Source: an optimization exercise on an open RTL-to-GDS flow (aim: small area). Production flows keep margins and buffers that such runs may drop.
In this exercise RTL edits were held to simulation tests only and were not proved equivalent to the original.
Some runs may be left out. An edit can pass the tests and still lose a function that they never use.
No activity file was given, so power comes from the tool's default toggle rates.

Fig. 1: run 1, I/O nets highlighted
Scale bar: 50 µm.
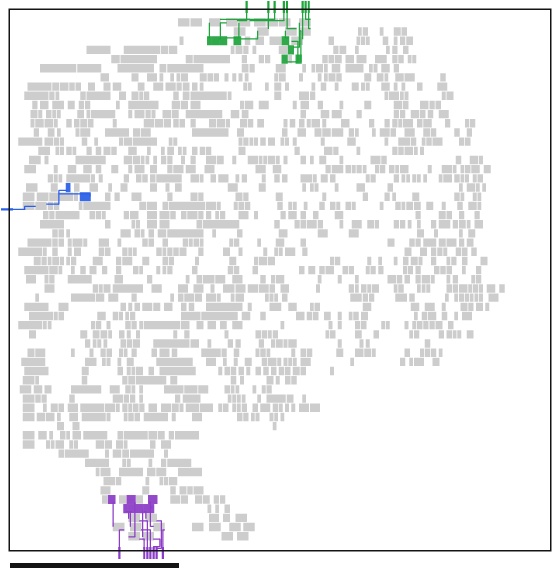
Fig. 2: run 1, wires after detailed routing
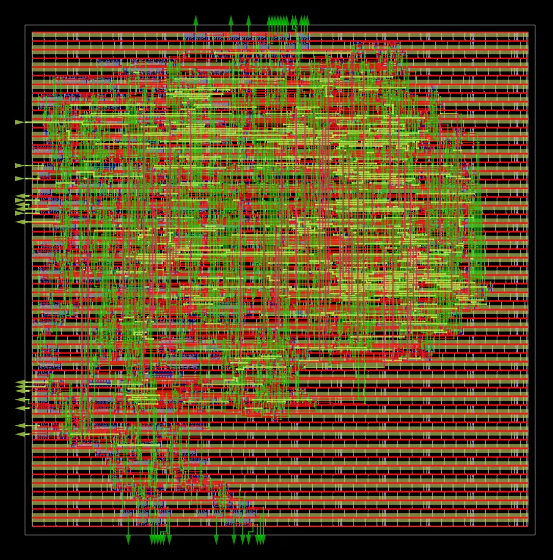
Fig. 3: run 1, clock network drawn from the DEF
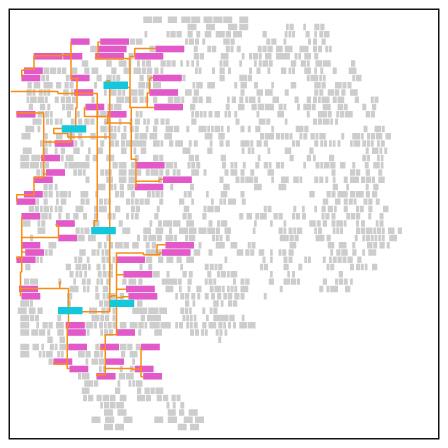
$ cat design/flow/flow/own_synth.tcl
# ORFS's synth.tcl, read and run unchanged except that its ABC call uses $OWN_ABC_SCRIPT.
set own_f [open $::env(SCRIPTS_DIR)/synth.tcl]
set own_txt [read $own_f]
close $own_f
set own_old {log_cmd abc {*}$abc_args}
if { [string first $own_old $own_txt] < 0 } { error "own_synth.tcl: ABC call not found in synth.tcl" }
set own_txt [string map [list $own_old {log_cmd abc -script $::env(OWN_ABC_SCRIPT) {*}[lrange $abc_args 2 end]}] $own_txt]
eval $own_txt
$ cat design/flow/flow/abc_area.script
strash
&get -n
&fraig -x
&put
scorr
dc2
strash
&get -n
&dch -f
&nf -a 
&put
strash
&get -n
&dch -f
&nf -a 
&put
strash
&get -n
&dch -f
&nf -a 
&put
strash
&get -n
&dch -f
&nf -a 
&put
strash
&get -n
&dch -f
&nf -a 
&put
strash
&get -n
&dch -f
&nf -a 
&put
strash
&get -n
&dch -f
&nf -a 
&put
strash
&get -n
&dch -f
&nf -a 
&put
strash
&get -n
&dch -f
&nf -a 
&put
strash
&get -n
&dch -f
&nf -a 
&put
topo
stime -c
upsize -c
dnsize -c
$ cat design/flow/design.v
module goStickMan(clk, resetn, go, up, down, plot, x, y, colour, HEX2, HEX1, HEX0);
  input clk;
  input resetn;
  input go, up, down;
  output reg plot;
  output [7:0] x;
  output [6:0] y;
  output [2:0] colour;
  output [6:0] HEX2, HEX1, HEX0;
  localparam P_W = 3'd0, P_R1 = 3'd1, P_R2 = 3'd2, P_J = 3'd3, P_S = 3'd4, P_E = 3'd5;
  localparam PH_PRE = 2'd0, PH_DRAW = 2'd1, PH_PCLR = 2'd3, PH_CLR = 2'd2;
  localparam S_SC = 4'd0, S_SPR = 4'd4, S_B3 = 4'd11, S_B0 = 4'd8,
             S_PREF = 4'd7, S_PREW = 4'd6;
  reg [2:0] pose;
  reg [1:0] ph;
  reg [3:0] seg;      
  reg [1:0] pass;     
  reg hold;           
  reg [11:0] score;
  reg [4:0] b;        
  reg [3:0] fl;       
  reg [3:0] lfsr;
  reg [7:0] xr;
  reg [6:0] yr;       
  assign colour = {3{ph[0]}};
  wire low = (seg[3:2] == 2'b00);           
  assign x = hold ? ((pose == P_W) ? 8'd48 : 8'd62) : xr;
  assign y = hold ? ((pose == P_W) ? 7'd56 : 7'd48) : yr - (low ? 7'd57 : 7'd17);
  wire game = (pose == P_R1) | (pose == P_R2) | (pose == P_J) | (pose == P_S);
  wire pclr = (ph == PH_PCLR);
  wire active = !pclr || game;
  wire blkseg = seg[3];
  wire [1:0] bj = seg[1:0];                 
  function [3:0] nib; input [1:0] s; input [11:0] sc;
    nib = (s == 2'd1) ? sc[3:0] : (s == 2'd2) ? sc[7:4] : sc[11:8];
  endfunction
  function [7:0] dbx; input [1:0] s;        
    dbx = (s == 2'd1) ? 8'd152 : (s == 2'd2) ? 8'd146 : 8'd140;
  endfunction
  wire [3:0] nseg = (seg == S_PREF) ? S_SC : (seg == S_PREW) ? S_SPR :
                    (seg == S_SPR) ? S_B3 : seg[3] ? seg - 4'd1 : seg + 4'd1;
  wire [3:0] dcur = nib(seg[1:0], score);
  wire [3:0] dnext = nib(nseg[1:0], score);
  wire [2:0] sk = nseg[2:0];
  wire [3:0] sv = nseg[2] ? {1'b0, pose} : dnext;
  wire [7:0] dbase = dbx(seg[1:0]);
  wire [2:0] col = xr[2:0] - dbase[2:0];
  wire rh_n0 = ~xr[0];
  wire rh_n1 = ~xr[1] & rh_n0;
  wire rh_n2 = ~xr[2] & rh_n1;
  wire rh_n3 = ~xr[3] & rh_n2;
  wire rh_n4 = ~xr[6] & rh_n3;
  wire rh_n5 = ~xr[2] & rh_n0;
  wire rh_n6 = ~xr[4] & rh_n5;
  wire rh_n7 = pose[0] ? rh_n6 : rh_n4;
  wire rh_n8 = ~xr[4] & rh_n1;
  wire rh_n9 = ~xr[2];
  wire rh_n10 = ~xr[4] & rh_n9;
  wire rh_n11 = pose[0] ? rh_n10 : rh_n8;
  wire rh_n12 = pose[1] ? rh_n11 : rh_n7;
  wire rh_n13 = ~xr[6] & rh_n0;
  wire rh_n14 = pose[0] ? rh_n13 : rh_n10;
  wire rh_n15 = pose[2] ? rh_n14 : rh_n12;
  wire rh_n16 = xr[0];
  wire rh_n17 = ~xr[1] | rh_n16;
  wire rh_n18 = ~xr[2] | rh_n17;
  wire rh_n19 = xr[1] | rh_n16;
  wire rh_n20 = xr[2] | rh_n19;
  wire rh_n21 = xr[3] ? rh_n20 : rh_n18;
  wire rh_n22 = ~xr[4] | rh_n21;
  wire rh_n23 = xr[2] | rh_n0;
  wire rh_n24 = xr[2];
  wire rh_n25 = xr[3] ? rh_n24 : rh_n23;
  wire rh_n26 = ~xr[4] & rh_n25;
  wire rh_n27 = xr[5] ? rh_n26 : rh_n22;
  wire rh_n28 = ~xr[6] | rh_n27;
  wire rh_n29 = ~pose[0] & rh_n28;
  wire rh_n30 = xr[1] & rh_n0;
  wire rh_n31 = pose[0] & rh_n30;
  wire rh_n32 = pose[1] ? rh_n31 : rh_n29;
  wire rh_n33 = xr[1] ? rh_n16 : rh_n0;
  wire rh_n34 = xr[4] ? rh_n16 : rh_n33;
  wire rh_n35 = ~xr[1] & rh_n16;
  wire rh_n36 = xr[2] ? rh_n35 : rh_n16;
  wire rh_n37 = xr[3] & rh_n36;
  wire rh_n38 = xr[2] & rh_n0;
  wire rh_n39 = xr[3] ? rh_n38 : rh_n9;
  wire rh_n40 = xr[4] ? rh_n39 : rh_n37;
  wire rh_n41 = ~xr[2] & rh_n16;
  wire rh_n42 = xr[5] ? rh_n41 : rh_n40;
  wire rh_n43 = xr[6] & rh_n42;
  wire rh_n44 = pose[0] ? rh_n43 : rh_n34;
  wire rh_n45 = pose[2] ? rh_n44 : rh_n32;
  wire rh_n46 = xr[1];
  wire rh_n47 = xr[2] & rh_n46;
  wire rh_n48 = ~xr[3] & rh_n47;
  wire rh_n49 = xr[4] & rh_n48;
  wire rh_n50 = xr[1] & rh_n16;
  wire rh_n51 = ~xr[2] | rh_n50;
  wire rh_n52 = xr[3] & rh_n51;
  wire rh_n53 = ~xr[4] & rh_n52;
  wire rh_n54 = xr[5] ? rh_n53 : rh_n49;
  wire rh_n55 = xr[6] & rh_n54;
  wire rh_n56 = xr[4] ? rh_n33 : rh_n38;
  wire rh_n57 = pose[0] ? rh_n56 : rh_n55;
  wire rh_n58 = xr[1] | rh_n0;
  wire rh_n59 = xr[4] & rh_n58;
  wire rh_n60 = ~xr[1] | rh_n0;
  wire rh_n61 = xr[4] ? rh_n46 : rh_n60;
  wire rh_n62 = pose[0] ? rh_n61 : rh_n59;
  wire rh_n63 = pose[1] ? rh_n62 : rh_n57;
  wire rh_n64 = ~xr[1];
  wire rh_n65 = xr[2] ? rh_n1 : rh_n64;
  wire rh_n66 = ~xr[3] | rh_n65;
  wire rh_n67 = xr[4] | rh_n66;
  wire rh_n68 = xr[2] | rh_n64;
  wire rh_n69 = xr[5] ? rh_n68 : rh_n67;
  wire rh_n70 = ~xr[6] | rh_n69;
  wire rh_n71 = pose[0] ? rh_n70 : rh_n46;
  wire rh_n72 = pose[2] ? rh_n71 : rh_n63;
  wire rh_n73 = xr[2] ? rh_n0 : rh_n46;
  wire rh_n74 = xr[3] ? rh_n73 : rh_n47;
  wire rh_n75 = xr[4] & rh_n74;
  wire rh_n76 = xr[5] ? rh_n53 : rh_n75;
  wire rh_n77 = xr[6] & rh_n76;
  wire rh_n78 = xr[2] & rh_n64;
  wire rh_n79 = xr[4] ? rh_n33 : rh_n78;
  wire rh_n80 = pose[0] ? rh_n79 : rh_n77;
  wire rh_n81 = xr[4] ? rh_n58 : rh_n50;
  wire rh_n82 = xr[1] ? rh_n0 : rh_n16;
  wire rh_n83 = xr[4] ? rh_n58 : rh_n82;
  wire rh_n84 = pose[0] ? rh_n83 : rh_n81;
  wire rh_n85 = pose[1] ? rh_n84 : rh_n80;
  wire rh_n86 = ~xr[4] | rh_n19;
  wire rh_n87 = ~xr[2] & rh_n35;
  wire rh_n88 = xr[3] & rh_n87;
  wire rh_n89 = ~xr[3] & rh_n5;
  wire rh_n90 = xr[4] ? rh_n89 : rh_n88;
  wire rh_n91 = ~xr[2] & rh_n64;
  wire rh_n92 = xr[5] ? rh_n91 : rh_n90;
  wire rh_n93 = xr[6] & rh_n92;
  wire rh_n94 = pose[0] ? rh_n93 : rh_n86;
  wire rh_n95 = pose[2] ? rh_n94 : rh_n85;
  wire rh_n96 = xr[2] & rh_n50;
  wire rh_n97 = xr[2] ? rh_n64 : rh_n58;
  wire rh_n98 = xr[3] ? rh_n97 : rh_n96;
  wire rh_n99 = xr[4] ? rh_n74 : rh_n98;
  wire rh_n100 = xr[2] ? rh_n64 : rh_n1;
  wire rh_n101 = ~xr[2] | rh_n46;
  wire rh_n102 = xr[3] ? rh_n101 : rh_n100;
  wire rh_n103 = ~xr[4] & rh_n102;
  wire rh_n104 = xr[5] ? rh_n103 : rh_n99;
  wire rh_n105 = xr[6] & rh_n104;
  wire rh_n106 = xr[4] ? rh_n16 : rh_n24;
  wire rh_n107 = pose[0] ? rh_n106 : rh_n105;
  wire rh_n108 = xr[4] ? rh_n46 : rh_n17;
  wire rh_n109 = xr[4] ? rh_n58 : rh_n60;
  wire rh_n110 = pose[0] ? rh_n109 : rh_n108;
  wire rh_n111 = pose[1] ? rh_n110 : rh_n107;
  wire rh_n112 = xr[2] | rh_n58;
  wire rh_n113 = ~xr[3] | rh_n112;
  wire rh_n114 = xr[2] | rh_n16;
  wire rh_n115 = xr[3] | rh_n114;
  wire rh_n116 = xr[4] ? rh_n115 : rh_n113;
  wire rh_n117 = xr[2] | rh_n46;
  wire rh_n118 = xr[5] ? rh_n117 : rh_n116;
  wire rh_n119 = ~xr[6] | rh_n118;
  wire rh_n120 = pose[0] ? rh_n119 : rh_n86;
  wire rh_n121 = pose[2] ? rh_n120 : rh_n111;
  wire rh_n122 = ~xr[2] | rh_n60;
  wire rh_n123 = xr[2] ? rh_n46 : rh_n35;
  wire rh_n124 = xr[3] ? rh_n123 : rh_n122;
  wire rh_n125 = ~xr[2] | rh_n64;
  wire rh_n126 = xr[2] ? rh_n16 : rh_n64;
  wire rh_n127 = xr[3] ? rh_n126 : rh_n125;
  wire rh_n128 = xr[4] ? rh_n127 : rh_n124;
  wire rh_n129 = xr[2] ? rh_n46 : rh_n19;
  wire rh_n130 = xr[3] ? rh_n78 : rh_n129;
  wire rh_n131 = xr[4] | rh_n130;
  wire rh_n132 = xr[5] ? rh_n131 : rh_n128;
  wire rh_n133 = ~xr[6] | rh_n132;
  wire rh_n134 = xr[4] ? rh_n17 : rh_n24;
  wire rh_n135 = pose[0] ? rh_n134 : rh_n133;
  wire rh_n136 = xr[4] ? rh_n35 : rh_n50;
  wire rh_n137 = pose[0] ? rh_n136 : rh_n81;
  wire rh_n138 = pose[1] ? rh_n137 : rh_n135;
  wire rh_n139 = ~xr[2] | rh_n16;
  wire rh_n140 = xr[3] ? rh_n139 : rh_n23;
  wire rh_n141 = ~xr[4] | rh_n140;
  wire rh_n142 = xr[5] | rh_n141;
  wire rh_n143 = ~xr[6] | rh_n142;
  wire rh_n144 = pose[0] ? rh_n143 : rh_n86;
  wire rh_n145 = pose[2] ? rh_n144 : rh_n138;
  wire rh_n146 = xr[4] ? rh_n30 : rh_n9;
  wire rh_n147 = pose[0] & rh_n146;
  wire rh_n148 = xr[4] ? rh_n35 : rh_n30;
  wire rh_n149 = ~pose[0] & rh_n148;
  wire rh_n150 = pose[1] ? rh_n149 : rh_n147;
  wire rh_n151 = xr[4] & rh_n1;
  wire rh_n152 = ~pose[0] & rh_n151;
  wire rh_n153 = pose[2] ? rh_n152 : rh_n150;
  wire rh_n154 = xr[3] | rh_n18;
  wire rh_n155 = xr[3] ? rh_n51 : rh_n18;
  wire rh_n156 = ~xr[2] | rh_n19;
  wire rh_n157 = xr[3] | rh_n156;
  wire rh_n158 = xr[4] ? rh_n157 : rh_n155;
  wire rh_n159 = xr[3] ? rh_n156 : rh_n18;
  wire rh_n160 = xr[4] | rh_n159;
  wire rh_n161 = xr[5] ? rh_n160 : rh_n158;
  wire rh_n162 = xr[6] ? rh_n161 : rh_n154;
  wire rh_n163 = pose[0] | rh_n162;
  wire rh_n164 = pose[1] | rh_n163;
  wire rh_n165 = ~xr[3] | rh_n20;
  wire rh_n166 = xr[3] ? rh_n139 : rh_n114;
  wire rh_n167 = xr[4] ? rh_n166 : rh_n165;
  wire rh_n168 = xr[5] | rh_n167;
  wire rh_n169 = ~xr[6] | rh_n168;
  wire rh_n170 = ~pose[0] | rh_n169;
  wire rh_n171 = pose[2] ? rh_n170 : rh_n164;
  wire rh_n172 = xr[2] & rh_n30;
  wire rh_n173 = xr[3] ? rh_n24 : rh_n172;
  wire rh_n174 = xr[2] ? rh_n30 : rh_n1;
  wire rh_n175 = xr[2] & rh_n60;
  wire rh_n176 = xr[3] ? rh_n175 : rh_n174;
  wire rh_n177 = xr[2] & rh_n1;
  wire rh_n178 = xr[3] ? rh_n38 : rh_n177;
  wire rh_n179 = xr[4] ? rh_n178 : rh_n176;
  wire rh_n180 = xr[3] ? rh_n177 : rh_n172;
  wire rh_n181 = ~xr[4] & rh_n180;
  wire rh_n182 = xr[5] ? rh_n181 : rh_n179;
  wire rh_n183 = xr[6] ? rh_n182 : rh_n173;
  wire rh_n184 = ~pose[0] & rh_n183;
  wire rh_n185 = ~pose[1] & rh_n184;
  wire rh_n186 = ~pose[2] & rh_n185;
  wire rh_n187 = xr[3] & rh_n2;
  wire rh_n188 = xr[3] ? rh_n38 : rh_n5;
  wire rh_n189 = xr[4] ? rh_n188 : rh_n187;
  wire rh_n190 = ~xr[5] & rh_n189;
  wire rh_n191 = xr[6] & rh_n190;
  wire rh_n192 = pose[0] & rh_n191;
  wire rh_n193 = pose[2] & rh_n192;
  wire rh_n194 = ~xr[2] & rh_n50;
  wire rh_n195 = xr[3] & rh_n194;
  wire rh_n196 = ~xr[4] & rh_n195;
  wire rh_n197 = ~xr[5] & rh_n196;
  wire rh_n198 = xr[6] & rh_n197;
  wire rh_n199 = pose[0] & rh_n198;
  wire rh_n200 = pose[2] & rh_n199;
  wire rh_n201 = xr[2] ? rh_n1 : rh_n30;
  wire rh_n202 = ~xr[3] | rh_n201;
  wire rh_n203 = xr[2] ? rh_n1 : rh_n16;
  wire rh_n204 = xr[3] ? rh_n68 : rh_n203;
  wire rh_n205 = xr[4] ? rh_n204 : rh_n202;
  wire rh_n206 = xr[5] | rh_n205;
  wire rh_n207 = ~xr[6] | rh_n206;
  wire rh_n208 = pose[0] & rh_n207;
  wire rh_n209 = pose[2] & rh_n208;
  wire rh_n210 = xr[3] & rh_n35;
  wire rh_n211 = xr[2] ? rh_n16 : rh_n0;
  wire rh_n212 = xr[3] ? rh_n73 : rh_n211;
  wire rh_n213 = xr[4] ? rh_n212 : rh_n210;
  wire rh_n214 = ~xr[5] & rh_n213;
  wire rh_n215 = xr[6] ? rh_n214 : rh_n0;
  wire rh_n216 = pose[0] & rh_n215;
  wire rh_n217 = pose[2] & rh_n216;
  wire rh_n218 = xr[2] & rh_n19;
  wire rh_n219 = xr[4] ? rh_n64 : rh_n218;
  wire rh_n220 = pose[0] & rh_n219;
  wire rh_n221 = xr[4] ? rh_n64 : rh_n19;
  wire rh_n222 = pose[0] ? rh_n219 : rh_n221;
  wire rh_n223 = pose[1] ? rh_n222 : rh_n220;
  wire rh_n224 = xr[2] ? rh_n46 : rh_n1;
  wire rh_n225 = xr[3] & rh_n224;
  wire rh_n226 = xr[4] ? rh_n212 : rh_n225;
  wire rh_n227 = ~xr[5] & rh_n226;
  wire rh_n228 = xr[6] ? rh_n227 : rh_n0;
  wire rh_n229 = pose[0] & rh_n228;
  wire rh_n230 = pose[2] ? rh_n229 : rh_n223;
  wire rh_n231 = xr[4] ? rh_n30 : rh_n177;
  wire rh_n232 = pose[0] & rh_n231;
  wire rh_n233 = xr[4] ? rh_n46 : rh_n1;
  wire rh_n234 = pose[0] ? rh_n231 : rh_n233;
  wire rh_n235 = pose[1] ? rh_n234 : rh_n232;
  wire rh_n236 = pose[2] ? rh_n229 : rh_n235;
  wire rh_n237 = xr[3] | rh_n20;
  wire rh_n238 = xr[3] ? rh_n117 : rh_n211;
  wire rh_n239 = xr[4] ? rh_n238 : rh_n237;
  wire rh_n240 = xr[5] | rh_n239;
  wire rh_n241 = xr[6] ? rh_n240 : rh_n0;
  wire rh_n242 = pose[0] & rh_n241;
  wire rh_n243 = pose[2] ? rh_n242 : rh_n235;
  wire rh_n244 = xr[3] ? rh_n224 : rh_n24;
  wire rh_n245 = xr[4] ? rh_n212 : rh_n244;
  wire rh_n246 = ~xr[5] & rh_n245;
  wire rh_n247 = xr[6] ? rh_n246 : rh_n0;
  wire rh_n248 = pose[0] & rh_n247;
  wire rh_n249 = pose[2] ? rh_n248 : rh_n235;
  wire rh_n250 = xr[4] & rh_n46;
  wire rh_n251 = pose[0] ? rh_n219 : rh_n250;
  wire rh_n252 = pose[1] ? rh_n251 : rh_n232;
  wire rh_n253 = pose[2] ? rh_n248 : rh_n252;
  wire rh_n254 = ~xr[2] | rh_n1;
  wire rh_n255 = xr[3] ? rh_n2 : rh_n254;
  wire rh_n256 = ~xr[4] | rh_n255;
  wire rh_n257 = xr[3] & rh_n100;
  wire rh_n258 = xr[4] | rh_n257;
  wire rh_n259 = xr[5] ? rh_n258 : rh_n256;
  wire rh_n260 = ~xr[6] | rh_n259;
  wire rh_n261 = pose[0] ? rh_n219 : rh_n260;
  wire rh_n262 = ~xr[4] | rh_n64;
  wire rh_n263 = ~xr[4] & rh_n96;
  wire rh_n264 = pose[0] ? rh_n263 : rh_n262;
  wire rh_n265 = pose[1] ? rh_n264 : rh_n261;
  wire rh_n266 = pose[2] ? rh_n248 : rh_n265;
  wire rh_n267 = xr[3] ? rh_n117 : rh_n174;
  wire rh_n268 = xr[3] ? rh_n122 : rh_n2;
  wire rh_n269 = xr[2] & rh_n33;
  wire rh_n270 = xr[3] ? rh_n24 : rh_n269;
  wire rh_n271 = xr[4] ? rh_n270 : rh_n268;
  wire rh_n272 = xr[2] ? rh_n17 : rh_n58;
  wire rh_n273 = xr[2] ? rh_n60 : rh_n35;
  wire rh_n274 = xr[3] ? rh_n273 : rh_n272;
  wire rh_n275 = xr[4] | rh_n274;
  wire rh_n276 = xr[5] ? rh_n275 : rh_n271;
  wire rh_n277 = xr[6] ? rh_n276 : rh_n267;
  wire rh_n278 = pose[0] ? rh_n263 : rh_n277;
  wire rh_n279 = ~xr[4] & rh_n50;
  wire rh_n280 = pose[1] ? rh_n279 : rh_n278;
  wire rh_n281 = pose[2] ? rh_n248 : rh_n280;
  wire rh_n282 = xr[3] ? rh_n24 : rh_n38;
  wire rh_n283 = xr[4] ? rh_n282 : rh_n268;
  wire rh_n284 = xr[2] ? rh_n60 : rh_n58;
  wire rh_n285 = xr[2] ? rh_n60 : rh_n46;
  wire rh_n286 = xr[3] ? rh_n285 : rh_n284;
  wire rh_n287 = xr[4] | rh_n286;
  wire rh_n288 = xr[5] ? rh_n287 : rh_n283;
  wire rh_n289 = xr[6] ? rh_n288 : rh_n267;
  wire rh_n290 = pose[0] ? rh_n263 : rh_n289;
  wire rh_n291 = pose[0] | rh_n279;
  wire rh_n292 = pose[1] ? rh_n291 : rh_n290;
  wire rh_n293 = ~xr[3] | rh_n224;
  wire rh_n294 = xr[4] ? rh_n173 : rh_n293;
  wire rh_n295 = xr[5] | rh_n294;
  wire rh_n296 = ~xr[6] | rh_n295;
  wire rh_n297 = pose[0] & rh_n296;
  wire rh_n298 = pose[2] ? rh_n297 : rh_n292;
  wire rh_n299 = xr[3] ? rh_n24 : rh_n78;
  wire rh_n300 = xr[4] ? rh_n299 : rh_n268;
  wire rh_n301 = xr[5] ? rh_n287 : rh_n300;
  wire rh_n302 = xr[6] ? rh_n301 : rh_n267;
  wire rh_n303 = pose[0] ? rh_n263 : rh_n302;
  wire rh_n304 = ~pose[0] & rh_n279;
  wire rh_n305 = pose[1] ? rh_n304 : rh_n303;
  wire rh_n306 = ~pose[2] & rh_n305;
  wire rh_n307 = xr[3] ? rh_n117 : rh_n284;
  wire rh_n308 = ~xr[3] | rh_n122;
  wire rh_n309 = xr[3] ? rh_n24 : rh_n177;
  wire rh_n310 = xr[4] ? rh_n309 : rh_n308;
  wire rh_n311 = xr[5] ? rh_n287 : rh_n310;
  wire rh_n312 = xr[6] ? rh_n311 : rh_n307;
  wire rh_n313 = xr[4] ? rh_n64 : rh_n47;
  wire rh_n314 = pose[0] ? rh_n313 : rh_n312;
  wire rh_n315 = xr[4] ? rh_n1 : rh_n46;
  wire rh_n316 = pose[0] ? rh_n221 : rh_n315;
  wire rh_n317 = pose[1] ? rh_n316 : rh_n314;
  wire rh_n318 = ~pose[2] & rh_n317;
  wire rh_n319 = xr[2] ? rh_n60 : rh_n1;
  wire rh_n320 = xr[3] ? rh_n117 : rh_n319;
  wire rh_n321 = xr[3] ? rh_n122 : rh_n24;
  wire rh_n322 = xr[4] ? rh_n299 : rh_n321;
  wire rh_n323 = xr[3] ? rh_n122 : rh_n112;
  wire rh_n324 = xr[4] | rh_n323;
  wire rh_n325 = xr[5] ? rh_n324 : rh_n322;
  wire rh_n326 = xr[6] ? rh_n325 : rh_n320;
  wire rh_n327 = xr[2] & rh_n16;
  wire rh_n328 = xr[4] ? rh_n35 : rh_n327;
  wire rh_n329 = pose[0] ? rh_n328 : rh_n326;
  wire rh_n330 = xr[4] ? rh_n35 : rh_n17;
  wire rh_n331 = ~pose[0] & rh_n330;
  wire rh_n332 = pose[1] ? rh_n331 : rh_n329;
  wire rh_n333 = ~pose[2] & rh_n332;
  wire rh_n334 = ~xr[2] & rh_n46;
  wire rh_n335 = xr[3] ? rh_n334 : rh_n319;
  wire rh_n336 = xr[3] ? rh_n125 : rh_n112;
  wire rh_n337 = xr[4] | rh_n336;
  wire rh_n338 = xr[5] ? rh_n337 : rh_n322;
  wire rh_n339 = xr[6] ? rh_n338 : rh_n335;
  wire rh_n340 = xr[4] ? rh_n30 : rh_n269;
  wire rh_n341 = pose[0] ? rh_n340 : rh_n339;
  wire rh_n342 = pose[1] ? rh_n331 : rh_n341;
  wire rh_n343 = ~pose[2] & rh_n342;
  wire rh_n344 = xr[4] ? rh_n24 : rh_n321;
  wire rh_n345 = xr[3] | rh_n24;
  wire rh_n346 = xr[4] | rh_n345;
  wire rh_n347 = xr[5] ? rh_n346 : rh_n344;
  wire rh_n348 = xr[6] ? rh_n347 : rh_n320;
  wire rh_n349 = xr[2] ? rh_n50 : rh_n16;
  wire rh_n350 = xr[4] ? rh_n50 : rh_n349;
  wire rh_n351 = pose[0] ? rh_n350 : rh_n348;
  wire rh_n352 = pose[1] ? rh_n330 : rh_n351;
  wire rh_n353 = xr[4] | rh_n293;
  wire rh_n354 = ~xr[2] & rh_n60;
  wire rh_n355 = xr[5] ? rh_n354 : rh_n353;
  wire rh_n356 = ~xr[6] | rh_n355;
  wire rh_n357 = pose[0] & rh_n356;
  wire rh_n358 = pose[2] ? rh_n357 : rh_n352;
  wire rh_n359 = ~xr[4] & rh_n349;
  wire rh_n360 = pose[1] ? rh_n330 : rh_n359;
  wire rh_n361 = xr[4] ? rh_n39 : rh_n244;
  wire rh_n362 = xr[5] ? rh_n194 : rh_n361;
  wire rh_n363 = xr[6] ? rh_n362 : rh_n0;
  wire rh_n364 = pose[0] & rh_n363;
  wire rh_n365 = pose[2] ? rh_n364 : rh_n360;
  wire rh_n366 = xr[2] & rh_n17;
  wire rh_n367 = ~xr[4] & rh_n366;
  wire rh_n368 = pose[1] ? rh_n330 : rh_n367;
  wire rh_n369 = xr[5] ? rh_n24 : rh_n361;
  wire rh_n370 = xr[6] ? rh_n369 : rh_n0;
  wire rh_n371 = pose[0] & rh_n370;
  wire rh_n372 = pose[2] ? rh_n371 : rh_n368;
  wire rh_n373 = ~xr[4] & rh_n47;
  wire rh_n374 = ~xr[4] & rh_n46;
  wire rh_n375 = pose[1] ? rh_n374 : rh_n373;
  wire rh_n376 = pose[0] ? rh_n370 : rh_n219;
  wire rh_n377 = pose[2] ? rh_n376 : rh_n375;
  wire rh_n378 = xr[4] ? rh_n1 : rh_n96;
  wire rh_n379 = pose[1] ? rh_n279 : rh_n378;
  wire rh_n380 = pose[0] ? rh_n363 : rh_n231;
  wire rh_n381 = pose[2] ? rh_n380 : rh_n379;
  wire rh_n382 = pose[1] ? rh_n279 : rh_n263;
  wire rh_n383 = xr[4] | rh_n244;
  wire rh_n384 = xr[5] ? rh_n354 : rh_n383;
  wire rh_n385 = xr[6] ? rh_n384 : rh_n0;
  wire rh_n386 = pose[0] ? rh_n385 : rh_n231;
  wire rh_n387 = pose[2] ? rh_n386 : rh_n382;
  wire rh_n388 = xr[3] ? rh_n24 : rh_n9;
  wire rh_n389 = xr[4] ? rh_n388 : rh_n244;
  wire rh_n390 = ~xr[5] & rh_n389;
  wire rh_n391 = xr[6] ? rh_n390 : rh_n0;
  wire rh_n392 = pose[0] ? rh_n391 : rh_n231;
  wire rh_n393 = pose[2] & rh_n392;
  wire rh_n394 = xr[4] ? rh_n1 : rh_n47;
  wire rh_n395 = xr[4] ? rh_n0 : rh_n46;
  wire rh_n396 = pose[1] ? rh_n395 : rh_n394;
  wire rh_n397 = ~xr[3] & rh_n24;
  wire rh_n398 = xr[4] ? rh_n388 : rh_n397;
  wire rh_n399 = ~xr[5] & rh_n398;
  wire rh_n400 = xr[6] ? rh_n399 : rh_n0;
  wire rh_n401 = pose[0] ? rh_n400 : rh_n231;
  wire rh_n402 = pose[2] ? rh_n401 : rh_n396;
  wire rh_n403 = pose[1] & rh_n395;
  wire rh_n404 = pose[0] ? rh_n400 : rh_n219;
  wire rh_n405 = pose[2] ? rh_n404 : rh_n403;
  wire rh_n406 = xr[4] ? rh_n64 : rh_n327;
  wire rh_n407 = xr[4] ? rh_n16 : rh_n46;
  wire rh_n408 = pose[1] ? rh_n407 : rh_n406;
  wire rh_n409 = pose[0] ? rh_n400 : rh_n263;
  wire rh_n410 = pose[2] ? rh_n409 : rh_n408;
  wire rh_n411 = xr[4] & rh_n30;
  wire rh_n412 = pose[1] ? rh_n407 : rh_n411;
  wire rh_n413 = xr[4] | rh_n47;
  wire rh_n414 = pose[2] ? rh_n413 : rh_n412;
  wire rh_n415 = xr[4] ? rh_n50 : rh_n24;
  wire rh_n416 = pose[1] ? rh_n407 : rh_n415;
  wire rh_n417 = ~xr[4] & rh_n327;
  wire rh_n418 = pose[2] ? rh_n417 : rh_n416;
  wire rh_n419 = xr[4] & rh_n16;
  wire rh_n420 = pose[1] & rh_n419;
  wire rh_n421 = pose[2] ? rh_n263 : rh_n420;
  wire rh_n422 = xr[4] ? rh_n46 : rh_n16;
  wire rh_n423 = ~xr[4] | rh_n16;
  wire rh_n424 = pose[1] ? rh_n423 : rh_n422;
  wire rh_n425 = ~xr[4] & rh_n30;
  wire rh_n426 = pose[2] ? rh_n425 : rh_n424;
  wire rh_n427 = ~xr[4];
  wire rh_n428 = pose[1] & rh_n427;
  wire rh_n429 = ~pose[2] & rh_n428;
  wire rh_n430 = ~pose[2];
  wire [42:0] rh = {1'b0, rh_n430, rh_n429, rh_n426, rh_n421, rh_n418, rh_n414, rh_n410, rh_n405, rh_n402, rh_n393, rh_n387, rh_n381, rh_n377, rh_n372, rh_n365, rh_n358, rh_n343, rh_n333, rh_n318, rh_n306, rh_n298, rh_n281, rh_n266, rh_n253, rh_n249, rh_n243, rh_n236, rh_n236, rh_n230, rh_n217, rh_n209, rh_n200, rh_n193, rh_n186, rh_n171, rh_n153, rh_n145, rh_n121, rh_n95, rh_n72, rh_n45, rh_n15};
  wire rs_n0 = ~xr[4];
  wire rs_n1 = ~xr[2] & rs_n0;
  wire rs_n2 = xr[1] & rs_n1;
  wire rs_n3 = xr[3] & rs_n2;
  wire rs_n4 = xr[0];
  wire rs_n5 = ~xr[2] & rs_n4;
  wire rs_n6 = ~xr[1] & rs_n5;
  wire rs_n7 = xr[3] & rs_n6;
  wire rs_n8 = ~xr[0];
  wire rs_n9 = xr[2] | rs_n8;
  wire rs_n10 = xr[1] | rs_n9;
  wire rs_n11 = ~xr[3] | rs_n10;
  wire rs_n12 = ~xr[1];
  wire rs_n13 = xr[1];
  wire rs_n14 = xr[2] & rs_n4;
  wire rs_n15 = xr[1] | rs_n14;
  wire rs_n16 = xr[1] | rs_n5;
  wire rs_n17 = xr[3] ? rs_n16 : rs_n15;
  wire rs_n18 = xr[3] | rs_n15;
  wire rs_n19 = xr[0] & rs_n0;
  wire rs_n20 = xr[2] & rs_n19;
  wire rs_n21 = xr[4];
  wire rs_n22 = xr[2] | rs_n21;
  wire rs_n23 = xr[1] ? rs_n22 : rs_n20;
  wire rs_n24 = xr[3] ? rs_n23 : rs_n15;
  wire [27:0] rs = {1'b0, 1'b0, 1'b0, 1'b0, 1'b0, 1'b0, 1'b0, 1'b0, 1'b0, 1'b0, 1'b0, 1'b0, 1'b0, 1'b0, rs_n24, rs_n18, rs_n17, 1'b1, 1'b0, rs_n13, rs_n12, 1'b0, 1'b0, 1'b0, rs_n11, rs_n7, rs_n7, rs_n3};
  wire rd_n0 = ~col[2];
  wire rd_n1 = pass[0];
  wire rd_n2 = dcur[0] & rd_n1;
  wire rd_n3 = ~dcur[3] & rd_n2;
  wire rd_n4 = ~dcur[1] & rd_n3;
  wire rd_n5 = ~dcur[2] & rd_n4;
  wire rd_n6 = col[1] ? rd_n5 : rd_n0;
  wire rd_n7 = dcur[0];
  wire rd_n8 = ~dcur[3] & rd_n7;
  wire rd_n9 = ~pass[1];
  wire rd_n10 = ~pass[0] & rd_n9;
  wire rd_n11 = dcur[0] & rd_n10;
  wire rd_n12 = dcur[1] ? rd_n11 : rd_n8;
  wire rd_n13 = ~dcur[2] & rd_n12;
  wire rd_n14 = ~col[1] & rd_n13;
  wire rd_n15 = col[0] ? rd_n14 : rd_n6;
  wire rd_n16 = ~dcur[0];
  wire rd_n17 = ~dcur[1] | rd_n16;
  wire rd_n18 = ~dcur[2] | rd_n17;
  wire rd_n19 = pass[1];
  wire rd_n20 = pass[0] | rd_n19;
  wire rd_n21 = ~dcur[0] | rd_n20;
  wire rd_n22 = ~dcur[1] | rd_n21;
  wire rd_n23 = dcur[2] ? rd_n17 : rd_n22;
  wire rd_n24 = col[1] ? rd_n23 : rd_n18;
  wire rd_n25 = dcur[1] & rd_n16;
  wire rd_n26 = ~dcur[1] | rd_n7;
  wire rd_n27 = dcur[2] ? rd_n26 : rd_n25;
  wire rd_n28 = col[1] | rd_n27;
  wire rd_n29 = col[0] ? rd_n28 : rd_n24;
  wire rd_n30 = dcur[1] & rd_n7;
  wire rd_n31 = dcur[2] & rd_n30;
  wire rd_n32 = ~dcur[1] & rd_n16;
  wire rd_n33 = dcur[2] & rd_n32;
  wire rd_n34 = col[1] ? rd_n33 : rd_n31;
  wire rd_n35 = col[0] ? rd_n33 : rd_n34;
  wire rd_n36 = dcur[1] & rd_n11;
  wire rd_n37 = dcur[1] ? rd_n7 : rd_n16;
  wire rd_n38 = dcur[2] ? rd_n37 : rd_n36;
  wire rd_n39 = col[1] ? rd_n38 : rd_n31;
  wire rd_n40 = dcur[2] & rd_n37;
  wire rd_n41 = col[1] ? rd_n33 : rd_n40;
  wire rd_n42 = col[0] ? rd_n41 : rd_n39;
  wire rd_n43 = dcur[1] ? rd_n16 : rd_n7;
  wire rd_n44 = dcur[2] ? rd_n43 : rd_n22;
  wire rd_n45 = col[1] ? rd_n44 : rd_n18;
  wire rd_n46 = ~dcur[2] | rd_n43;
  wire rd_n47 = dcur[1] | rd_n7;
  wire rd_n48 = ~dcur[2] | rd_n47;
  wire rd_n49 = col[1] ? rd_n48 : rd_n46;
  wire rd_n50 = col[0] ? rd_n49 : rd_n45;
  wire rd_n51 = ~col[2] | rd_n7;
  wire rd_n52 = dcur[1] ? rd_n7 : rd_n51;
  wire rd_n53 = dcur[2] & rd_n52;
  wire rd_n54 = dcur[2] ? rd_n47 : rd_n22;
  wire rd_n55 = col[1] ? rd_n54 : rd_n53;
  wire rd_n56 = dcur[3] | rd_n16;
  wire rd_n57 = dcur[1] | rd_n56;
  wire rd_n58 = dcur[2] ? rd_n47 : rd_n57;
  wire rd_n59 = dcur[2] | rd_n57;
  wire rd_n60 = col[1] ? rd_n59 : rd_n58;
  wire rd_n61 = col[0] ? rd_n60 : rd_n55;
  wire rd_n62 = dcur[1] | rd_n0;
  wire rd_n63 = ~dcur[2] | rd_n62;
  wire rd_n64 = ~dcur[1] & rd_n8;
  wire rd_n65 = ~dcur[2] & rd_n64;
  wire rd_n66 = col[1] ? rd_n65 : rd_n63;
  wire rd_n67 = col[1] ? rd_n33 : rd_n65;
  wire rd_n68 = col[0] ? rd_n67 : rd_n66;
  wire rd_n69 = col[2];
  wire rd_n70 = ~dcur[1] | rd_n69;
  wire rd_n71 = dcur[1] ? rd_n51 : rd_n0;
  wire rd_n72 = dcur[2] ? rd_n71 : rd_n70;
  wire rd_n73 = col[1] ? rd_n65 : rd_n72;
  wire rd_n74 = col[1] & rd_n33;
  wire rd_n75 = col[0] ? rd_n74 : rd_n73;
  wire rd_n76 = dcur[2] ? rd_n0 : rd_n70;
  wire rd_n77 = col[1] ? rd_n65 : rd_n76;
  wire rd_n78 = col[0] ? rd_n74 : rd_n77;
  wire rd_n79 = ~dcur[3] | rd_n7;
  wire rd_n80 = col[2] & rd_n16;
  wire rd_n81 = dcur[1] ? rd_n80 : rd_n79;
  wire rd_n82 = dcur[2] ? rd_n0 : rd_n81;
  wire rd_n83 = dcur[3] ? rd_n16 : rd_n7;
  wire rd_n84 = dcur[1] ? rd_n7 : rd_n83;
  wire rd_n85 = dcur[2] ? rd_n43 : rd_n84;
  wire rd_n86 = col[1] ? rd_n85 : rd_n82;
  wire rd_n87 = dcur[3] & rd_n16;
  wire rd_n88 = ~dcur[1] & rd_n87;
  wire rd_n89 = dcur[2] ? rd_n47 : rd_n88;
  wire rd_n90 = dcur[1] ? rd_n7 : rd_n87;
  wire rd_n91 = dcur[2] | rd_n90;
  wire rd_n92 = col[1] ? rd_n91 : rd_n89;
  wire rd_n93 = col[0] ? rd_n92 : rd_n86;
  wire rd_n94 = ~dcur[3] | rd_n16;
  wire rd_n95 = col[2] | rd_n94;
  wire rd_n96 = col[2] & rd_n7;
  wire rd_n97 = dcur[1] ? rd_n96 : rd_n95;
  wire rd_n98 = dcur[1] | rd_n69;
  wire rd_n99 = dcur[2] ? rd_n98 : rd_n97;
  wire rd_n100 = ~dcur[1] & rd_n7;
  wire rd_n101 = dcur[2] ? rd_n30 : rd_n100;
  wire rd_n102 = col[1] ? rd_n101 : rd_n99;
  wire rd_n103 = dcur[3] & rd_n7;
  wire rd_n104 = ~dcur[1] & rd_n103;
  wire rd_n105 = ~dcur[2] & rd_n104;
  wire rd_n106 = dcur[1] ? rd_n16 : rd_n103;
  wire rd_n107 = dcur[2] ? rd_n32 : rd_n106;
  wire rd_n108 = col[1] ? rd_n107 : rd_n105;
  wire rd_n109 = col[0] ? rd_n108 : rd_n102;
  wire rd_n110 = dcur[1] ? rd_n16 : rd_n8;
  wire rd_n111 = dcur[2] ? rd_n30 : rd_n110;
  wire rd_n112 = col[1] ? rd_n111 : rd_n99;
  wire rd_n113 = col[0] ? rd_n74 : rd_n112;
  wire rd_n114 = dcur[2] ? rd_n30 : rd_n64;
  wire rd_n115 = col[1] ? rd_n114 : rd_n99;
  wire rd_n116 = ~dcur[2] & rd_n25;
  wire rd_n117 = col[1] ? rd_n33 : rd_n116;
  wire rd_n118 = col[0] ? rd_n117 : rd_n115;
  wire rd_n119 = ~dcur[2];
  wire rd_n120 = col[1] ? rd_n114 : rd_n119;
  wire rd_n121 = col[0] ? rd_n74 : rd_n120;
  wire [27:0] rd = {1'b0, rd_n121, rd_n118, rd_n113, rd_n109, rd_n93, rd_n78, rd_n75, rd_n68, rd_n61, 1'b0, 1'b0, 1'b0, 1'b0, 1'b0, 1'b0, 1'b0, 1'b0, 1'b0, 1'b0, 1'b1, 1'b0, rd_n50, rd_n42, rd_n35, 1'b0, rd_n29, rd_n15};
  wire st_n0 = ~sv[0];
  wire st_n1 = ~sv[1] | st_n0;
  wire st_n2 = sv[2] | st_n1;
  wire st_n3 = sv[0];
  wire st_n4 = sv[3] ? st_n3 : st_n2;
  wire st_n5 = sk[0] & st_n4;
  wire st_n6 = sk[1] ? st_n4 : st_n5;
  wire st_n7 = ~sk[2] & st_n6;
  wire st_n8 = sv[3] & st_n0;
  wire st_n9 = sk[0] & st_n8;
  wire st_n10 = sk[1] ? st_n8 : st_n9;
  wire st_n11 = ~sk[2] & st_n10;
  wire st_n12 = sv[2] ? st_n0 : st_n1;
  wire st_n13 = sv[3] ? st_n3 : st_n12;
  wire st_n14 = sk[0] & st_n13;
  wire st_n15 = sk[1] ? st_n13 : st_n14;
  wire st_n16 = ~sv[2] & st_n0;
  wire st_n17 = sk[2] ? st_n16 : st_n15;
  wire st_n18 = sv[1] & st_n0;
  wire st_n19 = ~sv[1];
  wire st_n20 = sv[2] ? st_n19 : st_n18;
  wire st_n21 = ~sv[3] & st_n20;
  wire st_n22 = sk[0] & st_n21;
  wire st_n23 = sk[1] ? st_n21 : st_n22;
  wire st_n24 = sv[1];
  wire st_n25 = sv[2] ? st_n3 : st_n24;
  wire st_n26 = sk[2] ? st_n25 : st_n23;
  wire st_n27 = ~sv[2] & st_n24;
  wire st_n28 = ~sv[3] & st_n27;
  wire st_n29 = ~sk[0] | st_n28;
  wire st_n30 = sk[1] ? st_n28 : st_n29;
  wire st_n31 = ~sv[1] & st_n3;
  wire st_n32 = ~sv[2] & st_n31;
  wire st_n33 = sk[2] ? st_n32 : st_n30;
  wire st_n34 = sv[1] | st_n0;
  wire st_n35 = sv[2] ? st_n1 : st_n34;
  wire st_n36 = sv[3] ? st_n3 : st_n35;
  wire st_n37 = sk[0] & st_n36;
  wire st_n38 = sk[1] ? st_n36 : st_n37;
  wire st_n39 = sk[2] ? st_n3 : st_n38;
  wire st_n40 = sv[1] & st_n3;
  wire st_n41 = sv[2] ? st_n40 : st_n31;
  wire st_n42 = sv[3] ? st_n0 : st_n41;
  wire st_n43 = sk[0] & st_n42;
  wire st_n44 = sk[1] ? st_n42 : st_n43;
  wire st_n45 = sv[2] ? st_n3 : st_n1;
  wire st_n46 = sk[2] ? st_n45 : st_n44;
  wire st_n47 = sv[2] & st_n0;
  wire st_n48 = sk[2] & st_n47;
  wire st_n49 = ~sv[2] & st_n18;
  wire st_n50 = ~sv[3] & st_n49;
  wire st_n51 = ~sk[0] | st_n50;
  wire st_n52 = sk[1] ? st_n50 : st_n51;
  wire st_n53 = sv[2] ? st_n0 : st_n3;
  wire st_n54 = sk[2] ? st_n53 : st_n52;
  wire st_n55 = sv[2] ? st_n40 : st_n3;
  wire st_n56 = ~sv[3] & st_n55;
  wire st_n57 = sk[0] & st_n56;
  wire st_n58 = sv[2] ? st_n1 : st_n0;
  wire st_n59 = sv[3] | st_n58;
  wire st_n60 = sk[0] ? st_n56 : st_n59;
  wire st_n61 = sk[1] ? st_n60 : st_n57;
  wire st_n62 = sv[1] | st_n3;
  wire st_n63 = sv[2] ? st_n0 : st_n62;
  wire st_n64 = sk[2] ? st_n63 : st_n61;
  wire st_n65 = ~sk[0] | st_n8;
  wire st_n66 = sv[3] ? st_n0 : st_n55;
  wire st_n67 = ~sv[3] | st_n3;
  wire st_n68 = sk[0] ? st_n67 : st_n66;
  wire st_n69 = sk[1] ? st_n68 : st_n65;
  wire st_n70 = sv[2] & st_n3;
  wire st_n71 = sk[2] ? st_n70 : st_n69;
  wire st_n72 = sk[0] & st_n67;
  wire st_n73 = ~sk[1] | st_n72;
  wire st_n74 = ~sk[2] & st_n73;
  wire st_n75 = ~sk[1] | st_n65;
  wire st_n76 = ~sv[2] | st_n0;
  wire st_n77 = sk[2] ? st_n76 : st_n75;
  wire st_n78 = ~sv[1] & st_n0;
  wire st_n79 = sv[2] ? st_n3 : st_n78;
  wire st_n80 = sk[2] & st_n79;
  wire st_n81 = ~sk[2];
  wire [16:0] st = {st_n81, st_n80, st_n80, st_n77, st_n74, st_n71, st_n64, st_n54, 1'b1, st_n48, st_n46, st_n39, st_n33, st_n26, st_n17, st_n11, st_n7};
  wire df_n0 = dcur[0];
  wire df_n1 = ~dcur[0];
  wire df_n2 = dcur[1] ? df_n1 : df_n0;
  wire df_n3 = ~dcur[3] & df_n2;
  wire df_n4 = dcur[1] ? df_n0 : df_n1;
  wire df_n5 = dcur[2] ? df_n4 : df_n3;
  wire df_n6 = dcur[1] & df_n0;
  wire df_n7 = dcur[2] & df_n6;
  wire df_n8 = ~dcur[1] & df_n1;
  wire df_n9 = dcur[2] & df_n8;
  wire df_n10 = ~dcur[2] | df_n2;
  wire df_n11 = ~dcur[1] & df_n0;
  wire df_n12 = ~dcur[3] & df_n11;
  wire df_n13 = ~dcur[2] & df_n12;
  wire df_n14 = dcur[1] | df_n1;
  wire df_n15 = dcur[3] | df_n14;
  wire df_n16 = dcur[2] | df_n15;
  wire [6:0] df = {df_n16, df_n13, df_n13, df_n10, df_n9, df_n7, df_n5};
  wire h0_n0 = score[2];
  wire h0_n1 = ~score[1] & h0_n0;
  wire h0_n2 = ~score[3];
  wire h0_n3 = ~score[2] & h0_n2;
  wire h0_n4 = ~score[1] & h0_n3;
  wire h0_n5 = score[0] ? h0_n4 : h0_n1;
  wire h0_n6 = score[1] & h0_n0;
  wire h0_n7 = score[0] ? h0_n1 : h0_n6;
  wire h0_n8 = ~score[2];
  wire h0_n9 = score[1] & h0_n8;
  wire h0_n10 = ~score[0] & h0_n9;
  wire h0_n11 = score[1] ? h0_n0 : h0_n8;
  wire h0_n12 = score[0] ? h0_n11 : h0_n1;
  wire h0_n13 = score[0] | h0_n1;
  wire h0_n14 = score[1] | h0_n3;
  wire h0_n15 = score[0] ? h0_n14 : h0_n9;
  wire h0_n16 = score[1] ? h0_n0 : h0_n3;
  wire h0_n17 = score[0] ? h0_n16 : h0_n4;
  wire [6:0] h0 = {h0_n17, h0_n15, h0_n13, h0_n12, h0_n10, h0_n7, h0_n5};
  wire h1_n0 = score[6];
  wire h1_n1 = ~score[5] & h1_n0;
  wire h1_n2 = ~score[7];
  wire h1_n3 = ~score[6] & h1_n2;
  wire h1_n4 = ~score[5] & h1_n3;
  wire h1_n5 = score[4] ? h1_n4 : h1_n1;
  wire h1_n6 = score[5] & h1_n0;
  wire h1_n7 = score[4] ? h1_n1 : h1_n6;
  wire h1_n8 = ~score[6];
  wire h1_n9 = score[5] & h1_n8;
  wire h1_n10 = ~score[4] & h1_n9;
  wire h1_n11 = score[5] ? h1_n0 : h1_n8;
  wire h1_n12 = score[4] ? h1_n11 : h1_n1;
  wire h1_n13 = score[4] | h1_n1;
  wire h1_n14 = score[5] | h1_n3;
  wire h1_n15 = score[4] ? h1_n14 : h1_n9;
  wire h1_n16 = score[5] ? h1_n0 : h1_n3;
  wire h1_n17 = score[4] ? h1_n16 : h1_n4;
  wire [6:0] h1 = {h1_n17, h1_n15, h1_n13, h1_n12, h1_n10, h1_n7, h1_n5};
  wire h2_n0 = score[10];
  wire h2_n1 = ~score[9] & h2_n0;
  wire h2_n2 = ~score[11];
  wire h2_n3 = ~score[10] & h2_n2;
  wire h2_n4 = ~score[9] & h2_n3;
  wire h2_n5 = score[8] ? h2_n4 : h2_n1;
  wire h2_n6 = score[9] & h2_n0;
  wire h2_n7 = score[8] ? h2_n1 : h2_n6;
  wire h2_n8 = ~score[10];
  wire h2_n9 = score[9] & h2_n8;
  wire h2_n10 = ~score[8] & h2_n9;
  wire h2_n11 = score[9] ? h2_n0 : h2_n8;
  wire h2_n12 = score[8] ? h2_n11 : h2_n1;
  wire h2_n13 = score[8] | h2_n1;
  wire h2_n14 = score[9] | h2_n3;
  wire h2_n15 = score[8] ? h2_n14 : h2_n9;
  wire h2_n16 = score[9] ? h2_n0 : h2_n3;
  wire h2_n17 = score[8] ? h2_n16 : h2_n4;
  wire [6:0] h2 = {h2_n17, h2_n15, h2_n13, h2_n12, h2_n10, h2_n7, h2_n5};
  reg [42:0] t;
  always @(*) begin
    if (!low) t = rh;
    else if (seg[1:0] == 2'd0) t = {15'd0, rs};
    else t = {15'd0, rd};
  end
  wire [32:0] m = t[42:10];
  wire [2:0] dxn = t[9:7];
  wire [5:0] ytn = t[6:1];
  wire last = t[0];
  wire [32:0] thermo = ~(33'h1ffffffff << yr[5:0]);
  reg [32:0] below;
  reg [5:0] rn;
  integer k;
  always @(*) begin
    for (k = 0; k < 33; k = k + 1) below[k] = m[k] & thermo[k];
    rn = 6'd0;
    for (k = 0; k < 33; k = k + 1) if (below[k]) rn = k;
  end
  wire any = |below;
  wire end_scan = !any & last;
  wire col_end = (xr[2:0] == {b[1:0], 1'b0});
  wire row_end = (yr[3:0] == (fl[bj] ? 4'd9 : 4'd2));
  wire wrap = low && (seg[1:0] != 2'd0) && (pass != 2'd2);
  wire seg_end = (seg == S_PREF) || (seg == S_PREW) || (blkseg ? (col_end & row_end) : (end_scan & !wrap));
  wire frame_end = (seg == S_SPR && pose == P_W && xr == 8'd48 && yr == 7'd74) ||
                   (seg == S_SPR && pose == P_E && xr == 8'd62 && yr == 7'd66) ||
                   (seg == S_B0 && row_end && xr[2:0] == {b[1:0], 1'b1});
  reg [7:0] nx; reg [6:0] ny; reg [1:0] npass;
  always @(*) begin
    npass = pass;
    if (pclr) begin  
      if (col_end) begin nx = xr + 8'd4; ny = yr - 7'd1; end
      else begin nx = xr - 8'd1; ny = yr; end
    end else if (seg_end) begin
      if (!nseg[3]) begin nx = st[16:9]; ny = st[8:2]; npass = st[1:0]; end
      else if (nseg == S_B3) begin nx = {b, 1'b0} + 8'd124; ny = fl[3] ? 7'd71 : 7'd96; end
      else begin nx = xr - 8'd36; ny = fl[nseg[1:0]] ? 7'd71 : 7'd96; end
    end else if (blkseg) begin
      if (col_end) begin nx = xr + 8'd4; ny = yr - 7'd1; end
      else begin nx = xr - 8'd1; ny = yr; end
    end else if (end_scan) begin  
      npass = pass + 2'd1;
      if (pass == 2'd0) begin nx = dbase + 8'd1; ny = 7'd81; end
      else begin nx = dbase + df[6:4]; ny = 7'd72 + df[3:0]; end
    end else if (any) begin nx = xr; ny = {1'b1, rn}; end
    else begin nx = xr - {5'd0, dxn}; ny = {1'b1, ytn}; end
  end
  wire collide = game & (ph == PH_CLR) & (b >= 5'd4) & (b <= 5'd9) & (fl[0] ? (pose != P_S) : (pose != P_J));
  reg [2:0] npose; reg [1:0] nph; reg [3:0] nsg; reg nhold;
  always @(*) begin
    npose = pose; nph = ph; nhold = hold;
    nsg = (active && seg_end) ? nseg : seg;
    case (ph)
      PH_PRE: begin nph = PH_DRAW; nsg = (pose == P_W) ? S_PREW : S_PREF; nhold = 1'b0; end
      PH_DRAW: begin
        if (frame_end) begin
          if (pose != P_W || go) begin nph = PH_PCLR; nhold = 1'b0; end
          else begin nhold = 1'b1; nsg = S_PREW; end
        end
      end
      PH_PCLR: begin
        nsg = (pose == P_W) ? S_PREW : S_PREF;
        if (pose == P_W) begin if (!go) nph = PH_CLR; end
        else if (pose == P_E) begin if (go) nph = PH_CLR; end
        else if (col_end && yr == (fl[0] ? 7'd65 : 7'd90)) nph = PH_CLR;
      end
      default: begin  
        if (pose == P_E) begin
          if (frame_end) begin
            if (!go) begin npose = P_W; nph = PH_PRE; nhold = 1'b0; end
            else begin nhold = 1'b1; nsg = S_PREF; end
          end
        end else if (frame_end) begin
          nph = PH_PRE;
          if (pose == P_W) npose = P_R1;
          else if (collide) npose = P_E;
          else if (up) npose = P_J;
          else if (down) npose = P_S;
          else if (pose == P_R1) npose = P_R2;
          else npose = P_R1;
        end
      end
    endcase
  end
  always @(posedge clk) begin
    if (!resetn) begin
      pose <= P_W; ph <= PH_PRE;
    end else begin
      pose <= npose; ph <= nph;
    end
    seg <= nsg; hold <= nhold;
    if (active) begin xr <= nx; yr <= ny; pass <= npass; end
  end
  always @(posedge clk) begin
    if (!resetn) plot <= 1'b0;
    else plot <= (ph == PH_DRAW) | (ph == PH_CLR) | (ph == PH_PCLR && pose == P_W);
  end
  wire score_inc = game & (ph == PH_CLR) & frame_end & !collide & (b < 5'd3);
  always @(posedge clk) begin
    if (!resetn || (pose == P_W && ph == PH_DRAW)) score <= 12'd0;
    else if (score_inc) begin
      score[3:0] <= score[3:0] + 4'd1;
      if (score[3:0] == 4'd9) begin score[7:4] <= score[7:4] + 4'd1; score[3:0] <= 4'd0; end
      if (score[7:4] == 4'd9) begin score[7:4] <= 4'd0; score[11:8] <= score[11:8] + 4'd1; end
      if (score[11:8] == 4'd9) score[11:8] <= 4'd0;
    end
  end
  wire brst = !resetn || (pose == P_W && (ph == PH_PRE || ph == PH_DRAW));
  always @(posedge clk) begin
    if (brst) begin
      b <= 5'd25; fl <= 4'b1010; lfsr <= 4'd0;
    end else begin
      lfsr <= {lfsr[2:0], ~(lfsr[3] ^ lfsr[2])};
      if (game && ph == PH_PRE) begin
        if (b < 5'd3) begin b <= b + 5'd17; fl <= {lfsr[0], fl[3:1]}; end
        else b <= b - 5'd3;
      end
    end
  end
  assign HEX0 = h0;
  assign HEX1 = h1;
  assign HEX2 = h2;
endmodule
$ cat design/flow/constraint.sdc
create_clock -name core_clock -period 20.0 [get_ports {clk}]
set_input_delay 4.0000 -clock core_clock [delete_from_list [all_inputs] [get_ports {clk}]]
set_output_delay 4.0000 -clock core_clock [all_outputs]
set_load 0.01 [all_outputs]
$ cat design/flow/config.mk
export PLATFORM = sky130hd
export DESIGN_NAME = goStickMan
export DESIGN_NICKNAME = goStickMan
export VERILOG_FILES = /design/flow/design.v
export SDC_FILE = /design/flow/constraint.sdc
export NUM_CORES = 8
export LEC_CHECK = 0
export ABC_AREA = 1
export CAP_MARGIN = 20
export CORE_MARGIN = 2
export CORE_UTILIZATION = 30
export SLEW_MARGIN = 20
$ cat design/flow/standard.sh
#!/bin/bash
# synth_recipe.tcl (not shown) runs the flow's synth.tcl, then flattens the netlist and writes it again
# the make line also repeats each setting of config.mk as NAME=value (left out here)
make -C /OpenROAD-flow-scripts/flow DESIGN_CONFIG=/design/flow/config.mk WORK_HOME=/design/flow/orfs CLKGATE_MAP_FILE= SYNTH_SCRIPT=/design/flow/synth_recipe.tcl "${@:-finish}"
$ cat design/flow/flow/run.sh
#!/bin/bash
# Own layout flow: the standard ORFS flow (standard.sh), with two synthesis changes:
#  - the half/full adder cells are kept out (DONT_USE_CELLS), so Yosys's adder extraction
#    leaves that logic to ABC instead of fixing it into adder cells;
#  - ABC maps with flow/abc_area.script (several choice-based area mapping rounds).
# Everything else (registers, floorplan, power grid, placement, CTS, routing) is the standard flow.
set -euo pipefail
here=$(pwd)
cp config.mk own_config.mk
echo 'export DONT_USE_CELLS += sky130_fd_sc_hd__ha_1 sky130_fd_sc_hd__fa_1' >> own_config.mk
# synthesis script: synth_recipe.tcl with ABC's script swapped
sed "s#source \$::env(SCRIPTS_DIR)/synth.tcl#source $here/flow/own_synth.tcl#" synth_recipe.tcl > own_synth_top.tcl
sed -e "s#DESIGN_CONFIG=[^ ]*#DESIGN_CONFIG=$here/own_config.mk#" \
    -e "s#SYNTH_SCRIPT=[^ ]*#SYNTH_SCRIPT=$here/own_synth_top.tcl#" standard.sh > own_standard.sh
export OWN_ABC_SCRIPT=$here/flow/abc_area.script
bash own_standard.sh > flow_make.log 2>&1
==> run notes, run 1 <==
synth warn 1; first-pass GRT wire length 52.6 mm; cell family with most CP delay simple AND/OR/NAND/NOR gates; placed insts 1,521; Clock power frac 5.5%; Final Non-Filler Cells 1,529; Comb pwr share 81.6%; CP bufs+invs 1; Vias/cell 6.37; Die Span X 160 µm; status no timing/DRC/antenna violations; LEAKAGE 0.00281 µW; Setup crit start kind register; largest cells by area after synthesis a21oi_1 10%, dfxtp_1 9.6%, o21ai_0 9.1%; row count 57; Post-Syn Instances 1,159; Worst Setup Path Type register to output port; crit path DAT 3.38 ns; DRT Pass-1 Iters 6; antenna violations before repair 0; Slew HR 28.6%; storage element area 0.00124 mm²; Reg clk slew, reported paths 0.07 ns; switch share 61.6%; P per Cell Area 192 mW/mm²; area delta synth->final 12.9%; Core Region 0.0241 mm²; Comb. pwr 1300 µW; clock sinks 53; Least-Margin Pin Slew 1.06 ns; synthesized area per cell 6.30 µm²; clock root buffer clkbuf_16; clk buf depth 2; area of the multi-input gates 0.00579 mm²; vias in the first global route 9,111; share of cells above drive strength 1 3.24%; EDFF count, synth 18; period utilization 36.9%; syn nets 1,164; Setup Skew 0.00957 ns; top_reg_cell synth dfxtp_1; Ports 45; PostCTS Resize Cnt 0; Placer Congestion 1.05; ANT nets after route 0; CP peak stage delay 0.85 ns; Seq. pwr 204 µW; Pwr Total 1590 µW; Max-cap violations 0; Detailed Route WL 34.2 mm; pre-CTS WS 13.00 ns; n_diodes 0; sequential area share after synthesis 17.0%; die area 0.0256 mm²; CTS tree done; PortBufs 44; drt initial violations 1,503; Inserted Clock Buffers 5; Max Freq 0.135 GHz
## Picture notes: Fig. 1
colour	port	direction	edge	end cells	wire
green	`x`	output	top	8	129 µm
purple	`HEX1`	output	bottom	7	101 µm
blue	`down`	input	left	2	27.9 µm

## Picture notes: Fig. 2
wire length on met3: 3.29 mm
drt wl/cell: 22.4 µm
DR vias: 9,744

## Picture notes: Fig. 3
[orange] clock wires | length: 753 µm
[magenta] flip-flops | count: 53
[cyan] clock drivers | count: 5
routed clock nets	6

[run 1: worst paths after layout]
path                      startpoint                  to  slack (ns)  depth (start not counted)
hold / removal    lfsr[0]$_SDFF_PP0_  lfsr[1]$_SDFF_PP0_        0.44                          2
setup reg to reg      seg[1]$_DFF_P_     xr[1]$_DFFE_PP_       13.21                         17
hold reg to reg   lfsr[0]$_SDFF_PP0_  lfsr[1]$_SDFF_PP0_        0.44                          2
setup / recovery      seg[3]$_DFF_P_                y[6]       12.62                          8
[run 1: synth_stat cells, drive strengths merged (4+ instances only)]
master  instances
nor2          177
dfxtp          35
a22oi           8
a21oi         147
clkinv         23
o41ai           4
xor2            8
or3            14
a21o           10
buf            24
nand4           6
and2           17
o22ai          25
edfxtp         18
nand2b         21
o221a           4
and3            9
nor4            9
a221oi          6
nand2         170
o21bai          9
o221ai          6
o21ai         139
a211oi         13
o211ai         10
nor2b          16
nor3b           6
a211o           7
nand3          37
a31o            4
o31ai          10
a31oi          21
o311ai          4
xnor2          26
o21a            8
nor3           39
a32oi           7
or2            11
[run 1: through the flow]
stage               util (%)  cell area (µm²)
finish                  34.2             8250
detailed placement      33.6             8110
global route            34.2             8250
floorplan                  -             7310
CTS                     34.2             8250
global placement        33.6             8110
[run 1: logic make-up (layout without fill, tap and decap cells)]
kind of cell | count (synthesis) | in the layout | share of synthesized area, %
AO/OA/AOI/OAI | 473 | 473 | 39.9
flip-flops | 53 | 53 | 17.0
AND/OR/NAND/NOR | 545 | 545 | 34.2
multiplexers | 4 | 4 | 0.719
XOR/XNOR | 34 | 34 | 4.38
buffers and inverters | 50 | 96 | 3.80
[run 1: layout make-up]
cell class / count / area share (%)
clock buffer: 8 / 1.70
inverter: 26 / 1.18
multi-input combinational: 1056 / 70.2
sequential: 53 / 15.0
tap: 324 / 4.92
timing repair buffer: 62 / 6.98
[run 1: sequential cells by signal, summed over array words and instances (netlist names)]
signal	flops
b	5
lfsr	4
seg	4
pose	3
ph	2
hold	1
xr	8
pass	2
yr	7
fl	4
plot	1
score	12
[run 1: per-layer routing]
| layer | share of wire [%] | up-vias | global-route usage, % |
|---|---|---|---|
| li1 | - | 4431 | - |
| met1 | 40 | 4553 | 34.0 |
| met4 | 5.6 | 0 | 12.7 |
| met5 | 0 | - | 0 |
| met2 | 44 | 627 | 41.5 |
| met3 | 9.6 | 133 | 3.77 |
Fig. 4: run 1, wiring by layer
Only two layers are drawn.
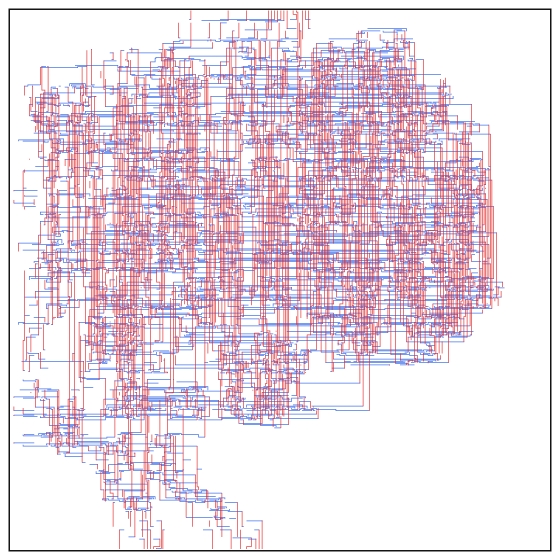

==> run 2, diff against run 1 <==
==> design/flow/flow/run.sh (replaced) <==
#!/bin/bash
# Own layout flow: the standard ORFS flow (standard.sh) with synthesis and buffering choices:
#  - flow/own.mk is added to the ORFS config: it keeps the half/full adder cells out
#    (DONT_USE_CELLS), so Yosys's adder extraction leaves that logic to ABC, and buffers the
#    ports with the smallest buffer cell;
#  - ABC maps with flow/abc_area.script (several choice-based area mapping rounds).
# Registers, floorplan, power grid, placement, CTS and routing are the standard flow's.
set -euo pipefail
here=$(pwd)
cat config.mk flow/own.mk > own_config.mk
sed "s#source \$::env(SCRIPTS_DIR)/synth.tcl#source $here/flow/own_synth.tcl#" synth_recipe.tcl > own_synth_top.tcl
sed -e "s#DESIGN_CONFIG=[^ ]*#DESIGN_CONFIG=$here/own_config.mk#" \
    -e "s#SYNTH_SCRIPT=[^ ]*#SYNTH_SCRIPT=$here/own_synth_top.tcl#" standard.sh > own_standard.sh
export OWN_ABC_SCRIPT=$here/flow/abc_area.script
bash own_standard.sh > flow_make.log 2>&1
==> design/flow/flow/abc_area.script (replaced) <==
strash
&get -n
&fraig -x
&put
scorr
dc2
strash
&get -n
&deepsyn -T 300
&put
strash
&get -n
&dch -f
&nf -a
&put
strash
&get -n
&dch -f
&nf -a
&put
strash
&get -n
&dch -f
&nf -a
&put
strash
&get -n
&dch -f
&nf -a
&put
strash
&get -n
&dch -f
&nf -a
&put
strash
&get -n
&dch -f
&nf -a
&put
topo
stime -c
upsize -c
dnsize -c
==> design/flow/flow/own.mk (new file) <==
export DONT_USE_CELLS += sky130_fd_sc_hd__ha_1 sky130_fd_sc_hd__fa_1
export BUFFER_PORTS_ARGS = -buffer_cell sky130_fd_sc_hd__buf_1
--- a/design/flow/config.mk
+++ b/design/flow/config.mk
@@ -10,3 +10,4 @@
 export CORE_MARGIN = 2
 export CORE_UTILIZATION = 30
+export CTS_BUF_LIST = sky130_fd_sc_hd__clkbuf_8
 export SLEW_MARGIN = 20
Fig. 5: run 2, wiring by layer
Only two layers are drawn.
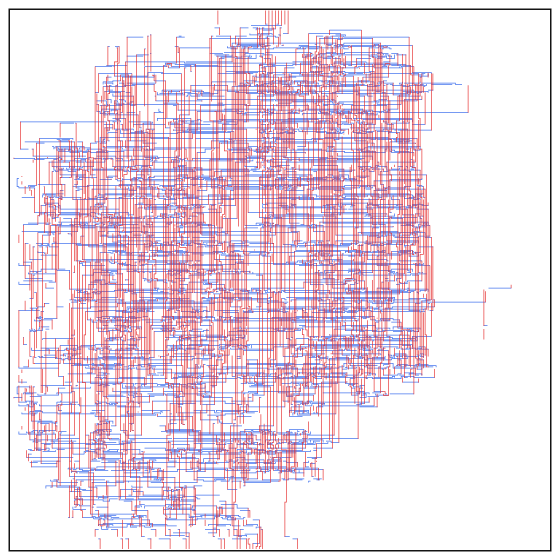
colour	layer	wire length
red	metal 2	15,000 µm
blue	metal 1	13,000 µm

Fig. 6: run 2, clock network drawn from the DEF
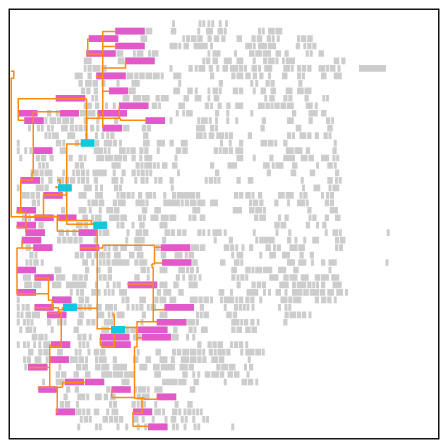
[orange] clock wires | length: 807 µm
[cyan] clock drivers | count: 5
[magenta] flip-flops | count: 53
routed clock nets	6

==> run notes, run 2 <==
drt wl/cell 24.1 µm (+7.8%); clock sinks 53 (unchanged); ANT nets after route 0 (unchanged); Die Span X 156 µm (-2.6%); row count 55 (-3.5%); Comb pwr share 80.5% (-1.1 points); Regs by FF count score (12), xr (8), yr (7); Inserted Clock Buffers 5 (unchanged); P per Cell Area 184 mW/mm² (-4.6%); crit path DAT 2.43 ns (-0.95 ns); Core Region 0.0226 mm² (-6.1%); cell area after layout 0.00750 mm² (-9.1%); Pwr Total 1380 µW (-13%); top cells by count, synth 153 x nor2_1, 138 x nand2_1, 92 x a21oi_1, 81 x o21ai_0, 52 x nor3_1; synth warn 1 (unchanged); drt initial violations 1,186 (-21%); Placed Area 0.00742 mm² (-8.5%); antenna violations before repair 0 (unchanged); period utilization 32.1% (-4.8 points); synthesized area per cell 6.68 µm² (+5.9%); clk buf depth 2 (unchanged); status no timing/DRC/antenna violations; Placer Congestion 1.06 (+0.90%); Detailed Route WL 33.1 mm (-3.4%); share of cells above drive strength 1 4.70% (+1.5 points); Max Freq 0.156 GHz (+15%); largest cells by area after synthesis dfxtp_1 10%, nor2_1 8.3%, edfxtp_1 7.8%; Setup Skew 0.0189 ns (+0.00936 ns); DRT Pass-1 Iters 6 (unchanged); vias in the first global route 8,230 (-9.7%)
Fig. 7: run 2, register map, names as in the netlist
Other sequential cells in the stronger grey, the rest of the logic in the fainter grey.
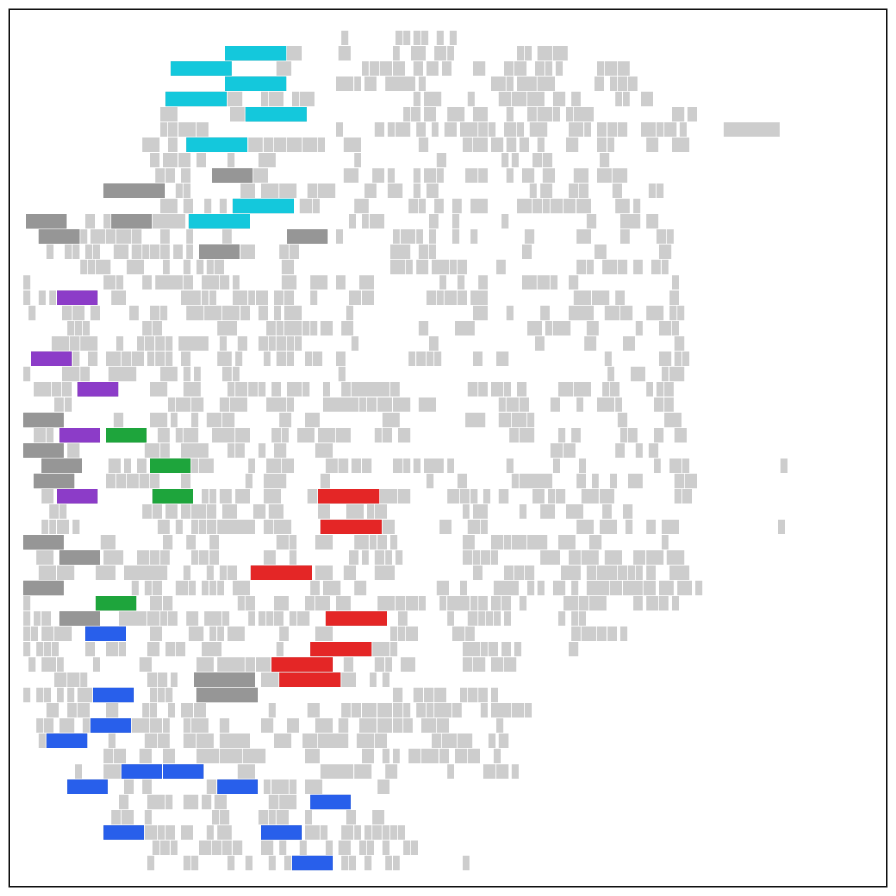
colour	netlist name	placed flops
purple	`b`	5
blue	`score`	12
cyan	`xr`	8
green	`seg`	4
red	`yr`	7

[run 2: cell types whose count changed in the layout (fill, tap and decap cells not counted), moves of 10 or more]
cell	before	now
a21oi_1	147	92
o21ai_0	133	81
buf_1	0	44
clkdlybuf4s50_1	44	0
nand2_1	169	138
nor2_1	176	153
nor3_1	39	52
o22ai_1	25	15
[run 2: cell families after synthesis]
family / share of synthesized area [%]
AND/OR/NAND/NOR: 37.4
AO/OA/AOI/OAI: 34.7
flip-flops: 17.9
buffers and inverters: 3.85
XOR/XNOR: 5.82
multiplexers: 0.145
adder cells (fa/ha/maj): 0.145
[run 2: power groups by stage]
stage          sequential [µW]  clock, µW  combinational, µW
2_1_floorplan              228          0                686
3_3_place_gp               203          0               1080
3_5_place_dp               205          0               1060
4_1_cts                    203       63.6               1070
5_1_grt                    210       68.5               1180
6_report                   206       63.1               1110
[run 2: final timing paths]
path / from / endpoint / slack, ns / depth (start not counted)
min: lfsr[1]$_SDFF_PP0_ / lfsr[2]$_SDFF_PP0_ / 0.45 / 1
max reg2reg: seg[1]$_DFF_P_ / xr[0]$_DFFE_PP_ / 14.28 / 16
max: pose[1]$_SDFFE_PN0P_ / y[3] / 13.57 / 5
min reg2reg: lfsr[1]$_SDFF_PP0_ / lfsr[2]$_SDFF_PP0_ / 0.45 / 1
[run 2: metal layers]
| layer | part of all wire [%] | track usage, % | up-vias |
|---|---|---|---|
| met4 | 6.5 | 15.7 | 0 |
| met2 | 45 | 43.0 | 624 |
| met1 | 39 | 34.8 | 4139 |
| met3 | 8.9 | 3.33 | 142 |
| met5 | 0 | 0 | - |
| li1 | - | - | 4004 |
[run 2: final cells by class]
| cell class | count | area [µm²] |
|---|---|---|
| clock buffer | 5 | 68.8 |
| clock inverter | 3 | 15.0 |
| fill | 2495 | 15100 |
| inverter | 23 | 86.3 |
| multi-input combinational | 937 | 5420 |
| sequential | 53 | 1240 |
| tap | 285 | 357 |
| timing repair buffer | 64 | 315 |
[run 2: critical path, stage by stage (launching register included)]
cell	delay (ns)
dfxtp_1	0.53
nor2_1	0.59
nand2_1	0.44
nand2_1	0.25
o21a_1	0.14
buf_1	0.15
[run 2: stage by stage]
stage	util [%]	instances
global route	33.1	1370
detailed placement	32.8	1362
floorplan	-	1037
global placement	32.8	1362
CTS	33.1	1370
finish	33.1	1370
Fig. 8: run 2, I/O nets highlighted
Scale bar: 50 µm.
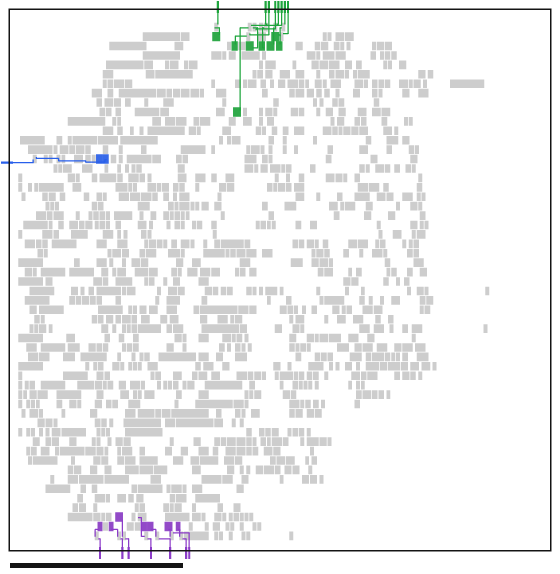

## Run 3: files that changed since run 2, shown whole
==> design/flow/design.v <==
module goStickMan(clk, resetn, go, up, down, plot, x, y, colour, HEX2, HEX1, HEX0);
  input clk;
  input resetn;
  input go, up, down;
  output reg plot;
  output [7:0] x;
  output [6:0] y;
  output [2:0] colour;
  output [6:0] HEX2, HEX1, HEX0;
  localparam P_W = 3'd0, P_E = 3'd1, P_R1 = 3'd2, P_R2 = 3'd3, P_J = 3'd6, P_S = 3'd7;
  localparam PH_PRE = 2'd0, PH_DRAW = 2'd1, PH_PCLR = 2'd3, PH_CLR = 2'd2;
  localparam S_SC = 4'd0, S_SPR = 4'd4, S_B3 = 4'd11, S_B0 = 4'd8,
             S_PREF = 4'd7, S_PREW = 4'd6;
  reg [2:0] pose;
  reg [1:0] ph;
  reg [3:0] seg;      
  reg [1:0] pass;     
  reg [11:0] score;
  reg [4:0] b;        
  reg [3:0] fl;       
  reg [3:0] lfsr;
  reg [7:0] xr;
  reg [6:0] yr;       
  assign colour = {3{ph[0]}};
  wire game = pose[1];
  wire isW = (pose[1:0] == 2'b00);
  wire isE = (pose[1:0] == 2'b01);
  wire hold = pose[2] & !pose[1];
  wire low = (seg[3:2] == 2'b00);           
  assign x = hold ? (isW ? 8'd48 : 8'd62) : xr;
  assign y = hold ? (isW ? 7'd56 : 7'd48) : yr - (low ? 7'd57 : 7'd17);
  wire pclr = (ph == PH_PCLR);
  wire active = !pclr || game;
  wire blkseg = seg[3];
  wire [1:0] bj = seg[1:0];                 
  function [3:0] nib; input [1:0] s; input [11:0] sc;
    nib = (s == 2'd1) ? sc[3:0] : (s == 2'd2) ? sc[7:4] : sc[11:8];
  endfunction
  function [7:0] dbx; input [1:0] s;        
    dbx = (s == 2'd1) ? 8'd152 : (s == 2'd2) ? 8'd146 : 8'd140;
  endfunction
  wire [3:0] nseg = (seg == S_PREF) ? S_SC : (seg == S_PREW) ? S_SPR :
                    (seg == S_SPR) ? S_B3 : seg[3] ? seg - 4'd1 : seg + 4'd1;
  wire [3:0] dcur = nib(seg[1:0], score);
  wire [3:0] dnext = nib(nseg[1:0], score);
  wire [2:0] sk = nseg[2:0];
  wire [3:0] sv = nseg[2] ? {1'b0, pose} : dnext;
  wire [7:0] dbase = dbx(seg[1:0]);
  wire [2:0] col = xr[2:0] - dbase[2:0];
  wire rh_n0 = ~xr[2];
  wire rh_n1 = ~xr[1] & rh_n0;
  wire rh_n2 = ~xr[0] & rh_n1;
  wire rh_n3 = ~xr[3] & rh_n2;
  wire rh_n4 = ~xr[0];
  wire rh_n5 = pose[0] ? rh_n4 : rh_n3;
  wire rh_n6 = xr[1] & rh_n0;
  wire rh_n7 = ~xr[0] & rh_n6;
  wire rh_n8 = xr[3] & rh_n7;
  wire rh_n9 = ~xr[1];
  wire rh_n10 = ~xr[0] & rh_n9;
  wire rh_n11 = xr[3] & rh_n10;
  wire rh_n12 = pose[0] ? rh_n11 : rh_n8;
  wire rh_n13 = xr[0] & rh_n6;
  wire rh_n14 = xr[3] & rh_n13;
  wire rh_n15 = pose[2] ? rh_n14 : rh_n12;
  wire rh_n16 = pose[1] ? rh_n15 : rh_n5;
  wire rh_n17 = ~xr[6] & rh_n16;
  wire rh_n18 = ~pose[0];
  wire rh_n19 = xr[1];
  wire rh_n20 = ~xr[0] & rh_n19;
  wire rh_n21 = xr[0];
  wire rh_n22 = xr[0] ? rh_n19 : rh_n9;
  wire rh_n23 = xr[3] ? rh_n22 : rh_n21;
  wire rh_n24 = pose[0] ? rh_n23 : rh_n20;
  wire rh_n25 = pose[2] & rh_n24;
  wire rh_n26 = pose[1] ? rh_n25 : rh_n18;
  wire rh_n27 = ~xr[1] | rh_n0;
  wire rh_n28 = ~xr[4] | rh_n27;
  wire rh_n29 = xr[0] | rh_n28;
  wire rh_n30 = ~xr[4] | rh_n19;
  wire rh_n31 = xr[0] | rh_n30;
  wire rh_n32 = xr[3] ? rh_n31 : rh_n29;
  wire rh_n33 = ~xr[4];
  wire rh_n34 = xr[2];
  wire rh_n35 = xr[1] & rh_n34;
  wire rh_n36 = xr[0] ? rh_n35 : rh_n33;
  wire rh_n37 = xr[1] | rh_n34;
  wire rh_n38 = xr[0] ? rh_n37 : rh_n34;
  wire rh_n39 = xr[3] ? rh_n38 : rh_n36;
  wire rh_n40 = xr[5] ? rh_n39 : rh_n32;
  wire rh_n41 = xr[4] & rh_n6;
  wire rh_n42 = xr[4] & rh_n35;
  wire rh_n43 = xr[0] ? rh_n33 : rh_n42;
  wire rh_n44 = xr[3] ? rh_n43 : rh_n41;
  wire rh_n45 = xr[5] ? rh_n21 : rh_n44;
  wire rh_n46 = pose[0] ? rh_n45 : rh_n40;
  wire rh_n47 = xr[6] ? rh_n46 : rh_n26;
  wire rh_n48 = pose[0];
  wire rh_n49 = xr[3] ? rh_n4 : rh_n22;
  wire rh_n50 = ~xr[3] & rh_n4;
  wire rh_n51 = pose[0] ? rh_n50 : rh_n49;
  wire rh_n52 = ~xr[0] | rh_n9;
  wire rh_n53 = xr[3] ? rh_n52 : rh_n19;
  wire rh_n54 = pose[0] ? rh_n19 : rh_n53;
  wire rh_n55 = pose[2] ? rh_n54 : rh_n51;
  wire rh_n56 = pose[1] ? rh_n55 : rh_n48;
  wire rh_n57 = xr[4] & rh_n19;
  wire rh_n58 = xr[0] ? rh_n57 : rh_n42;
  wire rh_n59 = ~xr[3] & rh_n58;
  wire rh_n60 = xr[1] | rh_n0;
  wire rh_n61 = xr[0] ? rh_n60 : rh_n0;
  wire rh_n62 = xr[3] & rh_n61;
  wire rh_n63 = xr[5] ? rh_n62 : rh_n59;
  wire rh_n64 = xr[4] | rh_n9;
  wire rh_n65 = xr[4] | rh_n1;
  wire rh_n66 = xr[0] ? rh_n65 : rh_n64;
  wire rh_n67 = ~xr[3] | rh_n66;
  wire rh_n68 = xr[5] ? rh_n9 : rh_n67;
  wire rh_n69 = pose[0] ? rh_n68 : rh_n63;
  wire rh_n70 = xr[6] ? rh_n69 : rh_n56;
  wire rh_n71 = xr[3] ? rh_n9 : rh_n22;
  wire rh_n72 = xr[0] & rh_n19;
  wire rh_n73 = xr[3] ? rh_n72 : rh_n4;
  wire rh_n74 = pose[0] ? rh_n73 : rh_n71;
  wire rh_n75 = ~xr[0] | rh_n19;
  wire rh_n76 = xr[0] ? rh_n9 : rh_n19;
  wire rh_n77 = xr[3] ? rh_n76 : rh_n75;
  wire rh_n78 = xr[0] | rh_n19;
  wire rh_n79 = xr[3] | rh_n78;
  wire rh_n80 = pose[0] ? rh_n79 : rh_n77;
  wire rh_n81 = pose[2] ? rh_n80 : rh_n74;
  wire rh_n82 = pose[1] & rh_n81;
  wire rh_n83 = xr[0] ? rh_n41 : rh_n57;
  wire rh_n84 = xr[3] ? rh_n83 : rh_n58;
  wire rh_n85 = xr[5] ? rh_n62 : rh_n84;
  wire rh_n86 = ~xr[0] & rh_n41;
  wire rh_n87 = ~xr[4] & rh_n1;
  wire rh_n88 = xr[0] & rh_n87;
  wire rh_n89 = xr[3] ? rh_n88 : rh_n86;
  wire rh_n90 = xr[0] ? rh_n9 : rh_n1;
  wire rh_n91 = xr[5] ? rh_n90 : rh_n89;
  wire rh_n92 = pose[0] ? rh_n91 : rh_n85;
  wire rh_n93 = xr[6] ? rh_n92 : rh_n82;
  wire rh_n94 = ~xr[1] | rh_n34;
  wire rh_n95 = ~xr[0] | rh_n94;
  wire rh_n96 = xr[3] ? rh_n95 : rh_n21;
  wire rh_n97 = xr[3] ? rh_n21 : rh_n20;
  wire rh_n98 = pose[0] ? rh_n97 : rh_n96;
  wire rh_n99 = xr[3] ? rh_n52 : rh_n75;
  wire rh_n100 = pose[0] ? rh_n79 : rh_n99;
  wire rh_n101 = pose[2] ? rh_n100 : rh_n98;
  wire rh_n102 = pose[1] ? rh_n101 : rh_n48;
  wire rh_n103 = xr[4] ? rh_n19 : rh_n35;
  wire rh_n104 = xr[0] ? rh_n103 : rh_n42;
  wire rh_n105 = xr[4] ? rh_n19 : rh_n27;
  wire rh_n106 = xr[0] ? rh_n41 : rh_n105;
  wire rh_n107 = xr[3] ? rh_n106 : rh_n104;
  wire rh_n108 = ~xr[4] & rh_n9;
  wire rh_n109 = ~xr[0] & rh_n108;
  wire rh_n110 = xr[3] ? rh_n60 : rh_n109;
  wire rh_n111 = xr[5] ? rh_n110 : rh_n107;
  wire rh_n112 = ~xr[4] | rh_n94;
  wire rh_n113 = xr[0] | rh_n112;
  wire rh_n114 = xr[4] | rh_n37;
  wire rh_n115 = ~xr[0] | rh_n114;
  wire rh_n116 = xr[3] ? rh_n115 : rh_n113;
  wire rh_n117 = xr[0] ? rh_n19 : rh_n37;
  wire rh_n118 = xr[5] ? rh_n117 : rh_n116;
  wire rh_n119 = pose[0] ? rh_n118 : rh_n111;
  wire rh_n120 = xr[6] ? rh_n119 : rh_n102;
  wire rh_n121 = xr[0] | rh_n9;
  wire rh_n122 = xr[3] ? rh_n95 : rh_n121;
  wire rh_n123 = pose[0] ? rh_n73 : rh_n122;
  wire rh_n124 = xr[0] & rh_n9;
  wire rh_n125 = xr[3] ? rh_n72 : rh_n124;
  wire rh_n126 = pose[0] ? rh_n79 : rh_n125;
  wire rh_n127 = pose[2] ? rh_n126 : rh_n123;
  wire rh_n128 = ~pose[1] | rh_n127;
  wire rh_n129 = xr[4] ? rh_n9 : rh_n27;
  wire rh_n130 = xr[0] ? rh_n129 : rh_n28;
  wire rh_n131 = xr[4] ? rh_n9 : rh_n35;
  wire rh_n132 = xr[0] ? rh_n112 : rh_n131;
  wire rh_n133 = xr[3] ? rh_n132 : rh_n130;
  wire rh_n134 = xr[4] | rh_n19;
  wire rh_n135 = xr[0] | rh_n134;
  wire rh_n136 = ~xr[1] & rh_n34;
  wire rh_n137 = xr[3] ? rh_n136 : rh_n135;
  wire rh_n138 = xr[5] ? rh_n137 : rh_n133;
  wire rh_n139 = ~xr[0] | rh_n112;
  wire rh_n140 = xr[3] ? rh_n29 : rh_n139;
  wire rh_n141 = xr[5] | rh_n140;
  wire rh_n142 = pose[0] ? rh_n141 : rh_n138;
  wire rh_n143 = xr[6] ? rh_n142 : rh_n128;
  wire rh_n144 = xr[3] ? rh_n13 : rh_n20;
  wire rh_n145 = xr[3] ? rh_n4 : rh_n21;
  wire rh_n146 = pose[0] ? rh_n145 : rh_n144;
  wire rh_n147 = ~xr[3] & rh_n10;
  wire rh_n148 = pose[0] & rh_n147;
  wire rh_n149 = pose[2] ? rh_n148 : rh_n146;
  wire rh_n150 = pose[1] & rh_n149;
  wire rh_n151 = ~xr[6] & rh_n150;
  wire rh_n152 = xr[0] | rh_n27;
  wire rh_n153 = xr[3] | rh_n152;
  wire rh_n154 = pose[0] | rh_n153;
  wire rh_n155 = pose[1] | rh_n154;
  wire rh_n156 = xr[4] ? rh_n60 : rh_n27;
  wire rh_n157 = xr[0] | rh_n156;
  wire rh_n158 = xr[4] | rh_n0;
  wire rh_n159 = xr[0] | rh_n158;
  wire rh_n160 = xr[3] ? rh_n159 : rh_n157;
  wire rh_n161 = xr[4] | rh_n27;
  wire rh_n162 = xr[0] | rh_n161;
  wire rh_n163 = xr[0] | rh_n60;
  wire rh_n164 = xr[3] ? rh_n163 : rh_n162;
  wire rh_n165 = xr[5] ? rh_n164 : rh_n160;
  wire rh_n166 = xr[4] ? rh_n27 : rh_n37;
  wire rh_n167 = xr[0] | rh_n166;
  wire rh_n168 = xr[3] ? rh_n167 : rh_n113;
  wire rh_n169 = xr[5] | rh_n168;
  wire rh_n170 = pose[0] ? rh_n169 : rh_n165;
  wire rh_n171 = xr[6] ? rh_n170 : rh_n155;
  wire rh_n172 = ~xr[0] & rh_n35;
  wire rh_n173 = xr[0] & rh_n34;
  wire rh_n174 = xr[3] ? rh_n173 : rh_n172;
  wire rh_n175 = ~pose[0] & rh_n174;
  wire rh_n176 = ~pose[1] & rh_n175;
  wire rh_n177 = xr[1] ? rh_n34 : rh_n0;
  wire rh_n178 = xr[4] ? rh_n136 : rh_n177;
  wire rh_n179 = ~xr[0] & rh_n178;
  wire rh_n180 = xr[4] ? rh_n35 : rh_n34;
  wire rh_n181 = ~xr[0] & rh_n180;
  wire rh_n182 = xr[3] ? rh_n181 : rh_n179;
  wire rh_n183 = ~xr[4] & rh_n35;
  wire rh_n184 = ~xr[0] & rh_n183;
  wire rh_n185 = ~xr[0] & rh_n136;
  wire rh_n186 = xr[3] ? rh_n185 : rh_n184;
  wire rh_n187 = xr[5] ? rh_n186 : rh_n182;
  wire rh_n188 = ~pose[0] & rh_n187;
  wire rh_n189 = xr[6] ? rh_n188 : rh_n176;
  wire rh_n190 = xr[4] ? rh_n35 : rh_n1;
  wire rh_n191 = ~xr[0] & rh_n190;
  wire rh_n192 = xr[3] ? rh_n191 : rh_n86;
  wire rh_n193 = ~xr[5] & rh_n192;
  wire rh_n194 = pose[0] & rh_n193;
  wire rh_n195 = xr[6] & rh_n194;
  wire rh_n196 = ~xr[4] & rh_n19;
  wire rh_n197 = xr[0] & rh_n196;
  wire rh_n198 = xr[3] & rh_n197;
  wire rh_n199 = ~xr[5] & rh_n198;
  wire rh_n200 = pose[0] & rh_n199;
  wire rh_n201 = xr[6] & rh_n200;
  wire rh_n202 = ~pose[1] & rh_n48;
  wire rh_n203 = ~xr[4] | rh_n9;
  wire rh_n204 = ~xr[4] | rh_n6;
  wire rh_n205 = xr[0] ? rh_n204 : rh_n203;
  wire rh_n206 = xr[1] ? rh_n0 : rh_n34;
  wire rh_n207 = xr[4] ? rh_n94 : rh_n206;
  wire rh_n208 = xr[4];
  wire rh_n209 = xr[0] ? rh_n208 : rh_n207;
  wire rh_n210 = xr[3] ? rh_n209 : rh_n205;
  wire rh_n211 = xr[5] | rh_n210;
  wire rh_n212 = pose[0] & rh_n211;
  wire rh_n213 = xr[6] ? rh_n212 : rh_n202;
  wire rh_n214 = pose[0] & rh_n4;
  wire rh_n215 = ~pose[1] & rh_n214;
  wire rh_n216 = xr[4] & rh_n94;
  wire rh_n217 = xr[0] ? rh_n216 : rh_n41;
  wire rh_n218 = xr[0] ? rh_n108 : rh_n57;
  wire rh_n219 = xr[3] ? rh_n218 : rh_n217;
  wire rh_n220 = ~xr[5] & rh_n219;
  wire rh_n221 = pose[0] & rh_n220;
  wire rh_n222 = xr[6] ? rh_n221 : rh_n215;
  wire rh_n223 = xr[0] ? rh_n94 : rh_n35;
  wire rh_n224 = xr[3] ? rh_n223 : rh_n9;
  wire rh_n225 = xr[3] ? rh_n78 : rh_n121;
  wire rh_n226 = pose[0] ? rh_n225 : rh_n224;
  wire rh_n227 = xr[0] ? rh_n94 : rh_n19;
  wire rh_n228 = xr[3] ? rh_n227 : rh_n9;
  wire rh_n229 = ~pose[0] & rh_n228;
  wire rh_n230 = pose[2] ? rh_n229 : rh_n226;
  wire rh_n231 = pose[1] ? rh_n230 : rh_n214;
  wire rh_n232 = xr[4] ? rh_n19 : rh_n177;
  wire rh_n233 = ~xr[0] & rh_n232;
  wire rh_n234 = xr[3] ? rh_n233 : rh_n217;
  wire rh_n235 = ~xr[5] & rh_n234;
  wire rh_n236 = pose[0] & rh_n235;
  wire rh_n237 = xr[6] ? rh_n236 : rh_n231;
  wire rh_n238 = xr[3] ? rh_n10 : rh_n20;
  wire rh_n239 = ~pose[0] & rh_n238;
  wire rh_n240 = pose[2] ? rh_n239 : rh_n238;
  wire rh_n241 = pose[1] ? rh_n240 : rh_n214;
  wire rh_n242 = xr[6] ? rh_n236 : rh_n241;
  wire rh_n243 = xr[4] ? rh_n6 : rh_n37;
  wire rh_n244 = xr[0] ? rh_n112 : rh_n243;
  wire rh_n245 = xr[3] ? rh_n30 : rh_n244;
  wire rh_n246 = xr[5] | rh_n245;
  wire rh_n247 = pose[0] & rh_n246;
  wire rh_n248 = xr[6] ? rh_n247 : rh_n241;
  wire rh_n249 = xr[4] ? rh_n6 : rh_n136;
  wire rh_n250 = xr[0] ? rh_n216 : rh_n249;
  wire rh_n251 = xr[3] ? rh_n233 : rh_n250;
  wire rh_n252 = ~xr[5] & rh_n251;
  wire rh_n253 = pose[0] & rh_n252;
  wire rh_n254 = xr[6] ? rh_n253 : rh_n241;
  wire rh_n255 = ~xr[3] & rh_n20;
  wire rh_n256 = pose[0] ? rh_n255 : rh_n238;
  wire rh_n257 = pose[2] ? rh_n229 : rh_n256;
  wire rh_n258 = pose[1] ? rh_n257 : rh_n214;
  wire rh_n259 = xr[6] ? rh_n253 : rh_n258;
  wire rh_n260 = ~pose[0] | rh_n4;
  wire rh_n261 = xr[3] | rh_n121;
  wire rh_n262 = pose[0] ? rh_n261 : rh_n224;
  wire rh_n263 = xr[0] & rh_n35;
  wire rh_n264 = xr[3] & rh_n263;
  wire rh_n265 = ~pose[0] & rh_n264;
  wire rh_n266 = pose[2] ? rh_n265 : rh_n262;
  wire rh_n267 = pose[1] ? rh_n266 : rh_n260;
  wire rh_n268 = ~xr[4] | rh_n1;
  wire rh_n269 = xr[0] ? rh_n268 : rh_n28;
  wire rh_n270 = xr[0] ? rh_n33 : rh_n203;
  wire rh_n271 = xr[3] ? rh_n270 : rh_n269;
  wire rh_n272 = ~xr[0] & rh_n208;
  wire rh_n273 = xr[3] ? rh_n10 : rh_n272;
  wire rh_n274 = xr[5] ? rh_n273 : rh_n271;
  wire rh_n275 = pose[0] ? rh_n252 : rh_n274;
  wire rh_n276 = xr[6] ? rh_n275 : rh_n267;
  wire rh_n277 = ~xr[0] & rh_n177;
  wire rh_n278 = xr[0] ? rh_n34 : rh_n19;
  wire rh_n279 = xr[3] ? rh_n278 : rh_n277;
  wire rh_n280 = pose[0] ? rh_n4 : rh_n279;
  wire rh_n281 = xr[3] & rh_n72;
  wire rh_n282 = pose[0] ? rh_n281 : rh_n264;
  wire rh_n283 = ~pose[0] & rh_n281;
  wire rh_n284 = pose[2] ? rh_n283 : rh_n282;
  wire rh_n285 = pose[1] ? rh_n284 : rh_n280;
  wire rh_n286 = xr[4] ? rh_n136 : rh_n1;
  wire rh_n287 = xr[0] ? rh_n57 : rh_n286;
  wire rh_n288 = ~xr[4] | rh_n35;
  wire rh_n289 = ~xr[0] & rh_n288;
  wire rh_n290 = xr[3] ? rh_n289 : rh_n287;
  wire rh_n291 = xr[0] ? rh_n19 : rh_n161;
  wire rh_n292 = xr[0] ? rh_n9 : rh_n34;
  wire rh_n293 = xr[3] ? rh_n292 : rh_n291;
  wire rh_n294 = xr[5] ? rh_n293 : rh_n290;
  wire rh_n295 = pose[0] ? rh_n252 : rh_n294;
  wire rh_n296 = xr[6] ? rh_n295 : rh_n285;
  wire rh_n297 = pose[0] | rh_n279;
  wire rh_n298 = pose[2] ? rh_n18 : rh_n282;
  wire rh_n299 = pose[1] ? rh_n298 : rh_n297;
  wire rh_n300 = xr[4] ? rh_n34 : rh_n1;
  wire rh_n301 = ~xr[0] & rh_n300;
  wire rh_n302 = xr[3] ? rh_n289 : rh_n301;
  wire rh_n303 = ~xr[0] & rh_n37;
  wire rh_n304 = xr[3] ? rh_n303 : rh_n4;
  wire rh_n305 = xr[5] ? rh_n304 : rh_n302;
  wire rh_n306 = xr[0] ? rh_n33 : rh_n30;
  wire rh_n307 = xr[0] ? rh_n57 : rh_n232;
  wire rh_n308 = xr[3] ? rh_n307 : rh_n306;
  wire rh_n309 = xr[5] | rh_n308;
  wire rh_n310 = pose[0] ? rh_n309 : rh_n305;
  wire rh_n311 = xr[6] ? rh_n310 : rh_n299;
  wire rh_n312 = ~pose[0] & rh_n279;
  wire rh_n313 = ~pose[2] & rh_n282;
  wire rh_n314 = pose[1] ? rh_n313 : rh_n312;
  wire rh_n315 = xr[4] & rh_n136;
  wire rh_n316 = xr[0] ? rh_n315 : rh_n286;
  wire rh_n317 = xr[3] ? rh_n289 : rh_n316;
  wire rh_n318 = xr[5] ? rh_n304 : rh_n317;
  wire rh_n319 = ~pose[0] & rh_n318;
  wire rh_n320 = xr[6] ? rh_n319 : rh_n314;
  wire rh_n321 = ~xr[0] | rh_n6;
  wire rh_n322 = xr[3] ? rh_n278 : rh_n321;
  wire rh_n323 = ~pose[0] & rh_n322;
  wire rh_n324 = xr[3] ? rh_n35 : rh_n9;
  wire rh_n325 = xr[3] ? rh_n75 : rh_n10;
  wire rh_n326 = pose[0] ? rh_n325 : rh_n324;
  wire rh_n327 = ~pose[0] & rh_n225;
  wire rh_n328 = pose[2] ? rh_n327 : rh_n326;
  wire rh_n329 = pose[1] ? rh_n328 : rh_n323;
  wire rh_n330 = ~xr[4] | rh_n136;
  wire rh_n331 = xr[0] ? rh_n33 : rh_n330;
  wire rh_n332 = ~xr[0] & rh_n30;
  wire rh_n333 = xr[3] ? rh_n332 : rh_n331;
  wire rh_n334 = xr[5] ? rh_n304 : rh_n333;
  wire rh_n335 = ~pose[0] & rh_n334;
  wire rh_n336 = xr[6] ? rh_n335 : rh_n329;
  wire rh_n337 = ~xr[0] & rh_n94;
  wire rh_n338 = xr[3] ? rh_n278 : rh_n337;
  wire rh_n339 = ~pose[0] & rh_n338;
  wire rh_n340 = xr[0] & rh_n94;
  wire rh_n341 = xr[3] ? rh_n340 : rh_n124;
  wire rh_n342 = pose[0] ? rh_n21 : rh_n341;
  wire rh_n343 = ~pose[2] & rh_n342;
  wire rh_n344 = pose[1] ? rh_n343 : rh_n339;
  wire rh_n345 = xr[3] ? rh_n332 : rh_n185;
  wire rh_n346 = xr[5] ? rh_n4 : rh_n345;
  wire rh_n347 = ~pose[0] & rh_n346;
  wire rh_n348 = xr[6] ? rh_n347 : rh_n344;
  wire rh_n349 = xr[3] ? rh_n20 : rh_n337;
  wire rh_n350 = ~pose[0] & rh_n349;
  wire rh_n351 = xr[0] ? rh_n35 : rh_n9;
  wire rh_n352 = xr[3] ? rh_n351 : rh_n20;
  wire rh_n353 = pose[0] ? rh_n21 : rh_n352;
  wire rh_n354 = ~pose[2] & rh_n353;
  wire rh_n355 = pose[1] ? rh_n354 : rh_n350;
  wire rh_n356 = xr[6] ? rh_n347 : rh_n355;
  wire rh_n357 = pose[0] | rh_n338;
  wire rh_n358 = pose[0] ? rh_n21 : rh_n72;
  wire rh_n359 = ~pose[2] & rh_n358;
  wire rh_n360 = pose[1] ? rh_n359 : rh_n357;
  wire rh_n361 = xr[3] | rh_n4;
  wire rh_n362 = xr[5] ? rh_n361 : rh_n345;
  wire rh_n363 = xr[4] | rh_n177;
  wire rh_n364 = xr[0] ? rh_n208 : rh_n363;
  wire rh_n365 = ~xr[3] | rh_n364;
  wire rh_n366 = xr[0] ? rh_n9 : rh_n60;
  wire rh_n367 = xr[5] ? rh_n366 : rh_n365;
  wire rh_n368 = pose[0] ? rh_n367 : rh_n362;
  wire rh_n369 = xr[6] ? rh_n368 : rh_n360;
  wire rh_n370 = pose[0] ? rh_n21 : rh_n281;
  wire rh_n371 = ~pose[2] & rh_n370;
  wire rh_n372 = pose[1] ? rh_n371 : rh_n4;
  wire rh_n373 = ~xr[4] & rh_n136;
  wire rh_n374 = xr[0] ? rh_n41 : rh_n373;
  wire rh_n375 = xr[3] ? rh_n233 : rh_n374;
  wire rh_n376 = xr[5] ? rh_n72 : rh_n375;
  wire rh_n377 = xr[6] ? rh_n376 : rh_n372;
  wire rh_n378 = xr[0] ? rh_n94 : rh_n9;
  wire rh_n379 = xr[3] & rh_n378;
  wire rh_n380 = pose[0] ? rh_n21 : rh_n379;
  wire rh_n381 = ~pose[2] & rh_n380;
  wire rh_n382 = pose[1] ? rh_n381 : rh_n4;
  wire rh_n383 = xr[5] ? rh_n185 : rh_n375;
  wire rh_n384 = xr[6] ? rh_n383 : rh_n382;
  wire rh_n385 = xr[3] & rh_n35;
  wire rh_n386 = xr[3] & rh_n75;
  wire rh_n387 = pose[0] ? rh_n386 : rh_n385;
  wire rh_n388 = pose[2] ? rh_n228 : rh_n387;
  wire rh_n389 = pose[1] ? rh_n388 : rh_n4;
  wire rh_n390 = xr[6] ? rh_n383 : rh_n389;
  wire rh_n391 = xr[3] ? rh_n263 : rh_n10;
  wire rh_n392 = pose[0] ? rh_n281 : rh_n391;
  wire rh_n393 = pose[2] ? rh_n238 : rh_n392;
  wire rh_n394 = pose[1] ? rh_n393 : rh_n4;
  wire rh_n395 = xr[6] ? rh_n376 : rh_n394;
  wire rh_n396 = pose[2] ? rh_n238 : rh_n282;
  wire rh_n397 = pose[1] ? rh_n396 : rh_n4;
  wire rh_n398 = xr[4] | rh_n136;
  wire rh_n399 = xr[0] ? rh_n208 : rh_n398;
  wire rh_n400 = xr[3] ? rh_n364 : rh_n399;
  wire rh_n401 = xr[5] ? rh_n366 : rh_n400;
  wire rh_n402 = xr[6] ? rh_n401 : rh_n397;
  wire rh_n403 = pose[2] & rh_n238;
  wire rh_n404 = pose[1] ? rh_n403 : rh_n4;
  wire rh_n405 = ~xr[5] & rh_n375;
  wire rh_n406 = xr[6] ? rh_n405 : rh_n404;
  wire rh_n407 = xr[3] ? rh_n172 : rh_n10;
  wire rh_n408 = pose[0] ? rh_n4 : rh_n407;
  wire rh_n409 = pose[2] ? rh_n238 : rh_n408;
  wire rh_n410 = pose[1] ? rh_n409 : rh_n4;
  wire rh_n411 = ~xr[0] & rh_n57;
  wire rh_n412 = xr[3] ? rh_n411 : rh_n374;
  wire rh_n413 = ~xr[5] & rh_n412;
  wire rh_n414 = xr[6] ? rh_n413 : rh_n410;
  wire rh_n415 = pose[2] ? rh_n228 : rh_n214;
  wire rh_n416 = pose[1] ? rh_n415 : rh_n4;
  wire rh_n417 = xr[6] ? rh_n413 : rh_n416;
  wire rh_n418 = pose[0] ? rh_n145 : rh_n124;
  wire rh_n419 = pose[2] ? rh_n264 : rh_n418;
  wire rh_n420 = pose[1] ? rh_n419 : rh_n4;
  wire rh_n421 = xr[3] ? rh_n20 : rh_n374;
  wire rh_n422 = ~xr[5] & rh_n421;
  wire rh_n423 = xr[6] ? rh_n422 : rh_n420;
  wire rh_n424 = pose[0] ? rh_n145 : rh_n50;
  wire rh_n425 = xr[0] ? rh_n35 : rh_n19;
  wire rh_n426 = ~xr[3] | rh_n425;
  wire rh_n427 = pose[2] ? rh_n426 : rh_n424;
  wire rh_n428 = xr[3] ? rh_n10 : rh_n72;
  wire rh_n429 = pose[0] ? rh_n145 : rh_n428;
  wire rh_n430 = xr[3] & rh_n340;
  wire rh_n431 = pose[2] ? rh_n430 : rh_n429;
  wire rh_n432 = ~xr[3] & rh_n21;
  wire rh_n433 = pose[0] & rh_n432;
  wire rh_n434 = pose[2] ? rh_n264 : rh_n433;
  wire rh_n435 = xr[3] ? rh_n21 : rh_n4;
  wire rh_n436 = xr[3] | rh_n21;
  wire rh_n437 = pose[0] ? rh_n436 : rh_n435;
  wire rh_n438 = xr[3] & rh_n4;
  wire rh_n439 = pose[2] ? rh_n438 : rh_n437;
  wire rh_n440 = xr[3];
  wire rh_n441 = pose[0] & rh_n440;
  wire rh_n442 = ~pose[2] & rh_n441;
  wire rh_n443 = ~pose[2];
  wire [42:0] rh = {1'b0, rh_n443, rh_n442, rh_n439, rh_n434, rh_n431, rh_n427, rh_n423, rh_n417, rh_n414, rh_n406, rh_n402, rh_n395, rh_n390, rh_n384, rh_n377, rh_n369, rh_n356, rh_n348, rh_n336, rh_n320, rh_n311, rh_n296, rh_n276, rh_n259, rh_n254, rh_n248, rh_n242, rh_n242, rh_n237, rh_n222, rh_n213, rh_n201, rh_n195, rh_n189, rh_n171, rh_n151, rh_n143, rh_n120, rh_n93, rh_n70, rh_n47, rh_n17};
  wire rs_n0 = ~xr[4];
  wire rs_n1 = ~xr[2] & rs_n0;
  wire rs_n2 = xr[1] & rs_n1;
  wire rs_n3 = xr[3] & rs_n2;
  wire rs_n4 = xr[0];
  wire rs_n5 = ~xr[2] & rs_n4;
  wire rs_n6 = ~xr[1] & rs_n5;
  wire rs_n7 = xr[3] & rs_n6;
  wire rs_n8 = ~xr[0];
  wire rs_n9 = xr[2] | rs_n8;
  wire rs_n10 = xr[1] | rs_n9;
  wire rs_n11 = ~xr[3] | rs_n10;
  wire rs_n12 = ~xr[1];
  wire rs_n13 = xr[1];
  wire rs_n14 = xr[2] & rs_n4;
  wire rs_n15 = xr[1] | rs_n14;
  wire rs_n16 = xr[1] | rs_n5;
  wire rs_n17 = xr[3] ? rs_n16 : rs_n15;
  wire rs_n18 = xr[3] | rs_n15;
  wire rs_n19 = xr[0] & rs_n0;
  wire rs_n20 = xr[2] & rs_n19;
  wire rs_n21 = xr[4];
  wire rs_n22 = xr[2] | rs_n21;
  wire rs_n23 = xr[1] ? rs_n22 : rs_n20;
  wire rs_n24 = xr[3] ? rs_n23 : rs_n15;
  wire [27:0] rs = {1'b0, 1'b0, 1'b0, 1'b0, 1'b0, 1'b0, 1'b0, 1'b0, 1'b0, 1'b0, 1'b0, 1'b0, 1'b0, 1'b0, rs_n24, rs_n18, rs_n17, 1'b1, 1'b0, rs_n13, rs_n12, 1'b0, 1'b0, 1'b0, rs_n11, rs_n7, rs_n7, rs_n3};
  wire rd_n0 = ~col[2];
  wire rd_n1 = pass[0];
  wire rd_n2 = dcur[0] & rd_n1;
  wire rd_n3 = ~dcur[3] & rd_n2;
  wire rd_n4 = ~dcur[1] & rd_n3;
  wire rd_n5 = ~dcur[2] & rd_n4;
  wire rd_n6 = col[1] ? rd_n5 : rd_n0;
  wire rd_n7 = dcur[0];
  wire rd_n8 = ~dcur[3] & rd_n7;
  wire rd_n9 = ~pass[1];
  wire rd_n10 = ~pass[0] & rd_n9;
  wire rd_n11 = dcur[0] & rd_n10;
  wire rd_n12 = dcur[1] ? rd_n11 : rd_n8;
  wire rd_n13 = ~dcur[2] & rd_n12;
  wire rd_n14 = ~col[1] & rd_n13;
  wire rd_n15 = col[0] ? rd_n14 : rd_n6;
  wire rd_n16 = ~dcur[0];
  wire rd_n17 = ~dcur[1] | rd_n16;
  wire rd_n18 = ~dcur[2] | rd_n17;
  wire rd_n19 = pass[1];
  wire rd_n20 = pass[0] | rd_n19;
  wire rd_n21 = ~dcur[0] | rd_n20;
  wire rd_n22 = ~dcur[1] | rd_n21;
  wire rd_n23 = dcur[2] ? rd_n17 : rd_n22;
  wire rd_n24 = col[1] ? rd_n23 : rd_n18;
  wire rd_n25 = dcur[1] & rd_n16;
  wire rd_n26 = ~dcur[1] | rd_n7;
  wire rd_n27 = dcur[2] ? rd_n26 : rd_n25;
  wire rd_n28 = col[1] | rd_n27;
  wire rd_n29 = col[0] ? rd_n28 : rd_n24;
  wire rd_n30 = dcur[1] & rd_n7;
  wire rd_n31 = dcur[2] & rd_n30;
  wire rd_n32 = ~dcur[1] & rd_n16;
  wire rd_n33 = dcur[2] & rd_n32;
  wire rd_n34 = col[1] ? rd_n33 : rd_n31;
  wire rd_n35 = col[0] ? rd_n33 : rd_n34;
  wire rd_n36 = dcur[1] & rd_n11;
  wire rd_n37 = dcur[1] ? rd_n7 : rd_n16;
  wire rd_n38 = dcur[2] ? rd_n37 : rd_n36;
  wire rd_n39 = col[1] ? rd_n38 : rd_n31;
  wire rd_n40 = dcur[2] & rd_n37;
  wire rd_n41 = col[1] ? rd_n33 : rd_n40;
  wire rd_n42 = col[0] ? rd_n41 : rd_n39;
  wire rd_n43 = dcur[1] ? rd_n16 : rd_n7;
  wire rd_n44 = dcur[2] ? rd_n43 : rd_n22;
  wire rd_n45 = col[1] ? rd_n44 : rd_n18;
  wire rd_n46 = ~dcur[2] | rd_n43;
  wire rd_n47 = dcur[1] | rd_n7;
  wire rd_n48 = ~dcur[2] | rd_n47;
  wire rd_n49 = col[1] ? rd_n48 : rd_n46;
  wire rd_n50 = col[0] ? rd_n49 : rd_n45;
  wire rd_n51 = ~col[2] | rd_n7;
  wire rd_n52 = dcur[1] ? rd_n7 : rd_n51;
  wire rd_n53 = dcur[2] & rd_n52;
  wire rd_n54 = dcur[2] ? rd_n47 : rd_n22;
  wire rd_n55 = col[1] ? rd_n54 : rd_n53;
  wire rd_n56 = dcur[3] | rd_n16;
  wire rd_n57 = dcur[1] | rd_n56;
  wire rd_n58 = dcur[2] ? rd_n47 : rd_n57;
  wire rd_n59 = dcur[2] | rd_n57;
  wire rd_n60 = col[1] ? rd_n59 : rd_n58;
  wire rd_n61 = col[0] ? rd_n60 : rd_n55;
  wire rd_n62 = dcur[1] | rd_n0;
  wire rd_n63 = ~dcur[2] | rd_n62;
  wire rd_n64 = ~dcur[1] & rd_n8;
  wire rd_n65 = ~dcur[2] & rd_n64;
  wire rd_n66 = col[1] ? rd_n65 : rd_n63;
  wire rd_n67 = col[1] ? rd_n33 : rd_n65;
  wire rd_n68 = col[0] ? rd_n67 : rd_n66;
  wire rd_n69 = col[2];
  wire rd_n70 = ~dcur[1] | rd_n69;
  wire rd_n71 = dcur[1] ? rd_n51 : rd_n0;
  wire rd_n72 = dcur[2] ? rd_n71 : rd_n70;
  wire rd_n73 = col[1] ? rd_n65 : rd_n72;
  wire rd_n74 = col[1] & rd_n33;
  wire rd_n75 = col[0] ? rd_n74 : rd_n73;
  wire rd_n76 = dcur[2] ? rd_n0 : rd_n70;
  wire rd_n77 = col[1] ? rd_n65 : rd_n76;
  wire rd_n78 = col[0] ? rd_n74 : rd_n77;
  wire rd_n79 = ~dcur[3] | rd_n7;
  wire rd_n80 = col[2] & rd_n16;
  wire rd_n81 = dcur[1] ? rd_n80 : rd_n79;
  wire rd_n82 = dcur[2] ? rd_n0 : rd_n81;
  wire rd_n83 = dcur[3] ? rd_n16 : rd_n7;
  wire rd_n84 = dcur[1] ? rd_n7 : rd_n83;
  wire rd_n85 = dcur[2] ? rd_n43 : rd_n84;
  wire rd_n86 = col[1] ? rd_n85 : rd_n82;
  wire rd_n87 = dcur[3] & rd_n16;
  wire rd_n88 = ~dcur[1] & rd_n87;
  wire rd_n89 = dcur[2] ? rd_n47 : rd_n88;
  wire rd_n90 = dcur[1] ? rd_n7 : rd_n87;
  wire rd_n91 = dcur[2] | rd_n90;
  wire rd_n92 = col[1] ? rd_n91 : rd_n89;
  wire rd_n93 = col[0] ? rd_n92 : rd_n86;
  wire rd_n94 = ~dcur[3] | rd_n16;
  wire rd_n95 = col[2] | rd_n94;
  wire rd_n96 = col[2] & rd_n7;
  wire rd_n97 = dcur[1] ? rd_n96 : rd_n95;
  wire rd_n98 = dcur[1] | rd_n69;
  wire rd_n99 = dcur[2] ? rd_n98 : rd_n97;
  wire rd_n100 = ~dcur[1] & rd_n7;
  wire rd_n101 = dcur[2] ? rd_n30 : rd_n100;
  wire rd_n102 = col[1] ? rd_n101 : rd_n99;
  wire rd_n103 = dcur[3] & rd_n7;
  wire rd_n104 = ~dcur[1] & rd_n103;
  wire rd_n105 = ~dcur[2] & rd_n104;
  wire rd_n106 = dcur[1] ? rd_n16 : rd_n103;
  wire rd_n107 = dcur[2] ? rd_n32 : rd_n106;
  wire rd_n108 = col[1] ? rd_n107 : rd_n105;
  wire rd_n109 = col[0] ? rd_n108 : rd_n102;
  wire rd_n110 = dcur[1] ? rd_n16 : rd_n8;
  wire rd_n111 = dcur[2] ? rd_n30 : rd_n110;
  wire rd_n112 = col[1] ? rd_n111 : rd_n99;
  wire rd_n113 = col[0] ? rd_n74 : rd_n112;
  wire rd_n114 = dcur[2] ? rd_n30 : rd_n64;
  wire rd_n115 = col[1] ? rd_n114 : rd_n99;
  wire rd_n116 = ~dcur[2] & rd_n25;
  wire rd_n117 = col[1] ? rd_n33 : rd_n116;
  wire rd_n118 = col[0] ? rd_n117 : rd_n115;
  wire rd_n119 = ~dcur[2];
  wire rd_n120 = col[1] ? rd_n114 : rd_n119;
  wire rd_n121 = col[0] ? rd_n74 : rd_n120;
  wire [27:0] rd = {1'b0, rd_n121, rd_n118, rd_n113, rd_n109, rd_n93, rd_n78, rd_n75, rd_n68, rd_n61, 1'b0, 1'b0, 1'b0, 1'b0, 1'b0, 1'b0, 1'b0, 1'b0, 1'b0, 1'b0, 1'b1, 1'b0, rd_n50, rd_n42, rd_n35, 1'b0, rd_n29, rd_n15};
  wire st_n0 = ~sv[0];
  wire st_n1 = ~sv[1] | st_n0;
  wire st_n2 = sv[2] | st_n1;
  wire st_n3 = sv[0];
  wire st_n4 = sv[3] ? st_n3 : st_n2;
  wire st_n5 = sk[0] & st_n4;
  wire st_n6 = sk[1] ? st_n4 : st_n5;
  wire st_n7 = ~sk[2] & st_n6;
  wire st_n8 = sv[3] & st_n0;
  wire st_n9 = sk[0] & st_n8;
  wire st_n10 = sk[1] ? st_n8 : st_n9;
  wire st_n11 = ~sk[2] & st_n10;
  wire st_n12 = sv[2] ? st_n0 : st_n1;
  wire st_n13 = sv[3] ? st_n3 : st_n12;
  wire st_n14 = sk[0] & st_n13;
  wire st_n15 = sk[1] ? st_n13 : st_n14;
  wire st_n16 = sv[1] ? st_n3 : st_n0;
  wire st_n17 = ~sv[1] & st_n0;
  wire st_n18 = sv[2] ? st_n17 : st_n16;
  wire st_n19 = sk[2] ? st_n18 : st_n15;
  wire st_n20 = sv[1] & st_n0;
  wire st_n21 = ~sv[1];
  wire st_n22 = sv[2] ? st_n21 : st_n20;
  wire st_n23 = ~sv[3] & st_n22;
  wire st_n24 = sk[0] & st_n23;
  wire st_n25 = sk[1] ? st_n23 : st_n24;
  wire st_n26 = sv[1] ? st_n0 : st_n3;
  wire st_n27 = sv[2] ? st_n26 : st_n3;
  wire st_n28 = sk[2] ? st_n27 : st_n25;
  wire st_n29 = sv[1];
  wire st_n30 = ~sv[2] & st_n29;
  wire st_n31 = ~sv[3] & st_n30;
  wire st_n32 = ~sk[0] | st_n31;
  wire st_n33 = sk[1] ? st_n31 : st_n32;
  wire st_n34 = ~sv[2] & st_n20;
  wire st_n35 = sk[2] ? st_n34 : st_n33;
  wire st_n36 = sv[1] | st_n0;
  wire st_n37 = sv[2] ? st_n1 : st_n36;
  wire st_n38 = sv[3] ? st_n3 : st_n37;
  wire st_n39 = sk[0] & st_n38;
  wire st_n40 = sk[1] ? st_n38 : st_n39;
  wire st_n41 = sk[2] ? st_n26 : st_n40;
  wire st_n42 = ~sv[1] & st_n3;
  wire st_n43 = sv[1] & st_n3;
  wire st_n44 = sv[2] ? st_n43 : st_n42;
  wire st_n45 = sv[3] ? st_n0 : st_n44;
  wire st_n46 = sk[0] & st_n45;
  wire st_n47 = sk[1] ? st_n45 : st_n46;
  wire st_n48 = ~sv[2] | st_n21;
  wire st_n49 = sk[2] ? st_n48 : st_n47;
  wire st_n50 = sv[2] & st_n43;
  wire st_n51 = sk[2] & st_n50;
  wire st_n52 = ~sv[3] & st_n34;
  wire st_n53 = ~sk[0] | st_n52;
  wire st_n54 = sk[1] ? st_n52 : st_n53;
  wire st_n55 = sv[2] ? st_n29 : st_n20;
  wire st_n56 = sk[2] ? st_n55 : st_n54;
  wire st_n57 = sv[2] ? st_n43 : st_n3;
  wire st_n58 = ~sv[3] & st_n57;
  wire st_n59 = sk[0] & st_n58;
  wire st_n60 = sv[2] ? st_n1 : st_n0;
  wire st_n61 = sv[3] | st_n60;
  wire st_n62 = sk[0] ? st_n58 : st_n61;
  wire st_n63 = sk[1] ? st_n62 : st_n59;
  wire st_n64 = sk[2] ? st_n29 : st_n63;
  wire st_n65 = ~sk[0] | st_n8;
  wire st_n66 = sv[3] ? st_n0 : st_n57;
  wire st_n67 = ~sv[3] | st_n3;
  wire st_n68 = sk[0] ? st_n67 : st_n66;
  wire st_n69 = sk[1] ? st_n68 : st_n65;
  wire st_n70 = sk[2] ? st_n42 : st_n69;
  wire st_n71 = sk[0] & st_n67;
  wire st_n72 = ~sk[1] | st_n71;
  wire st_n73 = ~sk[2] & st_n72;
  wire st_n74 = ~sk[1] | st_n65;
  wire st_n75 = sk[2] ? st_n36 : st_n74;
  wire st_n76 = sk[2] & st_n21;
  wire st_n77 = ~sk[2];
  wire [16:0] st = {st_n77, st_n76, st_n76, st_n75, st_n73, st_n70, st_n64, st_n56, 1'b1, st_n51, st_n49, st_n41, st_n35, st_n28, st_n19, st_n11, st_n7};
  wire df_n0 = dcur[0];
  wire df_n1 = ~dcur[0];
  wire df_n2 = dcur[1] ? df_n1 : df_n0;
  wire df_n3 = ~dcur[3] & df_n2;
  wire df_n4 = dcur[1] ? df_n0 : df_n1;
  wire df_n5 = dcur[2] ? df_n4 : df_n3;
  wire df_n6 = dcur[1] & df_n0;
  wire df_n7 = dcur[2] & df_n6;
  wire df_n8 = ~dcur[1] & df_n1;
  wire df_n9 = dcur[2] & df_n8;
  wire df_n10 = ~dcur[2] | df_n2;
  wire df_n11 = ~dcur[1] & df_n0;
  wire df_n12 = ~dcur[3] & df_n11;
  wire df_n13 = ~dcur[2] & df_n12;
  wire df_n14 = dcur[1] | df_n1;
  wire df_n15 = dcur[3] | df_n14;
  wire df_n16 = dcur[2] | df_n15;
  wire [6:0] df = {df_n16, df_n13, df_n13, df_n10, df_n9, df_n7, df_n5};
  wire h0_n0 = score[2];
  wire h0_n1 = ~score[1] & h0_n0;
  wire h0_n2 = ~score[3];
  wire h0_n3 = ~score[2] & h0_n2;
  wire h0_n4 = ~score[1] & h0_n3;
  wire h0_n5 = score[0] ? h0_n4 : h0_n1;
  wire h0_n6 = score[1] & h0_n0;
  wire h0_n7 = score[0] ? h0_n1 : h0_n6;
  wire h0_n8 = ~score[2];
  wire h0_n9 = score[1] & h0_n8;
  wire h0_n10 = ~score[0] & h0_n9;
  wire h0_n11 = score[1] ? h0_n0 : h0_n8;
  wire h0_n12 = score[0] ? h0_n11 : h0_n1;
  wire h0_n13 = score[0] | h0_n1;
  wire h0_n14 = score[1] | h0_n3;
  wire h0_n15 = score[0] ? h0_n14 : h0_n9;
  wire h0_n16 = score[1] ? h0_n0 : h0_n3;
  wire h0_n17 = score[0] ? h0_n16 : h0_n4;
  wire [6:0] h0 = {h0_n17, h0_n15, h0_n13, h0_n12, h0_n10, h0_n7, h0_n5};
  wire h1_n0 = score[6];
  wire h1_n1 = ~score[5] & h1_n0;
  wire h1_n2 = ~score[7];
  wire h1_n3 = ~score[6] & h1_n2;
  wire h1_n4 = ~score[5] & h1_n3;
  wire h1_n5 = score[4] ? h1_n4 : h1_n1;
  wire h1_n6 = score[5] & h1_n0;
  wire h1_n7 = score[4] ? h1_n1 : h1_n6;
  wire h1_n8 = ~score[6];
  wire h1_n9 = score[5] & h1_n8;
  wire h1_n10 = ~score[4] & h1_n9;
  wire h1_n11 = score[5] ? h1_n0 : h1_n8;
  wire h1_n12 = score[4] ? h1_n11 : h1_n1;
  wire h1_n13 = score[4] | h1_n1;
  wire h1_n14 = score[5] | h1_n3;
  wire h1_n15 = score[4] ? h1_n14 : h1_n9;
  wire h1_n16 = score[5] ? h1_n0 : h1_n3;
  wire h1_n17 = score[4] ? h1_n16 : h1_n4;
  wire [6:0] h1 = {h1_n17, h1_n15, h1_n13, h1_n12, h1_n10, h1_n7, h1_n5};
  wire h2_n0 = score[10];
  wire h2_n1 = ~score[9] & h2_n0;
  wire h2_n2 = ~score[11];
  wire h2_n3 = ~score[10] & h2_n2;
  wire h2_n4 = ~score[9] & h2_n3;
  wire h2_n5 = score[8] ? h2_n4 : h2_n1;
  wire h2_n6 = score[9] & h2_n0;
  wire h2_n7 = score[8] ? h2_n1 : h2_n6;
  wire h2_n8 = ~score[10];
  wire h2_n9 = score[9] & h2_n8;
  wire h2_n10 = ~score[8] & h2_n9;
  wire h2_n11 = score[9] ? h2_n0 : h2_n8;
  wire h2_n12 = score[8] ? h2_n11 : h2_n1;
  wire h2_n13 = score[8] | h2_n1;
  wire h2_n14 = score[9] | h2_n3;
  wire h2_n15 = score[8] ? h2_n14 : h2_n9;
  wire h2_n16 = score[9] ? h2_n0 : h2_n3;
  wire h2_n17 = score[8] ? h2_n16 : h2_n4;
  wire [6:0] h2 = {h2_n17, h2_n15, h2_n13, h2_n12, h2_n10, h2_n7, h2_n5};
  reg [42:0] t;
  always @(*) begin
    if (!low) t = rh;
    else if (seg[1:0] == 2'd0) t = {15'd0, rs};
    else t = {15'd0, rd};
  end
  wire [32:0] m = t[42:10];
  wire [2:0] dxn = t[9:7];
  wire [5:0] ytn = t[6:1];
  wire last = t[0];
  wire [32:0] thermo = ~(33'h1ffffffff << yr[5:0]);
  reg [32:0] below;
  reg [5:0] rn;
  integer k;
  always @(*) begin
    for (k = 0; k < 33; k = k + 1) below[k] = m[k] & thermo[k];
    rn = 6'd0;
    for (k = 0; k < 33; k = k + 1) if (below[k]) rn = k;
  end
  wire any = |below;
  wire end_scan = !any & last;
  wire col_end = (xr[2:0] == {b[1:0], 1'b0});
  wire row_end = (yr[3:0] == (fl[bj] ? 4'd9 : 4'd2));
  wire wrap = low && (seg[1:0] != 2'd0) && (pass != 2'd2);
  wire seg_end = (seg == S_PREF) || (seg == S_PREW) || (blkseg ? (col_end & row_end) : (end_scan & !wrap));
  wire frame_end = (seg == S_SPR && isW && xr == 8'd48 && yr == 7'd74) ||
                   (seg == S_SPR && isE && xr == 8'd62 && yr == 7'd66) ||
                   (seg == S_B0 && row_end && xr[2:0] == {b[1:0], 1'b1});
  reg [7:0] nx; reg [6:0] ny; reg [1:0] npass;
  always @(*) begin
    npass = pass;
    if (pclr && !game) begin  
      nx = 8'd48; ny = 7'd73;
    end else if (pclr) begin  
      if (col_end) begin nx = xr + 8'd4; ny = yr - 7'd1; end
      else begin nx = xr - 8'd1; ny = yr; end
    end else if (seg_end) begin
      if (!nseg[3]) begin nx = st[16:9]; ny = st[8:2]; npass = st[1:0]; end
      else if (nseg == S_B3) begin nx = {b, 1'b0} + 8'd124; ny = fl[3] ? 7'd71 : 7'd96; end
      else begin nx = xr - 8'd36; ny = fl[nseg[1:0]] ? 7'd71 : 7'd96; end
    end else if (blkseg) begin
      if (col_end) begin nx = xr + 8'd4; ny = yr - 7'd1; end
      else begin nx = xr - 8'd1; ny = yr; end
    end else if (end_scan) begin  
      npass = pass + 2'd1;
      if (pass == 2'd0) begin nx = dbase + 8'd1; ny = 7'd81; end
      else begin nx = dbase + df[6:4]; ny = 7'd72 + df[3:0]; end
    end else if (any) begin nx = xr; ny = {1'b1, rn}; end
    else begin nx = xr - {5'd0, dxn}; ny = {1'b1, ytn}; end
  end
  wire collide = game & (ph == PH_CLR) & (b >= 5'd4) & (b <= 5'd9) & (fl[0] ? (pose != P_S) : (pose != P_J));
  reg [2:0] npose; reg [1:0] nph; reg [3:0] nsg;
  always @(*) begin
    npose = pose; nph = ph;
    nsg = (active && seg_end) ? nseg : seg;
    case (ph)
      PH_PRE: begin nph = PH_DRAW; nsg = isW ? S_PREW : S_PREF; end
      PH_DRAW: begin
        if (frame_end) begin
          if (!isW || go) begin nph = PH_PCLR; if (isW) npose = P_W; end
          else begin npose = P_W | 3'd4; nsg = S_PREW; end
        end
      end
      PH_PCLR: begin
        nsg = isW ? S_PREW : S_PREF;
        if (isW) begin if (!go) nph = PH_CLR; end
        else if (isE) begin if (go) nph = PH_CLR; end
        else if (col_end && yr == (fl[0] ? 7'd65 : 7'd90)) nph = PH_CLR;
      end
      default: begin  
        if (isE) begin
          if (frame_end) begin
            if (!go) begin npose = P_W; nph = PH_PRE; end
            else begin npose = P_E | 3'd4; nsg = S_PREF; end
          end
        end else if (frame_end) begin
          nph = PH_PRE;
          if (isW) npose = P_R1;
          else if (collide) npose = P_E;
          else if (up) npose = P_J;
          else if (down) npose = P_S;
          else if (pose == P_R1) npose = P_R2;
          else npose = P_R1;
        end
      end
    endcase
  end
  always @(posedge clk) begin
    if (!resetn) begin
      pose <= P_W; ph <= PH_PRE;
    end else begin
      pose <= npose; ph <= nph;
    end
    seg <= nsg;
    xr <= nx; yr <= ny; pass <= npass;
  end
  always @(posedge clk) begin
    if (!resetn) plot <= 1'b0;
    else plot <= (ph == PH_DRAW) | (ph == PH_CLR) | (ph == PH_PCLR && isW);
  end
  wire score_inc = game & (ph == PH_CLR) & frame_end & !collide & (b < 5'd3);
  always @(posedge clk) begin
    if (!resetn || (isW && ph == PH_DRAW)) score <= 12'd0;
    else if (score_inc) begin
      score[3:0] <= score[3:0] + 4'd1;
      if (score[3:0] == 4'd9) begin score[7:4] <= score[7:4] + 4'd1; score[3:0] <= 4'd0; end
      if (score[7:4] == 4'd9) begin score[7:4] <= 4'd0; score[11:8] <= score[11:8] + 4'd1; end
      if (score[11:8] == 4'd9) score[11:8] <= 4'd0;
    end
  end
  wire brst = !resetn || (isW && (ph == PH_PRE || ph == PH_DRAW));
  always @(posedge clk) begin
    if (brst) begin
      b <= 5'd25; fl <= 4'b1010; lfsr <= 4'd0;
    end else begin
      lfsr <= {lfsr[2:0], ~(lfsr[3] ^ lfsr[2])};
      if (game && ph == PH_PRE) begin
        if (b < 5'd3) begin b <= b + 5'd17; fl <= {lfsr[0], fl[3:1]}; end
        else b <= b - 5'd3;
      end
    end
  end
  assign HEX0 = h0;
  assign HEX1 = h1;
  assign HEX2 = h2;
endmodule
==> design/flow/flow/abc_area.script <==
strash
&get -n
&fraig -x
&put
scorr
dc2
strash
&get -n
&deepsyn -T 900
&put
strash
&get -n
&dch -f
&nf -a
&put
strash
&get -n
&dch -f
&nf -a
&put
strash
&get -n
&dch -f
&nf -a
&put
strash
&get -n
&dch -f
&nf -a
&put
strash
&get -n
&dch -f
&nf -a
&put
strash
&get -n
&dch -f
&nf -a
&put
topo
stime -c
upsize -c
dnsize -c
Fig. 9: run 3, I/O nets highlighted
Scale bar: 50 µm.
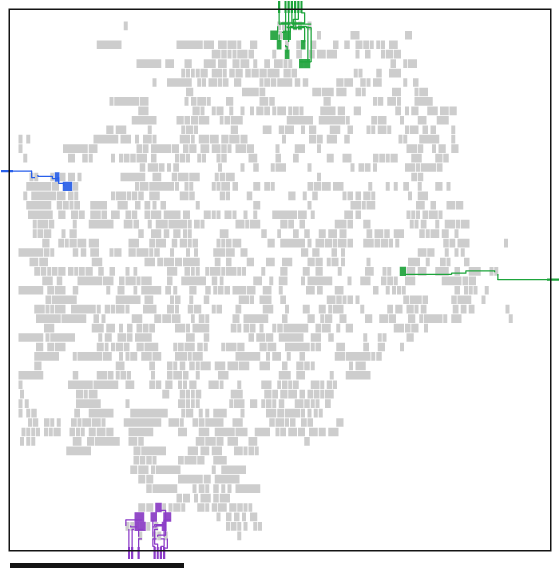
colour	port	direction	edge	end cells	wire
purple	`HEX1`	output	bottom	7	76.8 µm
blue	`down`	input	left	2	19.6 µm
green	`x`	output	7 top, 1 right	8	147 µm

Fig. 10: run 3, wiring by layer
Only two layers are drawn.
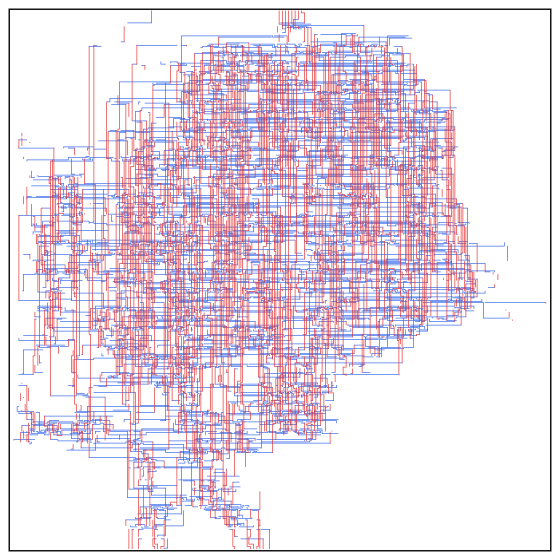
colour	layer	wire length
blue	metal 1	12,900 µm
red	metal 2	13,400 µm

==> run notes, run 3 <==
status no timing/DRC/antenna violations; synthesized area per cell 6.53 µm² (-2.1%); Final Non-Filler Cells 1,384 (+1.0%); Regs by FF count score (12), xr (8), yr (7); drt wl/cell 23.0 µm (-4.8%); placed insts 1,374 (+0.88%); drt initial violations 1,556 (+31%); row count 55 (unchanged); largest cells by area after synthesis dfxtp_1 15%, nor2_1 8.3%, nand2_1 8.1%; cell family with most CP delay simple AND/OR/NAND/NOR gates; top cells by count, synth 153 x nor2_1, 149 x nand2_1, 96 x o21ai_0, 87 x a21oi_1, 50 x dfxtp_1; Max Freq 0.148 GHz (-5.0%); Die Span X 156 µm (-0.25%); synth warn 1 (unchanged); ANT nets after route 0 (unchanged); Pwr Total 1460 µW (+6.1%); antenna violations before repair 1 (+1); # fillers 2,501 (+0.24%); DRT Pass-1 Iters 8 (+2); clk buf depth 2 (unchanged); Slowest-stage cell, CP dfxtp_1; vias in the first global route 8,196 (-0.41%); share of cells above drive strength 1 5.83% (+1.1 points); Setup Skew 0.0164 ns (-0.00254 ns); Detailed Route WL 31.8 mm (-3.8%); period utilization 33.8% (+1.7 points); Comb pwr share 82.4% (+1.9 points); crit path DAT 2.76 ns (+0.33 ns); Inserted Clock Buffers 5 (unchanged); CP bufs+invs 1 (unchanged); P per Cell Area 196 mW/mm² (+6.7%)
Fig. 11: run 3, register map, names as in the netlist
Other sequential cells in the stronger grey, the rest of the logic in the fainter grey.
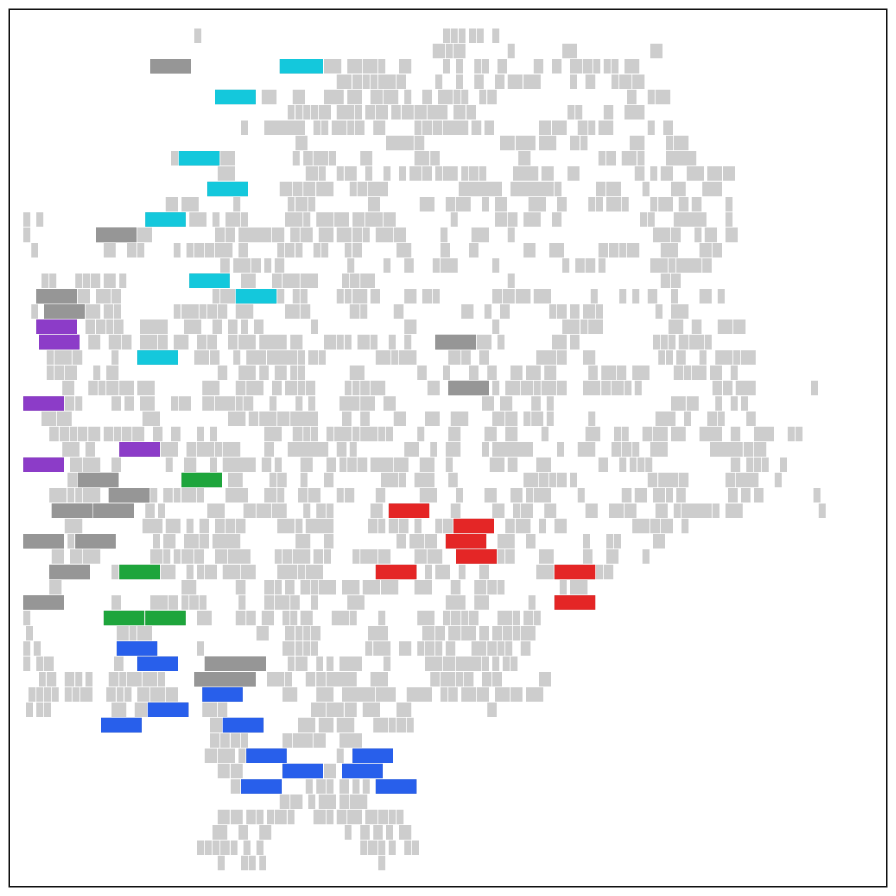
colour	netlist name	placed flops
purple	`b`	5
red	`yr`	7
blue	`score`	12
green	`seg`	4
cyan	`xr`	8
not coloured	16

==> run 3: cells by family after synthesis <==
family          after synthesis  share of synthesized area, %
buf+inv                      48                          3.96
compound gates              387                          36.9
simple gates                527                          38.4
xor+xnor                     38                          4.94
mux                           2                         0.363
flops                        52                          15.4
==> run 3: final timing paths <==
| kind | slack (ns) | to | cells past startpoint | from |
|---|---|---|---|---|
| setup / recovery | 13.24 | y[6] | 9 | yr[2]$_SDFF_PP0_ |
| hold / removal | 0.45 | lfsr[2]$_SDFF_PP0_ | 1 | lfsr[1]$_SDFF_PP0_ |
| setup reg to reg | 14.08 | yr[0]$_SDFF_PP1_ | 18 | xr[4]$_SDFFE_PP1P_ |
| hold reg to reg | 0.45 | lfsr[2]$_SDFF_PP0_ | 1 | lfsr[1]$_SDFF_PP0_ |
==> run 3: power by group through the flow <==
stage	sequential, µW	combinational [µW]	clock [µW]
global route	189	1280	76.8
floorplan	212	757	0
finish	186	1200	71.5
detailed placement	185	1150	0
global placement	184	1170	0
CTS	182	1150	73.1
==> run 3: worst register-to-register path: stages (launching register included) <==
cell,delay (ns)
dfxtp_1,0.85
clkinv_1,0.52
nor4_4,0.47
o31ai_1,0.13
o21ba_2,0.25
o21a_4,0.21
nor2_2,0.11
nor4_2,0.09
o31ai_1,0.53
and3_4,0.30
nand3_2,0.12
nand3b_4,0.26
nor2_4,0.23
or3_4,0.22
o21a_1,0.31
nand2_2,0.20
a211oi_1,0.63
nor3_1,0.20
a22oi_1,0.22
==> run 3: per-stage QoR <==
stage | instance area [µm²] | utilization (%) | setup WS, ns
3_5_place_dp | 7340 | 32.5 | 13.75
2_1_floorplan | 6890 | - | 14.08
4_1_cts | 7450 | 33.0 | 13.36
5_1_grt | 7450 | 33.0 | 13.03
3_3_place_gp | 7340 | 32.5 | 13.75
6_report | 7450 | 33.0 | 13.24
==> run 3: layout make-up <==
class	instances	area (µm²)	area share, %
flip-flops and latches	52	1060	14.3
well taps	285	357	4.78
inverters	24	92.6	1.24
clock inverters	3	33.8	0.453
clock buffers	5	68.8	0.923
repair buffers	60	283	3.79
diodes	1	2.50	0.0336
multi-input cells	954	5550	74.5
==> run 3: layer usage <==
metal / up-vias / track usage (%) / routed length, µm
met3: 138 / 6.13 / 3820
met4: 0 / 11.1 / 1770
li1: 4046 / - / -
met5: - / 0 / 0
met2: 693 / 39.0 / 13400
met1: 4198 / 34.2 / 12900
Fig. 12: run 3, clock network drawn from the DEF
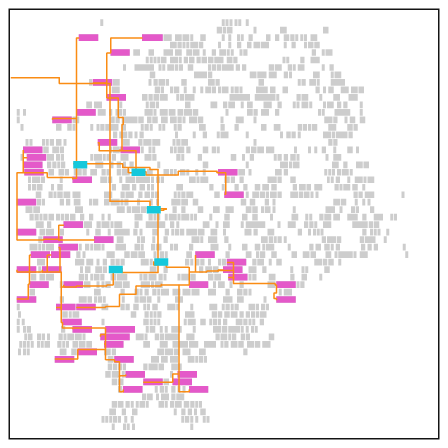

==> run 4, diff against run 3 <==
--- a/design/flow/flow/run.sh
+++ b/design/flow/flow/run.sh
@@ -4,5 +4,6 @@
 #    (DONT_USE_CELLS), so Yosys's adder extraction leaves that logic to ABC, and buffers the
 #    ports with the smallest buffer cell;
-#  - ABC maps with flow/abc_area.script (several choice-based area mapping rounds).
+#  - ABC maps with flow/abc_area.script from several seeds in parallel and the smallest
+#    result is kept (flow/own_synth.tcl).
 # Registers, floorplan, power grid, placement, CTS and routing are the standard flow's.
 set -euo pipefail
@@ -13,3 +14,5 @@
     -e "s#SYNTH_SCRIPT=[^ ]*#SYNTH_SCRIPT=$here/own_synth_top.tcl#" standard.sh > own_standard.sh
 export OWN_ABC_SCRIPT=$here/flow/abc_area.script
+export OWN_ABC_DIR=$here/abc_runs
+export OWN_ABC_SEEDS="1 2 3 4 5 6 7 8"
 bash own_standard.sh > flow_make.log 2>&1
--- a/design/flow/flow/abc_area.script
+++ b/design/flow/flow/abc_area.script
@@ -7,5 +7,5 @@
 strash
 &get -n
-&deepsyn -T 900
+&deepsyn -T 300 -S @SEED@
 &put
 strash
@@ -41,4 +41,2 @@
 topo
 stime -c
-upsize -c
-dnsize -c
==> design/flow/flow/own_synth.tcl (replaced) <==
# ORFS's synth.tcl, read and run unchanged except its ABC call: own_abc runs ABC
# on the same input from several random seeds at once (flow/abc_area.script with
# @SEED@ replaced), and keeps the smallest mapped result.
proc own_abc {abc_args} {
  set dir $::env(OWN_ABC_DIR)
  file mkdir $dir
  set rest [lrange $abc_args 2 end]
  # ABC's read_lib / read_constr lines, as Yosys's abc pass writes them
  set readlib "read_lib"
  set lib ""
  set constr ""
  for {set i 0} {$i < [llength $rest]} {incr i} {
    set a [lindex $rest $i]
    if {$a eq "-dont_use"} { incr i; append readlib " -X \"[lindex $rest $i]\"" }
    if {$a eq "-liberty"} { incr i; set lib [lindex $rest $i] }
    if {$a eq "-constr"} { incr i; set constr [lindex $rest $i] }
  }
  append readlib " -w \"$lib\""
  # 1. write ABC's input network
  design -save own_pre
  set f [open $dir/capture.script w]
  puts $f "write_blif $dir/in.blif"
  puts $f "strash"
  puts $f "map"
  close $f
  abc -script $dir/capture.script {*}$rest
  design -load own_pre
  # 2. the seeds, in parallel
  set tf [open $::env(OWN_ABC_SCRIPT)]
  set template [read $tf]
  close $tf
  if {[info exists ::env(YOSYS_EXE)]} {
    set abcbin [file join [file dirname [file normalize $::env(YOSYS_EXE)]] yosys-abc]
  } else {
    set abcbin [auto_execok yosys-abc]
  }
  set sh [open $dir/run_all.sh w]
  foreach s $::env(OWN_ABC_SEEDS) {
    set f [open $dir/seed_$s.script w]
    puts $f [string map [list @SEED@ $s] $template]
    close $f
    set f [open $dir/run_$s.abc w]
    puts $f "read_blif $dir/in.blif"
    puts $f $readlib
    if {$constr ne ""} { puts $f "read_constr -v \"$constr\"" }
    puts $f "source $dir/seed_$s.script"
    puts $f "write_blif $dir/out_$s.blif"
    puts $f "print_stats"
    close $f
    puts $sh "$abcbin -f $dir/run_$s.abc > $dir/log_$s.txt 2>&1 &"
  }
  puts $sh "wait"
  close $sh
  exec bash $dir/run_all.sh
  # 3. the smallest
  set best ""
  set best_area 1e30
  foreach s $::env(OWN_ABC_SEEDS) {
    if {![file exists $dir/out_$s.blif]} continue
    set f [open $dir/log_$s.txt]
    set txt [read $f]
    close $f
    if {[regexp {area =\s*([0-9.]+)} [lindex [regexp -all -inline {area =\s*[0-9.]+} $txt] end] -> area]} {
      puts "own_abc: seed $s area $area"
      if {$area < $best_area} { set best_area $area; set best $s }
    }
  }
  if {$best eq ""} { error "own_abc: no ABC run finished" }
  puts "own_abc: keeping seed $best (area $best_area)"
  # 4. take it in through Yosys's abc pass
  set f [open $dir/take.script w]
  puts $f "read_blif $dir/out_$best.blif"
  close $f
  abc -script $dir/take.script {*}$rest
}
set own_f [open $::env(SCRIPTS_DIR)/synth.tcl]
set own_txt [read $own_f]
close $own_f
set own_old {log_cmd abc {*}$abc_args}
if { [string first $own_old $own_txt] < 0 } { error "own_synth.tcl: ABC call not found in synth.tcl" }
set own_txt [string map [list $own_old {own_abc $abc_args}] $own_txt]
eval $own_txt
Fig. 13: run 4, clock network drawn from the DEF
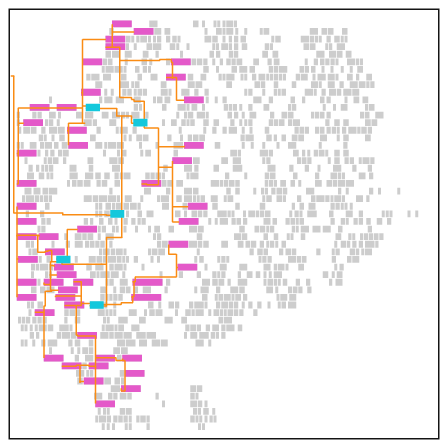
[magenta] flip-flops | count: 52
[cyan] clock drivers | count: 5
[orange] clock wires | length: 799 µm
routed clock nets	6

Fig. 14: run 4, wiring by layer
Only two layers are drawn.
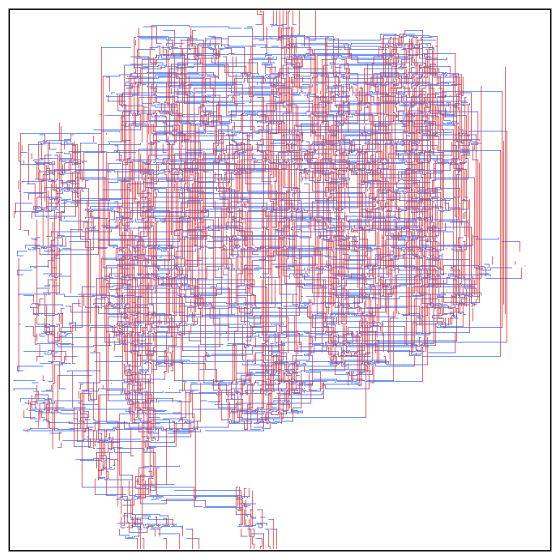
colour	layer	wire length
blue	metal 1	13,100 µm
red	metal 2	14,200 µm

==> run notes, run 4 <==
top cells by count, synth 149 x nand2_1, 146 x nor2_1, 116 x a21oi_1, 90 x o21ai_0, 57 x nor3_1; P per Cell Area 172 mW/mm² (-12%); antenna violations before repair 0 (-1); syn nets 1,077; cell area after layout 0.00726 mm² (-2.6%); row count 54 (-1.8%); share of cells above drive strength 1 2.50% (-3.3 points); Post-CTS Setup Inserts 0; synthesized area per cell 6.23 µm² (-4.7%); Final TNS setup 0 ns; Seq cells post-synth 52; Die Span X 153 µm (-1.5%); drt initial violations 1,377 (-12%); clk buf depth 2 (unchanged); Regs by FF count score (12), xr (8), yr (7); vias in the first global route 8,319 (+1.5%); status no timing/DRC/antenna violations; Placed Area 0.00717 mm² (-2.3%); synth warn 1 (unchanged); Setup Skew 0.0221 ns (+0.00575 ns); area delta synth->final 8.71%; most frequent cell after synthesis nand2_1; largest net degree at the start of global routing 42; n_diodes 0 (-1); period utilization 33.3% (-0.52 points); Inserted Clock Buffers 5 (unchanged); ANT nets after route 0 (unchanged); DRT Pass-1 Iters 7 (-1); Placer Congestion 1.04; Max Freq 0.150 GHz (+1.6%); Die Ht 153 µm; largest cells by area after synthesis dfxtp_1 15%, a21oi_1 8.7%, nand2_1 8.4%; Vias/cell 6.52; drt wl/cell 23.4 µm (+2.0%); crit path DAT 2.66 ns (-0.10 ns); Detailed Route WL 32.8 mm (+3.2%); # fillers 2,449 (-2.1%)
Fig. 15: run 4, register map, names as in the netlist
Other sequential cells in the stronger grey, the rest of the logic in the fainter grey.
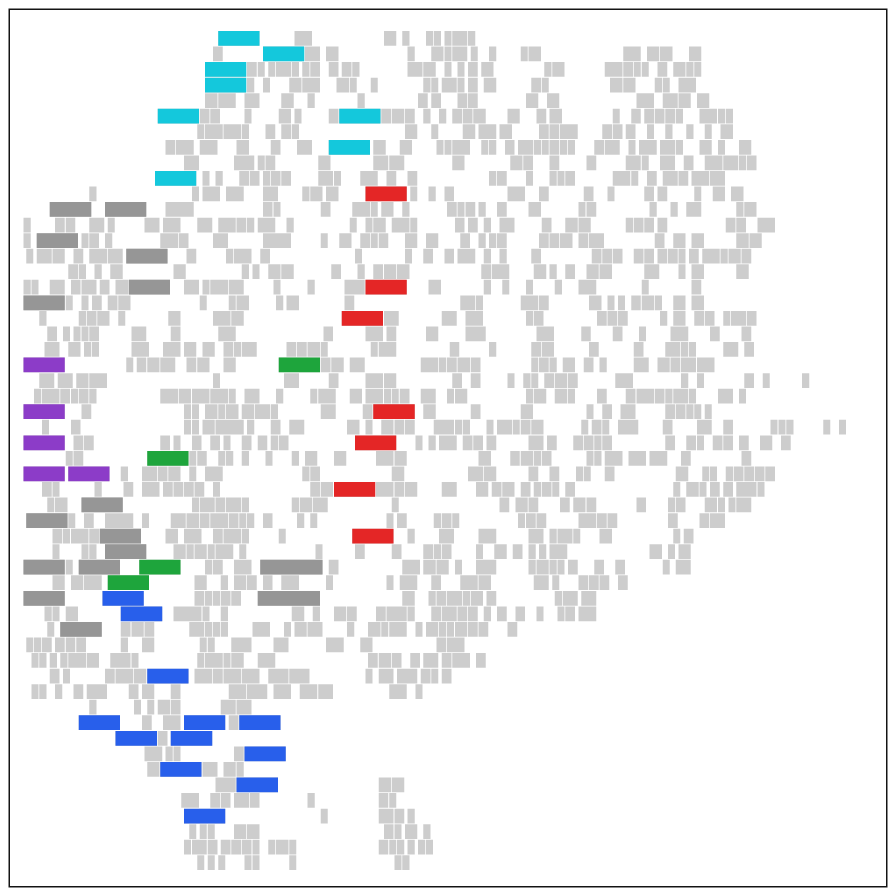
colour	netlist name	placed flops	where
green	`seg`	4	middle left
blue	`score`	12	lower left
cyan	`xr`	8	upper left
purple	`b`	5	middle left
red	`yr`	7	centre
not coloured	16

==> run 4: where the power goes <==
part	internal, µW	switching, µW	leakage [µW]
sequential	129	63.2	0.000429
clock	24.5	39.9	0.0000455
combinational	303	690	0.00203
==> run 4: layer usage <==
layer / wire (µm) / GRT usage, %
met3: 3540 / 4.37
met1: 13100 / 36.1
met4: 2060 / 14.2
met5: 0 / 0
met2: 14200 / 41.7
==> run 4: final cells by class <==
class	instances	area [µm²]	share of cell area, %
inverter	24	90.1	1.24
timing repair buffer	65	323	4.45
clock inverter	3	20.0	0.276
clock buffer	5	68.8	0.948
multi-input combinational	972	5350	73.7
sequential	52	1060	14.6
tap	280	350	4.83
==> run 4: worst paths after layout <==
check,cells past startpoint,start,end,slack [ns]
max,10,seg[3]$_DFF_P_,y[6],13.34
min,1,lfsr[1]$_SDFF_PP0_,lfsr[2]$_SDFF_PP0_,0.44
max reg2reg,20,seg[0]$_DFF_P_,xr[0]$_SDFFE_PP0P_,13.60
min reg2reg,1,lfsr[1]$_SDFF_PP0_,lfsr[2]$_SDFF_PP0_,0.44
==> run 4: through the flow <==
stage          worst slack [ns]  hold WS (ns)  utilization (%)  total power [µW]  std cells
6_report                  13.34         0.439             33.3              1250       1401
4_1_cts                   13.43         0.445             33.3              1200       1401
5_1_grt                   13.07         0.460             33.3              1320       1401
2_1_floorplan             13.84         0.407                -               802       1072
3_5_place_dp              13.77         0.421             32.9              1130       1393
3_3_place_gp              13.74         0.413             32.9              1150       1393
==> run 4: kinds of logic after synthesis <==
logic type	Yosys count	synth area share (%)
AO/OA/AOI/OAI	369	34.6
flip-flops	52	15.9
AND/OR/NAND/NOR	565	40.4
multiplexers	1	0.150
buffers and inverters	48	4.05
XOR/XNOR	37	4.85
==> run 4: worst max-delay path, stage by stage, from the launching register on <==
cell	delay (ns)
dfxtp_1	0.74
or2_0	0.18
buf_4	0.31
nand2_1	0.14
nand2_1	0.14
and3_1	0.22
a21oi_1	0.07
o21ai_0	0.18
nand2_1	0.07
nor2_1	0.10
buf_1	0.15
Fig. 16: run 4, wires after detailed routing
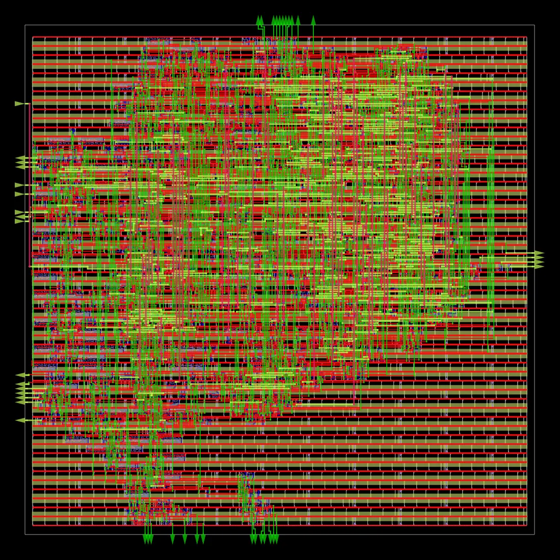

==> run 5, diff against run 4 <==
--- a/design/flow/flow/run.sh
+++ b/design/flow/flow/run.sh
@@ -4,6 +4,6 @@
 #    (DONT_USE_CELLS), so Yosys's adder extraction leaves that logic to ABC, and buffers the
 #    ports with the smallest buffer cell;
-#  - ABC maps with flow/abc_area.script from several seeds in parallel and the smallest
-#    result is kept (flow/own_synth.tcl).
+#  - ABC maps with flow/abc_area.script from several random seeds, run in parallel, and the
+#    smallest result is kept (flow/own_synth.tcl).
 # Registers, floorplan, power grid, placement, CTS and routing are the standard flow's.
 set -euo pipefail
@@ -15,4 +15,4 @@
 export OWN_ABC_SCRIPT=$here/flow/abc_area.script
 export OWN_ABC_DIR=$here/abc_runs
-export OWN_ABC_SEEDS="1 2 3 4 5 6 7 8"
+export OWN_ABC_SEEDS="1 2 3 4 5 6 7 8 9 10 11 12 13 14 15 16"
 bash own_standard.sh > flow_make.log 2>&1
==> design/flow/flow/abc_area.script (replaced) <==
strash
&get -n
&fraig -x
&put
scorr
dc2
strash
&get -n
&deepsyn -T 60 -S @SEED@
&put
strash
&get -n
&dch -f
&nf -a -R 1000 -C 32 -F 8 -A 8 -p
&put
strash
&get -n
&dch -f
&nf -a -R 1000 -C 32 -F 8 -A 8 -p
&put
topo
stime -c
--- a/design/flow/flow/own_synth.tcl
+++ b/design/flow/flow/own_synth.tcl
@@ -48,9 +48,13 @@
     puts $f "print_stats"
     close $f
-    puts $sh "$abcbin -f $dir/run_$s.abc > $dir/log_$s.txt 2>&1 &"
+    puts $sh "$abcbin -f $dir/run_$s.abc > $dir/log_$s.txt 2>&1"
   }
-  puts $sh "wait"
   close $sh
-  exec bash $dir/run_all.sh
+  set jobs 8
+  if {[info exists ::env(NUM_CORES)]} { set jobs $::env(NUM_CORES) }
+  set sh [open $dir/run_par.sh w]
+  puts $sh "xargs -P $jobs -I CMD bash -c CMD < $dir/run_all.sh"
+  close $sh
+  exec bash $dir/run_par.sh
   # 3. the smallest
   set best ""
Fig. 17: run 5, wires after detailed routing
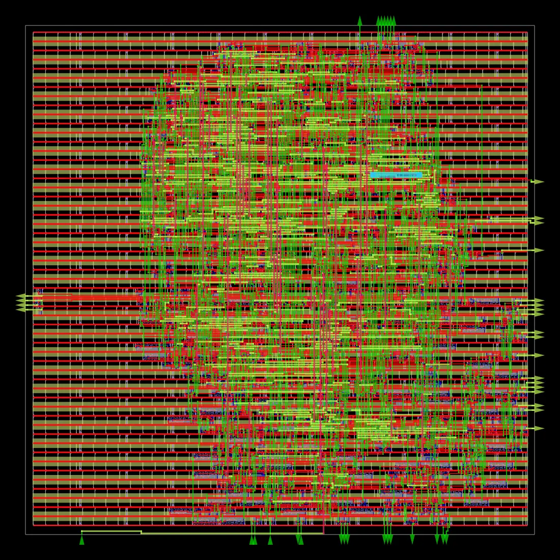
GRT Total Usage: 25.5%
wire length on met3: 3.51 mm

Fig. 18: run 5, I/O nets highlighted
Scale bar: 50 µm.
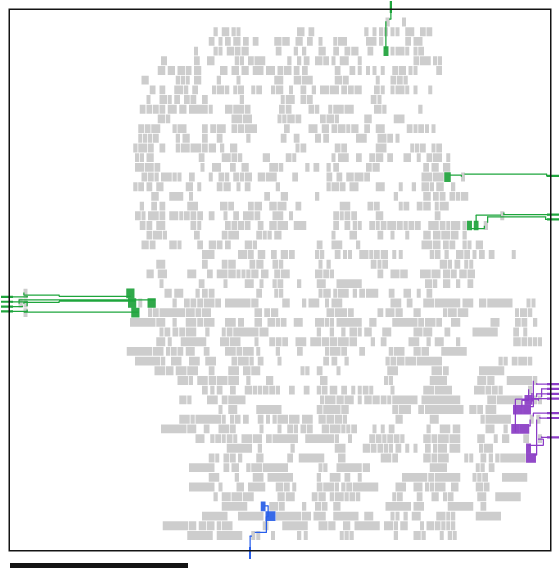
colour	port	direction	edge	end cells	wire
blue	`down`	input	bottom	2	16.1 µm
purple	`HEX1`	output	right	7	80.3 µm
green	`x`	output	4 left, 3 right, 1 top	8	237 µm

==> run notes, run 5 <==
status no timing/DRC/antenna violations; share of cells above drive strength 1 2.92% (+0.42 points); vias in the first global route 7,818 (-6.0%); Comb pwr share 82.6% (+3.1 points); Final TNS setup 0 ns (unchanged); Die Span X 152 µm (-1.0%); # fillers 2,410 (-1.6%); Die Ht 152 µm (-1.0%); min-delay src lfsr[1]$_SDFF_PP0_; syn nets 1,051 (-2.4%); largest net degree at the start of global routing 50 (+19%); Critical R2R Capture xr[0]$_SDFFE_PP0P_; NetSw 916 µW (+16%); Max Freq 0.126 GHz (-16%); area delta synth->final 9.24%; drt initial violations 1,672 (+21%); cell family with most CP delay simple AND/OR/NAND/NOR gates; Stages on worst setup path 25 (+15); synthesized area per cell 6.25 µm² (+0.32%); largest cells by area after synthesis dfxtp_1 15%, nor2_1 8.3%, nand2_1 8.0%; synth warn 1 (unchanged); Critical Path Sink xr[0]$_SDFFE_PP0P_; ANT nets after route 0 (unchanged); drt wl/cell 21.9 µm (-6.7%); CP bufs+invs 1 (-1); Placer Congestion 1.04 (unchanged); clk buf depth 2 (unchanged); sequential share of power 12.7% (-2.7 points); top cells by count, synth 145 x nor2_1, 140 x nand2_1, 103 x a21oi_1, 103 x o21ai_0; Slowest-stage cell, CP o21ai_0; worst setup path start seg[0]$_DFF_P_; storage element area 0.00106 mm² (unchanged); r2r setup slk 12.08 ns (-1.52 ns)
Fig. 19: run 5, clock network drawn from the DEF
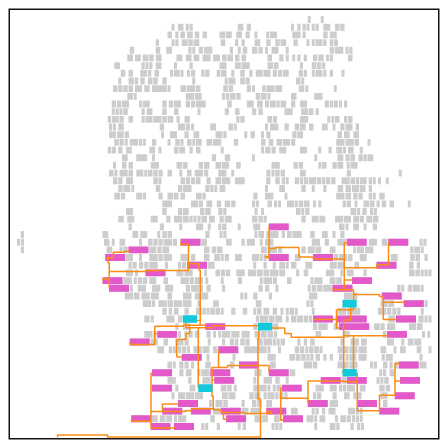
[cyan] clock drivers | count: 5
[magenta] flip-flops | count: 52
[orange] clock wires | length: 805 µm
routed clock nets	6

run 5: cell types whose count changed in the layout (fill, tap and decap cells not counted), moves of 6 or more:
| cell | delta |
|---|---|
| or2_0 | -6 |
| nor2b_1 | -6 |
| and2_0 | -8 |
| o21ai_0 | +13 |
| nand2b_1 | +10 |
| o22a_1 | +7 |
| nor3_1 | -6 |
| a31oi_1 | +14 |
| a21oi_1 | -13 |
| o211ai_1 | +6 |
| nand2_1 | -9 |
run 5: per-layer routing:
layer  GRT usage, %  routed length (µm)  part of all wire, %  up-vias
li1               -                   -                    -     4048
met1           34.7               12300                   41     4048
met2           39.8               13000                   43      665
met3           5.06                3510                   12      109
met4           9.31                1270                  4.2        2
met5              0                  13                0.043        -
run 5: per-stage QoR:
stage               instance area [µm²]  worst slack [ns]  utilization (%)
floorplan                          6540             13.82                -
global placement                   7040             12.78             32.6
detailed placement                 7040             12.37             32.6
CTS                                7140             12.35             33.0
global route                       7140             11.39             33.0
finish                             7140             12.08             33.0
run 5: final cells by class:
class	count	area share [%]
clock buffers	6	1.16
clock inverters	2	0.210
inverters	23	1.21
multi-input cells	947	73.0
flip-flops and latches	52	14.9
well taps	280	4.91
repair buffers	66	4.63
run 5: how the worst min path moves through the flow:
stage,end,slack [ns]
after floorplan,lfsr[2]$_SDFF_PP0_,0.41
after global placement,lfsr[2]$_SDFF_PP0_,0.42
after detailed placement,lfsr[2]$_SDFF_PP0_,0.43
after CTS,lfsr[2]$_SDFF_PP0_,0.45
after global routing,lfsr[2]$_SDFF_PP0_,0.47
final,lfsr[2]$_SDFF_PP0_,0.45
run 5: power groups by stage:
stage	logic, µW	clock network [µW]	registers (µW)
2_1_floorplan	760	0	212
3_3_place_gp	1180	0	186
3_5_place_dp	1150	0	186
4_1_cts	1160	68.4	183
5_1_grt	1300	74.4	188
6_report	1210	67.9	187
run 5: kinds of logic (layout without fill, tap and decap cells):
group / after synthesis / count (layout) / share of synthesized area (%)
and+or+nand+nor: 522 / 522 / 37.4
AOI/OAI and AO/OA: 387 / 387 / 37.0
DFF: 52 / 52 / 16.2
buffers and inverters: 47 / 97 / 4.08
xor gates and xnor gates: 35 / 35 / 4.69
muxes: 3 / 3 / 0.651
Fig. 20: run 5, wiring by layer
Only two layers are drawn.
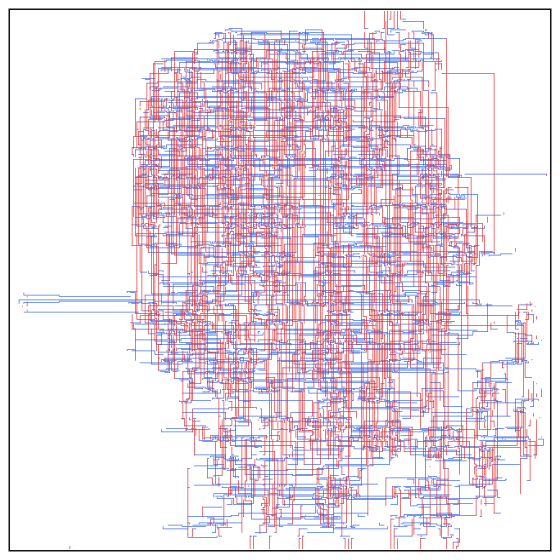

==> run 6, diff against run 5 <==
--- a/design/flow/design.v
+++ b/design/flow/design.v
@@ -807,13 +807,15 @@
   wire last = t[0];
   wire [32:0] thermo = ~(33'h1ffffffff << yr[5:0]);
-  reg [32:0] below;
+  wire [32:0] below = m & thermo;
+  reg [32:0] above;
   reg [5:0] rn;
   integer k;
   always @(*) begin
-    for (k = 0; k < 33; k = k + 1) below[k] = m[k] & thermo[k];
+    above[32] = 1'b0;
+    for (k = 31; k >= 0; k = k - 1) above[k] = above[k+1] | below[k+1];
     rn = 6'd0;
-    for (k = 0; k < 33; k = k + 1) if (below[k]) rn = k;
+    for (k = 0; k < 33; k = k + 1) if (below[k] & !above[k]) rn = rn | k;
   end
-  wire any = |below;
+  wire any = above[0] | below[0];
   wire end_scan = !any & last;
   wire col_end = (xr[2:0] == {b[1:0], 1'b0});
Fig. 21: run 6, wiring by layer
Only two layers are drawn.
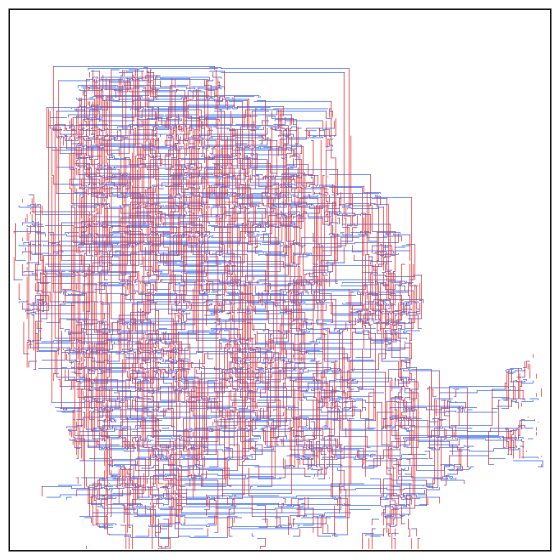
colour	layer	wire length
blue	metal 1	13,100 µm
red	metal 2	12,800 µm

Fig. 22: run 6, I/O nets highlighted
Scale bar: 50 µm.
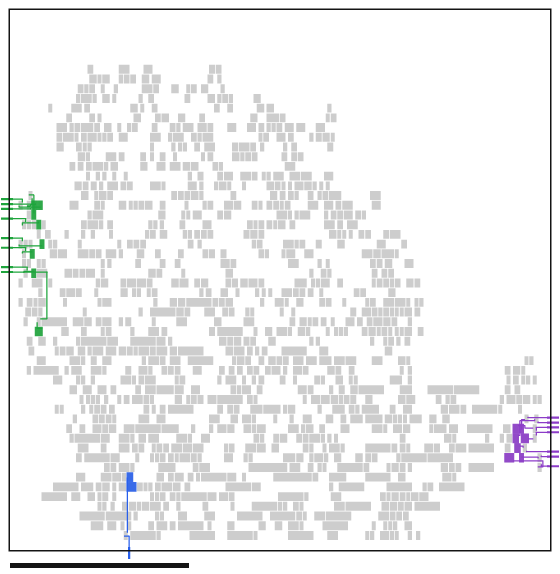
colour	port	direction	edge	end cells	wire
purple	`HEX1`	output	right	7	65.1 µm
blue	`down`	input	bottom	2	20.2 µm
green	`x`	output	left	8	97.4 µm

Fig. 23: run 6, clock network drawn from the DEF
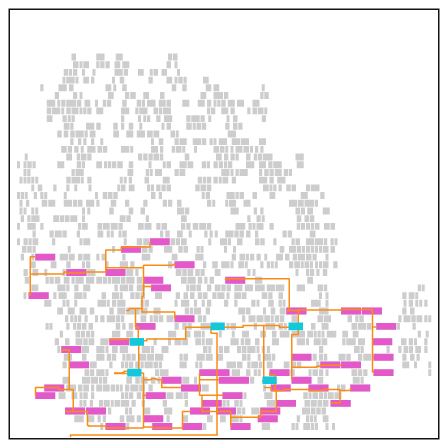
[magenta] flip-flops | count: 52
[cyan] clock drivers | count: 5
[orange] clock wires | length: 756 µm
routed clock nets	6

==> run notes, run 6 <==
Tmin final 7.56 ns; vias in the first global route 8,199 (+4.9%); min-delay src lfsr[1]$_SDFF_PP0_; Max Freq 0.132 GHz (+4.8%); PostCTS Resize Cnt 0; Final Hold Viols 0; largest cells by area after synthesis dfxtp_1 15%, o21ai_0 9.5%, nand2_1 8.9%; top_reg_cell synth dfxtp_1; DR vias 9,116; drt wl/cell 22.6 µm (+3.3%); Post-Syn Instances 1,050; Final TNS setup 0 ns (unchanged); CP bufs+invs 1 (unchanged); first-pass GRT wire length 48.5 mm; Slew Limit Fails 0; Reg clk slew, reported paths 0.11 ns; initial core utilization 30.8%; Die Ht 151 µm (-0.24%); synthesized area per cell 6.20 µm² (-0.88%); ANT nets after route 0 (unchanged); # fillers 2,332 (-3.2%); cell taking the most area after synthesis dfxtp_1; Worst Setup Path Type register to register; Final Non-Filler Cells 1,380; share of cells above drive strength 1 3.08% (+0.16 points); cell family with most CP delay compound AO/OA/AOI/OAI gates; Least-Margin Pin Slew 0.931 ns; crit end category register; Critical R2R Capture xr[6]$_SDFFE_PP0P_; status no timing/DRC/antenna violations; CP peak stage delay 0.85 ns; clock root buffer clkbuf_8; area delta synth->final 9.67%; antenna violations before repair 0; GRT Total Usage 27.3% (+1.8 points); Slowest-stage cell, CP dfxtp_1; final core utilization 33.7% (+0.69 points); synth warn 1 (unchanged); RSZ-0062 raised after global routing false; top cells by count, synth 155 x nand2_1, 149 x nor2_1, 124 x o21ai_0, 106 x a21oi_1; syn nets 1,055 (+0.38%); Slew HR 37.7%; Die Span X 151 µm (-0.24%); Max-cap violations 0; largest net degree at the start of global routing 49 (-2.0%); sequential area share after synthesis 16.3%; drt initial violations 1,324 (-21%); r2r setup slk 12.44 ns (+0.36 ns); Hold Crit Endpoint lfsr[2]$_SDFF_PP0_; Placer Congestion 1.06 (+2.0%); clk buf depth 2 (unchanged)
==> run 6: cell count changes after synthesis, sizes merged, moves of 7 or more <==
cell	previous run	this run
o21ai	103	124
nand2	140	155
nand2b	34	21
nand3	51	40
o22ai	22	14
nor3b	7	0
==> run 6: logic make-up after synthesis <==
kind of cell	Yosys count	synth area share, %
AO/OA/AOI/OAI	420	40.5
XOR/XNOR	27	3.64
buffers and inverters	51	4.33
flip-flops	52	16.3
multiplexers	4	0.616
AND/OR/NAND/NOR	496	34.6
==> run 6: worst max path at each step <==
stage              startpoint                  to  cells after the start
2_1_floorplan  seg[0]$_DFF_P_  xr[6]$_SDFFE_PP0P_                     20
3_3_place_gp   seg[0]$_DFF_P_  xr[6]$_SDFFE_PP0P_                     20
3_5_place_dp   seg[0]$_DFF_P_  xr[6]$_SDFFE_PP0P_                     20
4_1_cts        seg[0]$_DFF_P_  xr[6]$_SDFFE_PP0P_                     20
5_1_grt        seg[0]$_DFF_P_  xr[6]$_SDFFE_PP0P_                     21
6_report       seg[0]$_DFF_P_  xr[6]$_SDFFE_PP0P_                     21
==> run 6: through the flow <==
| stage | hold WS, ns | area [µm²] | setup slack (ns) |
|---|---|---|---|
| 5_1_grt | 0.497 | 7130 | 11.49 |
| 6_report | 0.454 | 7130 | 12.44 |
| 3_3_place_gp | 0.411 | 7030 | 12.88 |
| 3_5_place_dp | 0.427 | 7030 | 12.57 |
| 2_1_floorplan | 0.407 | 6500 | 13.43 |
| 4_1_cts | 0.458 | 7130 | 12.53 |
==> run 6: per-layer routing <==
metal	wire length, µm	track usage, %	vias up
met5	0	0	-
met4	1390	11.0	0
met3	3800	4.94	125
met2	12800	40.3	723
li1	-	-	4092
met1	13100	39.0	4176
==> run 6: area by class of cell <==
cell class                 count  area [µm²]  share of cell area (%)
inverter                      27         101                    1.42
clock inverter                 1        3.75                  0.0526
clock buffer                   7        96.3                    1.35
multi-input combinational    947        5160                    72.4
sequential                    52        1060                    14.9
timing repair buffer          71         365                    5.12
tap                          275         344                    4.82
==> run 6: power by group <==
part           switching (µW)  internal, µW  total (µW)
logic                     833           382        1220
registers                46.1           132         178
clock network            37.9          31.2        69.1
total                     917           546        1460
Fig. 24: run 6, register map, names as in the netlist
Other sequential cells in the stronger grey, the rest of the logic in the fainter grey.
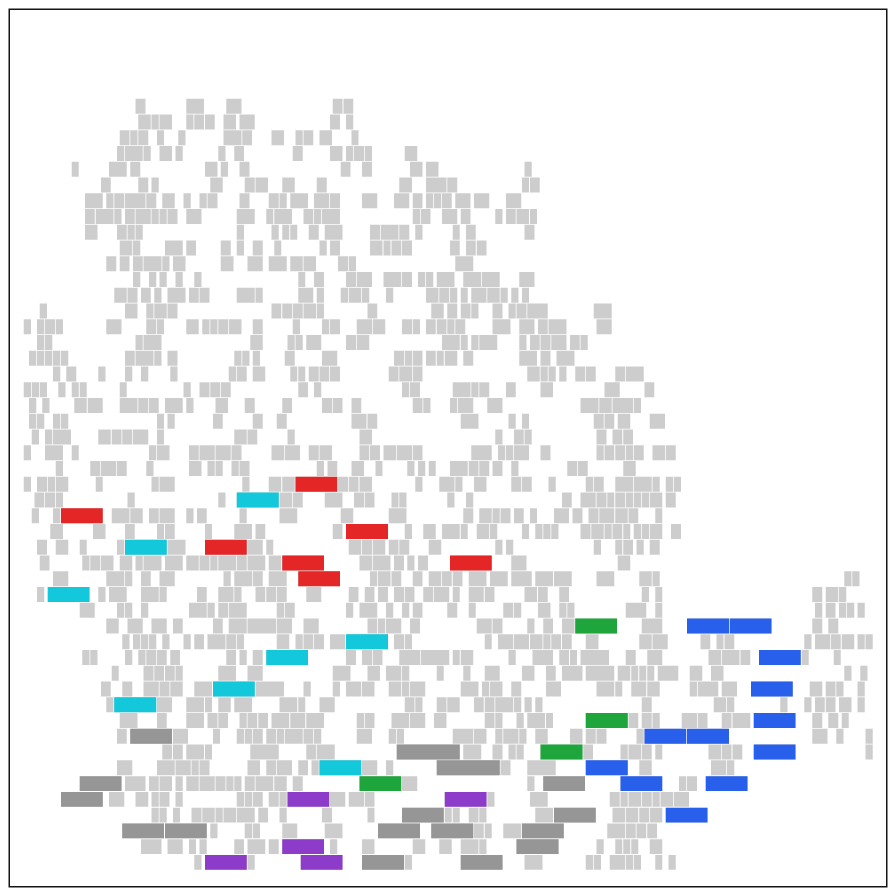

--- run 7: outline of the changes from run 6 ---
design/flow/design.v: 925 -> 919 lines; modules unchanged: 0
  goStickMan: edited, 925 -> 919 lines
Fig. 25: run 7, register map, names as in the netlist
Other sequential cells in the stronger grey, the rest of the logic in the fainter grey.
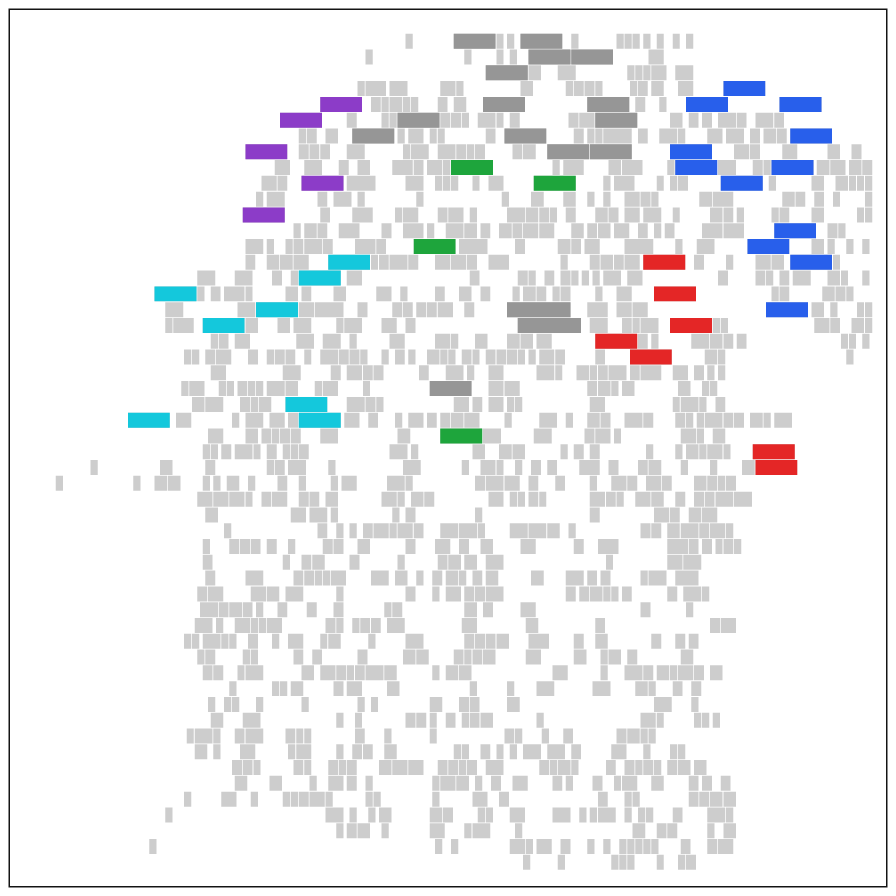
colour	netlist name	placed flops
green	`seg`	4
purple	`b`	5
red	`yr`	7
blue	`score`	12
cyan	`xr`	8
not coloured	16

Fig. 26: run 7, I/O nets highlighted
Scale bar: 50 µm.
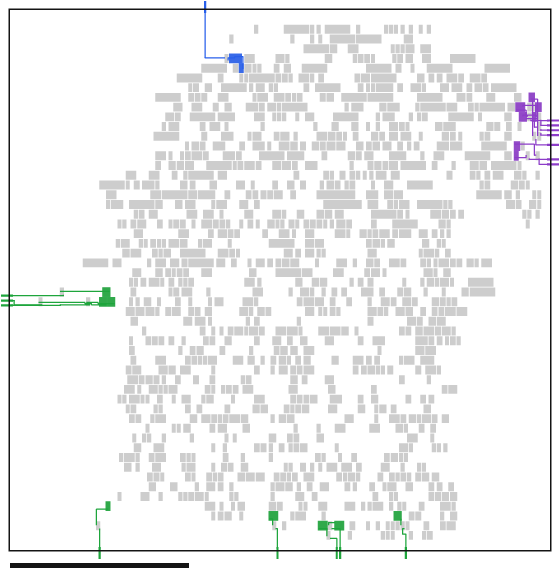
colour	port	direction	edge	end cells	wire
purple	`HEX1`	output	right	7	85.8 µm
blue	`down`	input	top	2	27.2 µm
green	`x`	output	5 bottom, 3 left	8	138 µm

Fig. 27: run 7, wiring by layer
Only two layers are drawn.
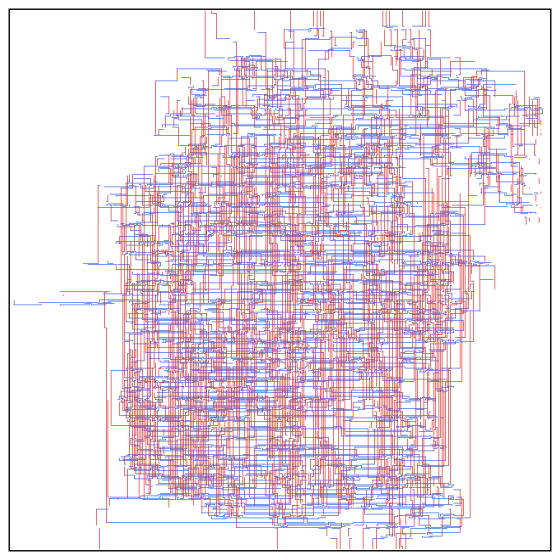
colour	layer	wire length
red	metal 2	13,200 µm
blue	metal 1	12,700 µm

==> run notes, run 7 <==
WHS 0.436 ns (-0.0182 ns); cell taking the most area after synthesis dfxtp_1; first-pass GRT wire length 46.3 mm (-4.7%); clock root buffer clkbuf_8; largest net degree at the start of global routing 50 (+2.0%); drt wl/cell 22.6 µm (about the same); CP peak stage delay 0.98 ns (+0.13 ns); Reg clk slew, reported paths 0.11 ns (about the same); antenna violations before repair 1 (+1); share of cells above drive strength 1 2.71% (-0.37 points); Least-Margin Pin Slew 1.14 ns (+0.206 ns); Post-Syn Instances 1,022 (-2.7%); # fillers 2,367 (+1.5%); drt initial violations 1,278 (-3.5%); largest cells by area after synthesis dfxtp_1 15%, a21oi_1 8.7%, nand2_1 8.4%; crit end category register; Worst Setup Path Type register to register; storage element area 0.00106 mm² (unchanged); vias in the first global route 7,877 (-3.9%); Die Ht 151 µm (-0.23%); ANT nets after route 0 (unchanged); top_reg_cell synth dfxtp_1; status no timing/DRC/antenna violations; RSZ-0062 raised after global routing false; syn nets 1,027 (-2.7%); CP bufs+invs 2 (+1); synth warn 1 (unchanged); max reg flops 12; PostCTS Resize Cnt 0 (unchanged); DR vias 8,696 (-4.6%); clk buf depth 2 (unchanged); Slew HR 24.2% (-13 points); Slowest-stage cell, CP a21oi_1; area of the multi-input gates 0.00513 mm² (-0.61%); sequential area share after synthesis 16.4% (+0.079 points); top cells by count, synth 145 x nand2_1, 135 x nor2_1, 113 x a21oi_1, 99 x o21ai_0, 50 x dfxtp_1; initial core utilization 30.7% (-0.052 points); Final TNS setup 0 ns (unchanged); Max-cap violations 0 (unchanged); Final Non-Filler Cells 1,346 (-2.5%); area delta synth->final 8.97%; Die Span X 151 µm (-0.23%); synthesized area per cell 6.33 µm² (+2.2%); cell family with most CP delay simple AND/OR/NAND/NOR gates; Max Freq 0.109 GHz (-17%); final core utilization 33.5% (-0.27 points); GRT Total Usage 26.2% (-1.2 points); Placer Congestion 1.01 (-4.7%); Max IR drop VDD 0.0498 mV; Final HPWL DP 23.0 mm
-- run 7: cell types whose count changed in the layout (fill, tap and decap cells not counted), sizes merged, moves of 6 or more --
cell | previous run | this run
nand2 | 155 | 145
and2 | 12 | 18
nor3b | 0 | 10
o21ai | 124 | 99
nor3 | 50 | 43
mux2i | 4 | 10
nor2 | 149 | 135
a21o | 8 | 14
a21oi | 106 | 113
nand3 | 40 | 34
o22ai | 14 | 20
-- run 7: stage by stage --
step / area (µm²) / worst slack [ns]
2_1_floorplan: 6470 / 12.82
3_3_place_gp: 6960 / 11.72
3_5_place_dp: 6960 / 11.29
4_1_cts: 7050 / 11.24
5_1_grt: 7050 / 10.08
6_report: 7050 / 10.86
-- run 7: path summary, 6_finish.rpt --
path / startpoint / endpoint / slack (ns) / cells past startpoint
worst max-delay path: xr[0]$_SDFFE_PP0P_ / xr[1]$_SDFFE_PP0P_ / 10.86 / 25
worst min-delay path: lfsr[0]$_SDFF_PP0_ / lfsr[1]$_SDFF_PP0_ / 0.44 / 2
worst min register to register: lfsr[0]$_SDFF_PP0_ / lfsr[1]$_SDFF_PP0_ / 0.44 / 2
worst max register to register: xr[0]$_SDFFE_PP0P_ / xr[1]$_SDFFE_PP0P_ / 10.86 / 25
-- run 7: per-layer routing --
layer  vias to the layer above  wire (µm)  GRT usage [%]
li1                       3953          -              -
met1                      4035      12700           35.3
met2                       585      13200           40.7
met3                       123       3050           5.63
met4                         0       1430           10.1
met5                         -          0              0
-- run 7: cells by family (layout without fill, tap and decap cells) --
group	count (synthesis)	in the layout	synth area share, %
XOR/XNOR	34	34	4.60
buffers and inverters	51	100	4.35
AO/OA/AOI/OAI	406	406	39.4
AND/OR/NAND/NOR	468	468	33.5
multiplexers	11	11	1.72
flip-flops	52	52	16.4
-- run 7: cell type report --
cell class,count,share of cell area [%]
Clock inverter,3,0.355
Timing Repair Buffer,65,4.58
Multi-Input combinational cell,919,72.7
Sequential cell,52,15.0
Tap cell,275,4.88
Clock buffer,5,0.976
Inverter,27,1.44
-- run 7: where the power goes --
part	total, µW	switching [µW]	internal [µW]
Combinational	1140	778	362
Sequential	172	43.2	129
Clock	68.6	42.9	25.7
Fig. 28: run 7, clock network drawn from the DEF
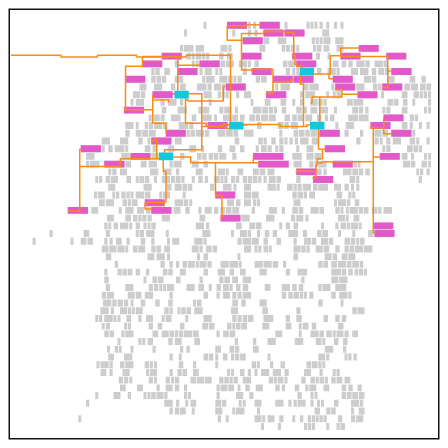

==> run 8, diff against run 7 <==
--- a/design/flow/design.v
+++ b/design/flow/design.v
@@ -480,5 +480,5 @@
   wire rh_n429 = ~pose[2] & rh_n428;
   wire rh_n430 = ~pose[2];
-  wire [39:0] rh = {1'b0, rh_n430, rh_n429, rh_n426, rh_n421, rh_n414, rh_n408, rh_n399, rh_n393, rh_n386, rh_n381, rh_n378, rh_n374, rh_n365, rh_n354, rh_n348, rh_n344, rh_n336, rh_n327, rh_n310, rh_n294, rh_n286, rh_n276, rh_n252, rh_n231, rh_n226, rh_n226, rh_n220, rh_n209, rh_n195, rh_n180, rh_n174, rh_n155, 1'b0, rh_n136, rh_n126, rh_n99, rh_n71, rh_n45, rh_n17};
+  wire [38:0] rh = {1'b0, rh_n430, rh_n429, rh_n426, rh_n421, rh_n414, rh_n408, rh_n399, rh_n393, rh_n386, rh_n381, rh_n378, rh_n374, rh_n365, rh_n354, rh_n348, rh_n344, rh_n336, rh_n327, rh_n310, rh_n294, rh_n286, rh_n276, rh_n252, rh_n231, rh_n226, rh_n226, rh_n220, rh_n209, rh_n195, rh_n180, rh_n174, rh_n155, rh_n136, rh_n126, rh_n99, rh_n71, rh_n45, rh_n17};
   wire rs_n0 = ~xr[4];
   wire rs_n1 = ~xr[2] & rs_n0;
@@ -506,5 +506,5 @@
   wire rs_n23 = xr[1] ? rs_n22 : rs_n20;
   wire rs_n24 = xr[3] ? rs_n23 : rs_n15;
-  wire [27:0] rs = {1'b0, 1'b0, 1'b0, 1'b0, 1'b0, 1'b0, 1'b0, 1'b0, 1'b0, 1'b0, 1'b0, 1'b0, 1'b0, 1'b0, rs_n24, rs_n18, rs_n17, 1'b1, 1'b0, rs_n13, rs_n12, 1'b0, 1'b0, 1'b0, rs_n11, rs_n7, rs_n7, rs_n3};
+  wire [26:0] rs = {1'b0, 1'b0, 1'b0, 1'b0, 1'b0, 1'b0, 1'b0, 1'b0, 1'b0, 1'b0, 1'b0, 1'b0, 1'b0, 1'b0, rs_n24, rs_n18, rs_n17, 1'b1, 1'b0, rs_n13, rs_n12, 1'b0, 1'b0, rs_n11, rs_n7, rs_n7, rs_n3};
   wire rd_n0 = ~col[2];
   wire rd_n1 = pass[0];
@@ -629,5 +629,5 @@
   wire rd_n120 = col[1] ? rd_n114 : rd_n119;
   wire rd_n121 = col[0] ? rd_n74 : rd_n120;
-  wire [27:0] rd = {1'b0, rd_n121, rd_n118, rd_n113, rd_n109, rd_n93, rd_n78, rd_n75, rd_n68, rd_n61, 1'b0, 1'b0, 1'b0, 1'b0, 1'b0, 1'b0, 1'b0, 1'b0, 1'b0, 1'b0, 1'b1, 1'b0, rd_n50, rd_n42, rd_n35, 1'b0, rd_n29, rd_n15};
+  wire [26:0] rd = {1'b0, rd_n121, rd_n118, rd_n113, rd_n109, rd_n93, rd_n78, rd_n75, rd_n68, rd_n61, 1'b0, 1'b0, 1'b0, 1'b0, 1'b0, 1'b0, 1'b0, 1'b0, 1'b0, 1'b0, 1'b1, rd_n50, rd_n42, rd_n35, 1'b0, rd_n29, rd_n15};
   wire st_n0 = ~sv[0];
   wire st_n1 = ~sv[1] | st_n0;
@@ -790,23 +790,25 @@
   wire h2_n17 = score[8] ? h2_n16 : h2_n4;
   wire [6:0] h2 = {h2_n17, h2_n15, h2_n13, h2_n12, h2_n10, h2_n7, h2_n5};
-  reg [39:0] t;
+  wire fe_w = !xr[0] & !xr[1] & !xr[6] & yr[0] & !yr[3];
+  wire fe_e = xr[5] & !yr[0] & !yr[2] & !yr[3] & !yr[4];
+  reg [38:0] t;
   always @(*) begin
     if (!low) t = rh;
-    else if (seg[1:0] == 2'd0) t = {12'd0, rs};
-    else t = {12'd0, rd};
+    else if (seg[1:0] == 2'd0) t = {rh[38:27], rs};
+    else t = {rh[38:27], rd};
   end
-  wire [29:0] m = t[39:10];
-  wire [2:0] dxn = t[9:7];
-  wire [5:0] ytn = t[6:1];
+  wire [29:0] m = t[38:9];
+  wire [2:0] dxn = t[8:6];
+  wire [4:0] ytn = t[5:1];
   wire last = t[0];
-  wire [29:0] thermo = ~(30'h3fffffff << yr[5:0]);
+  wire [29:0] thermo = ~(30'h3fffffff << yr[4:0]);
   wire [29:0] below = m & thermo;
   reg [29:0] above;
-  reg [5:0] rn;
+  reg [4:0] rn;
   integer k;
   always @(*) begin
     above[29] = 1'b0;
     for (k = 28; k >= 0; k = k - 1) above[k] = above[k+1] | below[k+1];
-    rn = 6'd0;
+    rn = 5'd0;
     for (k = 0; k < 30; k = k + 1) if (below[k] & !above[k]) rn = rn | k;
   end
@@ -817,6 +819,6 @@
   wire wrap = low && (seg[1:0] != 2'd0) && (pass != 2'd2);
   wire seg_end = (seg == S_PREF) || (seg == S_PREW) || (blkseg ? (col_end & row_end) : (end_scan & !wrap));
-  wire frame_end = (seg == S_SPR && isW && xr == 8'd48 && yr == 7'd71) ||
-                   (seg == S_SPRE && xr == 8'd62 && yr == 7'd66) ||
+  wire frame_end = (seg == S_SPR && isW && fe_w) ||
+                   (seg == S_SPRE && fe_e) ||
                    (seg == S_B0 && row_end && xr[2:0] == {b[1:0], 1'b1});
   reg [7:0] nx; reg [6:0] ny; reg [1:0] npass;
@@ -839,6 +841,6 @@
       if (pass == 2'd0) begin nx = dbase + 8'd1; ny = 7'd81; end
       else begin nx = dbase + df[6:4]; ny = 7'd72 + df[3:0]; end
-    end else if (any) begin nx = xr; ny = {1'b1, rn}; end
-    else begin nx = xr - {5'd0, dxn}; ny = {1'b1, ytn}; end
+    end else if (any) begin nx = xr; ny = {2'b10, rn}; end
+    else begin nx = xr - {5'd0, dxn}; ny = {2'b10, ytn}; end
   end
   wire collide = game & (ph == PH_CLR) & (b >= 5'd4) & (b <= 5'd9) & (fl[0] ? (pose != P_S) : (pose != P_J));
Fig. 29: run 8, clock network drawn from the DEF
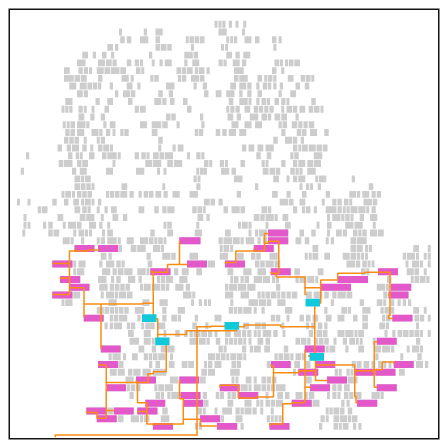
[orange] clock wires | length: 770 µm
[magenta] flip-flops | count: 52
[cyan] clock drivers | count: 5
routed clock nets	6

Fig. 30: run 8, I/O nets highlighted
Scale bar: 50 µm.
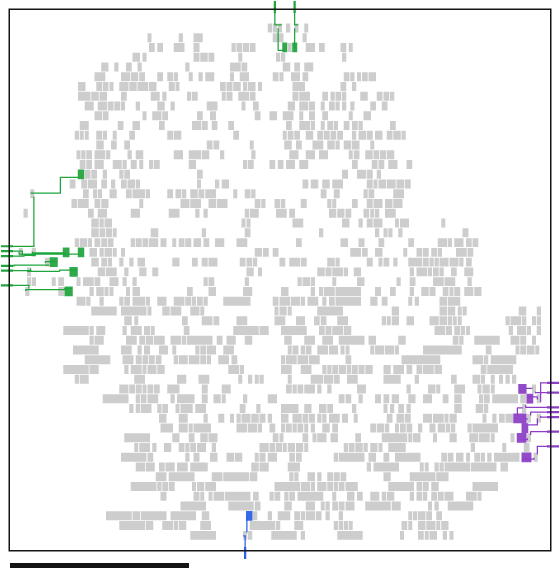
colour	port	direction	edge	end cells	wire
green	`x`	output	6 left, 2 top	8	153 µm
purple	`HEX1`	output	right	7	56.3 µm
blue	`down`	input	bottom	1	8.40 µm

==> run notes, run 8 <==
Max-cap violations 0 (unchanged); Slowest-stage cell, CP dfxtp_1; NetSw 880 µW (+1.7%); synthesized area per cell 6.20 µm² (-2.1%); switch share 63.4% (+0.84 points); CP bufs+invs 2 (unchanged); wire length on met3 3.16 mm (+3.5%); area delta synth->final 9.77%; Int Pwr 507 µW (-1.9%); first-pass GRT wire length 49.0 mm (+5.9%); Final TNS setup 0 ns (unchanged); PostCTS Resize Cnt 0 (unchanged); top cells by count, synth 168 x nor2_1, 129 x nand2_1, 115 x a21oi_1, 106 x o21ai_0, 50 x dfxtp_1; vias in the first global route 7,967 (+1.1%); Seq. pwr 170 µW (about the same); Worst Setup Path Type register to register; Max IR drop VDD 0.0825 mV (+66%); Top pwr grp combinational logic; cell area after layout 0.00707 mm² (+0.21%); Stages on worst setup path 24 (-4.0%); sequential share of power 12.2% (-0.3 points); status no timing/DRC/antenna violations; drt wl/cell 23.6 µm (+4.5%); crit end category register; Final HPWL DP 24.7 mm (+7.8%); largest net degree at the start of global routing 62 (+24%); Clock power frac 4.9% (about the same); GRT met2 Usage 42.6% (+2.0 points); top_reg_cell synth dfxtp_1; Die Ht 151 µm (-0.26%); CP peak stage delay 0.71 ns (-0.27 ns); initial core utilization 30.6% (-0.064 points); antenna violations before repair 0 (-1); Die Span X 151 µm (-0.26%); cell taking the most area after synthesis dfxtp_1; clock root buffer clkbuf_8; max reg flops 12 (unchanged); GRT busiest layer met2; share of cells above drive strength 1 3.29% (+0.59 points); worst setup path start seg[1]$_DFF_P_; RSZ-0062 raised after global routing false; Comb. pwr 1150 µW (about the same); Comb pwr share 82.9% (+0.3 points)
Fig. 31: run 8, wires after detailed routing
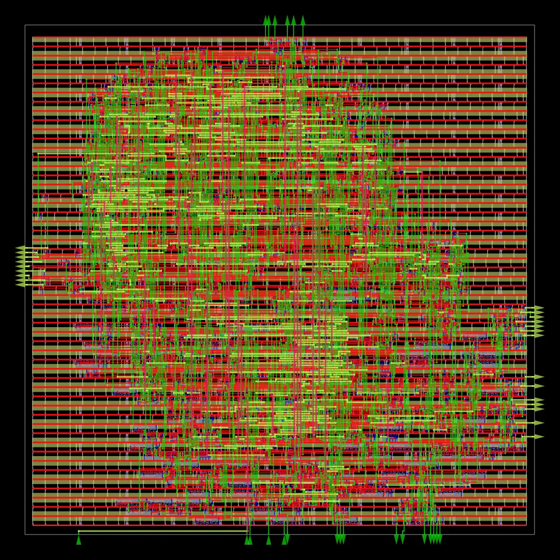
met1 wire length: 14.1 mm
DR vias: 8,756
GRT Total Usage: 28.2%

## run 8: cell count changes in the layout (fill, tap and decap cells not counted), sizes merged, moves of 6 or more
cell    change
a31oi       +6
a32oi      -10
and2        -9
buf         +6
mux2i       -6
nand2      -16
nand2b     +10
nand3       +9
nor2       +33
nor2b       +9
o21ai       +7
xnor2       +9
xor2        -7
## run 8: how the worst min path moves through the flow
stage / depth (start not counted) / end / from / slack [ns]
3_3_place_gp: 1 / lfsr[2]$_SDFF_PP0_ / lfsr[1]$_SDFF_PP0_ / 0.42
3_5_place_dp: 1 / lfsr[2]$_SDFF_PP0_ / lfsr[1]$_SDFF_PP0_ / 0.43
4_1_cts: 1 / lfsr[2]$_SDFF_PP0_ / lfsr[1]$_SDFF_PP0_ / 0.46
5_1_grt: 1 / lfsr[2]$_SDFF_PP0_ / lfsr[1]$_SDFF_PP0_ / 0.47
2_1_floorplan: 1 / lfsr[2]$_SDFF_PP0_ / lfsr[1]$_SDFF_PP0_ / 0.41
6_report: 1 / lfsr[2]$_SDFF_PP0_ / lfsr[1]$_SDFF_PP0_ / 0.45
## run 8: cells by family (layout without fill, tap and decap cells)
logic type / count (synthesis) / in the layout / synth area share, %
simple gates: 501 / 501 / 35.8
compound gates: 397 / 397 / 37.9
flops: 52 / 52 / 16.5
buf+inv: 47 / 102 / 4.14
xor+xnor: 36 / 36 / 4.90
mux: 5 / 5 / 0.797
## run 8: per-stage QoR
stage               total power [µW]  hold WS [ns]  worst slack, ns  utilization, %  std cells
global route                    1470         0.475            11.54            33.6       1368
detailed placement              1260         0.433            12.42            33.2       1360
CTS                             1340         0.456            12.36            33.6       1368
floorplan                        887         0.414            12.68               -       1038
finish                          1390         0.454            12.02            33.6       1368
global placement                1300         0.421            12.54            33.2       1360
## run 8: area by class of cell
type / instances / area [µm²]
Multi-Input combinational cell: 939 / 5110
Clock inverter: 2 / 13.8
Sequential cell: 52 / 1060
Timing Repair Buffer: 71 / 368
Fill cell: 2371 / 14000
Clock buffer: 6 / 82.6
Inverter: 23 / 86.3
Tap cell: 275 / 344
## run 8: worst reg2reg max path, delay by kind of cell, from the launching register on
family          cells  cell delay (ns)
compound gates      8             2.32
buf+inv             2             0.48
flops               1             0.71
simple gates       14             4.38
Fig. 32: run 8, register map, names as in the netlist
Other sequential cells in the stronger grey, the rest of the logic in the fainter grey.
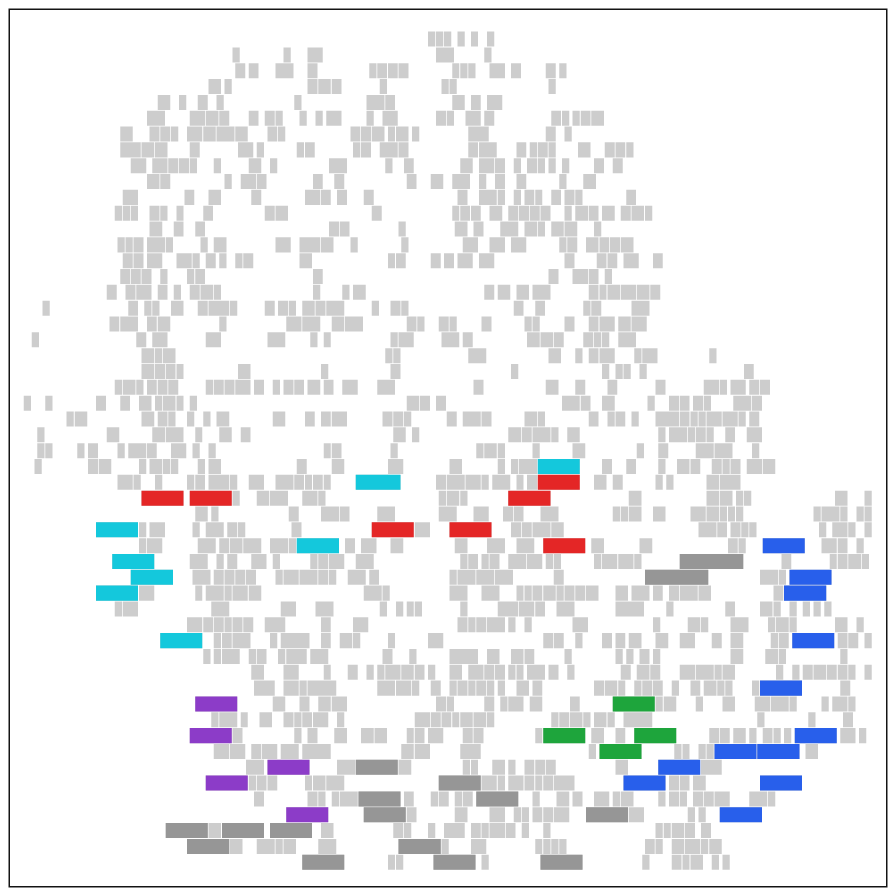

## Run 9: large edit since run 8, in outline
design/flow/design.v: 921 -> 888 lines; modules unchanged: 0
  goStickMan: edited, 921 -> 888 lines
==> design/flow/flow/own.mk (replaced) <==
export DONT_USE_CELLS += sky130_fd_sc_hd__ha_1 sky130_fd_sc_hd__fa_1
export BUFFER_PORTS_ARGS = -buffer_cell sky130_fd_sc_hd__buf_1
override export MIN_BUF_CELL_AND_PORTS = sky130_fd_sc_hd__buf_1 A X
Fig. 33: run 9, register map, names as in the netlist
Other sequential cells in the stronger grey, the rest of the logic in the fainter grey.
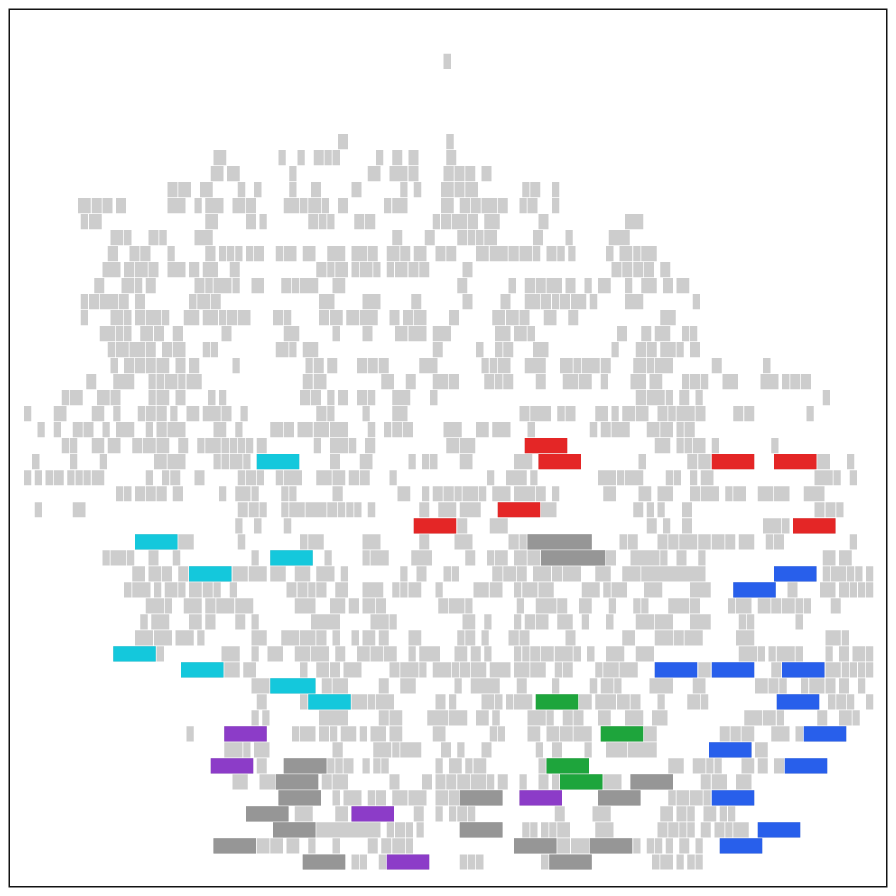
colour	netlist name	placed flops
red	`yr`	7
cyan	`xr`	8
blue	`score`	12
purple	`b`	5
green	`seg`	4

Fig. 34: run 9, clock network drawn from the DEF
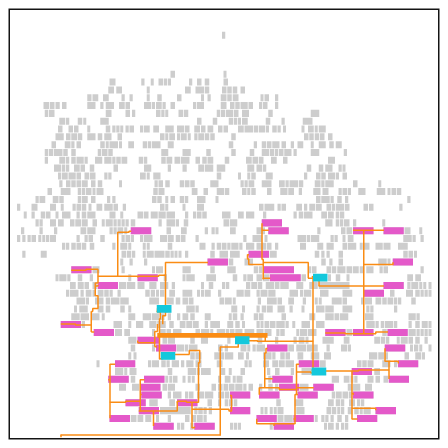
[cyan] clock drivers | count: 5
[orange] clock wires | length: 817 µm
[magenta] flip-flops | count: 52
routed clock nets	6

==> run notes, run 9 <==
wire length on met3 3.46 mm (+9.6%); CP bufs+invs 0 (-2); clock root buffer clkbuf_8; largest net degree at the start of global routing 60 (-3.2%); share of cells above drive strength 1 2.88% (-0.41 points); worst setup path start seg[0]$_DFF_P_; min-delay src lfsr[1]$_SDFF_PP0_; hold path cells 1 (unchanged); top cells by count, synth 152 x nand2_1, 140 x nor2_1, 101 x a21oi_1, 93 x o21ai_0, 50 x dfxtp_1; final core utilization 34.7% (+1.0 points); area delta synth->final 12.6%; DR vias 8,687 (-0.79%); drt wl/cell 21.9 µm (-7.4%); first-pass GRT wire length 45.1 mm (-8.0%); top_reg_cell synth dfxtp_1; PostCTS Resize Cnt 0 (unchanged); antenna violations before repair 1 (+1); initial core utilization 30.8% (+0.16 points); CP peak stage delay 0.96 ns (+0.25 ns); met1 wire length 12.9 mm (-8.6%); Max IR drop VDD 0.0652 mV (-21%); Worst Setup Path Type register to register; synthesized area per cell 6.25 µm² (+0.82%); storage element area 0.00106 mm² (unchanged); # fillers 2,246 (-5.3%); max reg flops 12 (unchanged); status no timing/DRC/antenna violations; Final HPWL DP 22.1 mm (-11%)
Fig. 35: run 9, I/O nets highlighted
Scale bar: 50 µm.
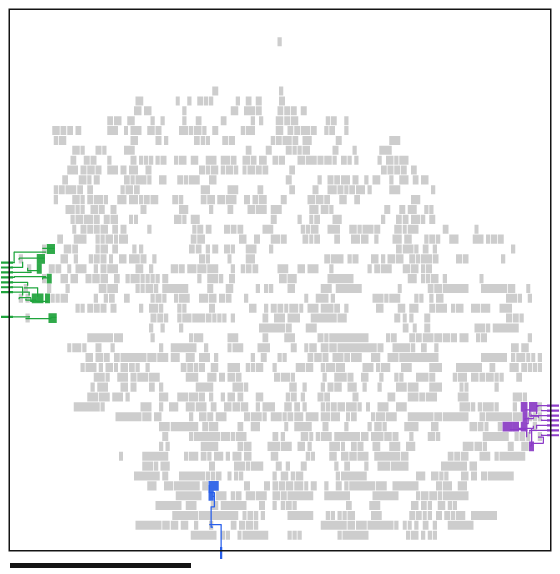
colour	port	direction	edge	end cells	wire
blue	`down`	input	bottom	2	24.6 µm
purple	`HEX1`	output	right	7	62.1 µm
green	`x`	output	left	8	96.4 µm

-- run 9: layer usage --
metal / GRT usage, % / vias up
met5: 0 / -
met2: 37.6 / 638
li1: - / 3956
met1: 37.6 / 3972
met4: 8.24 / 2
met3: 6.06 / 119
-- run 9: power breakdown --
| group | switching, µW | total, µW | internal, µW | leakage, µW |
|---|---|---|---|---|
| Combinational | 787 | 1160 | 373 | 0.00191 |
| Clock | 41.7 | 92.2 | 50.5 | 0.0000688 |
| Sequential | 50.8 | 184 | 133 | 0.000429 |
| Total | 880 | 1440 | 556 | 0.00241 |
-- run 9: cell type report --
cell class | instances | share of cell area [%]
clock buffer | 5 | 0.972
multi-input combinational | 922 | 72.2
tap | 270 | 4.77
antenna | 1 | 0.0353
inverter | 29 | 1.54
timing repair buffer | 65 | 4.49
sequential | 52 | 15.0
clock inverter | 3 | 0.972
-- run 9: path summary, 6_finish.rpt --
kind / to
setup / recovery: xr[0]$_SDFFE_PP0P_
hold / removal: lfsr[2]$_SDFF_PP0_
setup reg to reg: xr[0]$_SDFFE_PP0P_
hold reg to reg: lfsr[2]$_SDFF_PP0_
-- run 9: through the flow --
step | power (µW) | area [µm²] | setup slack [ns]
after global placement | 1310 | 6930 | 11.08
after CTS | 1380 | 7070 | 10.62
after global routing | 1530 | 7080 | 10.02
after floorplan | 926 | 6290 | 12.77
final | 1440 | 7080 | 10.81
after detailed placement | 1280 | 6930 | 10.75
-- run 9: worst register-to-register path, cell delays in order, from the launching register on --
cell	delay [ns]
dfxtp_1	0.79
or2_0	0.52
nand2_1	0.34
a222oi_1	0.96
nand3b_1	0.29
or2_0	0.43
nand4_1	0.21
a21oi_1	0.05
a311oi_1	0.39
o21bai_1	0.17
nor4_1	0.57
nor3b_1	0.29
and2_0	0.18
nor2b_1	0.20
nand2b_1	0.11
nor3_1	0.61
nand2_1	0.18
o21ai_0	0.24
o21ai_0	0.42
nor2_1	0.65
nor2_1	0.26
nor3_2	0.59
o21bai_1	0.25
a21oi_1	0.07
a22oi_1	0.19
nor2_1	0.06
-- run 9: cell families (layout without fill, tap and decap cells) --
family | count (synthesis) | count (layout) | share of synthesized area [%]
AOI/OAI and AO/OA | 374 | 374 | 37.8
xor gates and xnor gates | 34 | 34 | 4.73
muxes | 6 | 6 | 0.974
DFF | 52 | 52 | 16.9
buffers and inverters | 32 | 102 | 1.91
and+or+nand+nor | 508 | 508 | 37.7
other | 0 | 1 | 0
Fig. 36: run 9, wiring by layer
Only two layers are drawn.
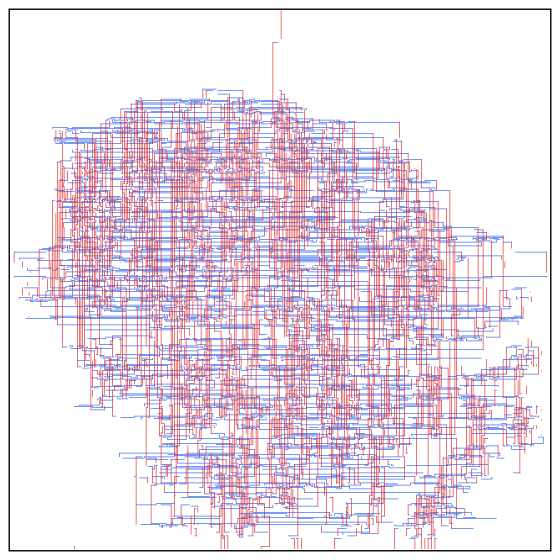

==> run 10, diff against run 9 <==
--- a/design/flow/design.v
+++ b/design/flow/design.v
@@ -37,4 +37,7 @@
     nib = (s == 2'd1) ? sc[3:0] : (s == 2'd2) ? sc[7:4] : sc[11:8];
   endfunction
+  function [4:0] dbx5; input [1:0] s;       
+    dbx5 = (s == 2'd1) ? 5'd24 : (s == 2'd2) ? 5'd18 : 5'd12;
+  endfunction
   function [7:0] dbx; input [1:0] s;        
     dbx = (s == 2'd1) ? 8'd152 : (s == 2'd2) ? 8'd146 : 8'd140;
@@ -45,6 +48,5 @@
   wire [3:0] dcur = nib(seg[1:0], score);
   wire [3:0] dnext = nib(nseg[1:0], score);
-  wire [2:0] sk = nseg[2:0];
-  wire [3:0] sv = nseg[2] ? {1'b0, pose} : dnext;
+  wire [1:0] sk = {nseg[2], nseg[0]};
   wire [7:0] dbase = dbx(seg[1:0]);
   wire [2:0] col = xr[2:0] - dbase[2:0];
@@ -626,110 +628,69 @@
   wire rd_n121 = col[0] ? rd_n73 : rd_n120;
   wire [31:0] rd = {1'b0, rd_n121, rd_n118, rd_n113, rd_n109, rd_n93, rd_n77, rd_n74, rd_n67, rd_n58, 1'b0, 1'b0, 1'b0, 1'b0, 1'b0, 1'b0, 1'b0, 1'b0, 1'b0, 1'b0, 1'b0, 1'b0, 1'b0, 1'b0, 1'b0, 1'b1, rd_n47, rd_n44, rd_n41, rd_n37, rd_n26, rd_n15};
-  wire st_n0 = ~sv[0];
-  wire st_n1 = ~sv[1] | st_n0;
-  wire st_n2 = sv[2] | st_n1;
-  wire st_n3 = sv[0];
-  wire st_n4 = sv[3] ? st_n3 : st_n2;
-  wire st_n5 = sk[0] & st_n4;
-  wire st_n6 = sk[1] ? st_n4 : st_n5;
-  wire st_n7 = ~sk[2] & st_n6;
-  wire st_n8 = sv[3] & st_n0;
-  wire st_n9 = sk[0] & st_n8;
-  wire st_n10 = sk[1] ? st_n8 : st_n9;
-  wire st_n11 = ~sk[2] & st_n10;
-  wire st_n12 = sv[1] & st_n3;
-  wire st_n13 = sv[2] ? st_n3 : st_n12;
-  wire st_n14 = sv[3] ? st_n0 : st_n13;
-  wire st_n15 = ~sk[0] | st_n14;
-  wire st_n16 = sk[1] ? st_n14 : st_n15;
-  wire st_n17 = sv[1] & st_n0;
-  wire st_n18 = sv[1];
-  wire st_n19 = sv[2] ? st_n18 : st_n17;
-  wire st_n20 = sk[0] | st_n19;
-  wire st_n21 = sk[2] ? st_n20 : st_n16;
-  wire st_n22 = ~sv[1];
-  wire st_n23 = sv[1] ? st_n0 : st_n3;
-  wire st_n24 = sv[2] ? st_n23 : st_n22;
-  wire st_n25 = sv[3] ? st_n3 : st_n24;
-  wire st_n26 = sk[0] & st_n25;
-  wire st_n27 = sk[1] ? st_n25 : st_n26;
-  wire st_n28 = sv[2] ? st_n1 : st_n22;
-  wire st_n29 = sk[0] | st_n28;
-  wire st_n30 = sk[2] ? st_n29 : st_n27;
-  wire st_n31 = sv[1] | st_n3;
-  wire st_n32 = sv[2] ? st_n31 : st_n1;
-  wire st_n33 = sv[3] | st_n32;
-  wire st_n34 = sk[0] & st_n33;
-  wire st_n35 = sk[1] ? st_n33 : st_n34;
-  wire st_n36 = sv[2] | st_n22;
-  wire st_n37 = ~sk[0] & st_n36;
-  wire st_n38 = sk[2] ? st_n37 : st_n35;
-  wire st_n39 = ~sv[1] & st_n0;
-  wire st_n40 = sv[2] ? st_n23 : st_n39;
-  wire st_n41 = sv[3] ? st_n3 : st_n40;
-  wire st_n42 = ~sk[0] | st_n41;
-  wire st_n43 = sk[1] ? st_n41 : st_n42;
-  wire st_n44 = ~sv[1] | st_n3;
-  wire st_n45 = sv[2] ? st_n44 : st_n1;
-  wire st_n46 = sk[0] | st_n45;
-  wire st_n47 = sk[2] ? st_n46 : st_n43;
-  wire st_n48 = sv[1] ? st_n3 : st_n0;
-  wire st_n49 = sv[2] ? st_n48 : st_n31;
-  wire st_n50 = sv[3] ? st_n0 : st_n49;
-  wire st_n51 = sk[0] & st_n50;
-  wire st_n52 = sk[1] ? st_n50 : st_n51;
-  wire st_n53 = sv[2] ? st_n12 : st_n18;
-  wire st_n54 = sk[0] | st_n53;
-  wire st_n55 = sk[2] ? st_n54 : st_n52;
-  wire st_n56 = ~sv[2] & st_n17;
-  wire st_n57 = ~sv[3] & st_n56;
-  wire st_n58 = ~sk[0] | st_n57;
-  wire st_n59 = sk[1] ? st_n57 : st_n58;
-  wire st_n60 = ~sk[0] & st_n19;
-  wire st_n61 = sk[2] ? st_n60 : st_n59;
-  wire st_n62 = sv[2] ? st_n12 : st_n3;
-  wire st_n63 = ~sv[3] & st_n62;
-  wire st_n64 = sk[0] & st_n63;
-  wire st_n65 = sv[2] ? st_n1 : st_n0;
-  wire st_n66 = sv[3] | st_n65;
-  wire st_n67 = sk[0] ? st_n63 : st_n66;
-  wire st_n68 = sk[1] ? st_n67 : st_n64;
-  wire st_n69 = ~sk[0] & st_n18;
-  wire st_n70 = sk[2] ? st_n69 : st_n68;
-  wire st_n71 = ~sk[0] | st_n8;
-  wire st_n72 = sv[3] ? st_n0 : st_n62;
-  wire st_n73 = ~sv[3] | st_n3;
-  wire st_n74 = sk[0] ? st_n73 : st_n72;
-  wire st_n75 = sk[1] ? st_n74 : st_n71;
-  wire st_n76 = sk[0];
-  wire st_n77 = sk[2] ? st_n76 : st_n75;
-  wire st_n78 = sk[0] & st_n73;
-  wire st_n79 = ~sk[1] | st_n78;
-  wire st_n80 = ~sk[2] & st_n79;
-  wire st_n81 = ~sk[1] | st_n71;
-  wire st_n82 = ~sk[0];
-  wire st_n83 = sk[2] ? st_n82 : st_n81;
-  wire st_n84 = sk[0] | st_n22;
-  wire st_n85 = sk[2] & st_n84;
-  wire st_n86 = ~sk[2];
-  wire [16:0] st = {st_n86, st_n85, st_n85, st_n83, st_n80, st_n77, st_n70, st_n61, 1'b1, 1'b0, st_n55, st_n47, st_n38, st_n30, st_n21, st_n11, st_n7};
-  wire df_n0 = dcur[0];
-  wire df_n1 = ~dcur[0];
-  wire df_n2 = dcur[1] ? df_n1 : df_n0;
-  wire df_n3 = ~dcur[3] & df_n2;
-  wire df_n4 = dcur[1] ? df_n0 : df_n1;
+  wire st_n0 = ~sk[1];
+  wire st_n1 = pose[1] | st_n0;
+  wire st_n2 = ~pose[1] | st_n0;
+  wire st_n3 = pose[2] | st_n2;
+  wire st_n4 = pose[0] ? st_n3 : st_n1;
+  wire st_n5 = sk[1];
+  wire st_n6 = ~pose[1] & st_n5;
+  wire st_n7 = pose[2] ? st_n5 : st_n6;
+  wire st_n8 = pose[0] ? st_n6 : st_n7;
+  wire st_n9 = pose[1] & st_n5;
+  wire st_n10 = pose[2] & st_n9;
+  wire st_n11 = pose[0] ? st_n10 : st_n7;
+  wire st_n12 = ~pose[2] | st_n2;
+  wire st_n13 = pose[0] ? st_n3 : st_n12;
+  wire st_n14 = ~pose[2] & st_n9;
+  wire st_n15 = pose[0] ? st_n5 : st_n14;
+  wire st_n16 = pose[2] ? st_n1 : st_n0;
+  wire st_n17 = pose[0] ? st_n16 : st_n1;
+  wire st_n18 = pose[0] ? st_n2 : st_n0;
+  wire st_n19 = ~pose[0] | st_n1;
+  wire [14:0] st = {st_n0, st_n6, st_n6, st_n19, st_n0, st_n18, st_n9, st_n17, 1'b1, 1'b0, st_n15, st_n13, st_n11, st_n8, st_n4};
+  wire ds_n0 = ~dnext[0];
+  wire ds_n1 = ~dnext[1] | ds_n0;
+  wire ds_n2 = dnext[2] | ds_n1;
+  wire ds_n3 = dnext[0];
+  wire ds_n4 = dnext[3] ? ds_n3 : ds_n2;
+  wire ds_n5 = dnext[3] & ds_n0;
+  wire ds_n6 = dnext[1] & ds_n3;
+  wire ds_n7 = dnext[2] ? ds_n3 : ds_n6;
+  wire ds_n8 = dnext[3] ? ds_n0 : ds_n7;
+  wire ds_n9 = ~dnext[1];
+  wire ds_n10 = dnext[1] ? ds_n0 : ds_n3;
+  wire ds_n11 = dnext[2] ? ds_n10 : ds_n9;
+  wire ds_n12 = dnext[3] ? ds_n3 : ds_n11;
+  wire ds_n13 = dnext[1] | ds_n3;
+  wire ds_n14 = dnext[2] ? ds_n13 : ds_n1;
+  wire ds_n15 = dnext[3] | ds_n14;
+  wire ds_n16 = ~dnext[1] & ds_n0;
+  wire ds_n17 = dnext[2] ? ds_n10 : ds_n16;
+  wire ds_n18 = dnext[3] ? ds_n3 : ds_n17;
+  wire ds_n19 = dnext[1] ? ds_n3 : ds_n0;
+  wire ds_n20 = dnext[2] ? ds_n19 : ds_n13;
+  wire ds_n21 = dnext[3] ? ds_n0 : ds_n20;
+  wire ds_n22 = dnext[1] & ds_n0;
+  wire ds_n23 = ~dnext[2] & ds_n22;
+  wire ds_n24 = ~dnext[3] & ds_n23;
+  wire ds_n25 = dnext[2] ? ds_n6 : ds_n3;
+  wire ds_n26 = ~dnext[3] & ds_n25;
+  wire [11:0] ds = {ds_n5, ds_n26, ds_n24, 1'b1, 1'b0, ds_n21, ds_n18, ds_n15, ds_n12, ds_n8, ds_n5, ds_n4};
+  wire df_n0 = ~dcur[0];
+  wire df_n1 = dcur[3] | df_n0;
+  wire df_n2 = dcur[0];
+  wire df_n3 = dcur[1] ? df_n2 : df_n1;
+  wire df_n4 = dcur[1] ? df_n0 : df_n2;
   wire df_n5 = dcur[2] ? df_n4 : df_n3;
-  wire df_n6 = dcur[1] & df_n0;
-  wire df_n7 = dcur[2] & df_n6;
-  wire df_n8 = ~dcur[1] & df_n1;
-  wire df_n9 = dcur[2] & df_n8;
-  wire df_n10 = ~dcur[2] | df_n2;
-  wire df_n11 = ~dcur[1] & df_n0;
-  wire df_n12 = ~dcur[3] & df_n11;
-  wire df_n13 = ~dcur[2] & df_n12;
-  wire df_n14 = dcur[1] | df_n1;
-  wire df_n15 = dcur[3] | df_n14;
-  wire df_n16 = dcur[2] | df_n15;
-  wire [6:0] df = {df_n16, df_n13, df_n13, df_n10, df_n9, df_n7, df_n5};
+  wire df_n6 = ~dcur[3] & df_n2;
+  wire df_n7 = dcur[1] ? df_n0 : df_n6;
+  wire df_n8 = ~dcur[1] & df_n0;
+  wire df_n9 = dcur[2] ? df_n8 : df_n7;
+  wire df_n10 = ~dcur[2] | df_n4;
+  wire df_n11 = ~dcur[1] & df_n6;
+  wire df_n12 = ~dcur[2] & df_n11;
+  wire df_n13 = dcur[1] | df_n1;
+  wire df_n14 = dcur[2] | df_n13;
+  wire [9:0] df = {df_n14, df_n12, df_n12, 1'b1, 1'b0, 1'b1, 1'b0, df_n10, df_n9, df_n5};
   function [6:0] seg7;
     input [3:0] i;
@@ -789,25 +750,32 @@
                    (seg == S_SPRE && fe_e) ||
                    (seg == S_B0 && row_end && xr[2:0] == {b[1:0], 1'b1});
+  wire [2:0] dcol = seg_end ? ds[11:9] : (pass == 2'd0) ? 3'd1 : df[9:7];
+  wire [4:0] dxs = dbx5(seg_end ? nseg[1:0] : seg[1:0]) + {2'b00, dcol};
+  wire bstep = pclr || (blkseg && !seg_end);
+  wire b3 = seg_end && (nseg == S_B3);
+  reg [7:0] kx;
+  always @(*) begin
+    if (bstep) kx = col_end ? 8'd4 : -8'd1;
+    else if (b3) kx = 8'd124;
+    else if (seg_end) kx = -8'd36;
+    else if (any) kx = 8'd0;
+    else kx = -{5'd0, dxn};
+  end
+  wire [7:0] xs = (b3 ? {2'b00, b, 1'b0} : xr) + kx;
   reg [7:0] nx; reg [6:0] ny; reg [1:0] npass;
   always @(*) begin
-    npass = pass;
+    npass = pass; nx = xs;
     if (pclr && !game) begin  
       nx = 8'd48; ny = 7'd70;
-    end else if (pclr) begin  
-      if (col_end) begin nx = xr + 8'd4; ny = yr - 7'd1; end
-      else begin nx = xr - 8'd1; ny = yr; end
-    end else if (seg_end) begin
-      if (!nseg[3]) begin nx = st[16:9]; ny = st[8:2]; npass = st[1:0]; end
-      else if (nseg == S_B3) begin nx = {b, 1'b0} + 8'd124; ny = fl[3] ? 7'd68 : 7'd93; end
-      else begin nx = xr - 8'd36; ny = fl[nseg[1:0]] ? 7'd68 : 7'd93; end
-    end else if (blkseg) begin
-      if (col_end) begin nx = xr + 8'd4; ny = yr - 7'd1; end
-      else begin nx = xr - 8'd1; ny = yr; end
+    end else if (bstep) ny = col_end ? yr - 7'd1 : yr;    
+    else if (seg_end) begin
+      if (!nseg[3] && !nseg[2] && nseg[1:0] != 2'd0) begin  
+        nx = {3'b100, dxs}; ny = ds[8:2]; npass = ds[1:0];
+      end else if (!nseg[3]) begin nx = st[14:7]; ny = st[6:0]; end
+      else ny = fl[nseg[1:0]] ? 7'd68 : 7'd93;
     end else if (end_scan) begin  
       npass = pass + 2'd1;
-      if (pass == 2'd0) begin nx = dbase + 8'd1; ny = 7'd86; end
-      else begin nx = dbase + df[6:4]; ny = 7'd77 + df[3:0]; end
-    end else if (any) begin nx = xr; ny = {2'b10, rn}; end
-    else begin nx = xr - {5'd0, dxn}; ny = {2'b10, ytn}; end
+      nx = {3'b100, dxs}; ny = (pass == 2'd0) ? 7'd86 : df[6:0];
+    end else ny = {2'b10, any ? rn : ytn};
   end
   wire collide = game & (ph == PH_CLR) & (b >= 5'd4) & (b <= 5'd9) & (fl[0] ? (pose != P_S) : (pose != P_J));
--- a/design/flow/config.mk
+++ b/design/flow/config.mk
@@ -11,3 +11,4 @@
 export CORE_UTILIZATION = 30
 export CTS_BUF_LIST = sky130_fd_sc_hd__clkbuf_8
+export GPL_TIMING_DRIVEN = 0
 export SLEW_MARGIN = 20
Fig. 37: run 10, wiring by layer
Only two layers are drawn.
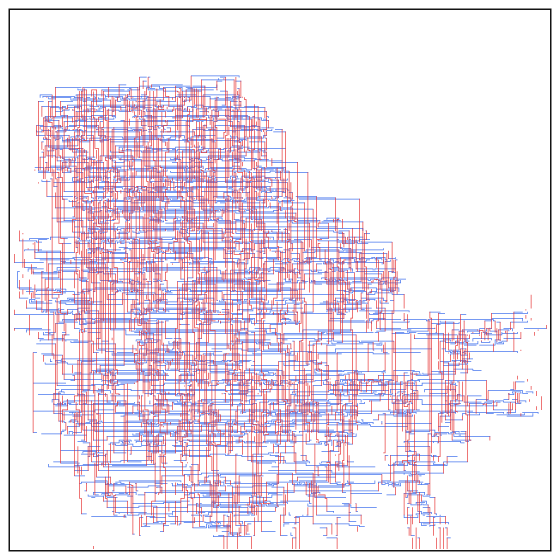
colour	layer	wire length
red	metal 2	10,000 µm
blue	metal 1	10,900 µm

Fig. 38: run 10, wires after detailed routing
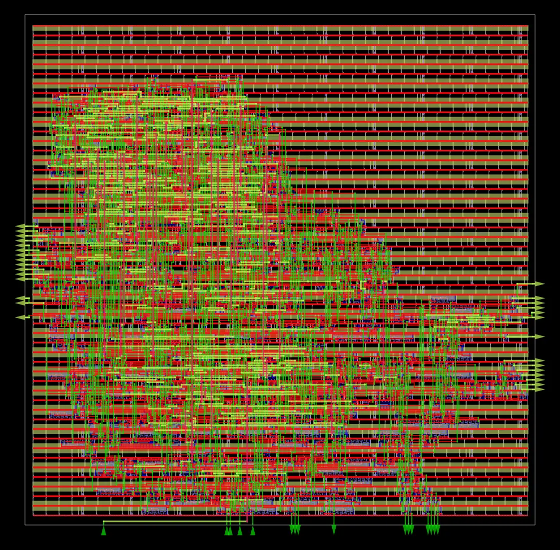
DR vias: 7,913
Detailed Route WL: 24.8 mm
drt wl/cell: 19.7 µm
wire length on met3: 2.80 mm

Fig. 39: run 10, I/O nets highlighted
Scale bar: 50 µm.
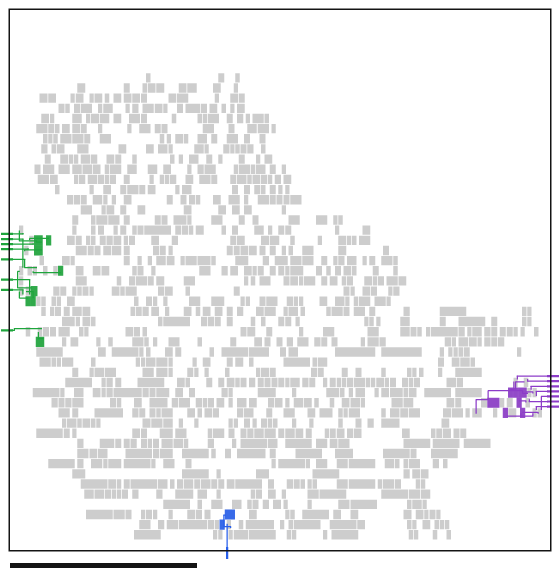
colour	port	direction	edge	end cells	wire
purple	`HEX1`	output	right	7	83.5 µm
blue	`down`	input	bottom	2	12.3 µm
green	`x`	output	left	8	101 µm

==> run notes, run 10 <==
antenna violations before repair 0 (-1); n_diodes 0 (-1); Seq cells post-synth 52; cell area after layout 0.00658 mm² (-7.0%); CP peak stage delay 0.88 ns (-0.08 ns); area delta synth->final 10.9%; Tmin final 10.51 ns; top_reg_cell synth dfxtp_1; share of cells above drive strength 1 1.61% (-1.3 points); clock root buffer clkbuf_8; GRT Total Usage 23.5%; final core utilization 33.8% (-0.84 points); worst setup path start seg[0]$_DFF_P_; # fillers 2,178 (-3.0%); Core Region 0.0195 mm²; min-delay src lfsr[1]$_SDFF_PP0_; largest net degree at the start of global routing 41 (-32%); Worst Setup Path Type register to register; status no timing/DRC/antenna violations; Critical R2R Capture xr[7]$_SDFF_PP0_; Placed Area 0.00650 mm² (-6.2%); latest clock arrival within the worst-skew pair 0.32 ns; top cells by count, synth 140 x nand2_1, 127 x nor2_1, 95 x o21ai_0, 88 x a21oi_1, 50 x dfxtp_1; Post-Syn Instances 939; initial core utilization 30.5% (-0.30 points); Max IR drop VDD 0.0841 mV (+29%); PostCTS Resize Cnt 0 (unchanged); synthesized area per cell 6.32 µm² (+1.1%); clk buf depth 2; htree depth 2; Hold Crit Endpoint lfsr[2]$_SDFF_PP0_; P per Cell Area 174 mW/mm²; max reg flops 12 (unchanged); Pwr Total 1140 µW (-20%); hold path cells 1 (unchanged); Final HPWL DP 18.5 mm (-16%); Largest Register score; Max-cap violations 0; Die Ht 145 µm; CTS Hold Buffers Added 0; Max Freq 0.0952 GHz; first-pass GRT wire length 38.8 mm (-14%)
==> run 10: layout make-up <==
cell class / instances / area [µm²] / area share (%)
clock inverter: 3 / 12.5 / 0.190
inverter: 27 / 101 / 1.54
clock buffer: 5 / 68.8 / 1.05
timing repair buffer: 47 / 220 / 3.34
sequential: 52 / 1070 / 16.2
buffer: 3 / 11.3 / 0.171
multi-input combinational: 857 / 4770 / 72.5
tap: 265 / 332 / 5.04
==> run 10: logic make-up after synthesis <==
| family | after synthesis | share of synthesized area [%] |
|---|---|---|
| muxes | 6 | 1.03 |
| xor gates and xnor gates | 27 | 3.98 |
| DFF | 52 | 17.9 |
| buffers and inverters | 30 | 1.90 |
| and+or+nand+nor | 471 | 37.2 |
| AOI/OAI and AO/OA | 352 | 37.9 |
| adders and majority gates | 1 | 0.169 |
==> run 10: worst max-delay path by stage <==
stage | slack [ns] | cells past startpoint | endpoint
global route | 8.45 | 35 | xr[7]$_SDFF_PP0_
finish | 9.49 | 35 | xr[7]$_SDFF_PP0_
global placement | 9.18 | 33 | xr[7]$_SDFF_PP0_
floorplan | 11.72 | 33 | xr[7]$_SDFF_PP0_
detailed placement | 9.85 | 35 | xr[7]$_SDFF_PP0_
CTS | 9.80 | 35 | xr[7]$_SDFF_PP0_
==> run 10: power breakdown <==
part / leakage, µW / total (µW) / internal, µW / switching [µW]
sequential: 0.000429 / 217 / 129 / 88.3
combinational: 0.00178 / 865 / 294 / 571
clock: 0.0000505 / 60.4 / 23.7 / 36.7
==> run 10: layer usage <==
metal  GRT usage, %  vias to the layer above  wire, µm
li1               -                     3665         -
met4           9.35                        0      1080
met3           3.88                       98      2800
met2           33.5                      540     10000
met5              0                        -         0
met1           34.8                     3610     10900
==> run 10: metrics by stage <==
stage / std cells / setup slack (ns)
floorplan: 939 / 11.72
CTS: 1259 / 9.80
finish: 1259 / 9.49
detailed placement: 1251 / 9.85
global route: 1259 / 8.45
global placement: 1248 / 9.18
==> run 10: critical path, delay by kind of cell, from the launching register on <==
| family | cells | cell delay [ns] |
|---|---|---|
| xor gates and xnor gates | 2 | 0.25 |
| DFF | 1 | 0.58 |
| buffers and inverters | 1 | 0.09 |
| muxes | 1 | 0.39 |
| and+or+nand+nor | 15 | 4.40 |
| adders and majority gates | 1 | 0.37 |
| AOI/OAI and AO/OA | 15 | 4.28 |
Fig. 40: run 10, register map, names as in the netlist
Other sequential cells in the stronger grey, the rest of the logic in the fainter grey.
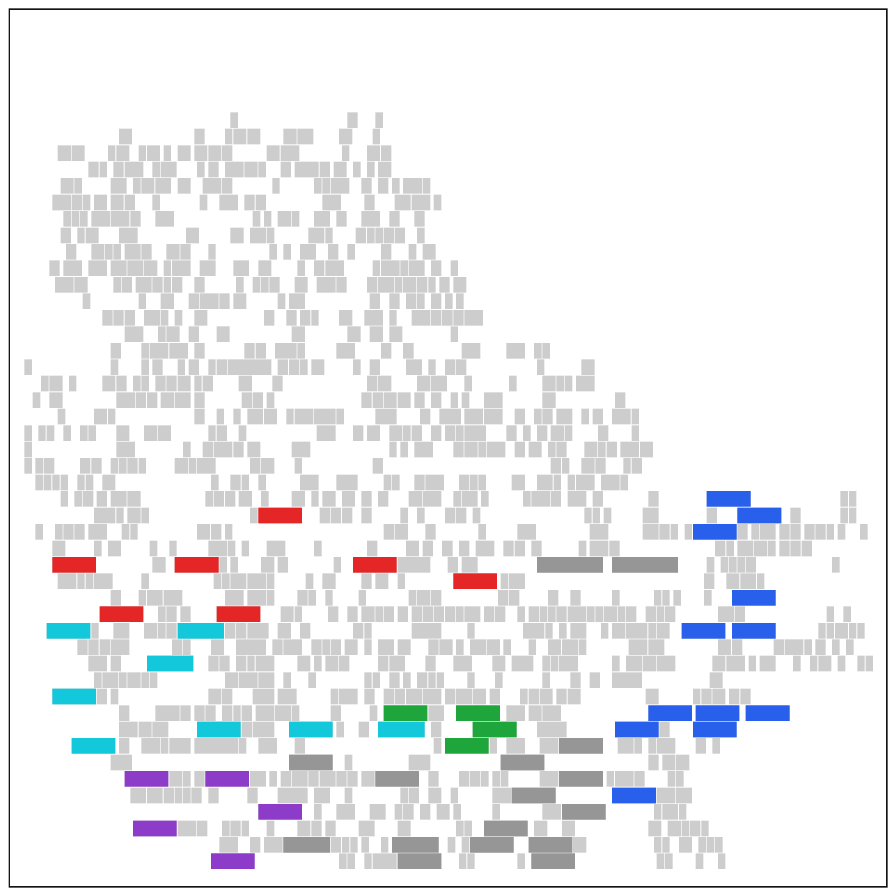

==> run 11, diff against run 10 <==
==> design/flow/flow/run.sh (replaced) <==
#!/bin/bash
# Own layout flow: the standard ORFS flow (standard.sh) with synthesis and buffering choices:
#  - flow/own.mk is added to the ORFS config: it keeps the half/full adder cells out
#    (DONT_USE_CELLS), so Yosys's adder extraction leaves that logic to ABC; it buffers the
#    ports, and the wires Yosys would leave as assignments, with the smallest buffer cell;
#    and it builds the clock tree from clkbuf_8 cells without dummy loads;
#  - ABC maps with flow/abc_area.script from several random seeds, run in parallel, and the
#    smallest result is kept (flow/own_synth.tcl).
# Registers, floorplan, power grid, placement, clock tree and routing come from the standard
# flow's steps.
set -euo pipefail
here=$(pwd)
cat config.mk flow/own.mk > own_config.mk
sed "s#source \$::env(SCRIPTS_DIR)/synth.tcl#source $here/flow/own_synth.tcl#" synth_recipe.tcl > own_synth_top.tcl
sed -e "s#DESIGN_CONFIG=[^ ]*#DESIGN_CONFIG=$here/own_config.mk#" \
    -e "s#SYNTH_SCRIPT=[^ ]*#SYNTH_SCRIPT=$here/own_synth_top.tcl#" standard.sh > own_standard.sh
export OWN_ABC_SCRIPT=$here/flow/abc_area.script
export OWN_ABC_DIR=$here/abc_runs
export OWN_ABC_SEEDS="1 2 3 4 5 6 7 8 9 10 11 12 13 14 15 16 17 18 19 20 21 22 23 24"
bash own_standard.sh > flow_make.log 2>&1
==> design/flow/flow/own.mk (replaced) <==
export DONT_USE_CELLS += sky130_fd_sc_hd__ha_1 sky130_fd_sc_hd__fa_1
export BUFFER_PORTS_ARGS = -buffer_cell sky130_fd_sc_hd__buf_1
override export MIN_BUF_CELL_AND_PORTS = sky130_fd_sc_hd__buf_1 A X
export CTS_ARGS = -sink_clustering_enable -repair_clock_nets -buf_list sky130_fd_sc_hd__clkbuf_8 -dont_use_dummy_load
Fig. 41: run 11, register map, names as in the netlist
Other sequential cells in the stronger grey, the rest of the logic in the fainter grey.
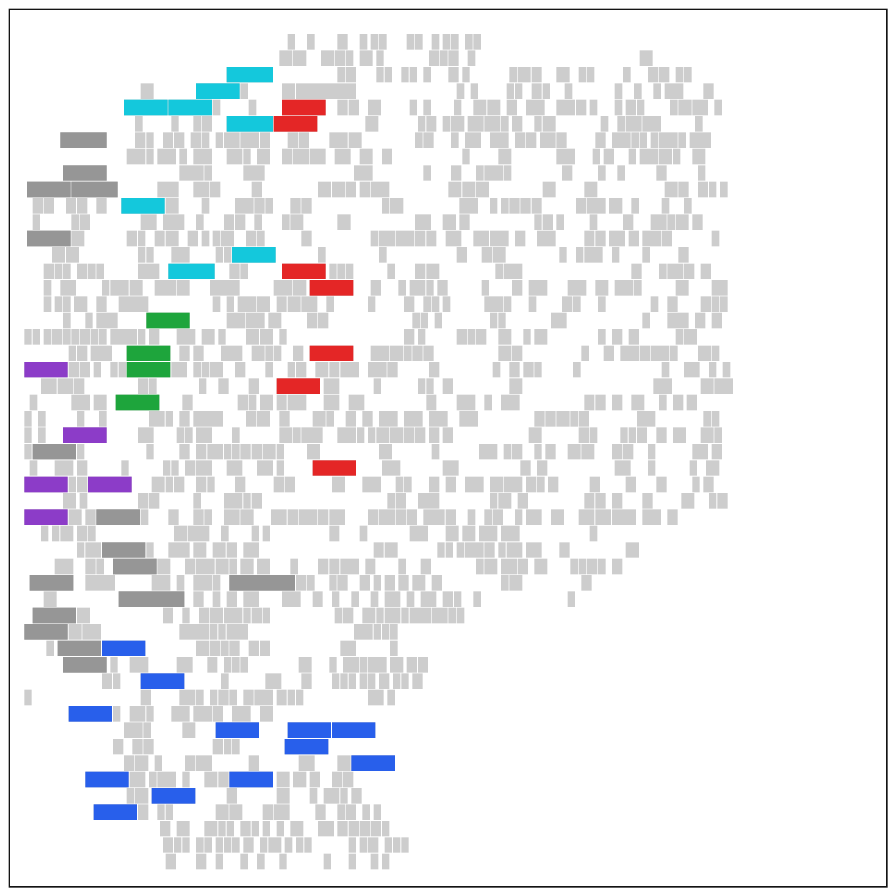
colour	netlist name	placed flops
purple	`b`	5
red	`yr`	7
green	`seg`	4
blue	`score`	12
cyan	`xr`	8
not coloured	16

Fig. 42: run 11, wiring by layer
Only two layers are drawn.
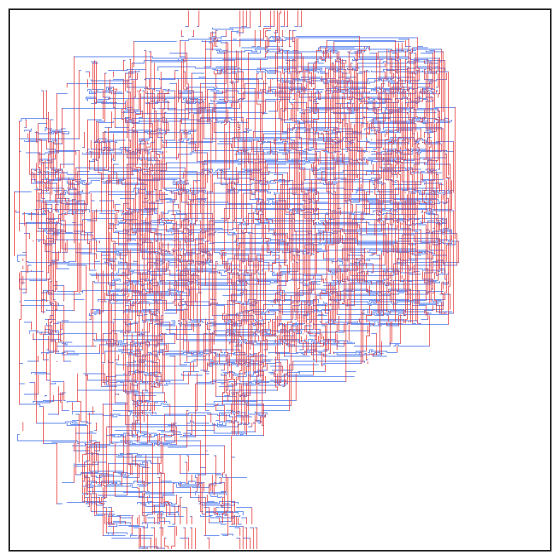
colour	layer	wire length
red	metal 2	12,200 µm
blue	metal 1	10,900 µm

Fig. 43: run 11, clock network drawn from the DEF
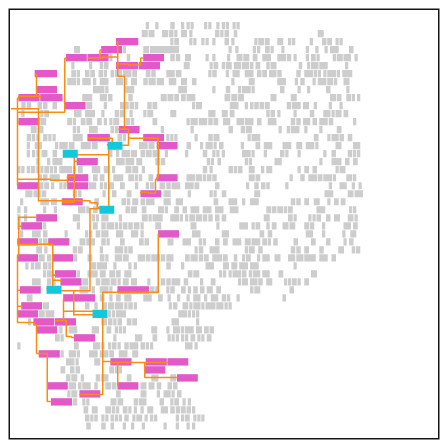
[magenta] flip-flops | count: 52
[orange] clock wires | length: 695 µm
[cyan] clock drivers | count: 5
routed clock nets	6

==> run notes, run 11 <==
PostCTS Resize Cnt 0 (unchanged); Final Non-Filler Cells 1,285 (+2.1%); Critical R2R Capture xr[7]$_SDFF_PP0_; placed insts 1,280 (+2.3%); # fillers 2,241 (+2.9%); Core Region 0.0195 mm² (+0.33%); clock root buffer clkbuf_8; share of cells above drive strength 1 1.18% (-0.43 points); clk buf depth 2 (unchanged); met1 wire length 10.9 mm (+0.33%); n_diodes 0 (unchanged); synthesized area per cell 6.18 µm² (-2.2%); Die Ht 145 µm (+0.49%); Setup Skew 0.0106 ns; Largest Register score; area delta synth->final 10.1%; post-route worst setup slack 10.44 ns (+0.942 ns); switch share 62.6% (+1.6 points); first-pass GRT wire length 41.5 mm (+7.1%); Clock power frac 4.3% (-1.0 points); crit path DAT 9.82 ns; area of the multi-input gates 0.00483 mm² (+1.3%); latest clock arrival within the worst-skew pair 0.31 ns (about the same); Max IR drop VDD 0.0693 mV (-18%); CTS tree done; largest net degree at the start of global routing 36 (-12%); syn nets 975; Int Pwr 486 µW (+8.8%); Hold Crit Endpoint lfsr[2]$_SDFF_PP0_; Post-Syn Instances 970 (+3.3%); storage element area 0.00107 mm² (unchanged); top_reg_cell synth dfxtp_1; status no timing/DRC/antenna violations; hold path cells 1 (unchanged); top cells by count, synth 154 x nor2_1, 152 x nand2_1, 103 x a21oi_1, 93 x o21ai_0, 50 x dfxtp_1; sequential share of power 18.8% (-0.2 points); Max-cap violations 0 (unchanged); RSZ-0062 raised after global routing false; min-delay src lfsr[1]$_SDFF_PP0_; Reg clk slew, reported paths 0.09 ns; CP peak stage delay 0.97 ns (+0.09 ns); detailed route wirelength on metal2 12.2 mm (+22%); Seq cells post-synth 52 (unchanged); Final HPWL DP 19.9 mm (+7.8%); DR vias 8,155 (+3.1%); max reg flops 12 (unchanged); Pwr Total 1300 µW (+14%); Detailed Route WL 26.9 mm (+8.4%); Worst Setup Path Type register to register; initial core utilization 30.7% (+0.21 points); pre-CTS WS 10.89 ns (+1.04 ns); Comb pwr share 76.9% (+1.2 points); Tmin final 9.56 ns (-0.942 ns); htree depth 2 (unchanged); Slowest-stage cell, CP nor2_1; Yosys top cell area share 16.7%; CTS Hold Buffers Added 0 (unchanged); drt wl/cell 20.9 µm (+6.2%); Max Freq 0.105 GHz (+9.8%)
run 11: final cells by class:
class	count	share of cell area, %
Buffer	3	0.171
Inverter	26	1.48
Clock buffer	5	1.04
Tap cell	265	5.02
Timing Repair Buffer	45	2.92
Sequential cell	52	16.2
Multi-Input combinational cell	889	73.2
run 11: power by group through the flow:
stage	combinational, µW	clock, µW	sequential [µW]
final	998	56.1	243
after floorplan	689	0	195
after detailed placement	958	0	237
after global routing	1080	61.8	247
after global placement	955	0	244
after CTS	964	57.9	235
run 11: metrics by stage:
stage	instance area [µm²]	hold slack, ns	util [%]
2_1_floorplan	6000	0.414	-
3_3_place_gp	6490	0.420	33.3
3_5_place_dp	6530	0.428	33.4
4_1_cts	6600	0.451	33.8
5_1_grt	6600	0.478	33.8
6_report	6600	0.449	33.8
run 11: worst max path at each step:
stage / start / to / slack, ns / cells past startpoint
global route: xr[3]$_SDFF_PP0_ / xr[7]$_SDFF_PP0_ / 9.86 / 32
global placement: xr[0]$_SDFF_PP0_ / xr[7]$_SDFF_PP0_ / 10.00 / 34
detailed placement: xr[3]$_SDFF_PP0_ / xr[7]$_SDFF_PP0_ / 10.89 / 32
CTS: xr[3]$_SDFF_PP0_ / xr[7]$_SDFF_PP0_ / 10.85 / 32
floorplan: xr[0]$_SDFF_PP0_ / xr[7]$_SDFF_PP0_ / 12.82 / 37
finish: xr[3]$_SDFF_PP0_ / xr[7]$_SDFF_PP0_ / 10.44 / 32
run 11: kinds of logic (layout without fill, tap and decap cells):
| group | after synthesis | in the layout | synth area share (%) |
|---|---|---|---|
| muxes | 10 | 10 | 1.69 |
| AOI/OAI and AO/OA | 366 | 366 | 38.3 |
| DFF | 52 | 52 | 17.7 |
| and+or+nand+nor | 489 | 489 | 37.0 |
| xor gates and xnor gates | 24 | 24 | 3.51 |
| buffers and inverters | 29 | 79 | 1.82 |
run 11: per-layer routing:
layer	global-route usage, %	up-vias
met2	39.4	492
met1	31.0	3779
met4	12.5	0
met5	0	-
li1	-	3771
met3	3.13	113
run 11: critical path: cells and delay by family (launching register included):
kind	cells	cell delay (ns)
simple gates	15	4.41
compound gates	14	2.93
flops	1	0.82
buf+inv	1	0.65
mux	2	0.65
Fig. 44: run 11, I/O nets highlighted
Scale bar: 50 µm.
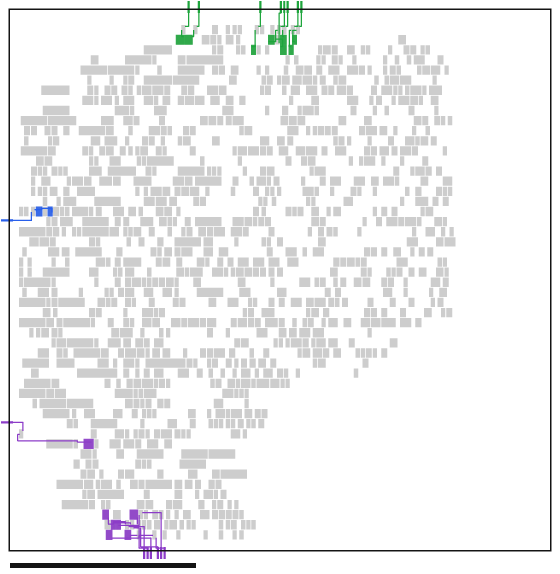

==> run 12, diff against run 11 <==
--- a/design/flow/flow/abc_area.script
+++ b/design/flow/flow/abc_area.script
@@ -7,5 +7,5 @@
 strash
 &get -n
-&deepsyn -T 60 -S @SEED@
+&deepsyn -J 200 -T 3000 -S @SEED@
 &put
 strash
--- a/design/flow/config.mk
+++ b/design/flow/config.mk
@@ -9,5 +9,5 @@
 export CAP_MARGIN = 20
 export CORE_MARGIN = 2
-export CORE_UTILIZATION = 30
+export CORE_UTILIZATION = 50
 export CTS_BUF_LIST = sky130_fd_sc_hd__clkbuf_8
 export GPL_TIMING_DRIVEN = 0
Fig. 45: run 12, I/O nets highlighted
Scale bar: 20 µm.
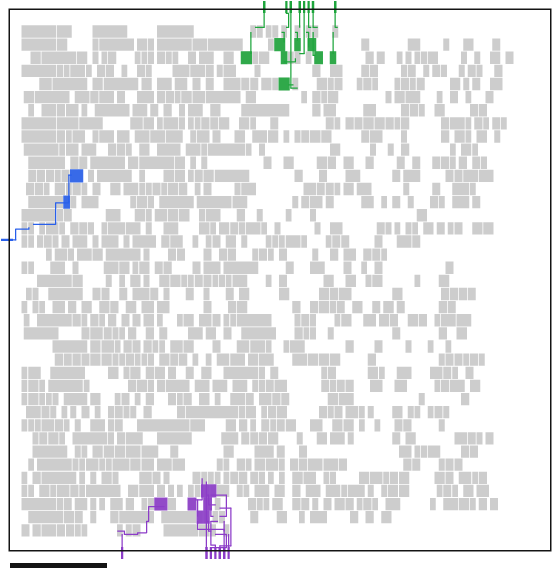
colour	port	direction	edge	end cells	wire
green	`x`	output	top	8	77.9 µm
purple	`HEX1`	output	bottom	7	105 µm
blue	`down`	input	left	2	24.0 µm

Fig. 46: run 12, wires after detailed routing
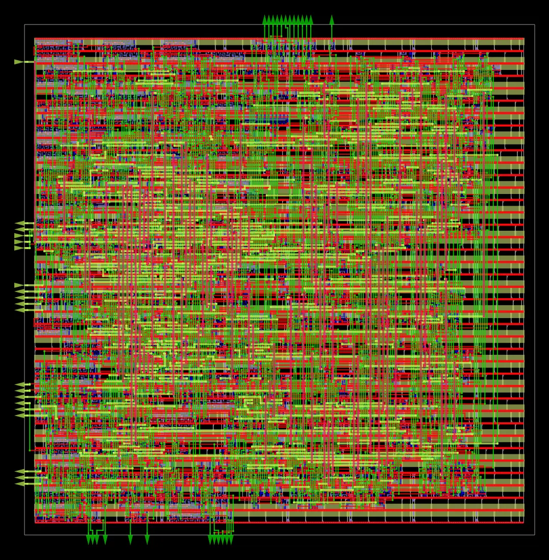
Detailed Route WL: 26.2 mm
detailed route wirelength on metal2: 11.7 mm
drt wl/cell: 23.1 µm

==> run notes, run 12 <==
status no timing/DRC/antenna violations; max reg flops 12 (unchanged); Largest Register score; initial core utilization 51.2% (+20 points); Core Region 0.0114 mm² (-42%); syn nets 945 (-3.1%); GRT met2 Usage 65.2% (+26 points); PostCTS Resize Cnt 0 (unchanged); Setup Skew 0.0289 ns (+0.0182 ns); Slowest-stage cell, CP a222oi_1; clock root buffer clkbuf_8; post-synthesis compound-gate area fraction 37.5% (-0.82 points); CP peak stage delay 0.89 ns (-0.08 ns); CTS Hold Buffers Added 0 (unchanged); met1 usage 47.1% (+16 points); n_diodes 0 (unchanged); Max Freq 0.101 GHz (-3.3%); Max IR drop VDD 0.0768 mV (+11%); Adder-Cell Fraction of Synth Area 0% (unchanged); top_reg_cell synth dfxtp_1; Pwr Total 1080 µW (-17%); Max-cap violations 0 (unchanged); xor and xnor area share after synthesis 3.61% (+0.11 points); Yosys top cell area share 17.2% (+0.50 points); synthesized area per cell 6.19 µm² (+0.18%); htree depth 2 (unchanged); clk buf depth 2 (unchanged); largest family of logic cells by synthesized area simple AND/OR/NAND/NOR gates; share of cells above drive strength 1 1.31% (+0.13 points); latest clock arrival within the worst-skew pair 0.32 ns (about the same); Die Ht 112 µm (-23%); largest net degree at the start of global routing 37 (+2.8%); met3 Track Usage GR 8.22% (+5.1 points); CTS tree done; post-synthesis mux area share 0.860% (-0.83 points); top cells by count, synth 140 x nor2_1, 135 x nand2_1, 108 x a21oi_1, 108 x o21ai_0, 50 x dfxtp_1; simple-gate share of the synthesized area 38.0% (+1.0 points); Tmin final 9.89 ns (+0.322 ns); Reg clk slew, reported paths 0.10 ns (about the same)
Fig. 47: run 12, clock network drawn from the DEF
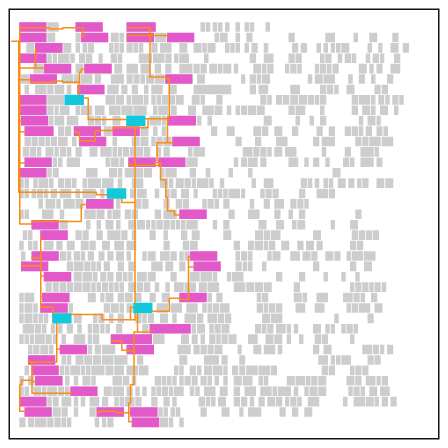
[cyan] clock drivers | count: 5
[orange] clock wires | length: 618 µm
[magenta] flip-flops | count: 52
routed clock nets	6

==> run 12: cell types whose count changed after synthesis, sizes merged, moves of 6 or more <==
cell and delta:
a31oi -11, and2 +6, and3 +11, nand2 -17, nor2 -14, nor2b +8, o21ai +15, o31ai -6
or3 -6
==> run 12: cell type report <==
class | instances | area, µm²
buffer | 3 | 11.3
clock buffer | 5 | 68.8
fill | 1145 | 5080
inverter | 25 | 93.8
multi-input combinational | 860 | 4660
sequential | 52 | 1060
tap | 143 | 179
timing repair buffer | 47 | 208
==> run 12: where the power goes <==
part	switching [µW]	leakage (µW)	internal [µW]
clock	32.7	0.0000359	22.7
sequential	93.9	0.000428	126
combinational	535	0.00175	270
==> run 12: path summary, 6_finish.rpt <==
path              cells past startpoint            endpoint  slack (ns)                from
setup reg to reg                     31    xr[7]$_SDFF_PP0_       10.12      seg[1]$_DFF_P_
setup / recovery                     31    xr[7]$_SDFF_PP0_       10.12      seg[1]$_DFF_P_
hold reg to reg                       1  lfsr[2]$_SDFF_PP0_        0.46  lfsr[1]$_SDFF_PP0_
hold / removal                        1  lfsr[2]$_SDFF_PP0_        0.46  lfsr[1]$_SDFF_PP0_
==> run 12: per-layer routing <==
| metal | wire length, µm | vias to the layer above | part of all wire [%] |
|---|---|---|---|
| li1 | - | 3638 | - |
| met1 | 9340 | 3726 | 36 |
| met2 | 11700 | 682 | 45 |
| met3 | 3080 | 197 | 12 |
| met4 | 2070 | 0 | 7.9 |
| met5 | 0 | - | 0 |
==> run 12: critical path: cells and delay by family, from the launching register on <==
kind / cells / cell delay, ns
AO/OA/AOI/OAI: 15 / 4.87
AND/OR/NAND/NOR: 14 / 3.97
flip-flops: 1 / 0.55
buffers and inverters: 2 / 0.37
==> run 12: per-stage QoR <==
step                setup slack, ns  utilization [%]  cells  hold slack [ns]  area [µm²]
CTS                           10.49             55.2   1134            0.463        6280
floorplan                     12.42                -    940            0.414        5820
detailed placement            10.59             54.6   1129            0.434        6210
global placement               9.61             54.2   1127            0.431        6160
finish                        10.12             55.3   1135            0.459        6290
global route                   9.56             55.3   1135            0.475        6290
Fig. 48: run 12, register map, names as in the netlist
Other sequential cells in the stronger grey, the rest of the logic in the fainter grey.
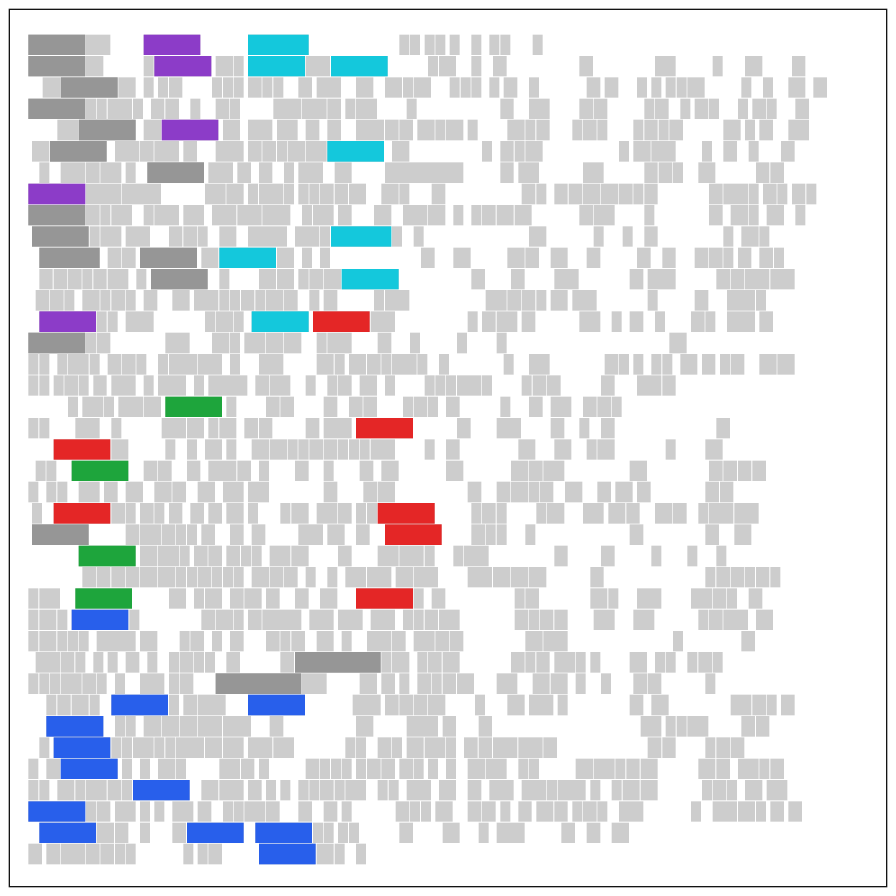

==> run 13, diff against run 12 <==
--- a/design/flow/flow/run.sh
+++ b/design/flow/flow/run.sh
@@ -17,4 +17,4 @@
 export OWN_ABC_SCRIPT=$here/flow/abc_area.script
 export OWN_ABC_DIR=$here/abc_runs
-export OWN_ABC_SEEDS="1 2 3 4 5 6 7 8 9 10 11 12 13 14 15 16 17 18 19 20 21 22 23 24"
+export OWN_ABC_SEEDS="1 2 3 4 5 6 7 8 9 10 11 12 13 14 15 16"
 bash own_standard.sh > flow_make.log 2>&1
--- a/design/flow/flow/abc_area.script
+++ b/design/flow/flow/abc_area.script
@@ -7,5 +7,5 @@
 strash
 &get -n
-&deepsyn -J 200 -T 3000 -S @SEED@
+&deepsyn -J 100 -T 1800 -S @SEED@
 &put
 strash
--- a/design/flow/config.mk
+++ b/design/flow/config.mk
@@ -9,5 +9,5 @@
 export CAP_MARGIN = 20
 export CORE_MARGIN = 2
-export CORE_UTILIZATION = 50
+export CORE_UTILIZATION = 30
 export CTS_BUF_LIST = sky130_fd_sc_hd__clkbuf_8
 export GPL_TIMING_DRIVEN = 0
Fig. 49: run 13, register map, names as in the netlist
Other sequential cells in the stronger grey, the rest of the logic in the fainter grey.
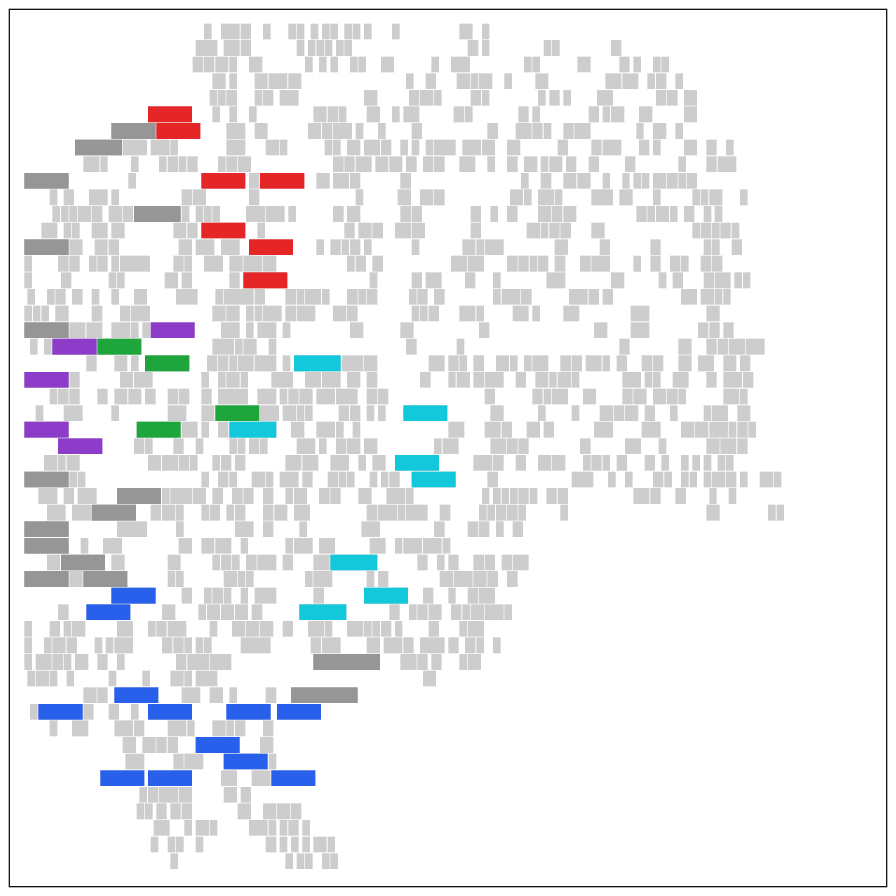
colour	netlist name	placed flops	where
red	`yr`	7	upper left
purple	`b`	5	middle left
blue	`score`	12	lower left
green	`seg`	4	middle left
cyan	`xr`	8	centre
not coloured	16

Fig. 50: run 13, I/O nets highlighted
Scale bar: 50 µm.
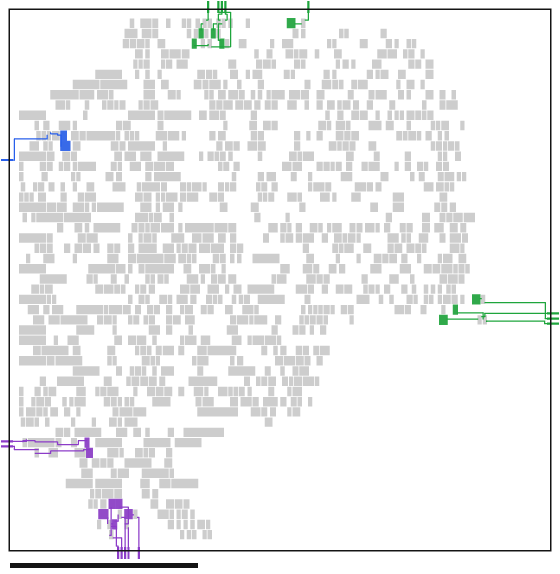
colour	port	direction	edge	end cells	wire
green	`x`	output	5 top, 3 right	8	121 µm
purple	`HEX1`	output	5 bottom, 2 left	7	105 µm
blue	`down`	input	left	2	22.6 µm

==> run notes, run 13 <==
max reg flops 12 (unchanged); Core Region 0.0193 mm² (+69%); largest net degree at the start of global routing 39 (+5.4%); sequential share of power 21.0% (+0.6 points); top_reg_cell synth dfxtp_1; Post-CTS Setup Inserts 0; status no timing/DRC/antenna violations; PostCTS Resize Cnt 0 (unchanged); n_diodes 0 (unchanged); CTS Hold Buffers Added 0 (unchanged); hold path cells 1 (unchanged); Clock power frac 5.1% (about the same); syn nets 938 (-0.74%); drt wl/cell 20.8 µm (-10%); Max Freq 0.101 GHz (about the same); Tmin final 9.89 ns (+0.00290 ns); depth of the most critical reg-to-reg path 35 (+13%); Yosys top cell area share 17.1% (-0.074 points); latest clock arrival within the worst-skew pair 0.32 ns (about the same); clock root buffer clkbuf_8; Setup Skew 0.0166 ns (-0.0123 ns); htree depth 2 (unchanged); Slowest-stage cell, CP nor2b_1; top cells by count, synth 142 x nor2_1, 134 x nand2_1, 105 x o21ai_0, 78 x a21oi_1, 50 x dfxtp_1; Placed Area 0.00636 mm² (+2.4%); Comb pwr share 73.9% (-0.6 points); Die Ht 144 µm (+28%); Max IR drop VDD 0.0574 mV (-25%); Int Pwr 433 µW (+3.4%); switch share 61.0% (-0.26 points); initial core utilization 30.3% (-21 points); CP peak stage delay 0.88 ns (about the same); Largest Register score; clk buf depth 2 (unchanged); CTS tree done
Fig. 51: run 13, clock network drawn from the DEF
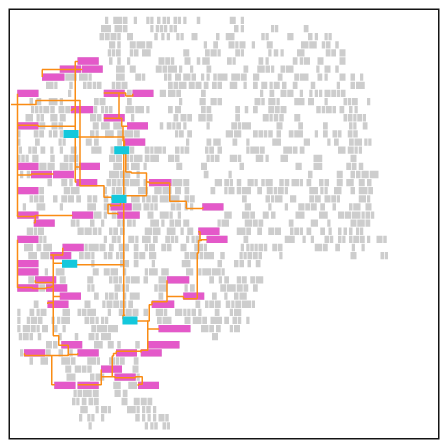
[orange] clock wires | length: 694 µm
[cyan] clock drivers | count: 5
[magenta] flip-flops | count: 52
routed clock nets	6

## run 13: critical path, delay by kind of cell, from the launching register on
| kind | cells | cell delay [ns] |
|---|---|---|
| AOI/OAI and AO/OA | 14 | 3.54 |
| xor gates and xnor gates | 1 | 0.17 |
| buffers and inverters | 1 | 0.28 |
| DFF | 1 | 0.73 |
| muxes | 1 | 0.13 |
| and+or+nand+nor | 18 | 4.94 |
## run 13: power by group through the flow
| stage | combinational [µW] | clock (µW) | sequential, µW |
|---|---|---|---|
| after floorplan | 578 | 0 | 186 |
| after global placement | 791 | 0 | 229 |
| after detailed placement | 783 | 0 | 228 |
| after CTS | 789 | 58.3 | 225 |
| after global routing | 895 | 62.1 | 236 |
| final | 820 | 56.4 | 233 |
## run 13: through the flow
step	hold WS [ns]	setup WS, ns	utilization [%]	total power [µW]	std cells
after detailed placement	0.420	10.48	33.0	1010	1243
after global routing	0.462	9.37	33.3	1190	1248
after floorplan	0.414	12.99	-	764	933
after CTS	0.442	10.41	33.3	1070	1248
final	0.442	10.11	33.3	1110	1248
after global placement	0.418	10.23	32.9	1020	1242
## run 13: cells by family after synthesis
logic type                 count (synthesis)  synth area share [%]
muxes                                      6                  1.05
AOI/OAI and AO/OA                        328                  35.0
xor gates and xnor gates                  32                  4.79
buffers and inverters                     20                  1.28
DFF                                       52                  18.2
and+or+nand+nor                          494                  39.5
adders and majority gates                  1                 0.171
## run 13: area by class of cell
cell class / instances / area, µm²
multi-input cells: 861 / 4710
plain buffers: 3 / 11.3
flip-flops and latches: 52 / 1070
repair buffers: 45 / 170
fillers: 2208 / 12800
inverters: 17 / 63.8
well taps: 265 / 332
clock buffers: 5 / 68.8
## run 13: per-layer routing
metal / global-route usage (%) / part of all wire [%] / vias up
met2: 37.3 / 42 / 523
met1: 33.5 / 41 / 3583
met4: 13.3 / 5.7 / 0
li1: - / - / 3595
met5: 0 / 0 / -
met3: 4.57 / 10 / 112
## run 13: final timing paths
check                      from                  to  slack (ns)
min reg2reg  lfsr[1]$_SDFF_PP0_  lfsr[2]$_SDFF_PP0_        0.44
min          lfsr[1]$_SDFF_PP0_  lfsr[2]$_SDFF_PP0_        0.44
max reg2reg      seg[0]$_DFF_P_    xr[7]$_SDFF_PP0_       10.11
max              seg[0]$_DFF_P_    xr[7]$_SDFF_PP0_       10.11
Fig. 52: run 13, wires after detailed routing
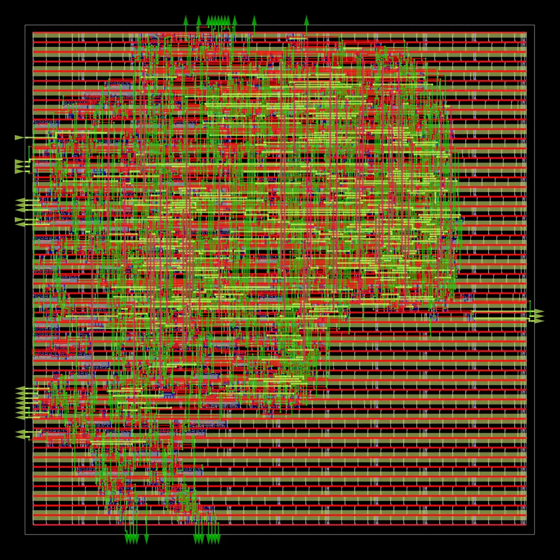

==> run 14, diff against run 13 <==
--- a/design/flow/flow/run.sh
+++ b/design/flow/flow/run.sh
@@ -17,4 +17,4 @@
 export OWN_ABC_SCRIPT=$here/flow/abc_area.script
 export OWN_ABC_DIR=$here/abc_runs
-export OWN_ABC_SEEDS="1 2 3 4 5 6 7 8 9 10 11 12 13 14 15 16"
+export OWN_ABC_SEEDS="1 2 3 4 5 6 7 8 9 10 11 12 13 14 15 16 17 18 19 20 21 22 23 24 25 26 27 28 29 30 31 32 33 34 35 36 37 38 39 40 41 42 43 44 45 46 47 48"
 bash own_standard.sh > flow_make.log 2>&1
Fig. 53: run 14, wires after detailed routing
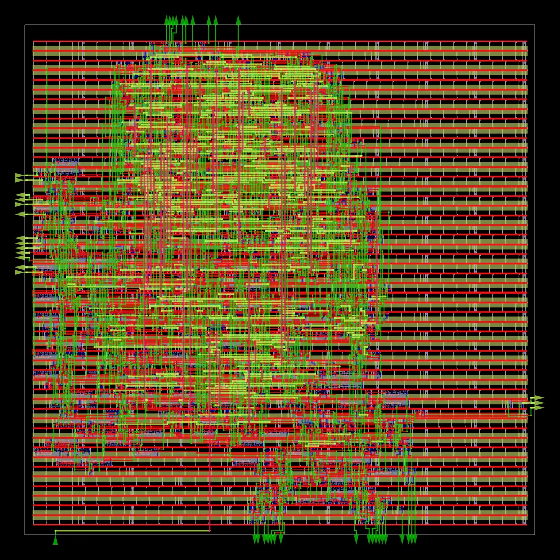
met1 wire length: 10.4 mm
wire length on met3: 3.12 mm
Detailed Route WL: 25.3 mm
drt wl/cell: 20.3 µm
DR vias: 7,884

Fig. 54: run 14, I/O nets highlighted
Scale bar: 50 µm.
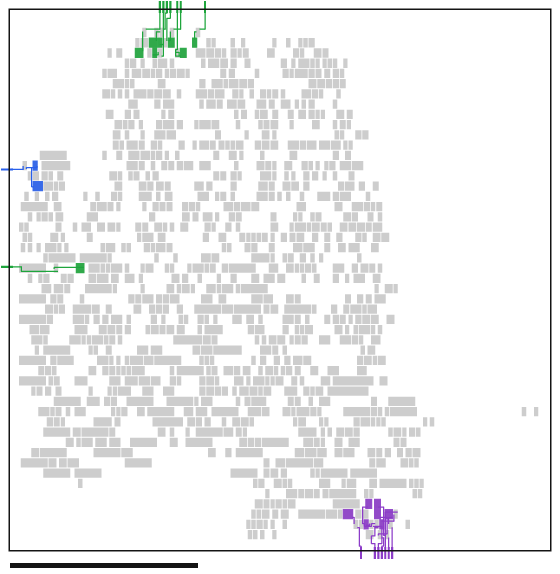
colour	port	direction	edge	end cells	wire
blue	`down`	input	left	2	12.8 µm
green	`x`	output	7 top, 1 left	8	103 µm
purple	`HEX1`	output	bottom	7	88.9 µm

Fig. 55: run 14, register map, names as in the netlist
Other sequential cells in the stronger grey, the rest of the logic in the fainter grey.
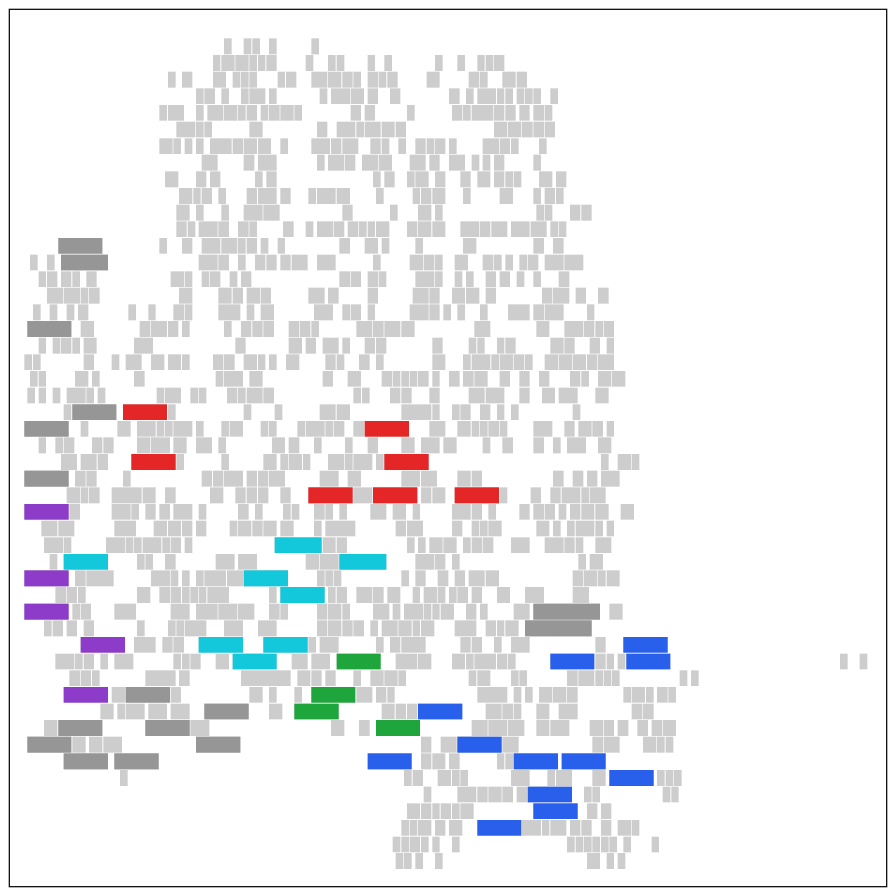
colour	netlist name	placed flops
red	`yr`	7
green	`seg`	4
purple	`b`	5
blue	`score`	12
cyan	`xr`	8

==> run notes, run 14 <==
post-synthesis mux area share 1.42% (+0.37 points); status no timing/DRC/antenna violations; # fillers 2,130 (-3.5%); Setup Skew 0.0117 ns (-0.00490 ns); CTS Hold Buffers Added 0 (unchanged); largest family of logic cells by synthesized area simple AND/OR/NAND/NOR gates; RR Startpoint xr[3]$_SDFF_PP0_; htree depth 2 (unchanged); CP peak stage delay 1.09 ns (+0.21 ns); depth of the most critical reg-to-reg path 37 (+5.7%); initial core utilization 30.8% (+0.48 points); Critical Path Sink xr[7]$_SDFF_PP0_; Max IR drop VDD 0.0655 mV (+14%); largest net degree at the start of global routing 38 (-2.6%); Largest Register score; Pwr Total 1170 µW (+5.8%); worst setup path start xr[3]$_SDFF_PP0_; Die Ht 143 µm (-0.20%); Post-CTS Setup Inserts 0 (unchanged); max reg flops 12 (unchanged); top_reg_cell synth dfxtp_1; CTS tree done; Critical R2R Capture xr[7]$_SDFF_PP0_; post-synthesis compound-gate area fraction 35.5% (+0.51 points); n_diodes 0 (unchanged)
## run 14: cell types whose count changed after synthesis, moves of 5 or more
cell / change
o21ai_0: -21
a21oi_1: +15
nor2_1: +12
nand2_1: -10
clkinv_1: +9
a31oi_1: +8
nor3_1: +7
and2_0: -6
o311ai_0: +6
a222oi_1: -5
nor2b_1: -5
## run 14: area by class of cell
cell class                      count  area [µm²]  area share (%)
Clock buffer                        5        68.8            1.07
Inverter                           26        97.6            1.52
Timing Repair Buffer               45         176            2.75
Sequential cell                    52        1060            16.6
Buffer                              3        11.3           0.176
Tap cell                          260         325            5.08
Multi-Input combinational cell    853        4660            72.8
## run 14: cells by family after synthesis
logic type      count (synthesis)
compound gates                331
xor+xnor                       26
buf+inv                        29
flops                          52
mux                             7
simple gates                  489
## run 14: power breakdown
part	internal (µW)	switching (µW)	total, µW
Clock	22.8	37.8	60.5
Combinational	287	586	873
Sequential	130	110	240
## run 14: per-layer routing
layer / vias to the layer above / wire [µm] / GRT usage, %
met3: 116 / 3120 / 5.06
met1: 3555 / 10400 / 33.5
met4: 0 / 1210 / 10.4
met2: 607 / 10500 / 35.8
li1: 3606 / - / -
met5: - / 0 / 0
## run 14: critical path, delay by kind of cell (launching register included)
family	cells	cell delay (ns)
AO/OA/AOI/OAI	13	2.98
buffers and inverters	2	0.78
flip-flops	1	1.09
multiplexers	2	0.31
AND/OR/NAND/NOR	20	4.79

==> screenshots <==
Wires after detailed routing.
(a)
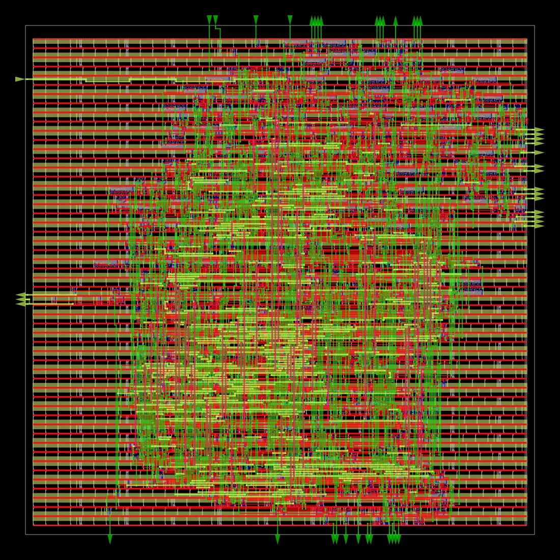
(b)
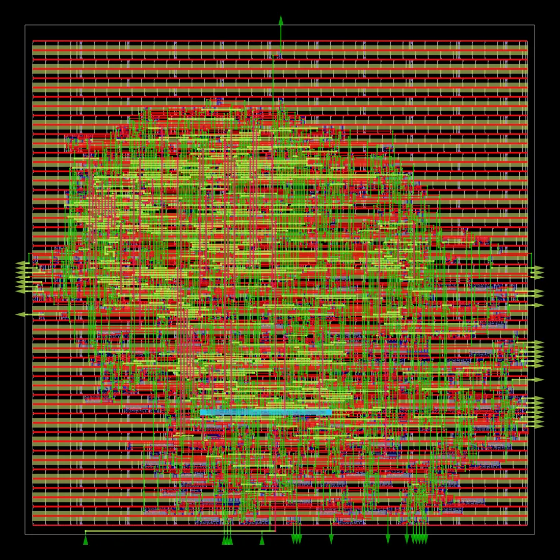
(c)
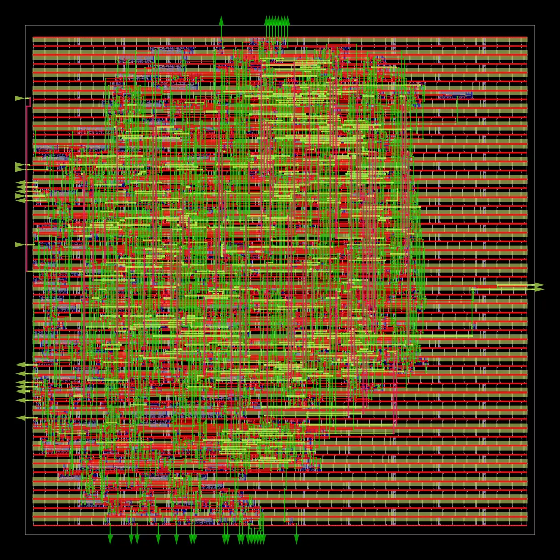
(d)
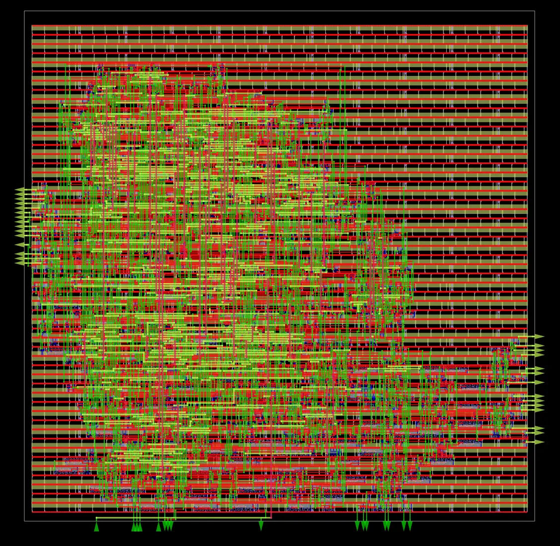
| picture | from |
|---|---|
| (c) | run 2 |
| (b) | run 9 |
| (d) | run 6 |
| (a) | run 7 |


==> notes/layouts.md <==
Pictures saved along the way, in no particular order.

Wiring by layer.
Only two layers are drawn.
panel A
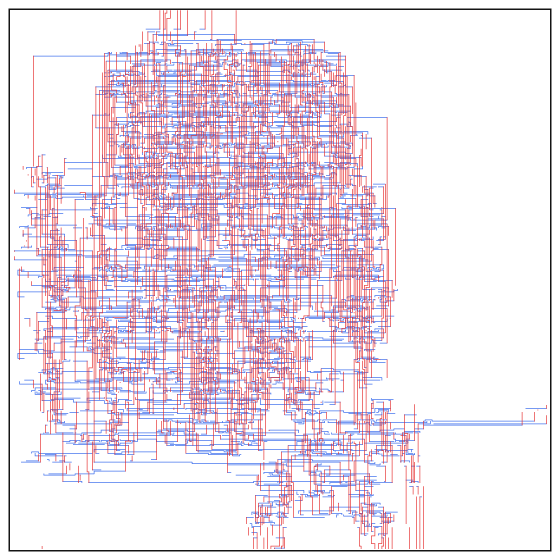
panel B
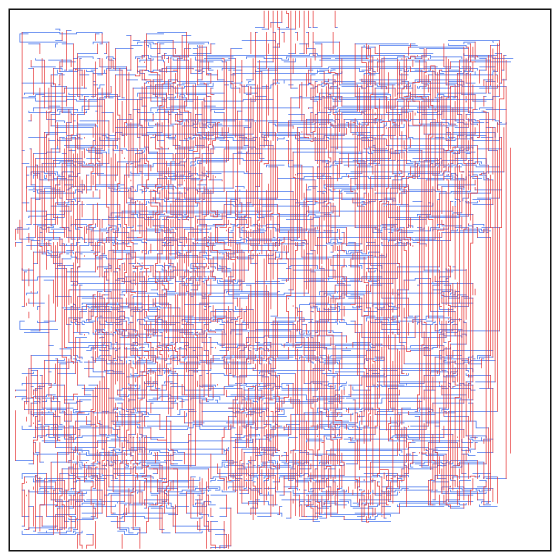
panel C
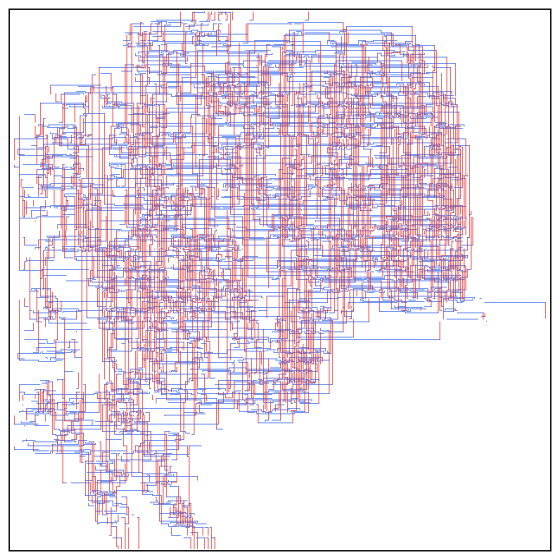
panel D
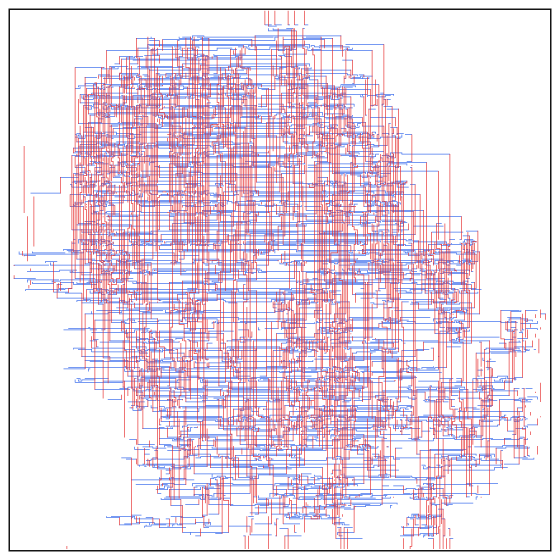
run 14: panel A
run 13: panel C
run 12: panel B
run 8: panel D
- most wire: panel D

Key to panel B:
colour	layer	wire length
blue	metal 1	9,340 µm
red	metal 2	11,700 µm

## re-timing with driven ports
How much do the figures lean on ideal ports? The routed layouts below were timed once more, with nothing changed but the port constraints. Step 1: set_driving_cell puts a clkbuf_16 on clk and a buf_2 on each other input, an assumption about the parent block. Step 2, shift: input delay + t, output delay - t, t = (earliest + latest rising clock arrival at the registers) / 2. This alone moves slack from input paths to output paths. a / b / c = no drivers / after step 1 / after step 2; a / b = the first two.
| run | t (ns) | setup WS [ns] | hold WS [ns] |
|---|---|---|---|
| run 1 | 0.336 | 12.620 / 12.581 / 12.917 | 0.436 / 0.436 / 0.436 |
| run 2 | 0.353 | 13.575 / 13.546 / 13.898 | 0.448 / 0.448 / 0.448 |
| run 3 | 0.365 | 13.236 / 13.200 / 13.565 | 0.447 / 0.447 / 0.447 |
| run 4 | 0.353 | 13.340 / 13.311 / 13.596 | 0.439 / 0.439 / 0.439 |
| run 5 | 0.352 | 12.076 / 12.076 / 12.076 | 0.447 / 0.447 / 0.447 |
| run 6 | 0.350 | 12.436 / 12.436 / 12.436 | 0.454 / 0.454 / 0.454 |
| run 7 | 0.360 | 10.855 / 10.855 / 10.855 | 0.436 / 0.436 / 0.436 |
| run 8 | 0.350 | 12.021 / 12.021 / 12.021 | 0.454 / 0.454 / 0.454 |
| run 9 | 0.357 | 10.809 / 10.809 / 10.809 | 0.458 / 0.458 / 0.458 |
| run 10 | 0.345 | 9.495 / 9.495 / 9.495 | 0.440 / 0.440 / 0.440 |
| run 11 | 0.337 | 10.437 / 10.437 / 10.437 | 0.449 / 0.449 / 0.449 |
| run 12 | 0.338 | 10.115 / 10.115 / 10.115 | 0.459 / 0.459 / 0.459 |
| run 13 | 0.337 | 10.112 / 10.112 / 10.112 | 0.442 / 0.442 / 0.442 |
| run 14 | 0.363 | 9.845 / 9.845 / 9.845 | 0.455 / 0.455 / 0.455 |
After both steps setup and hold are still met in every run listed.
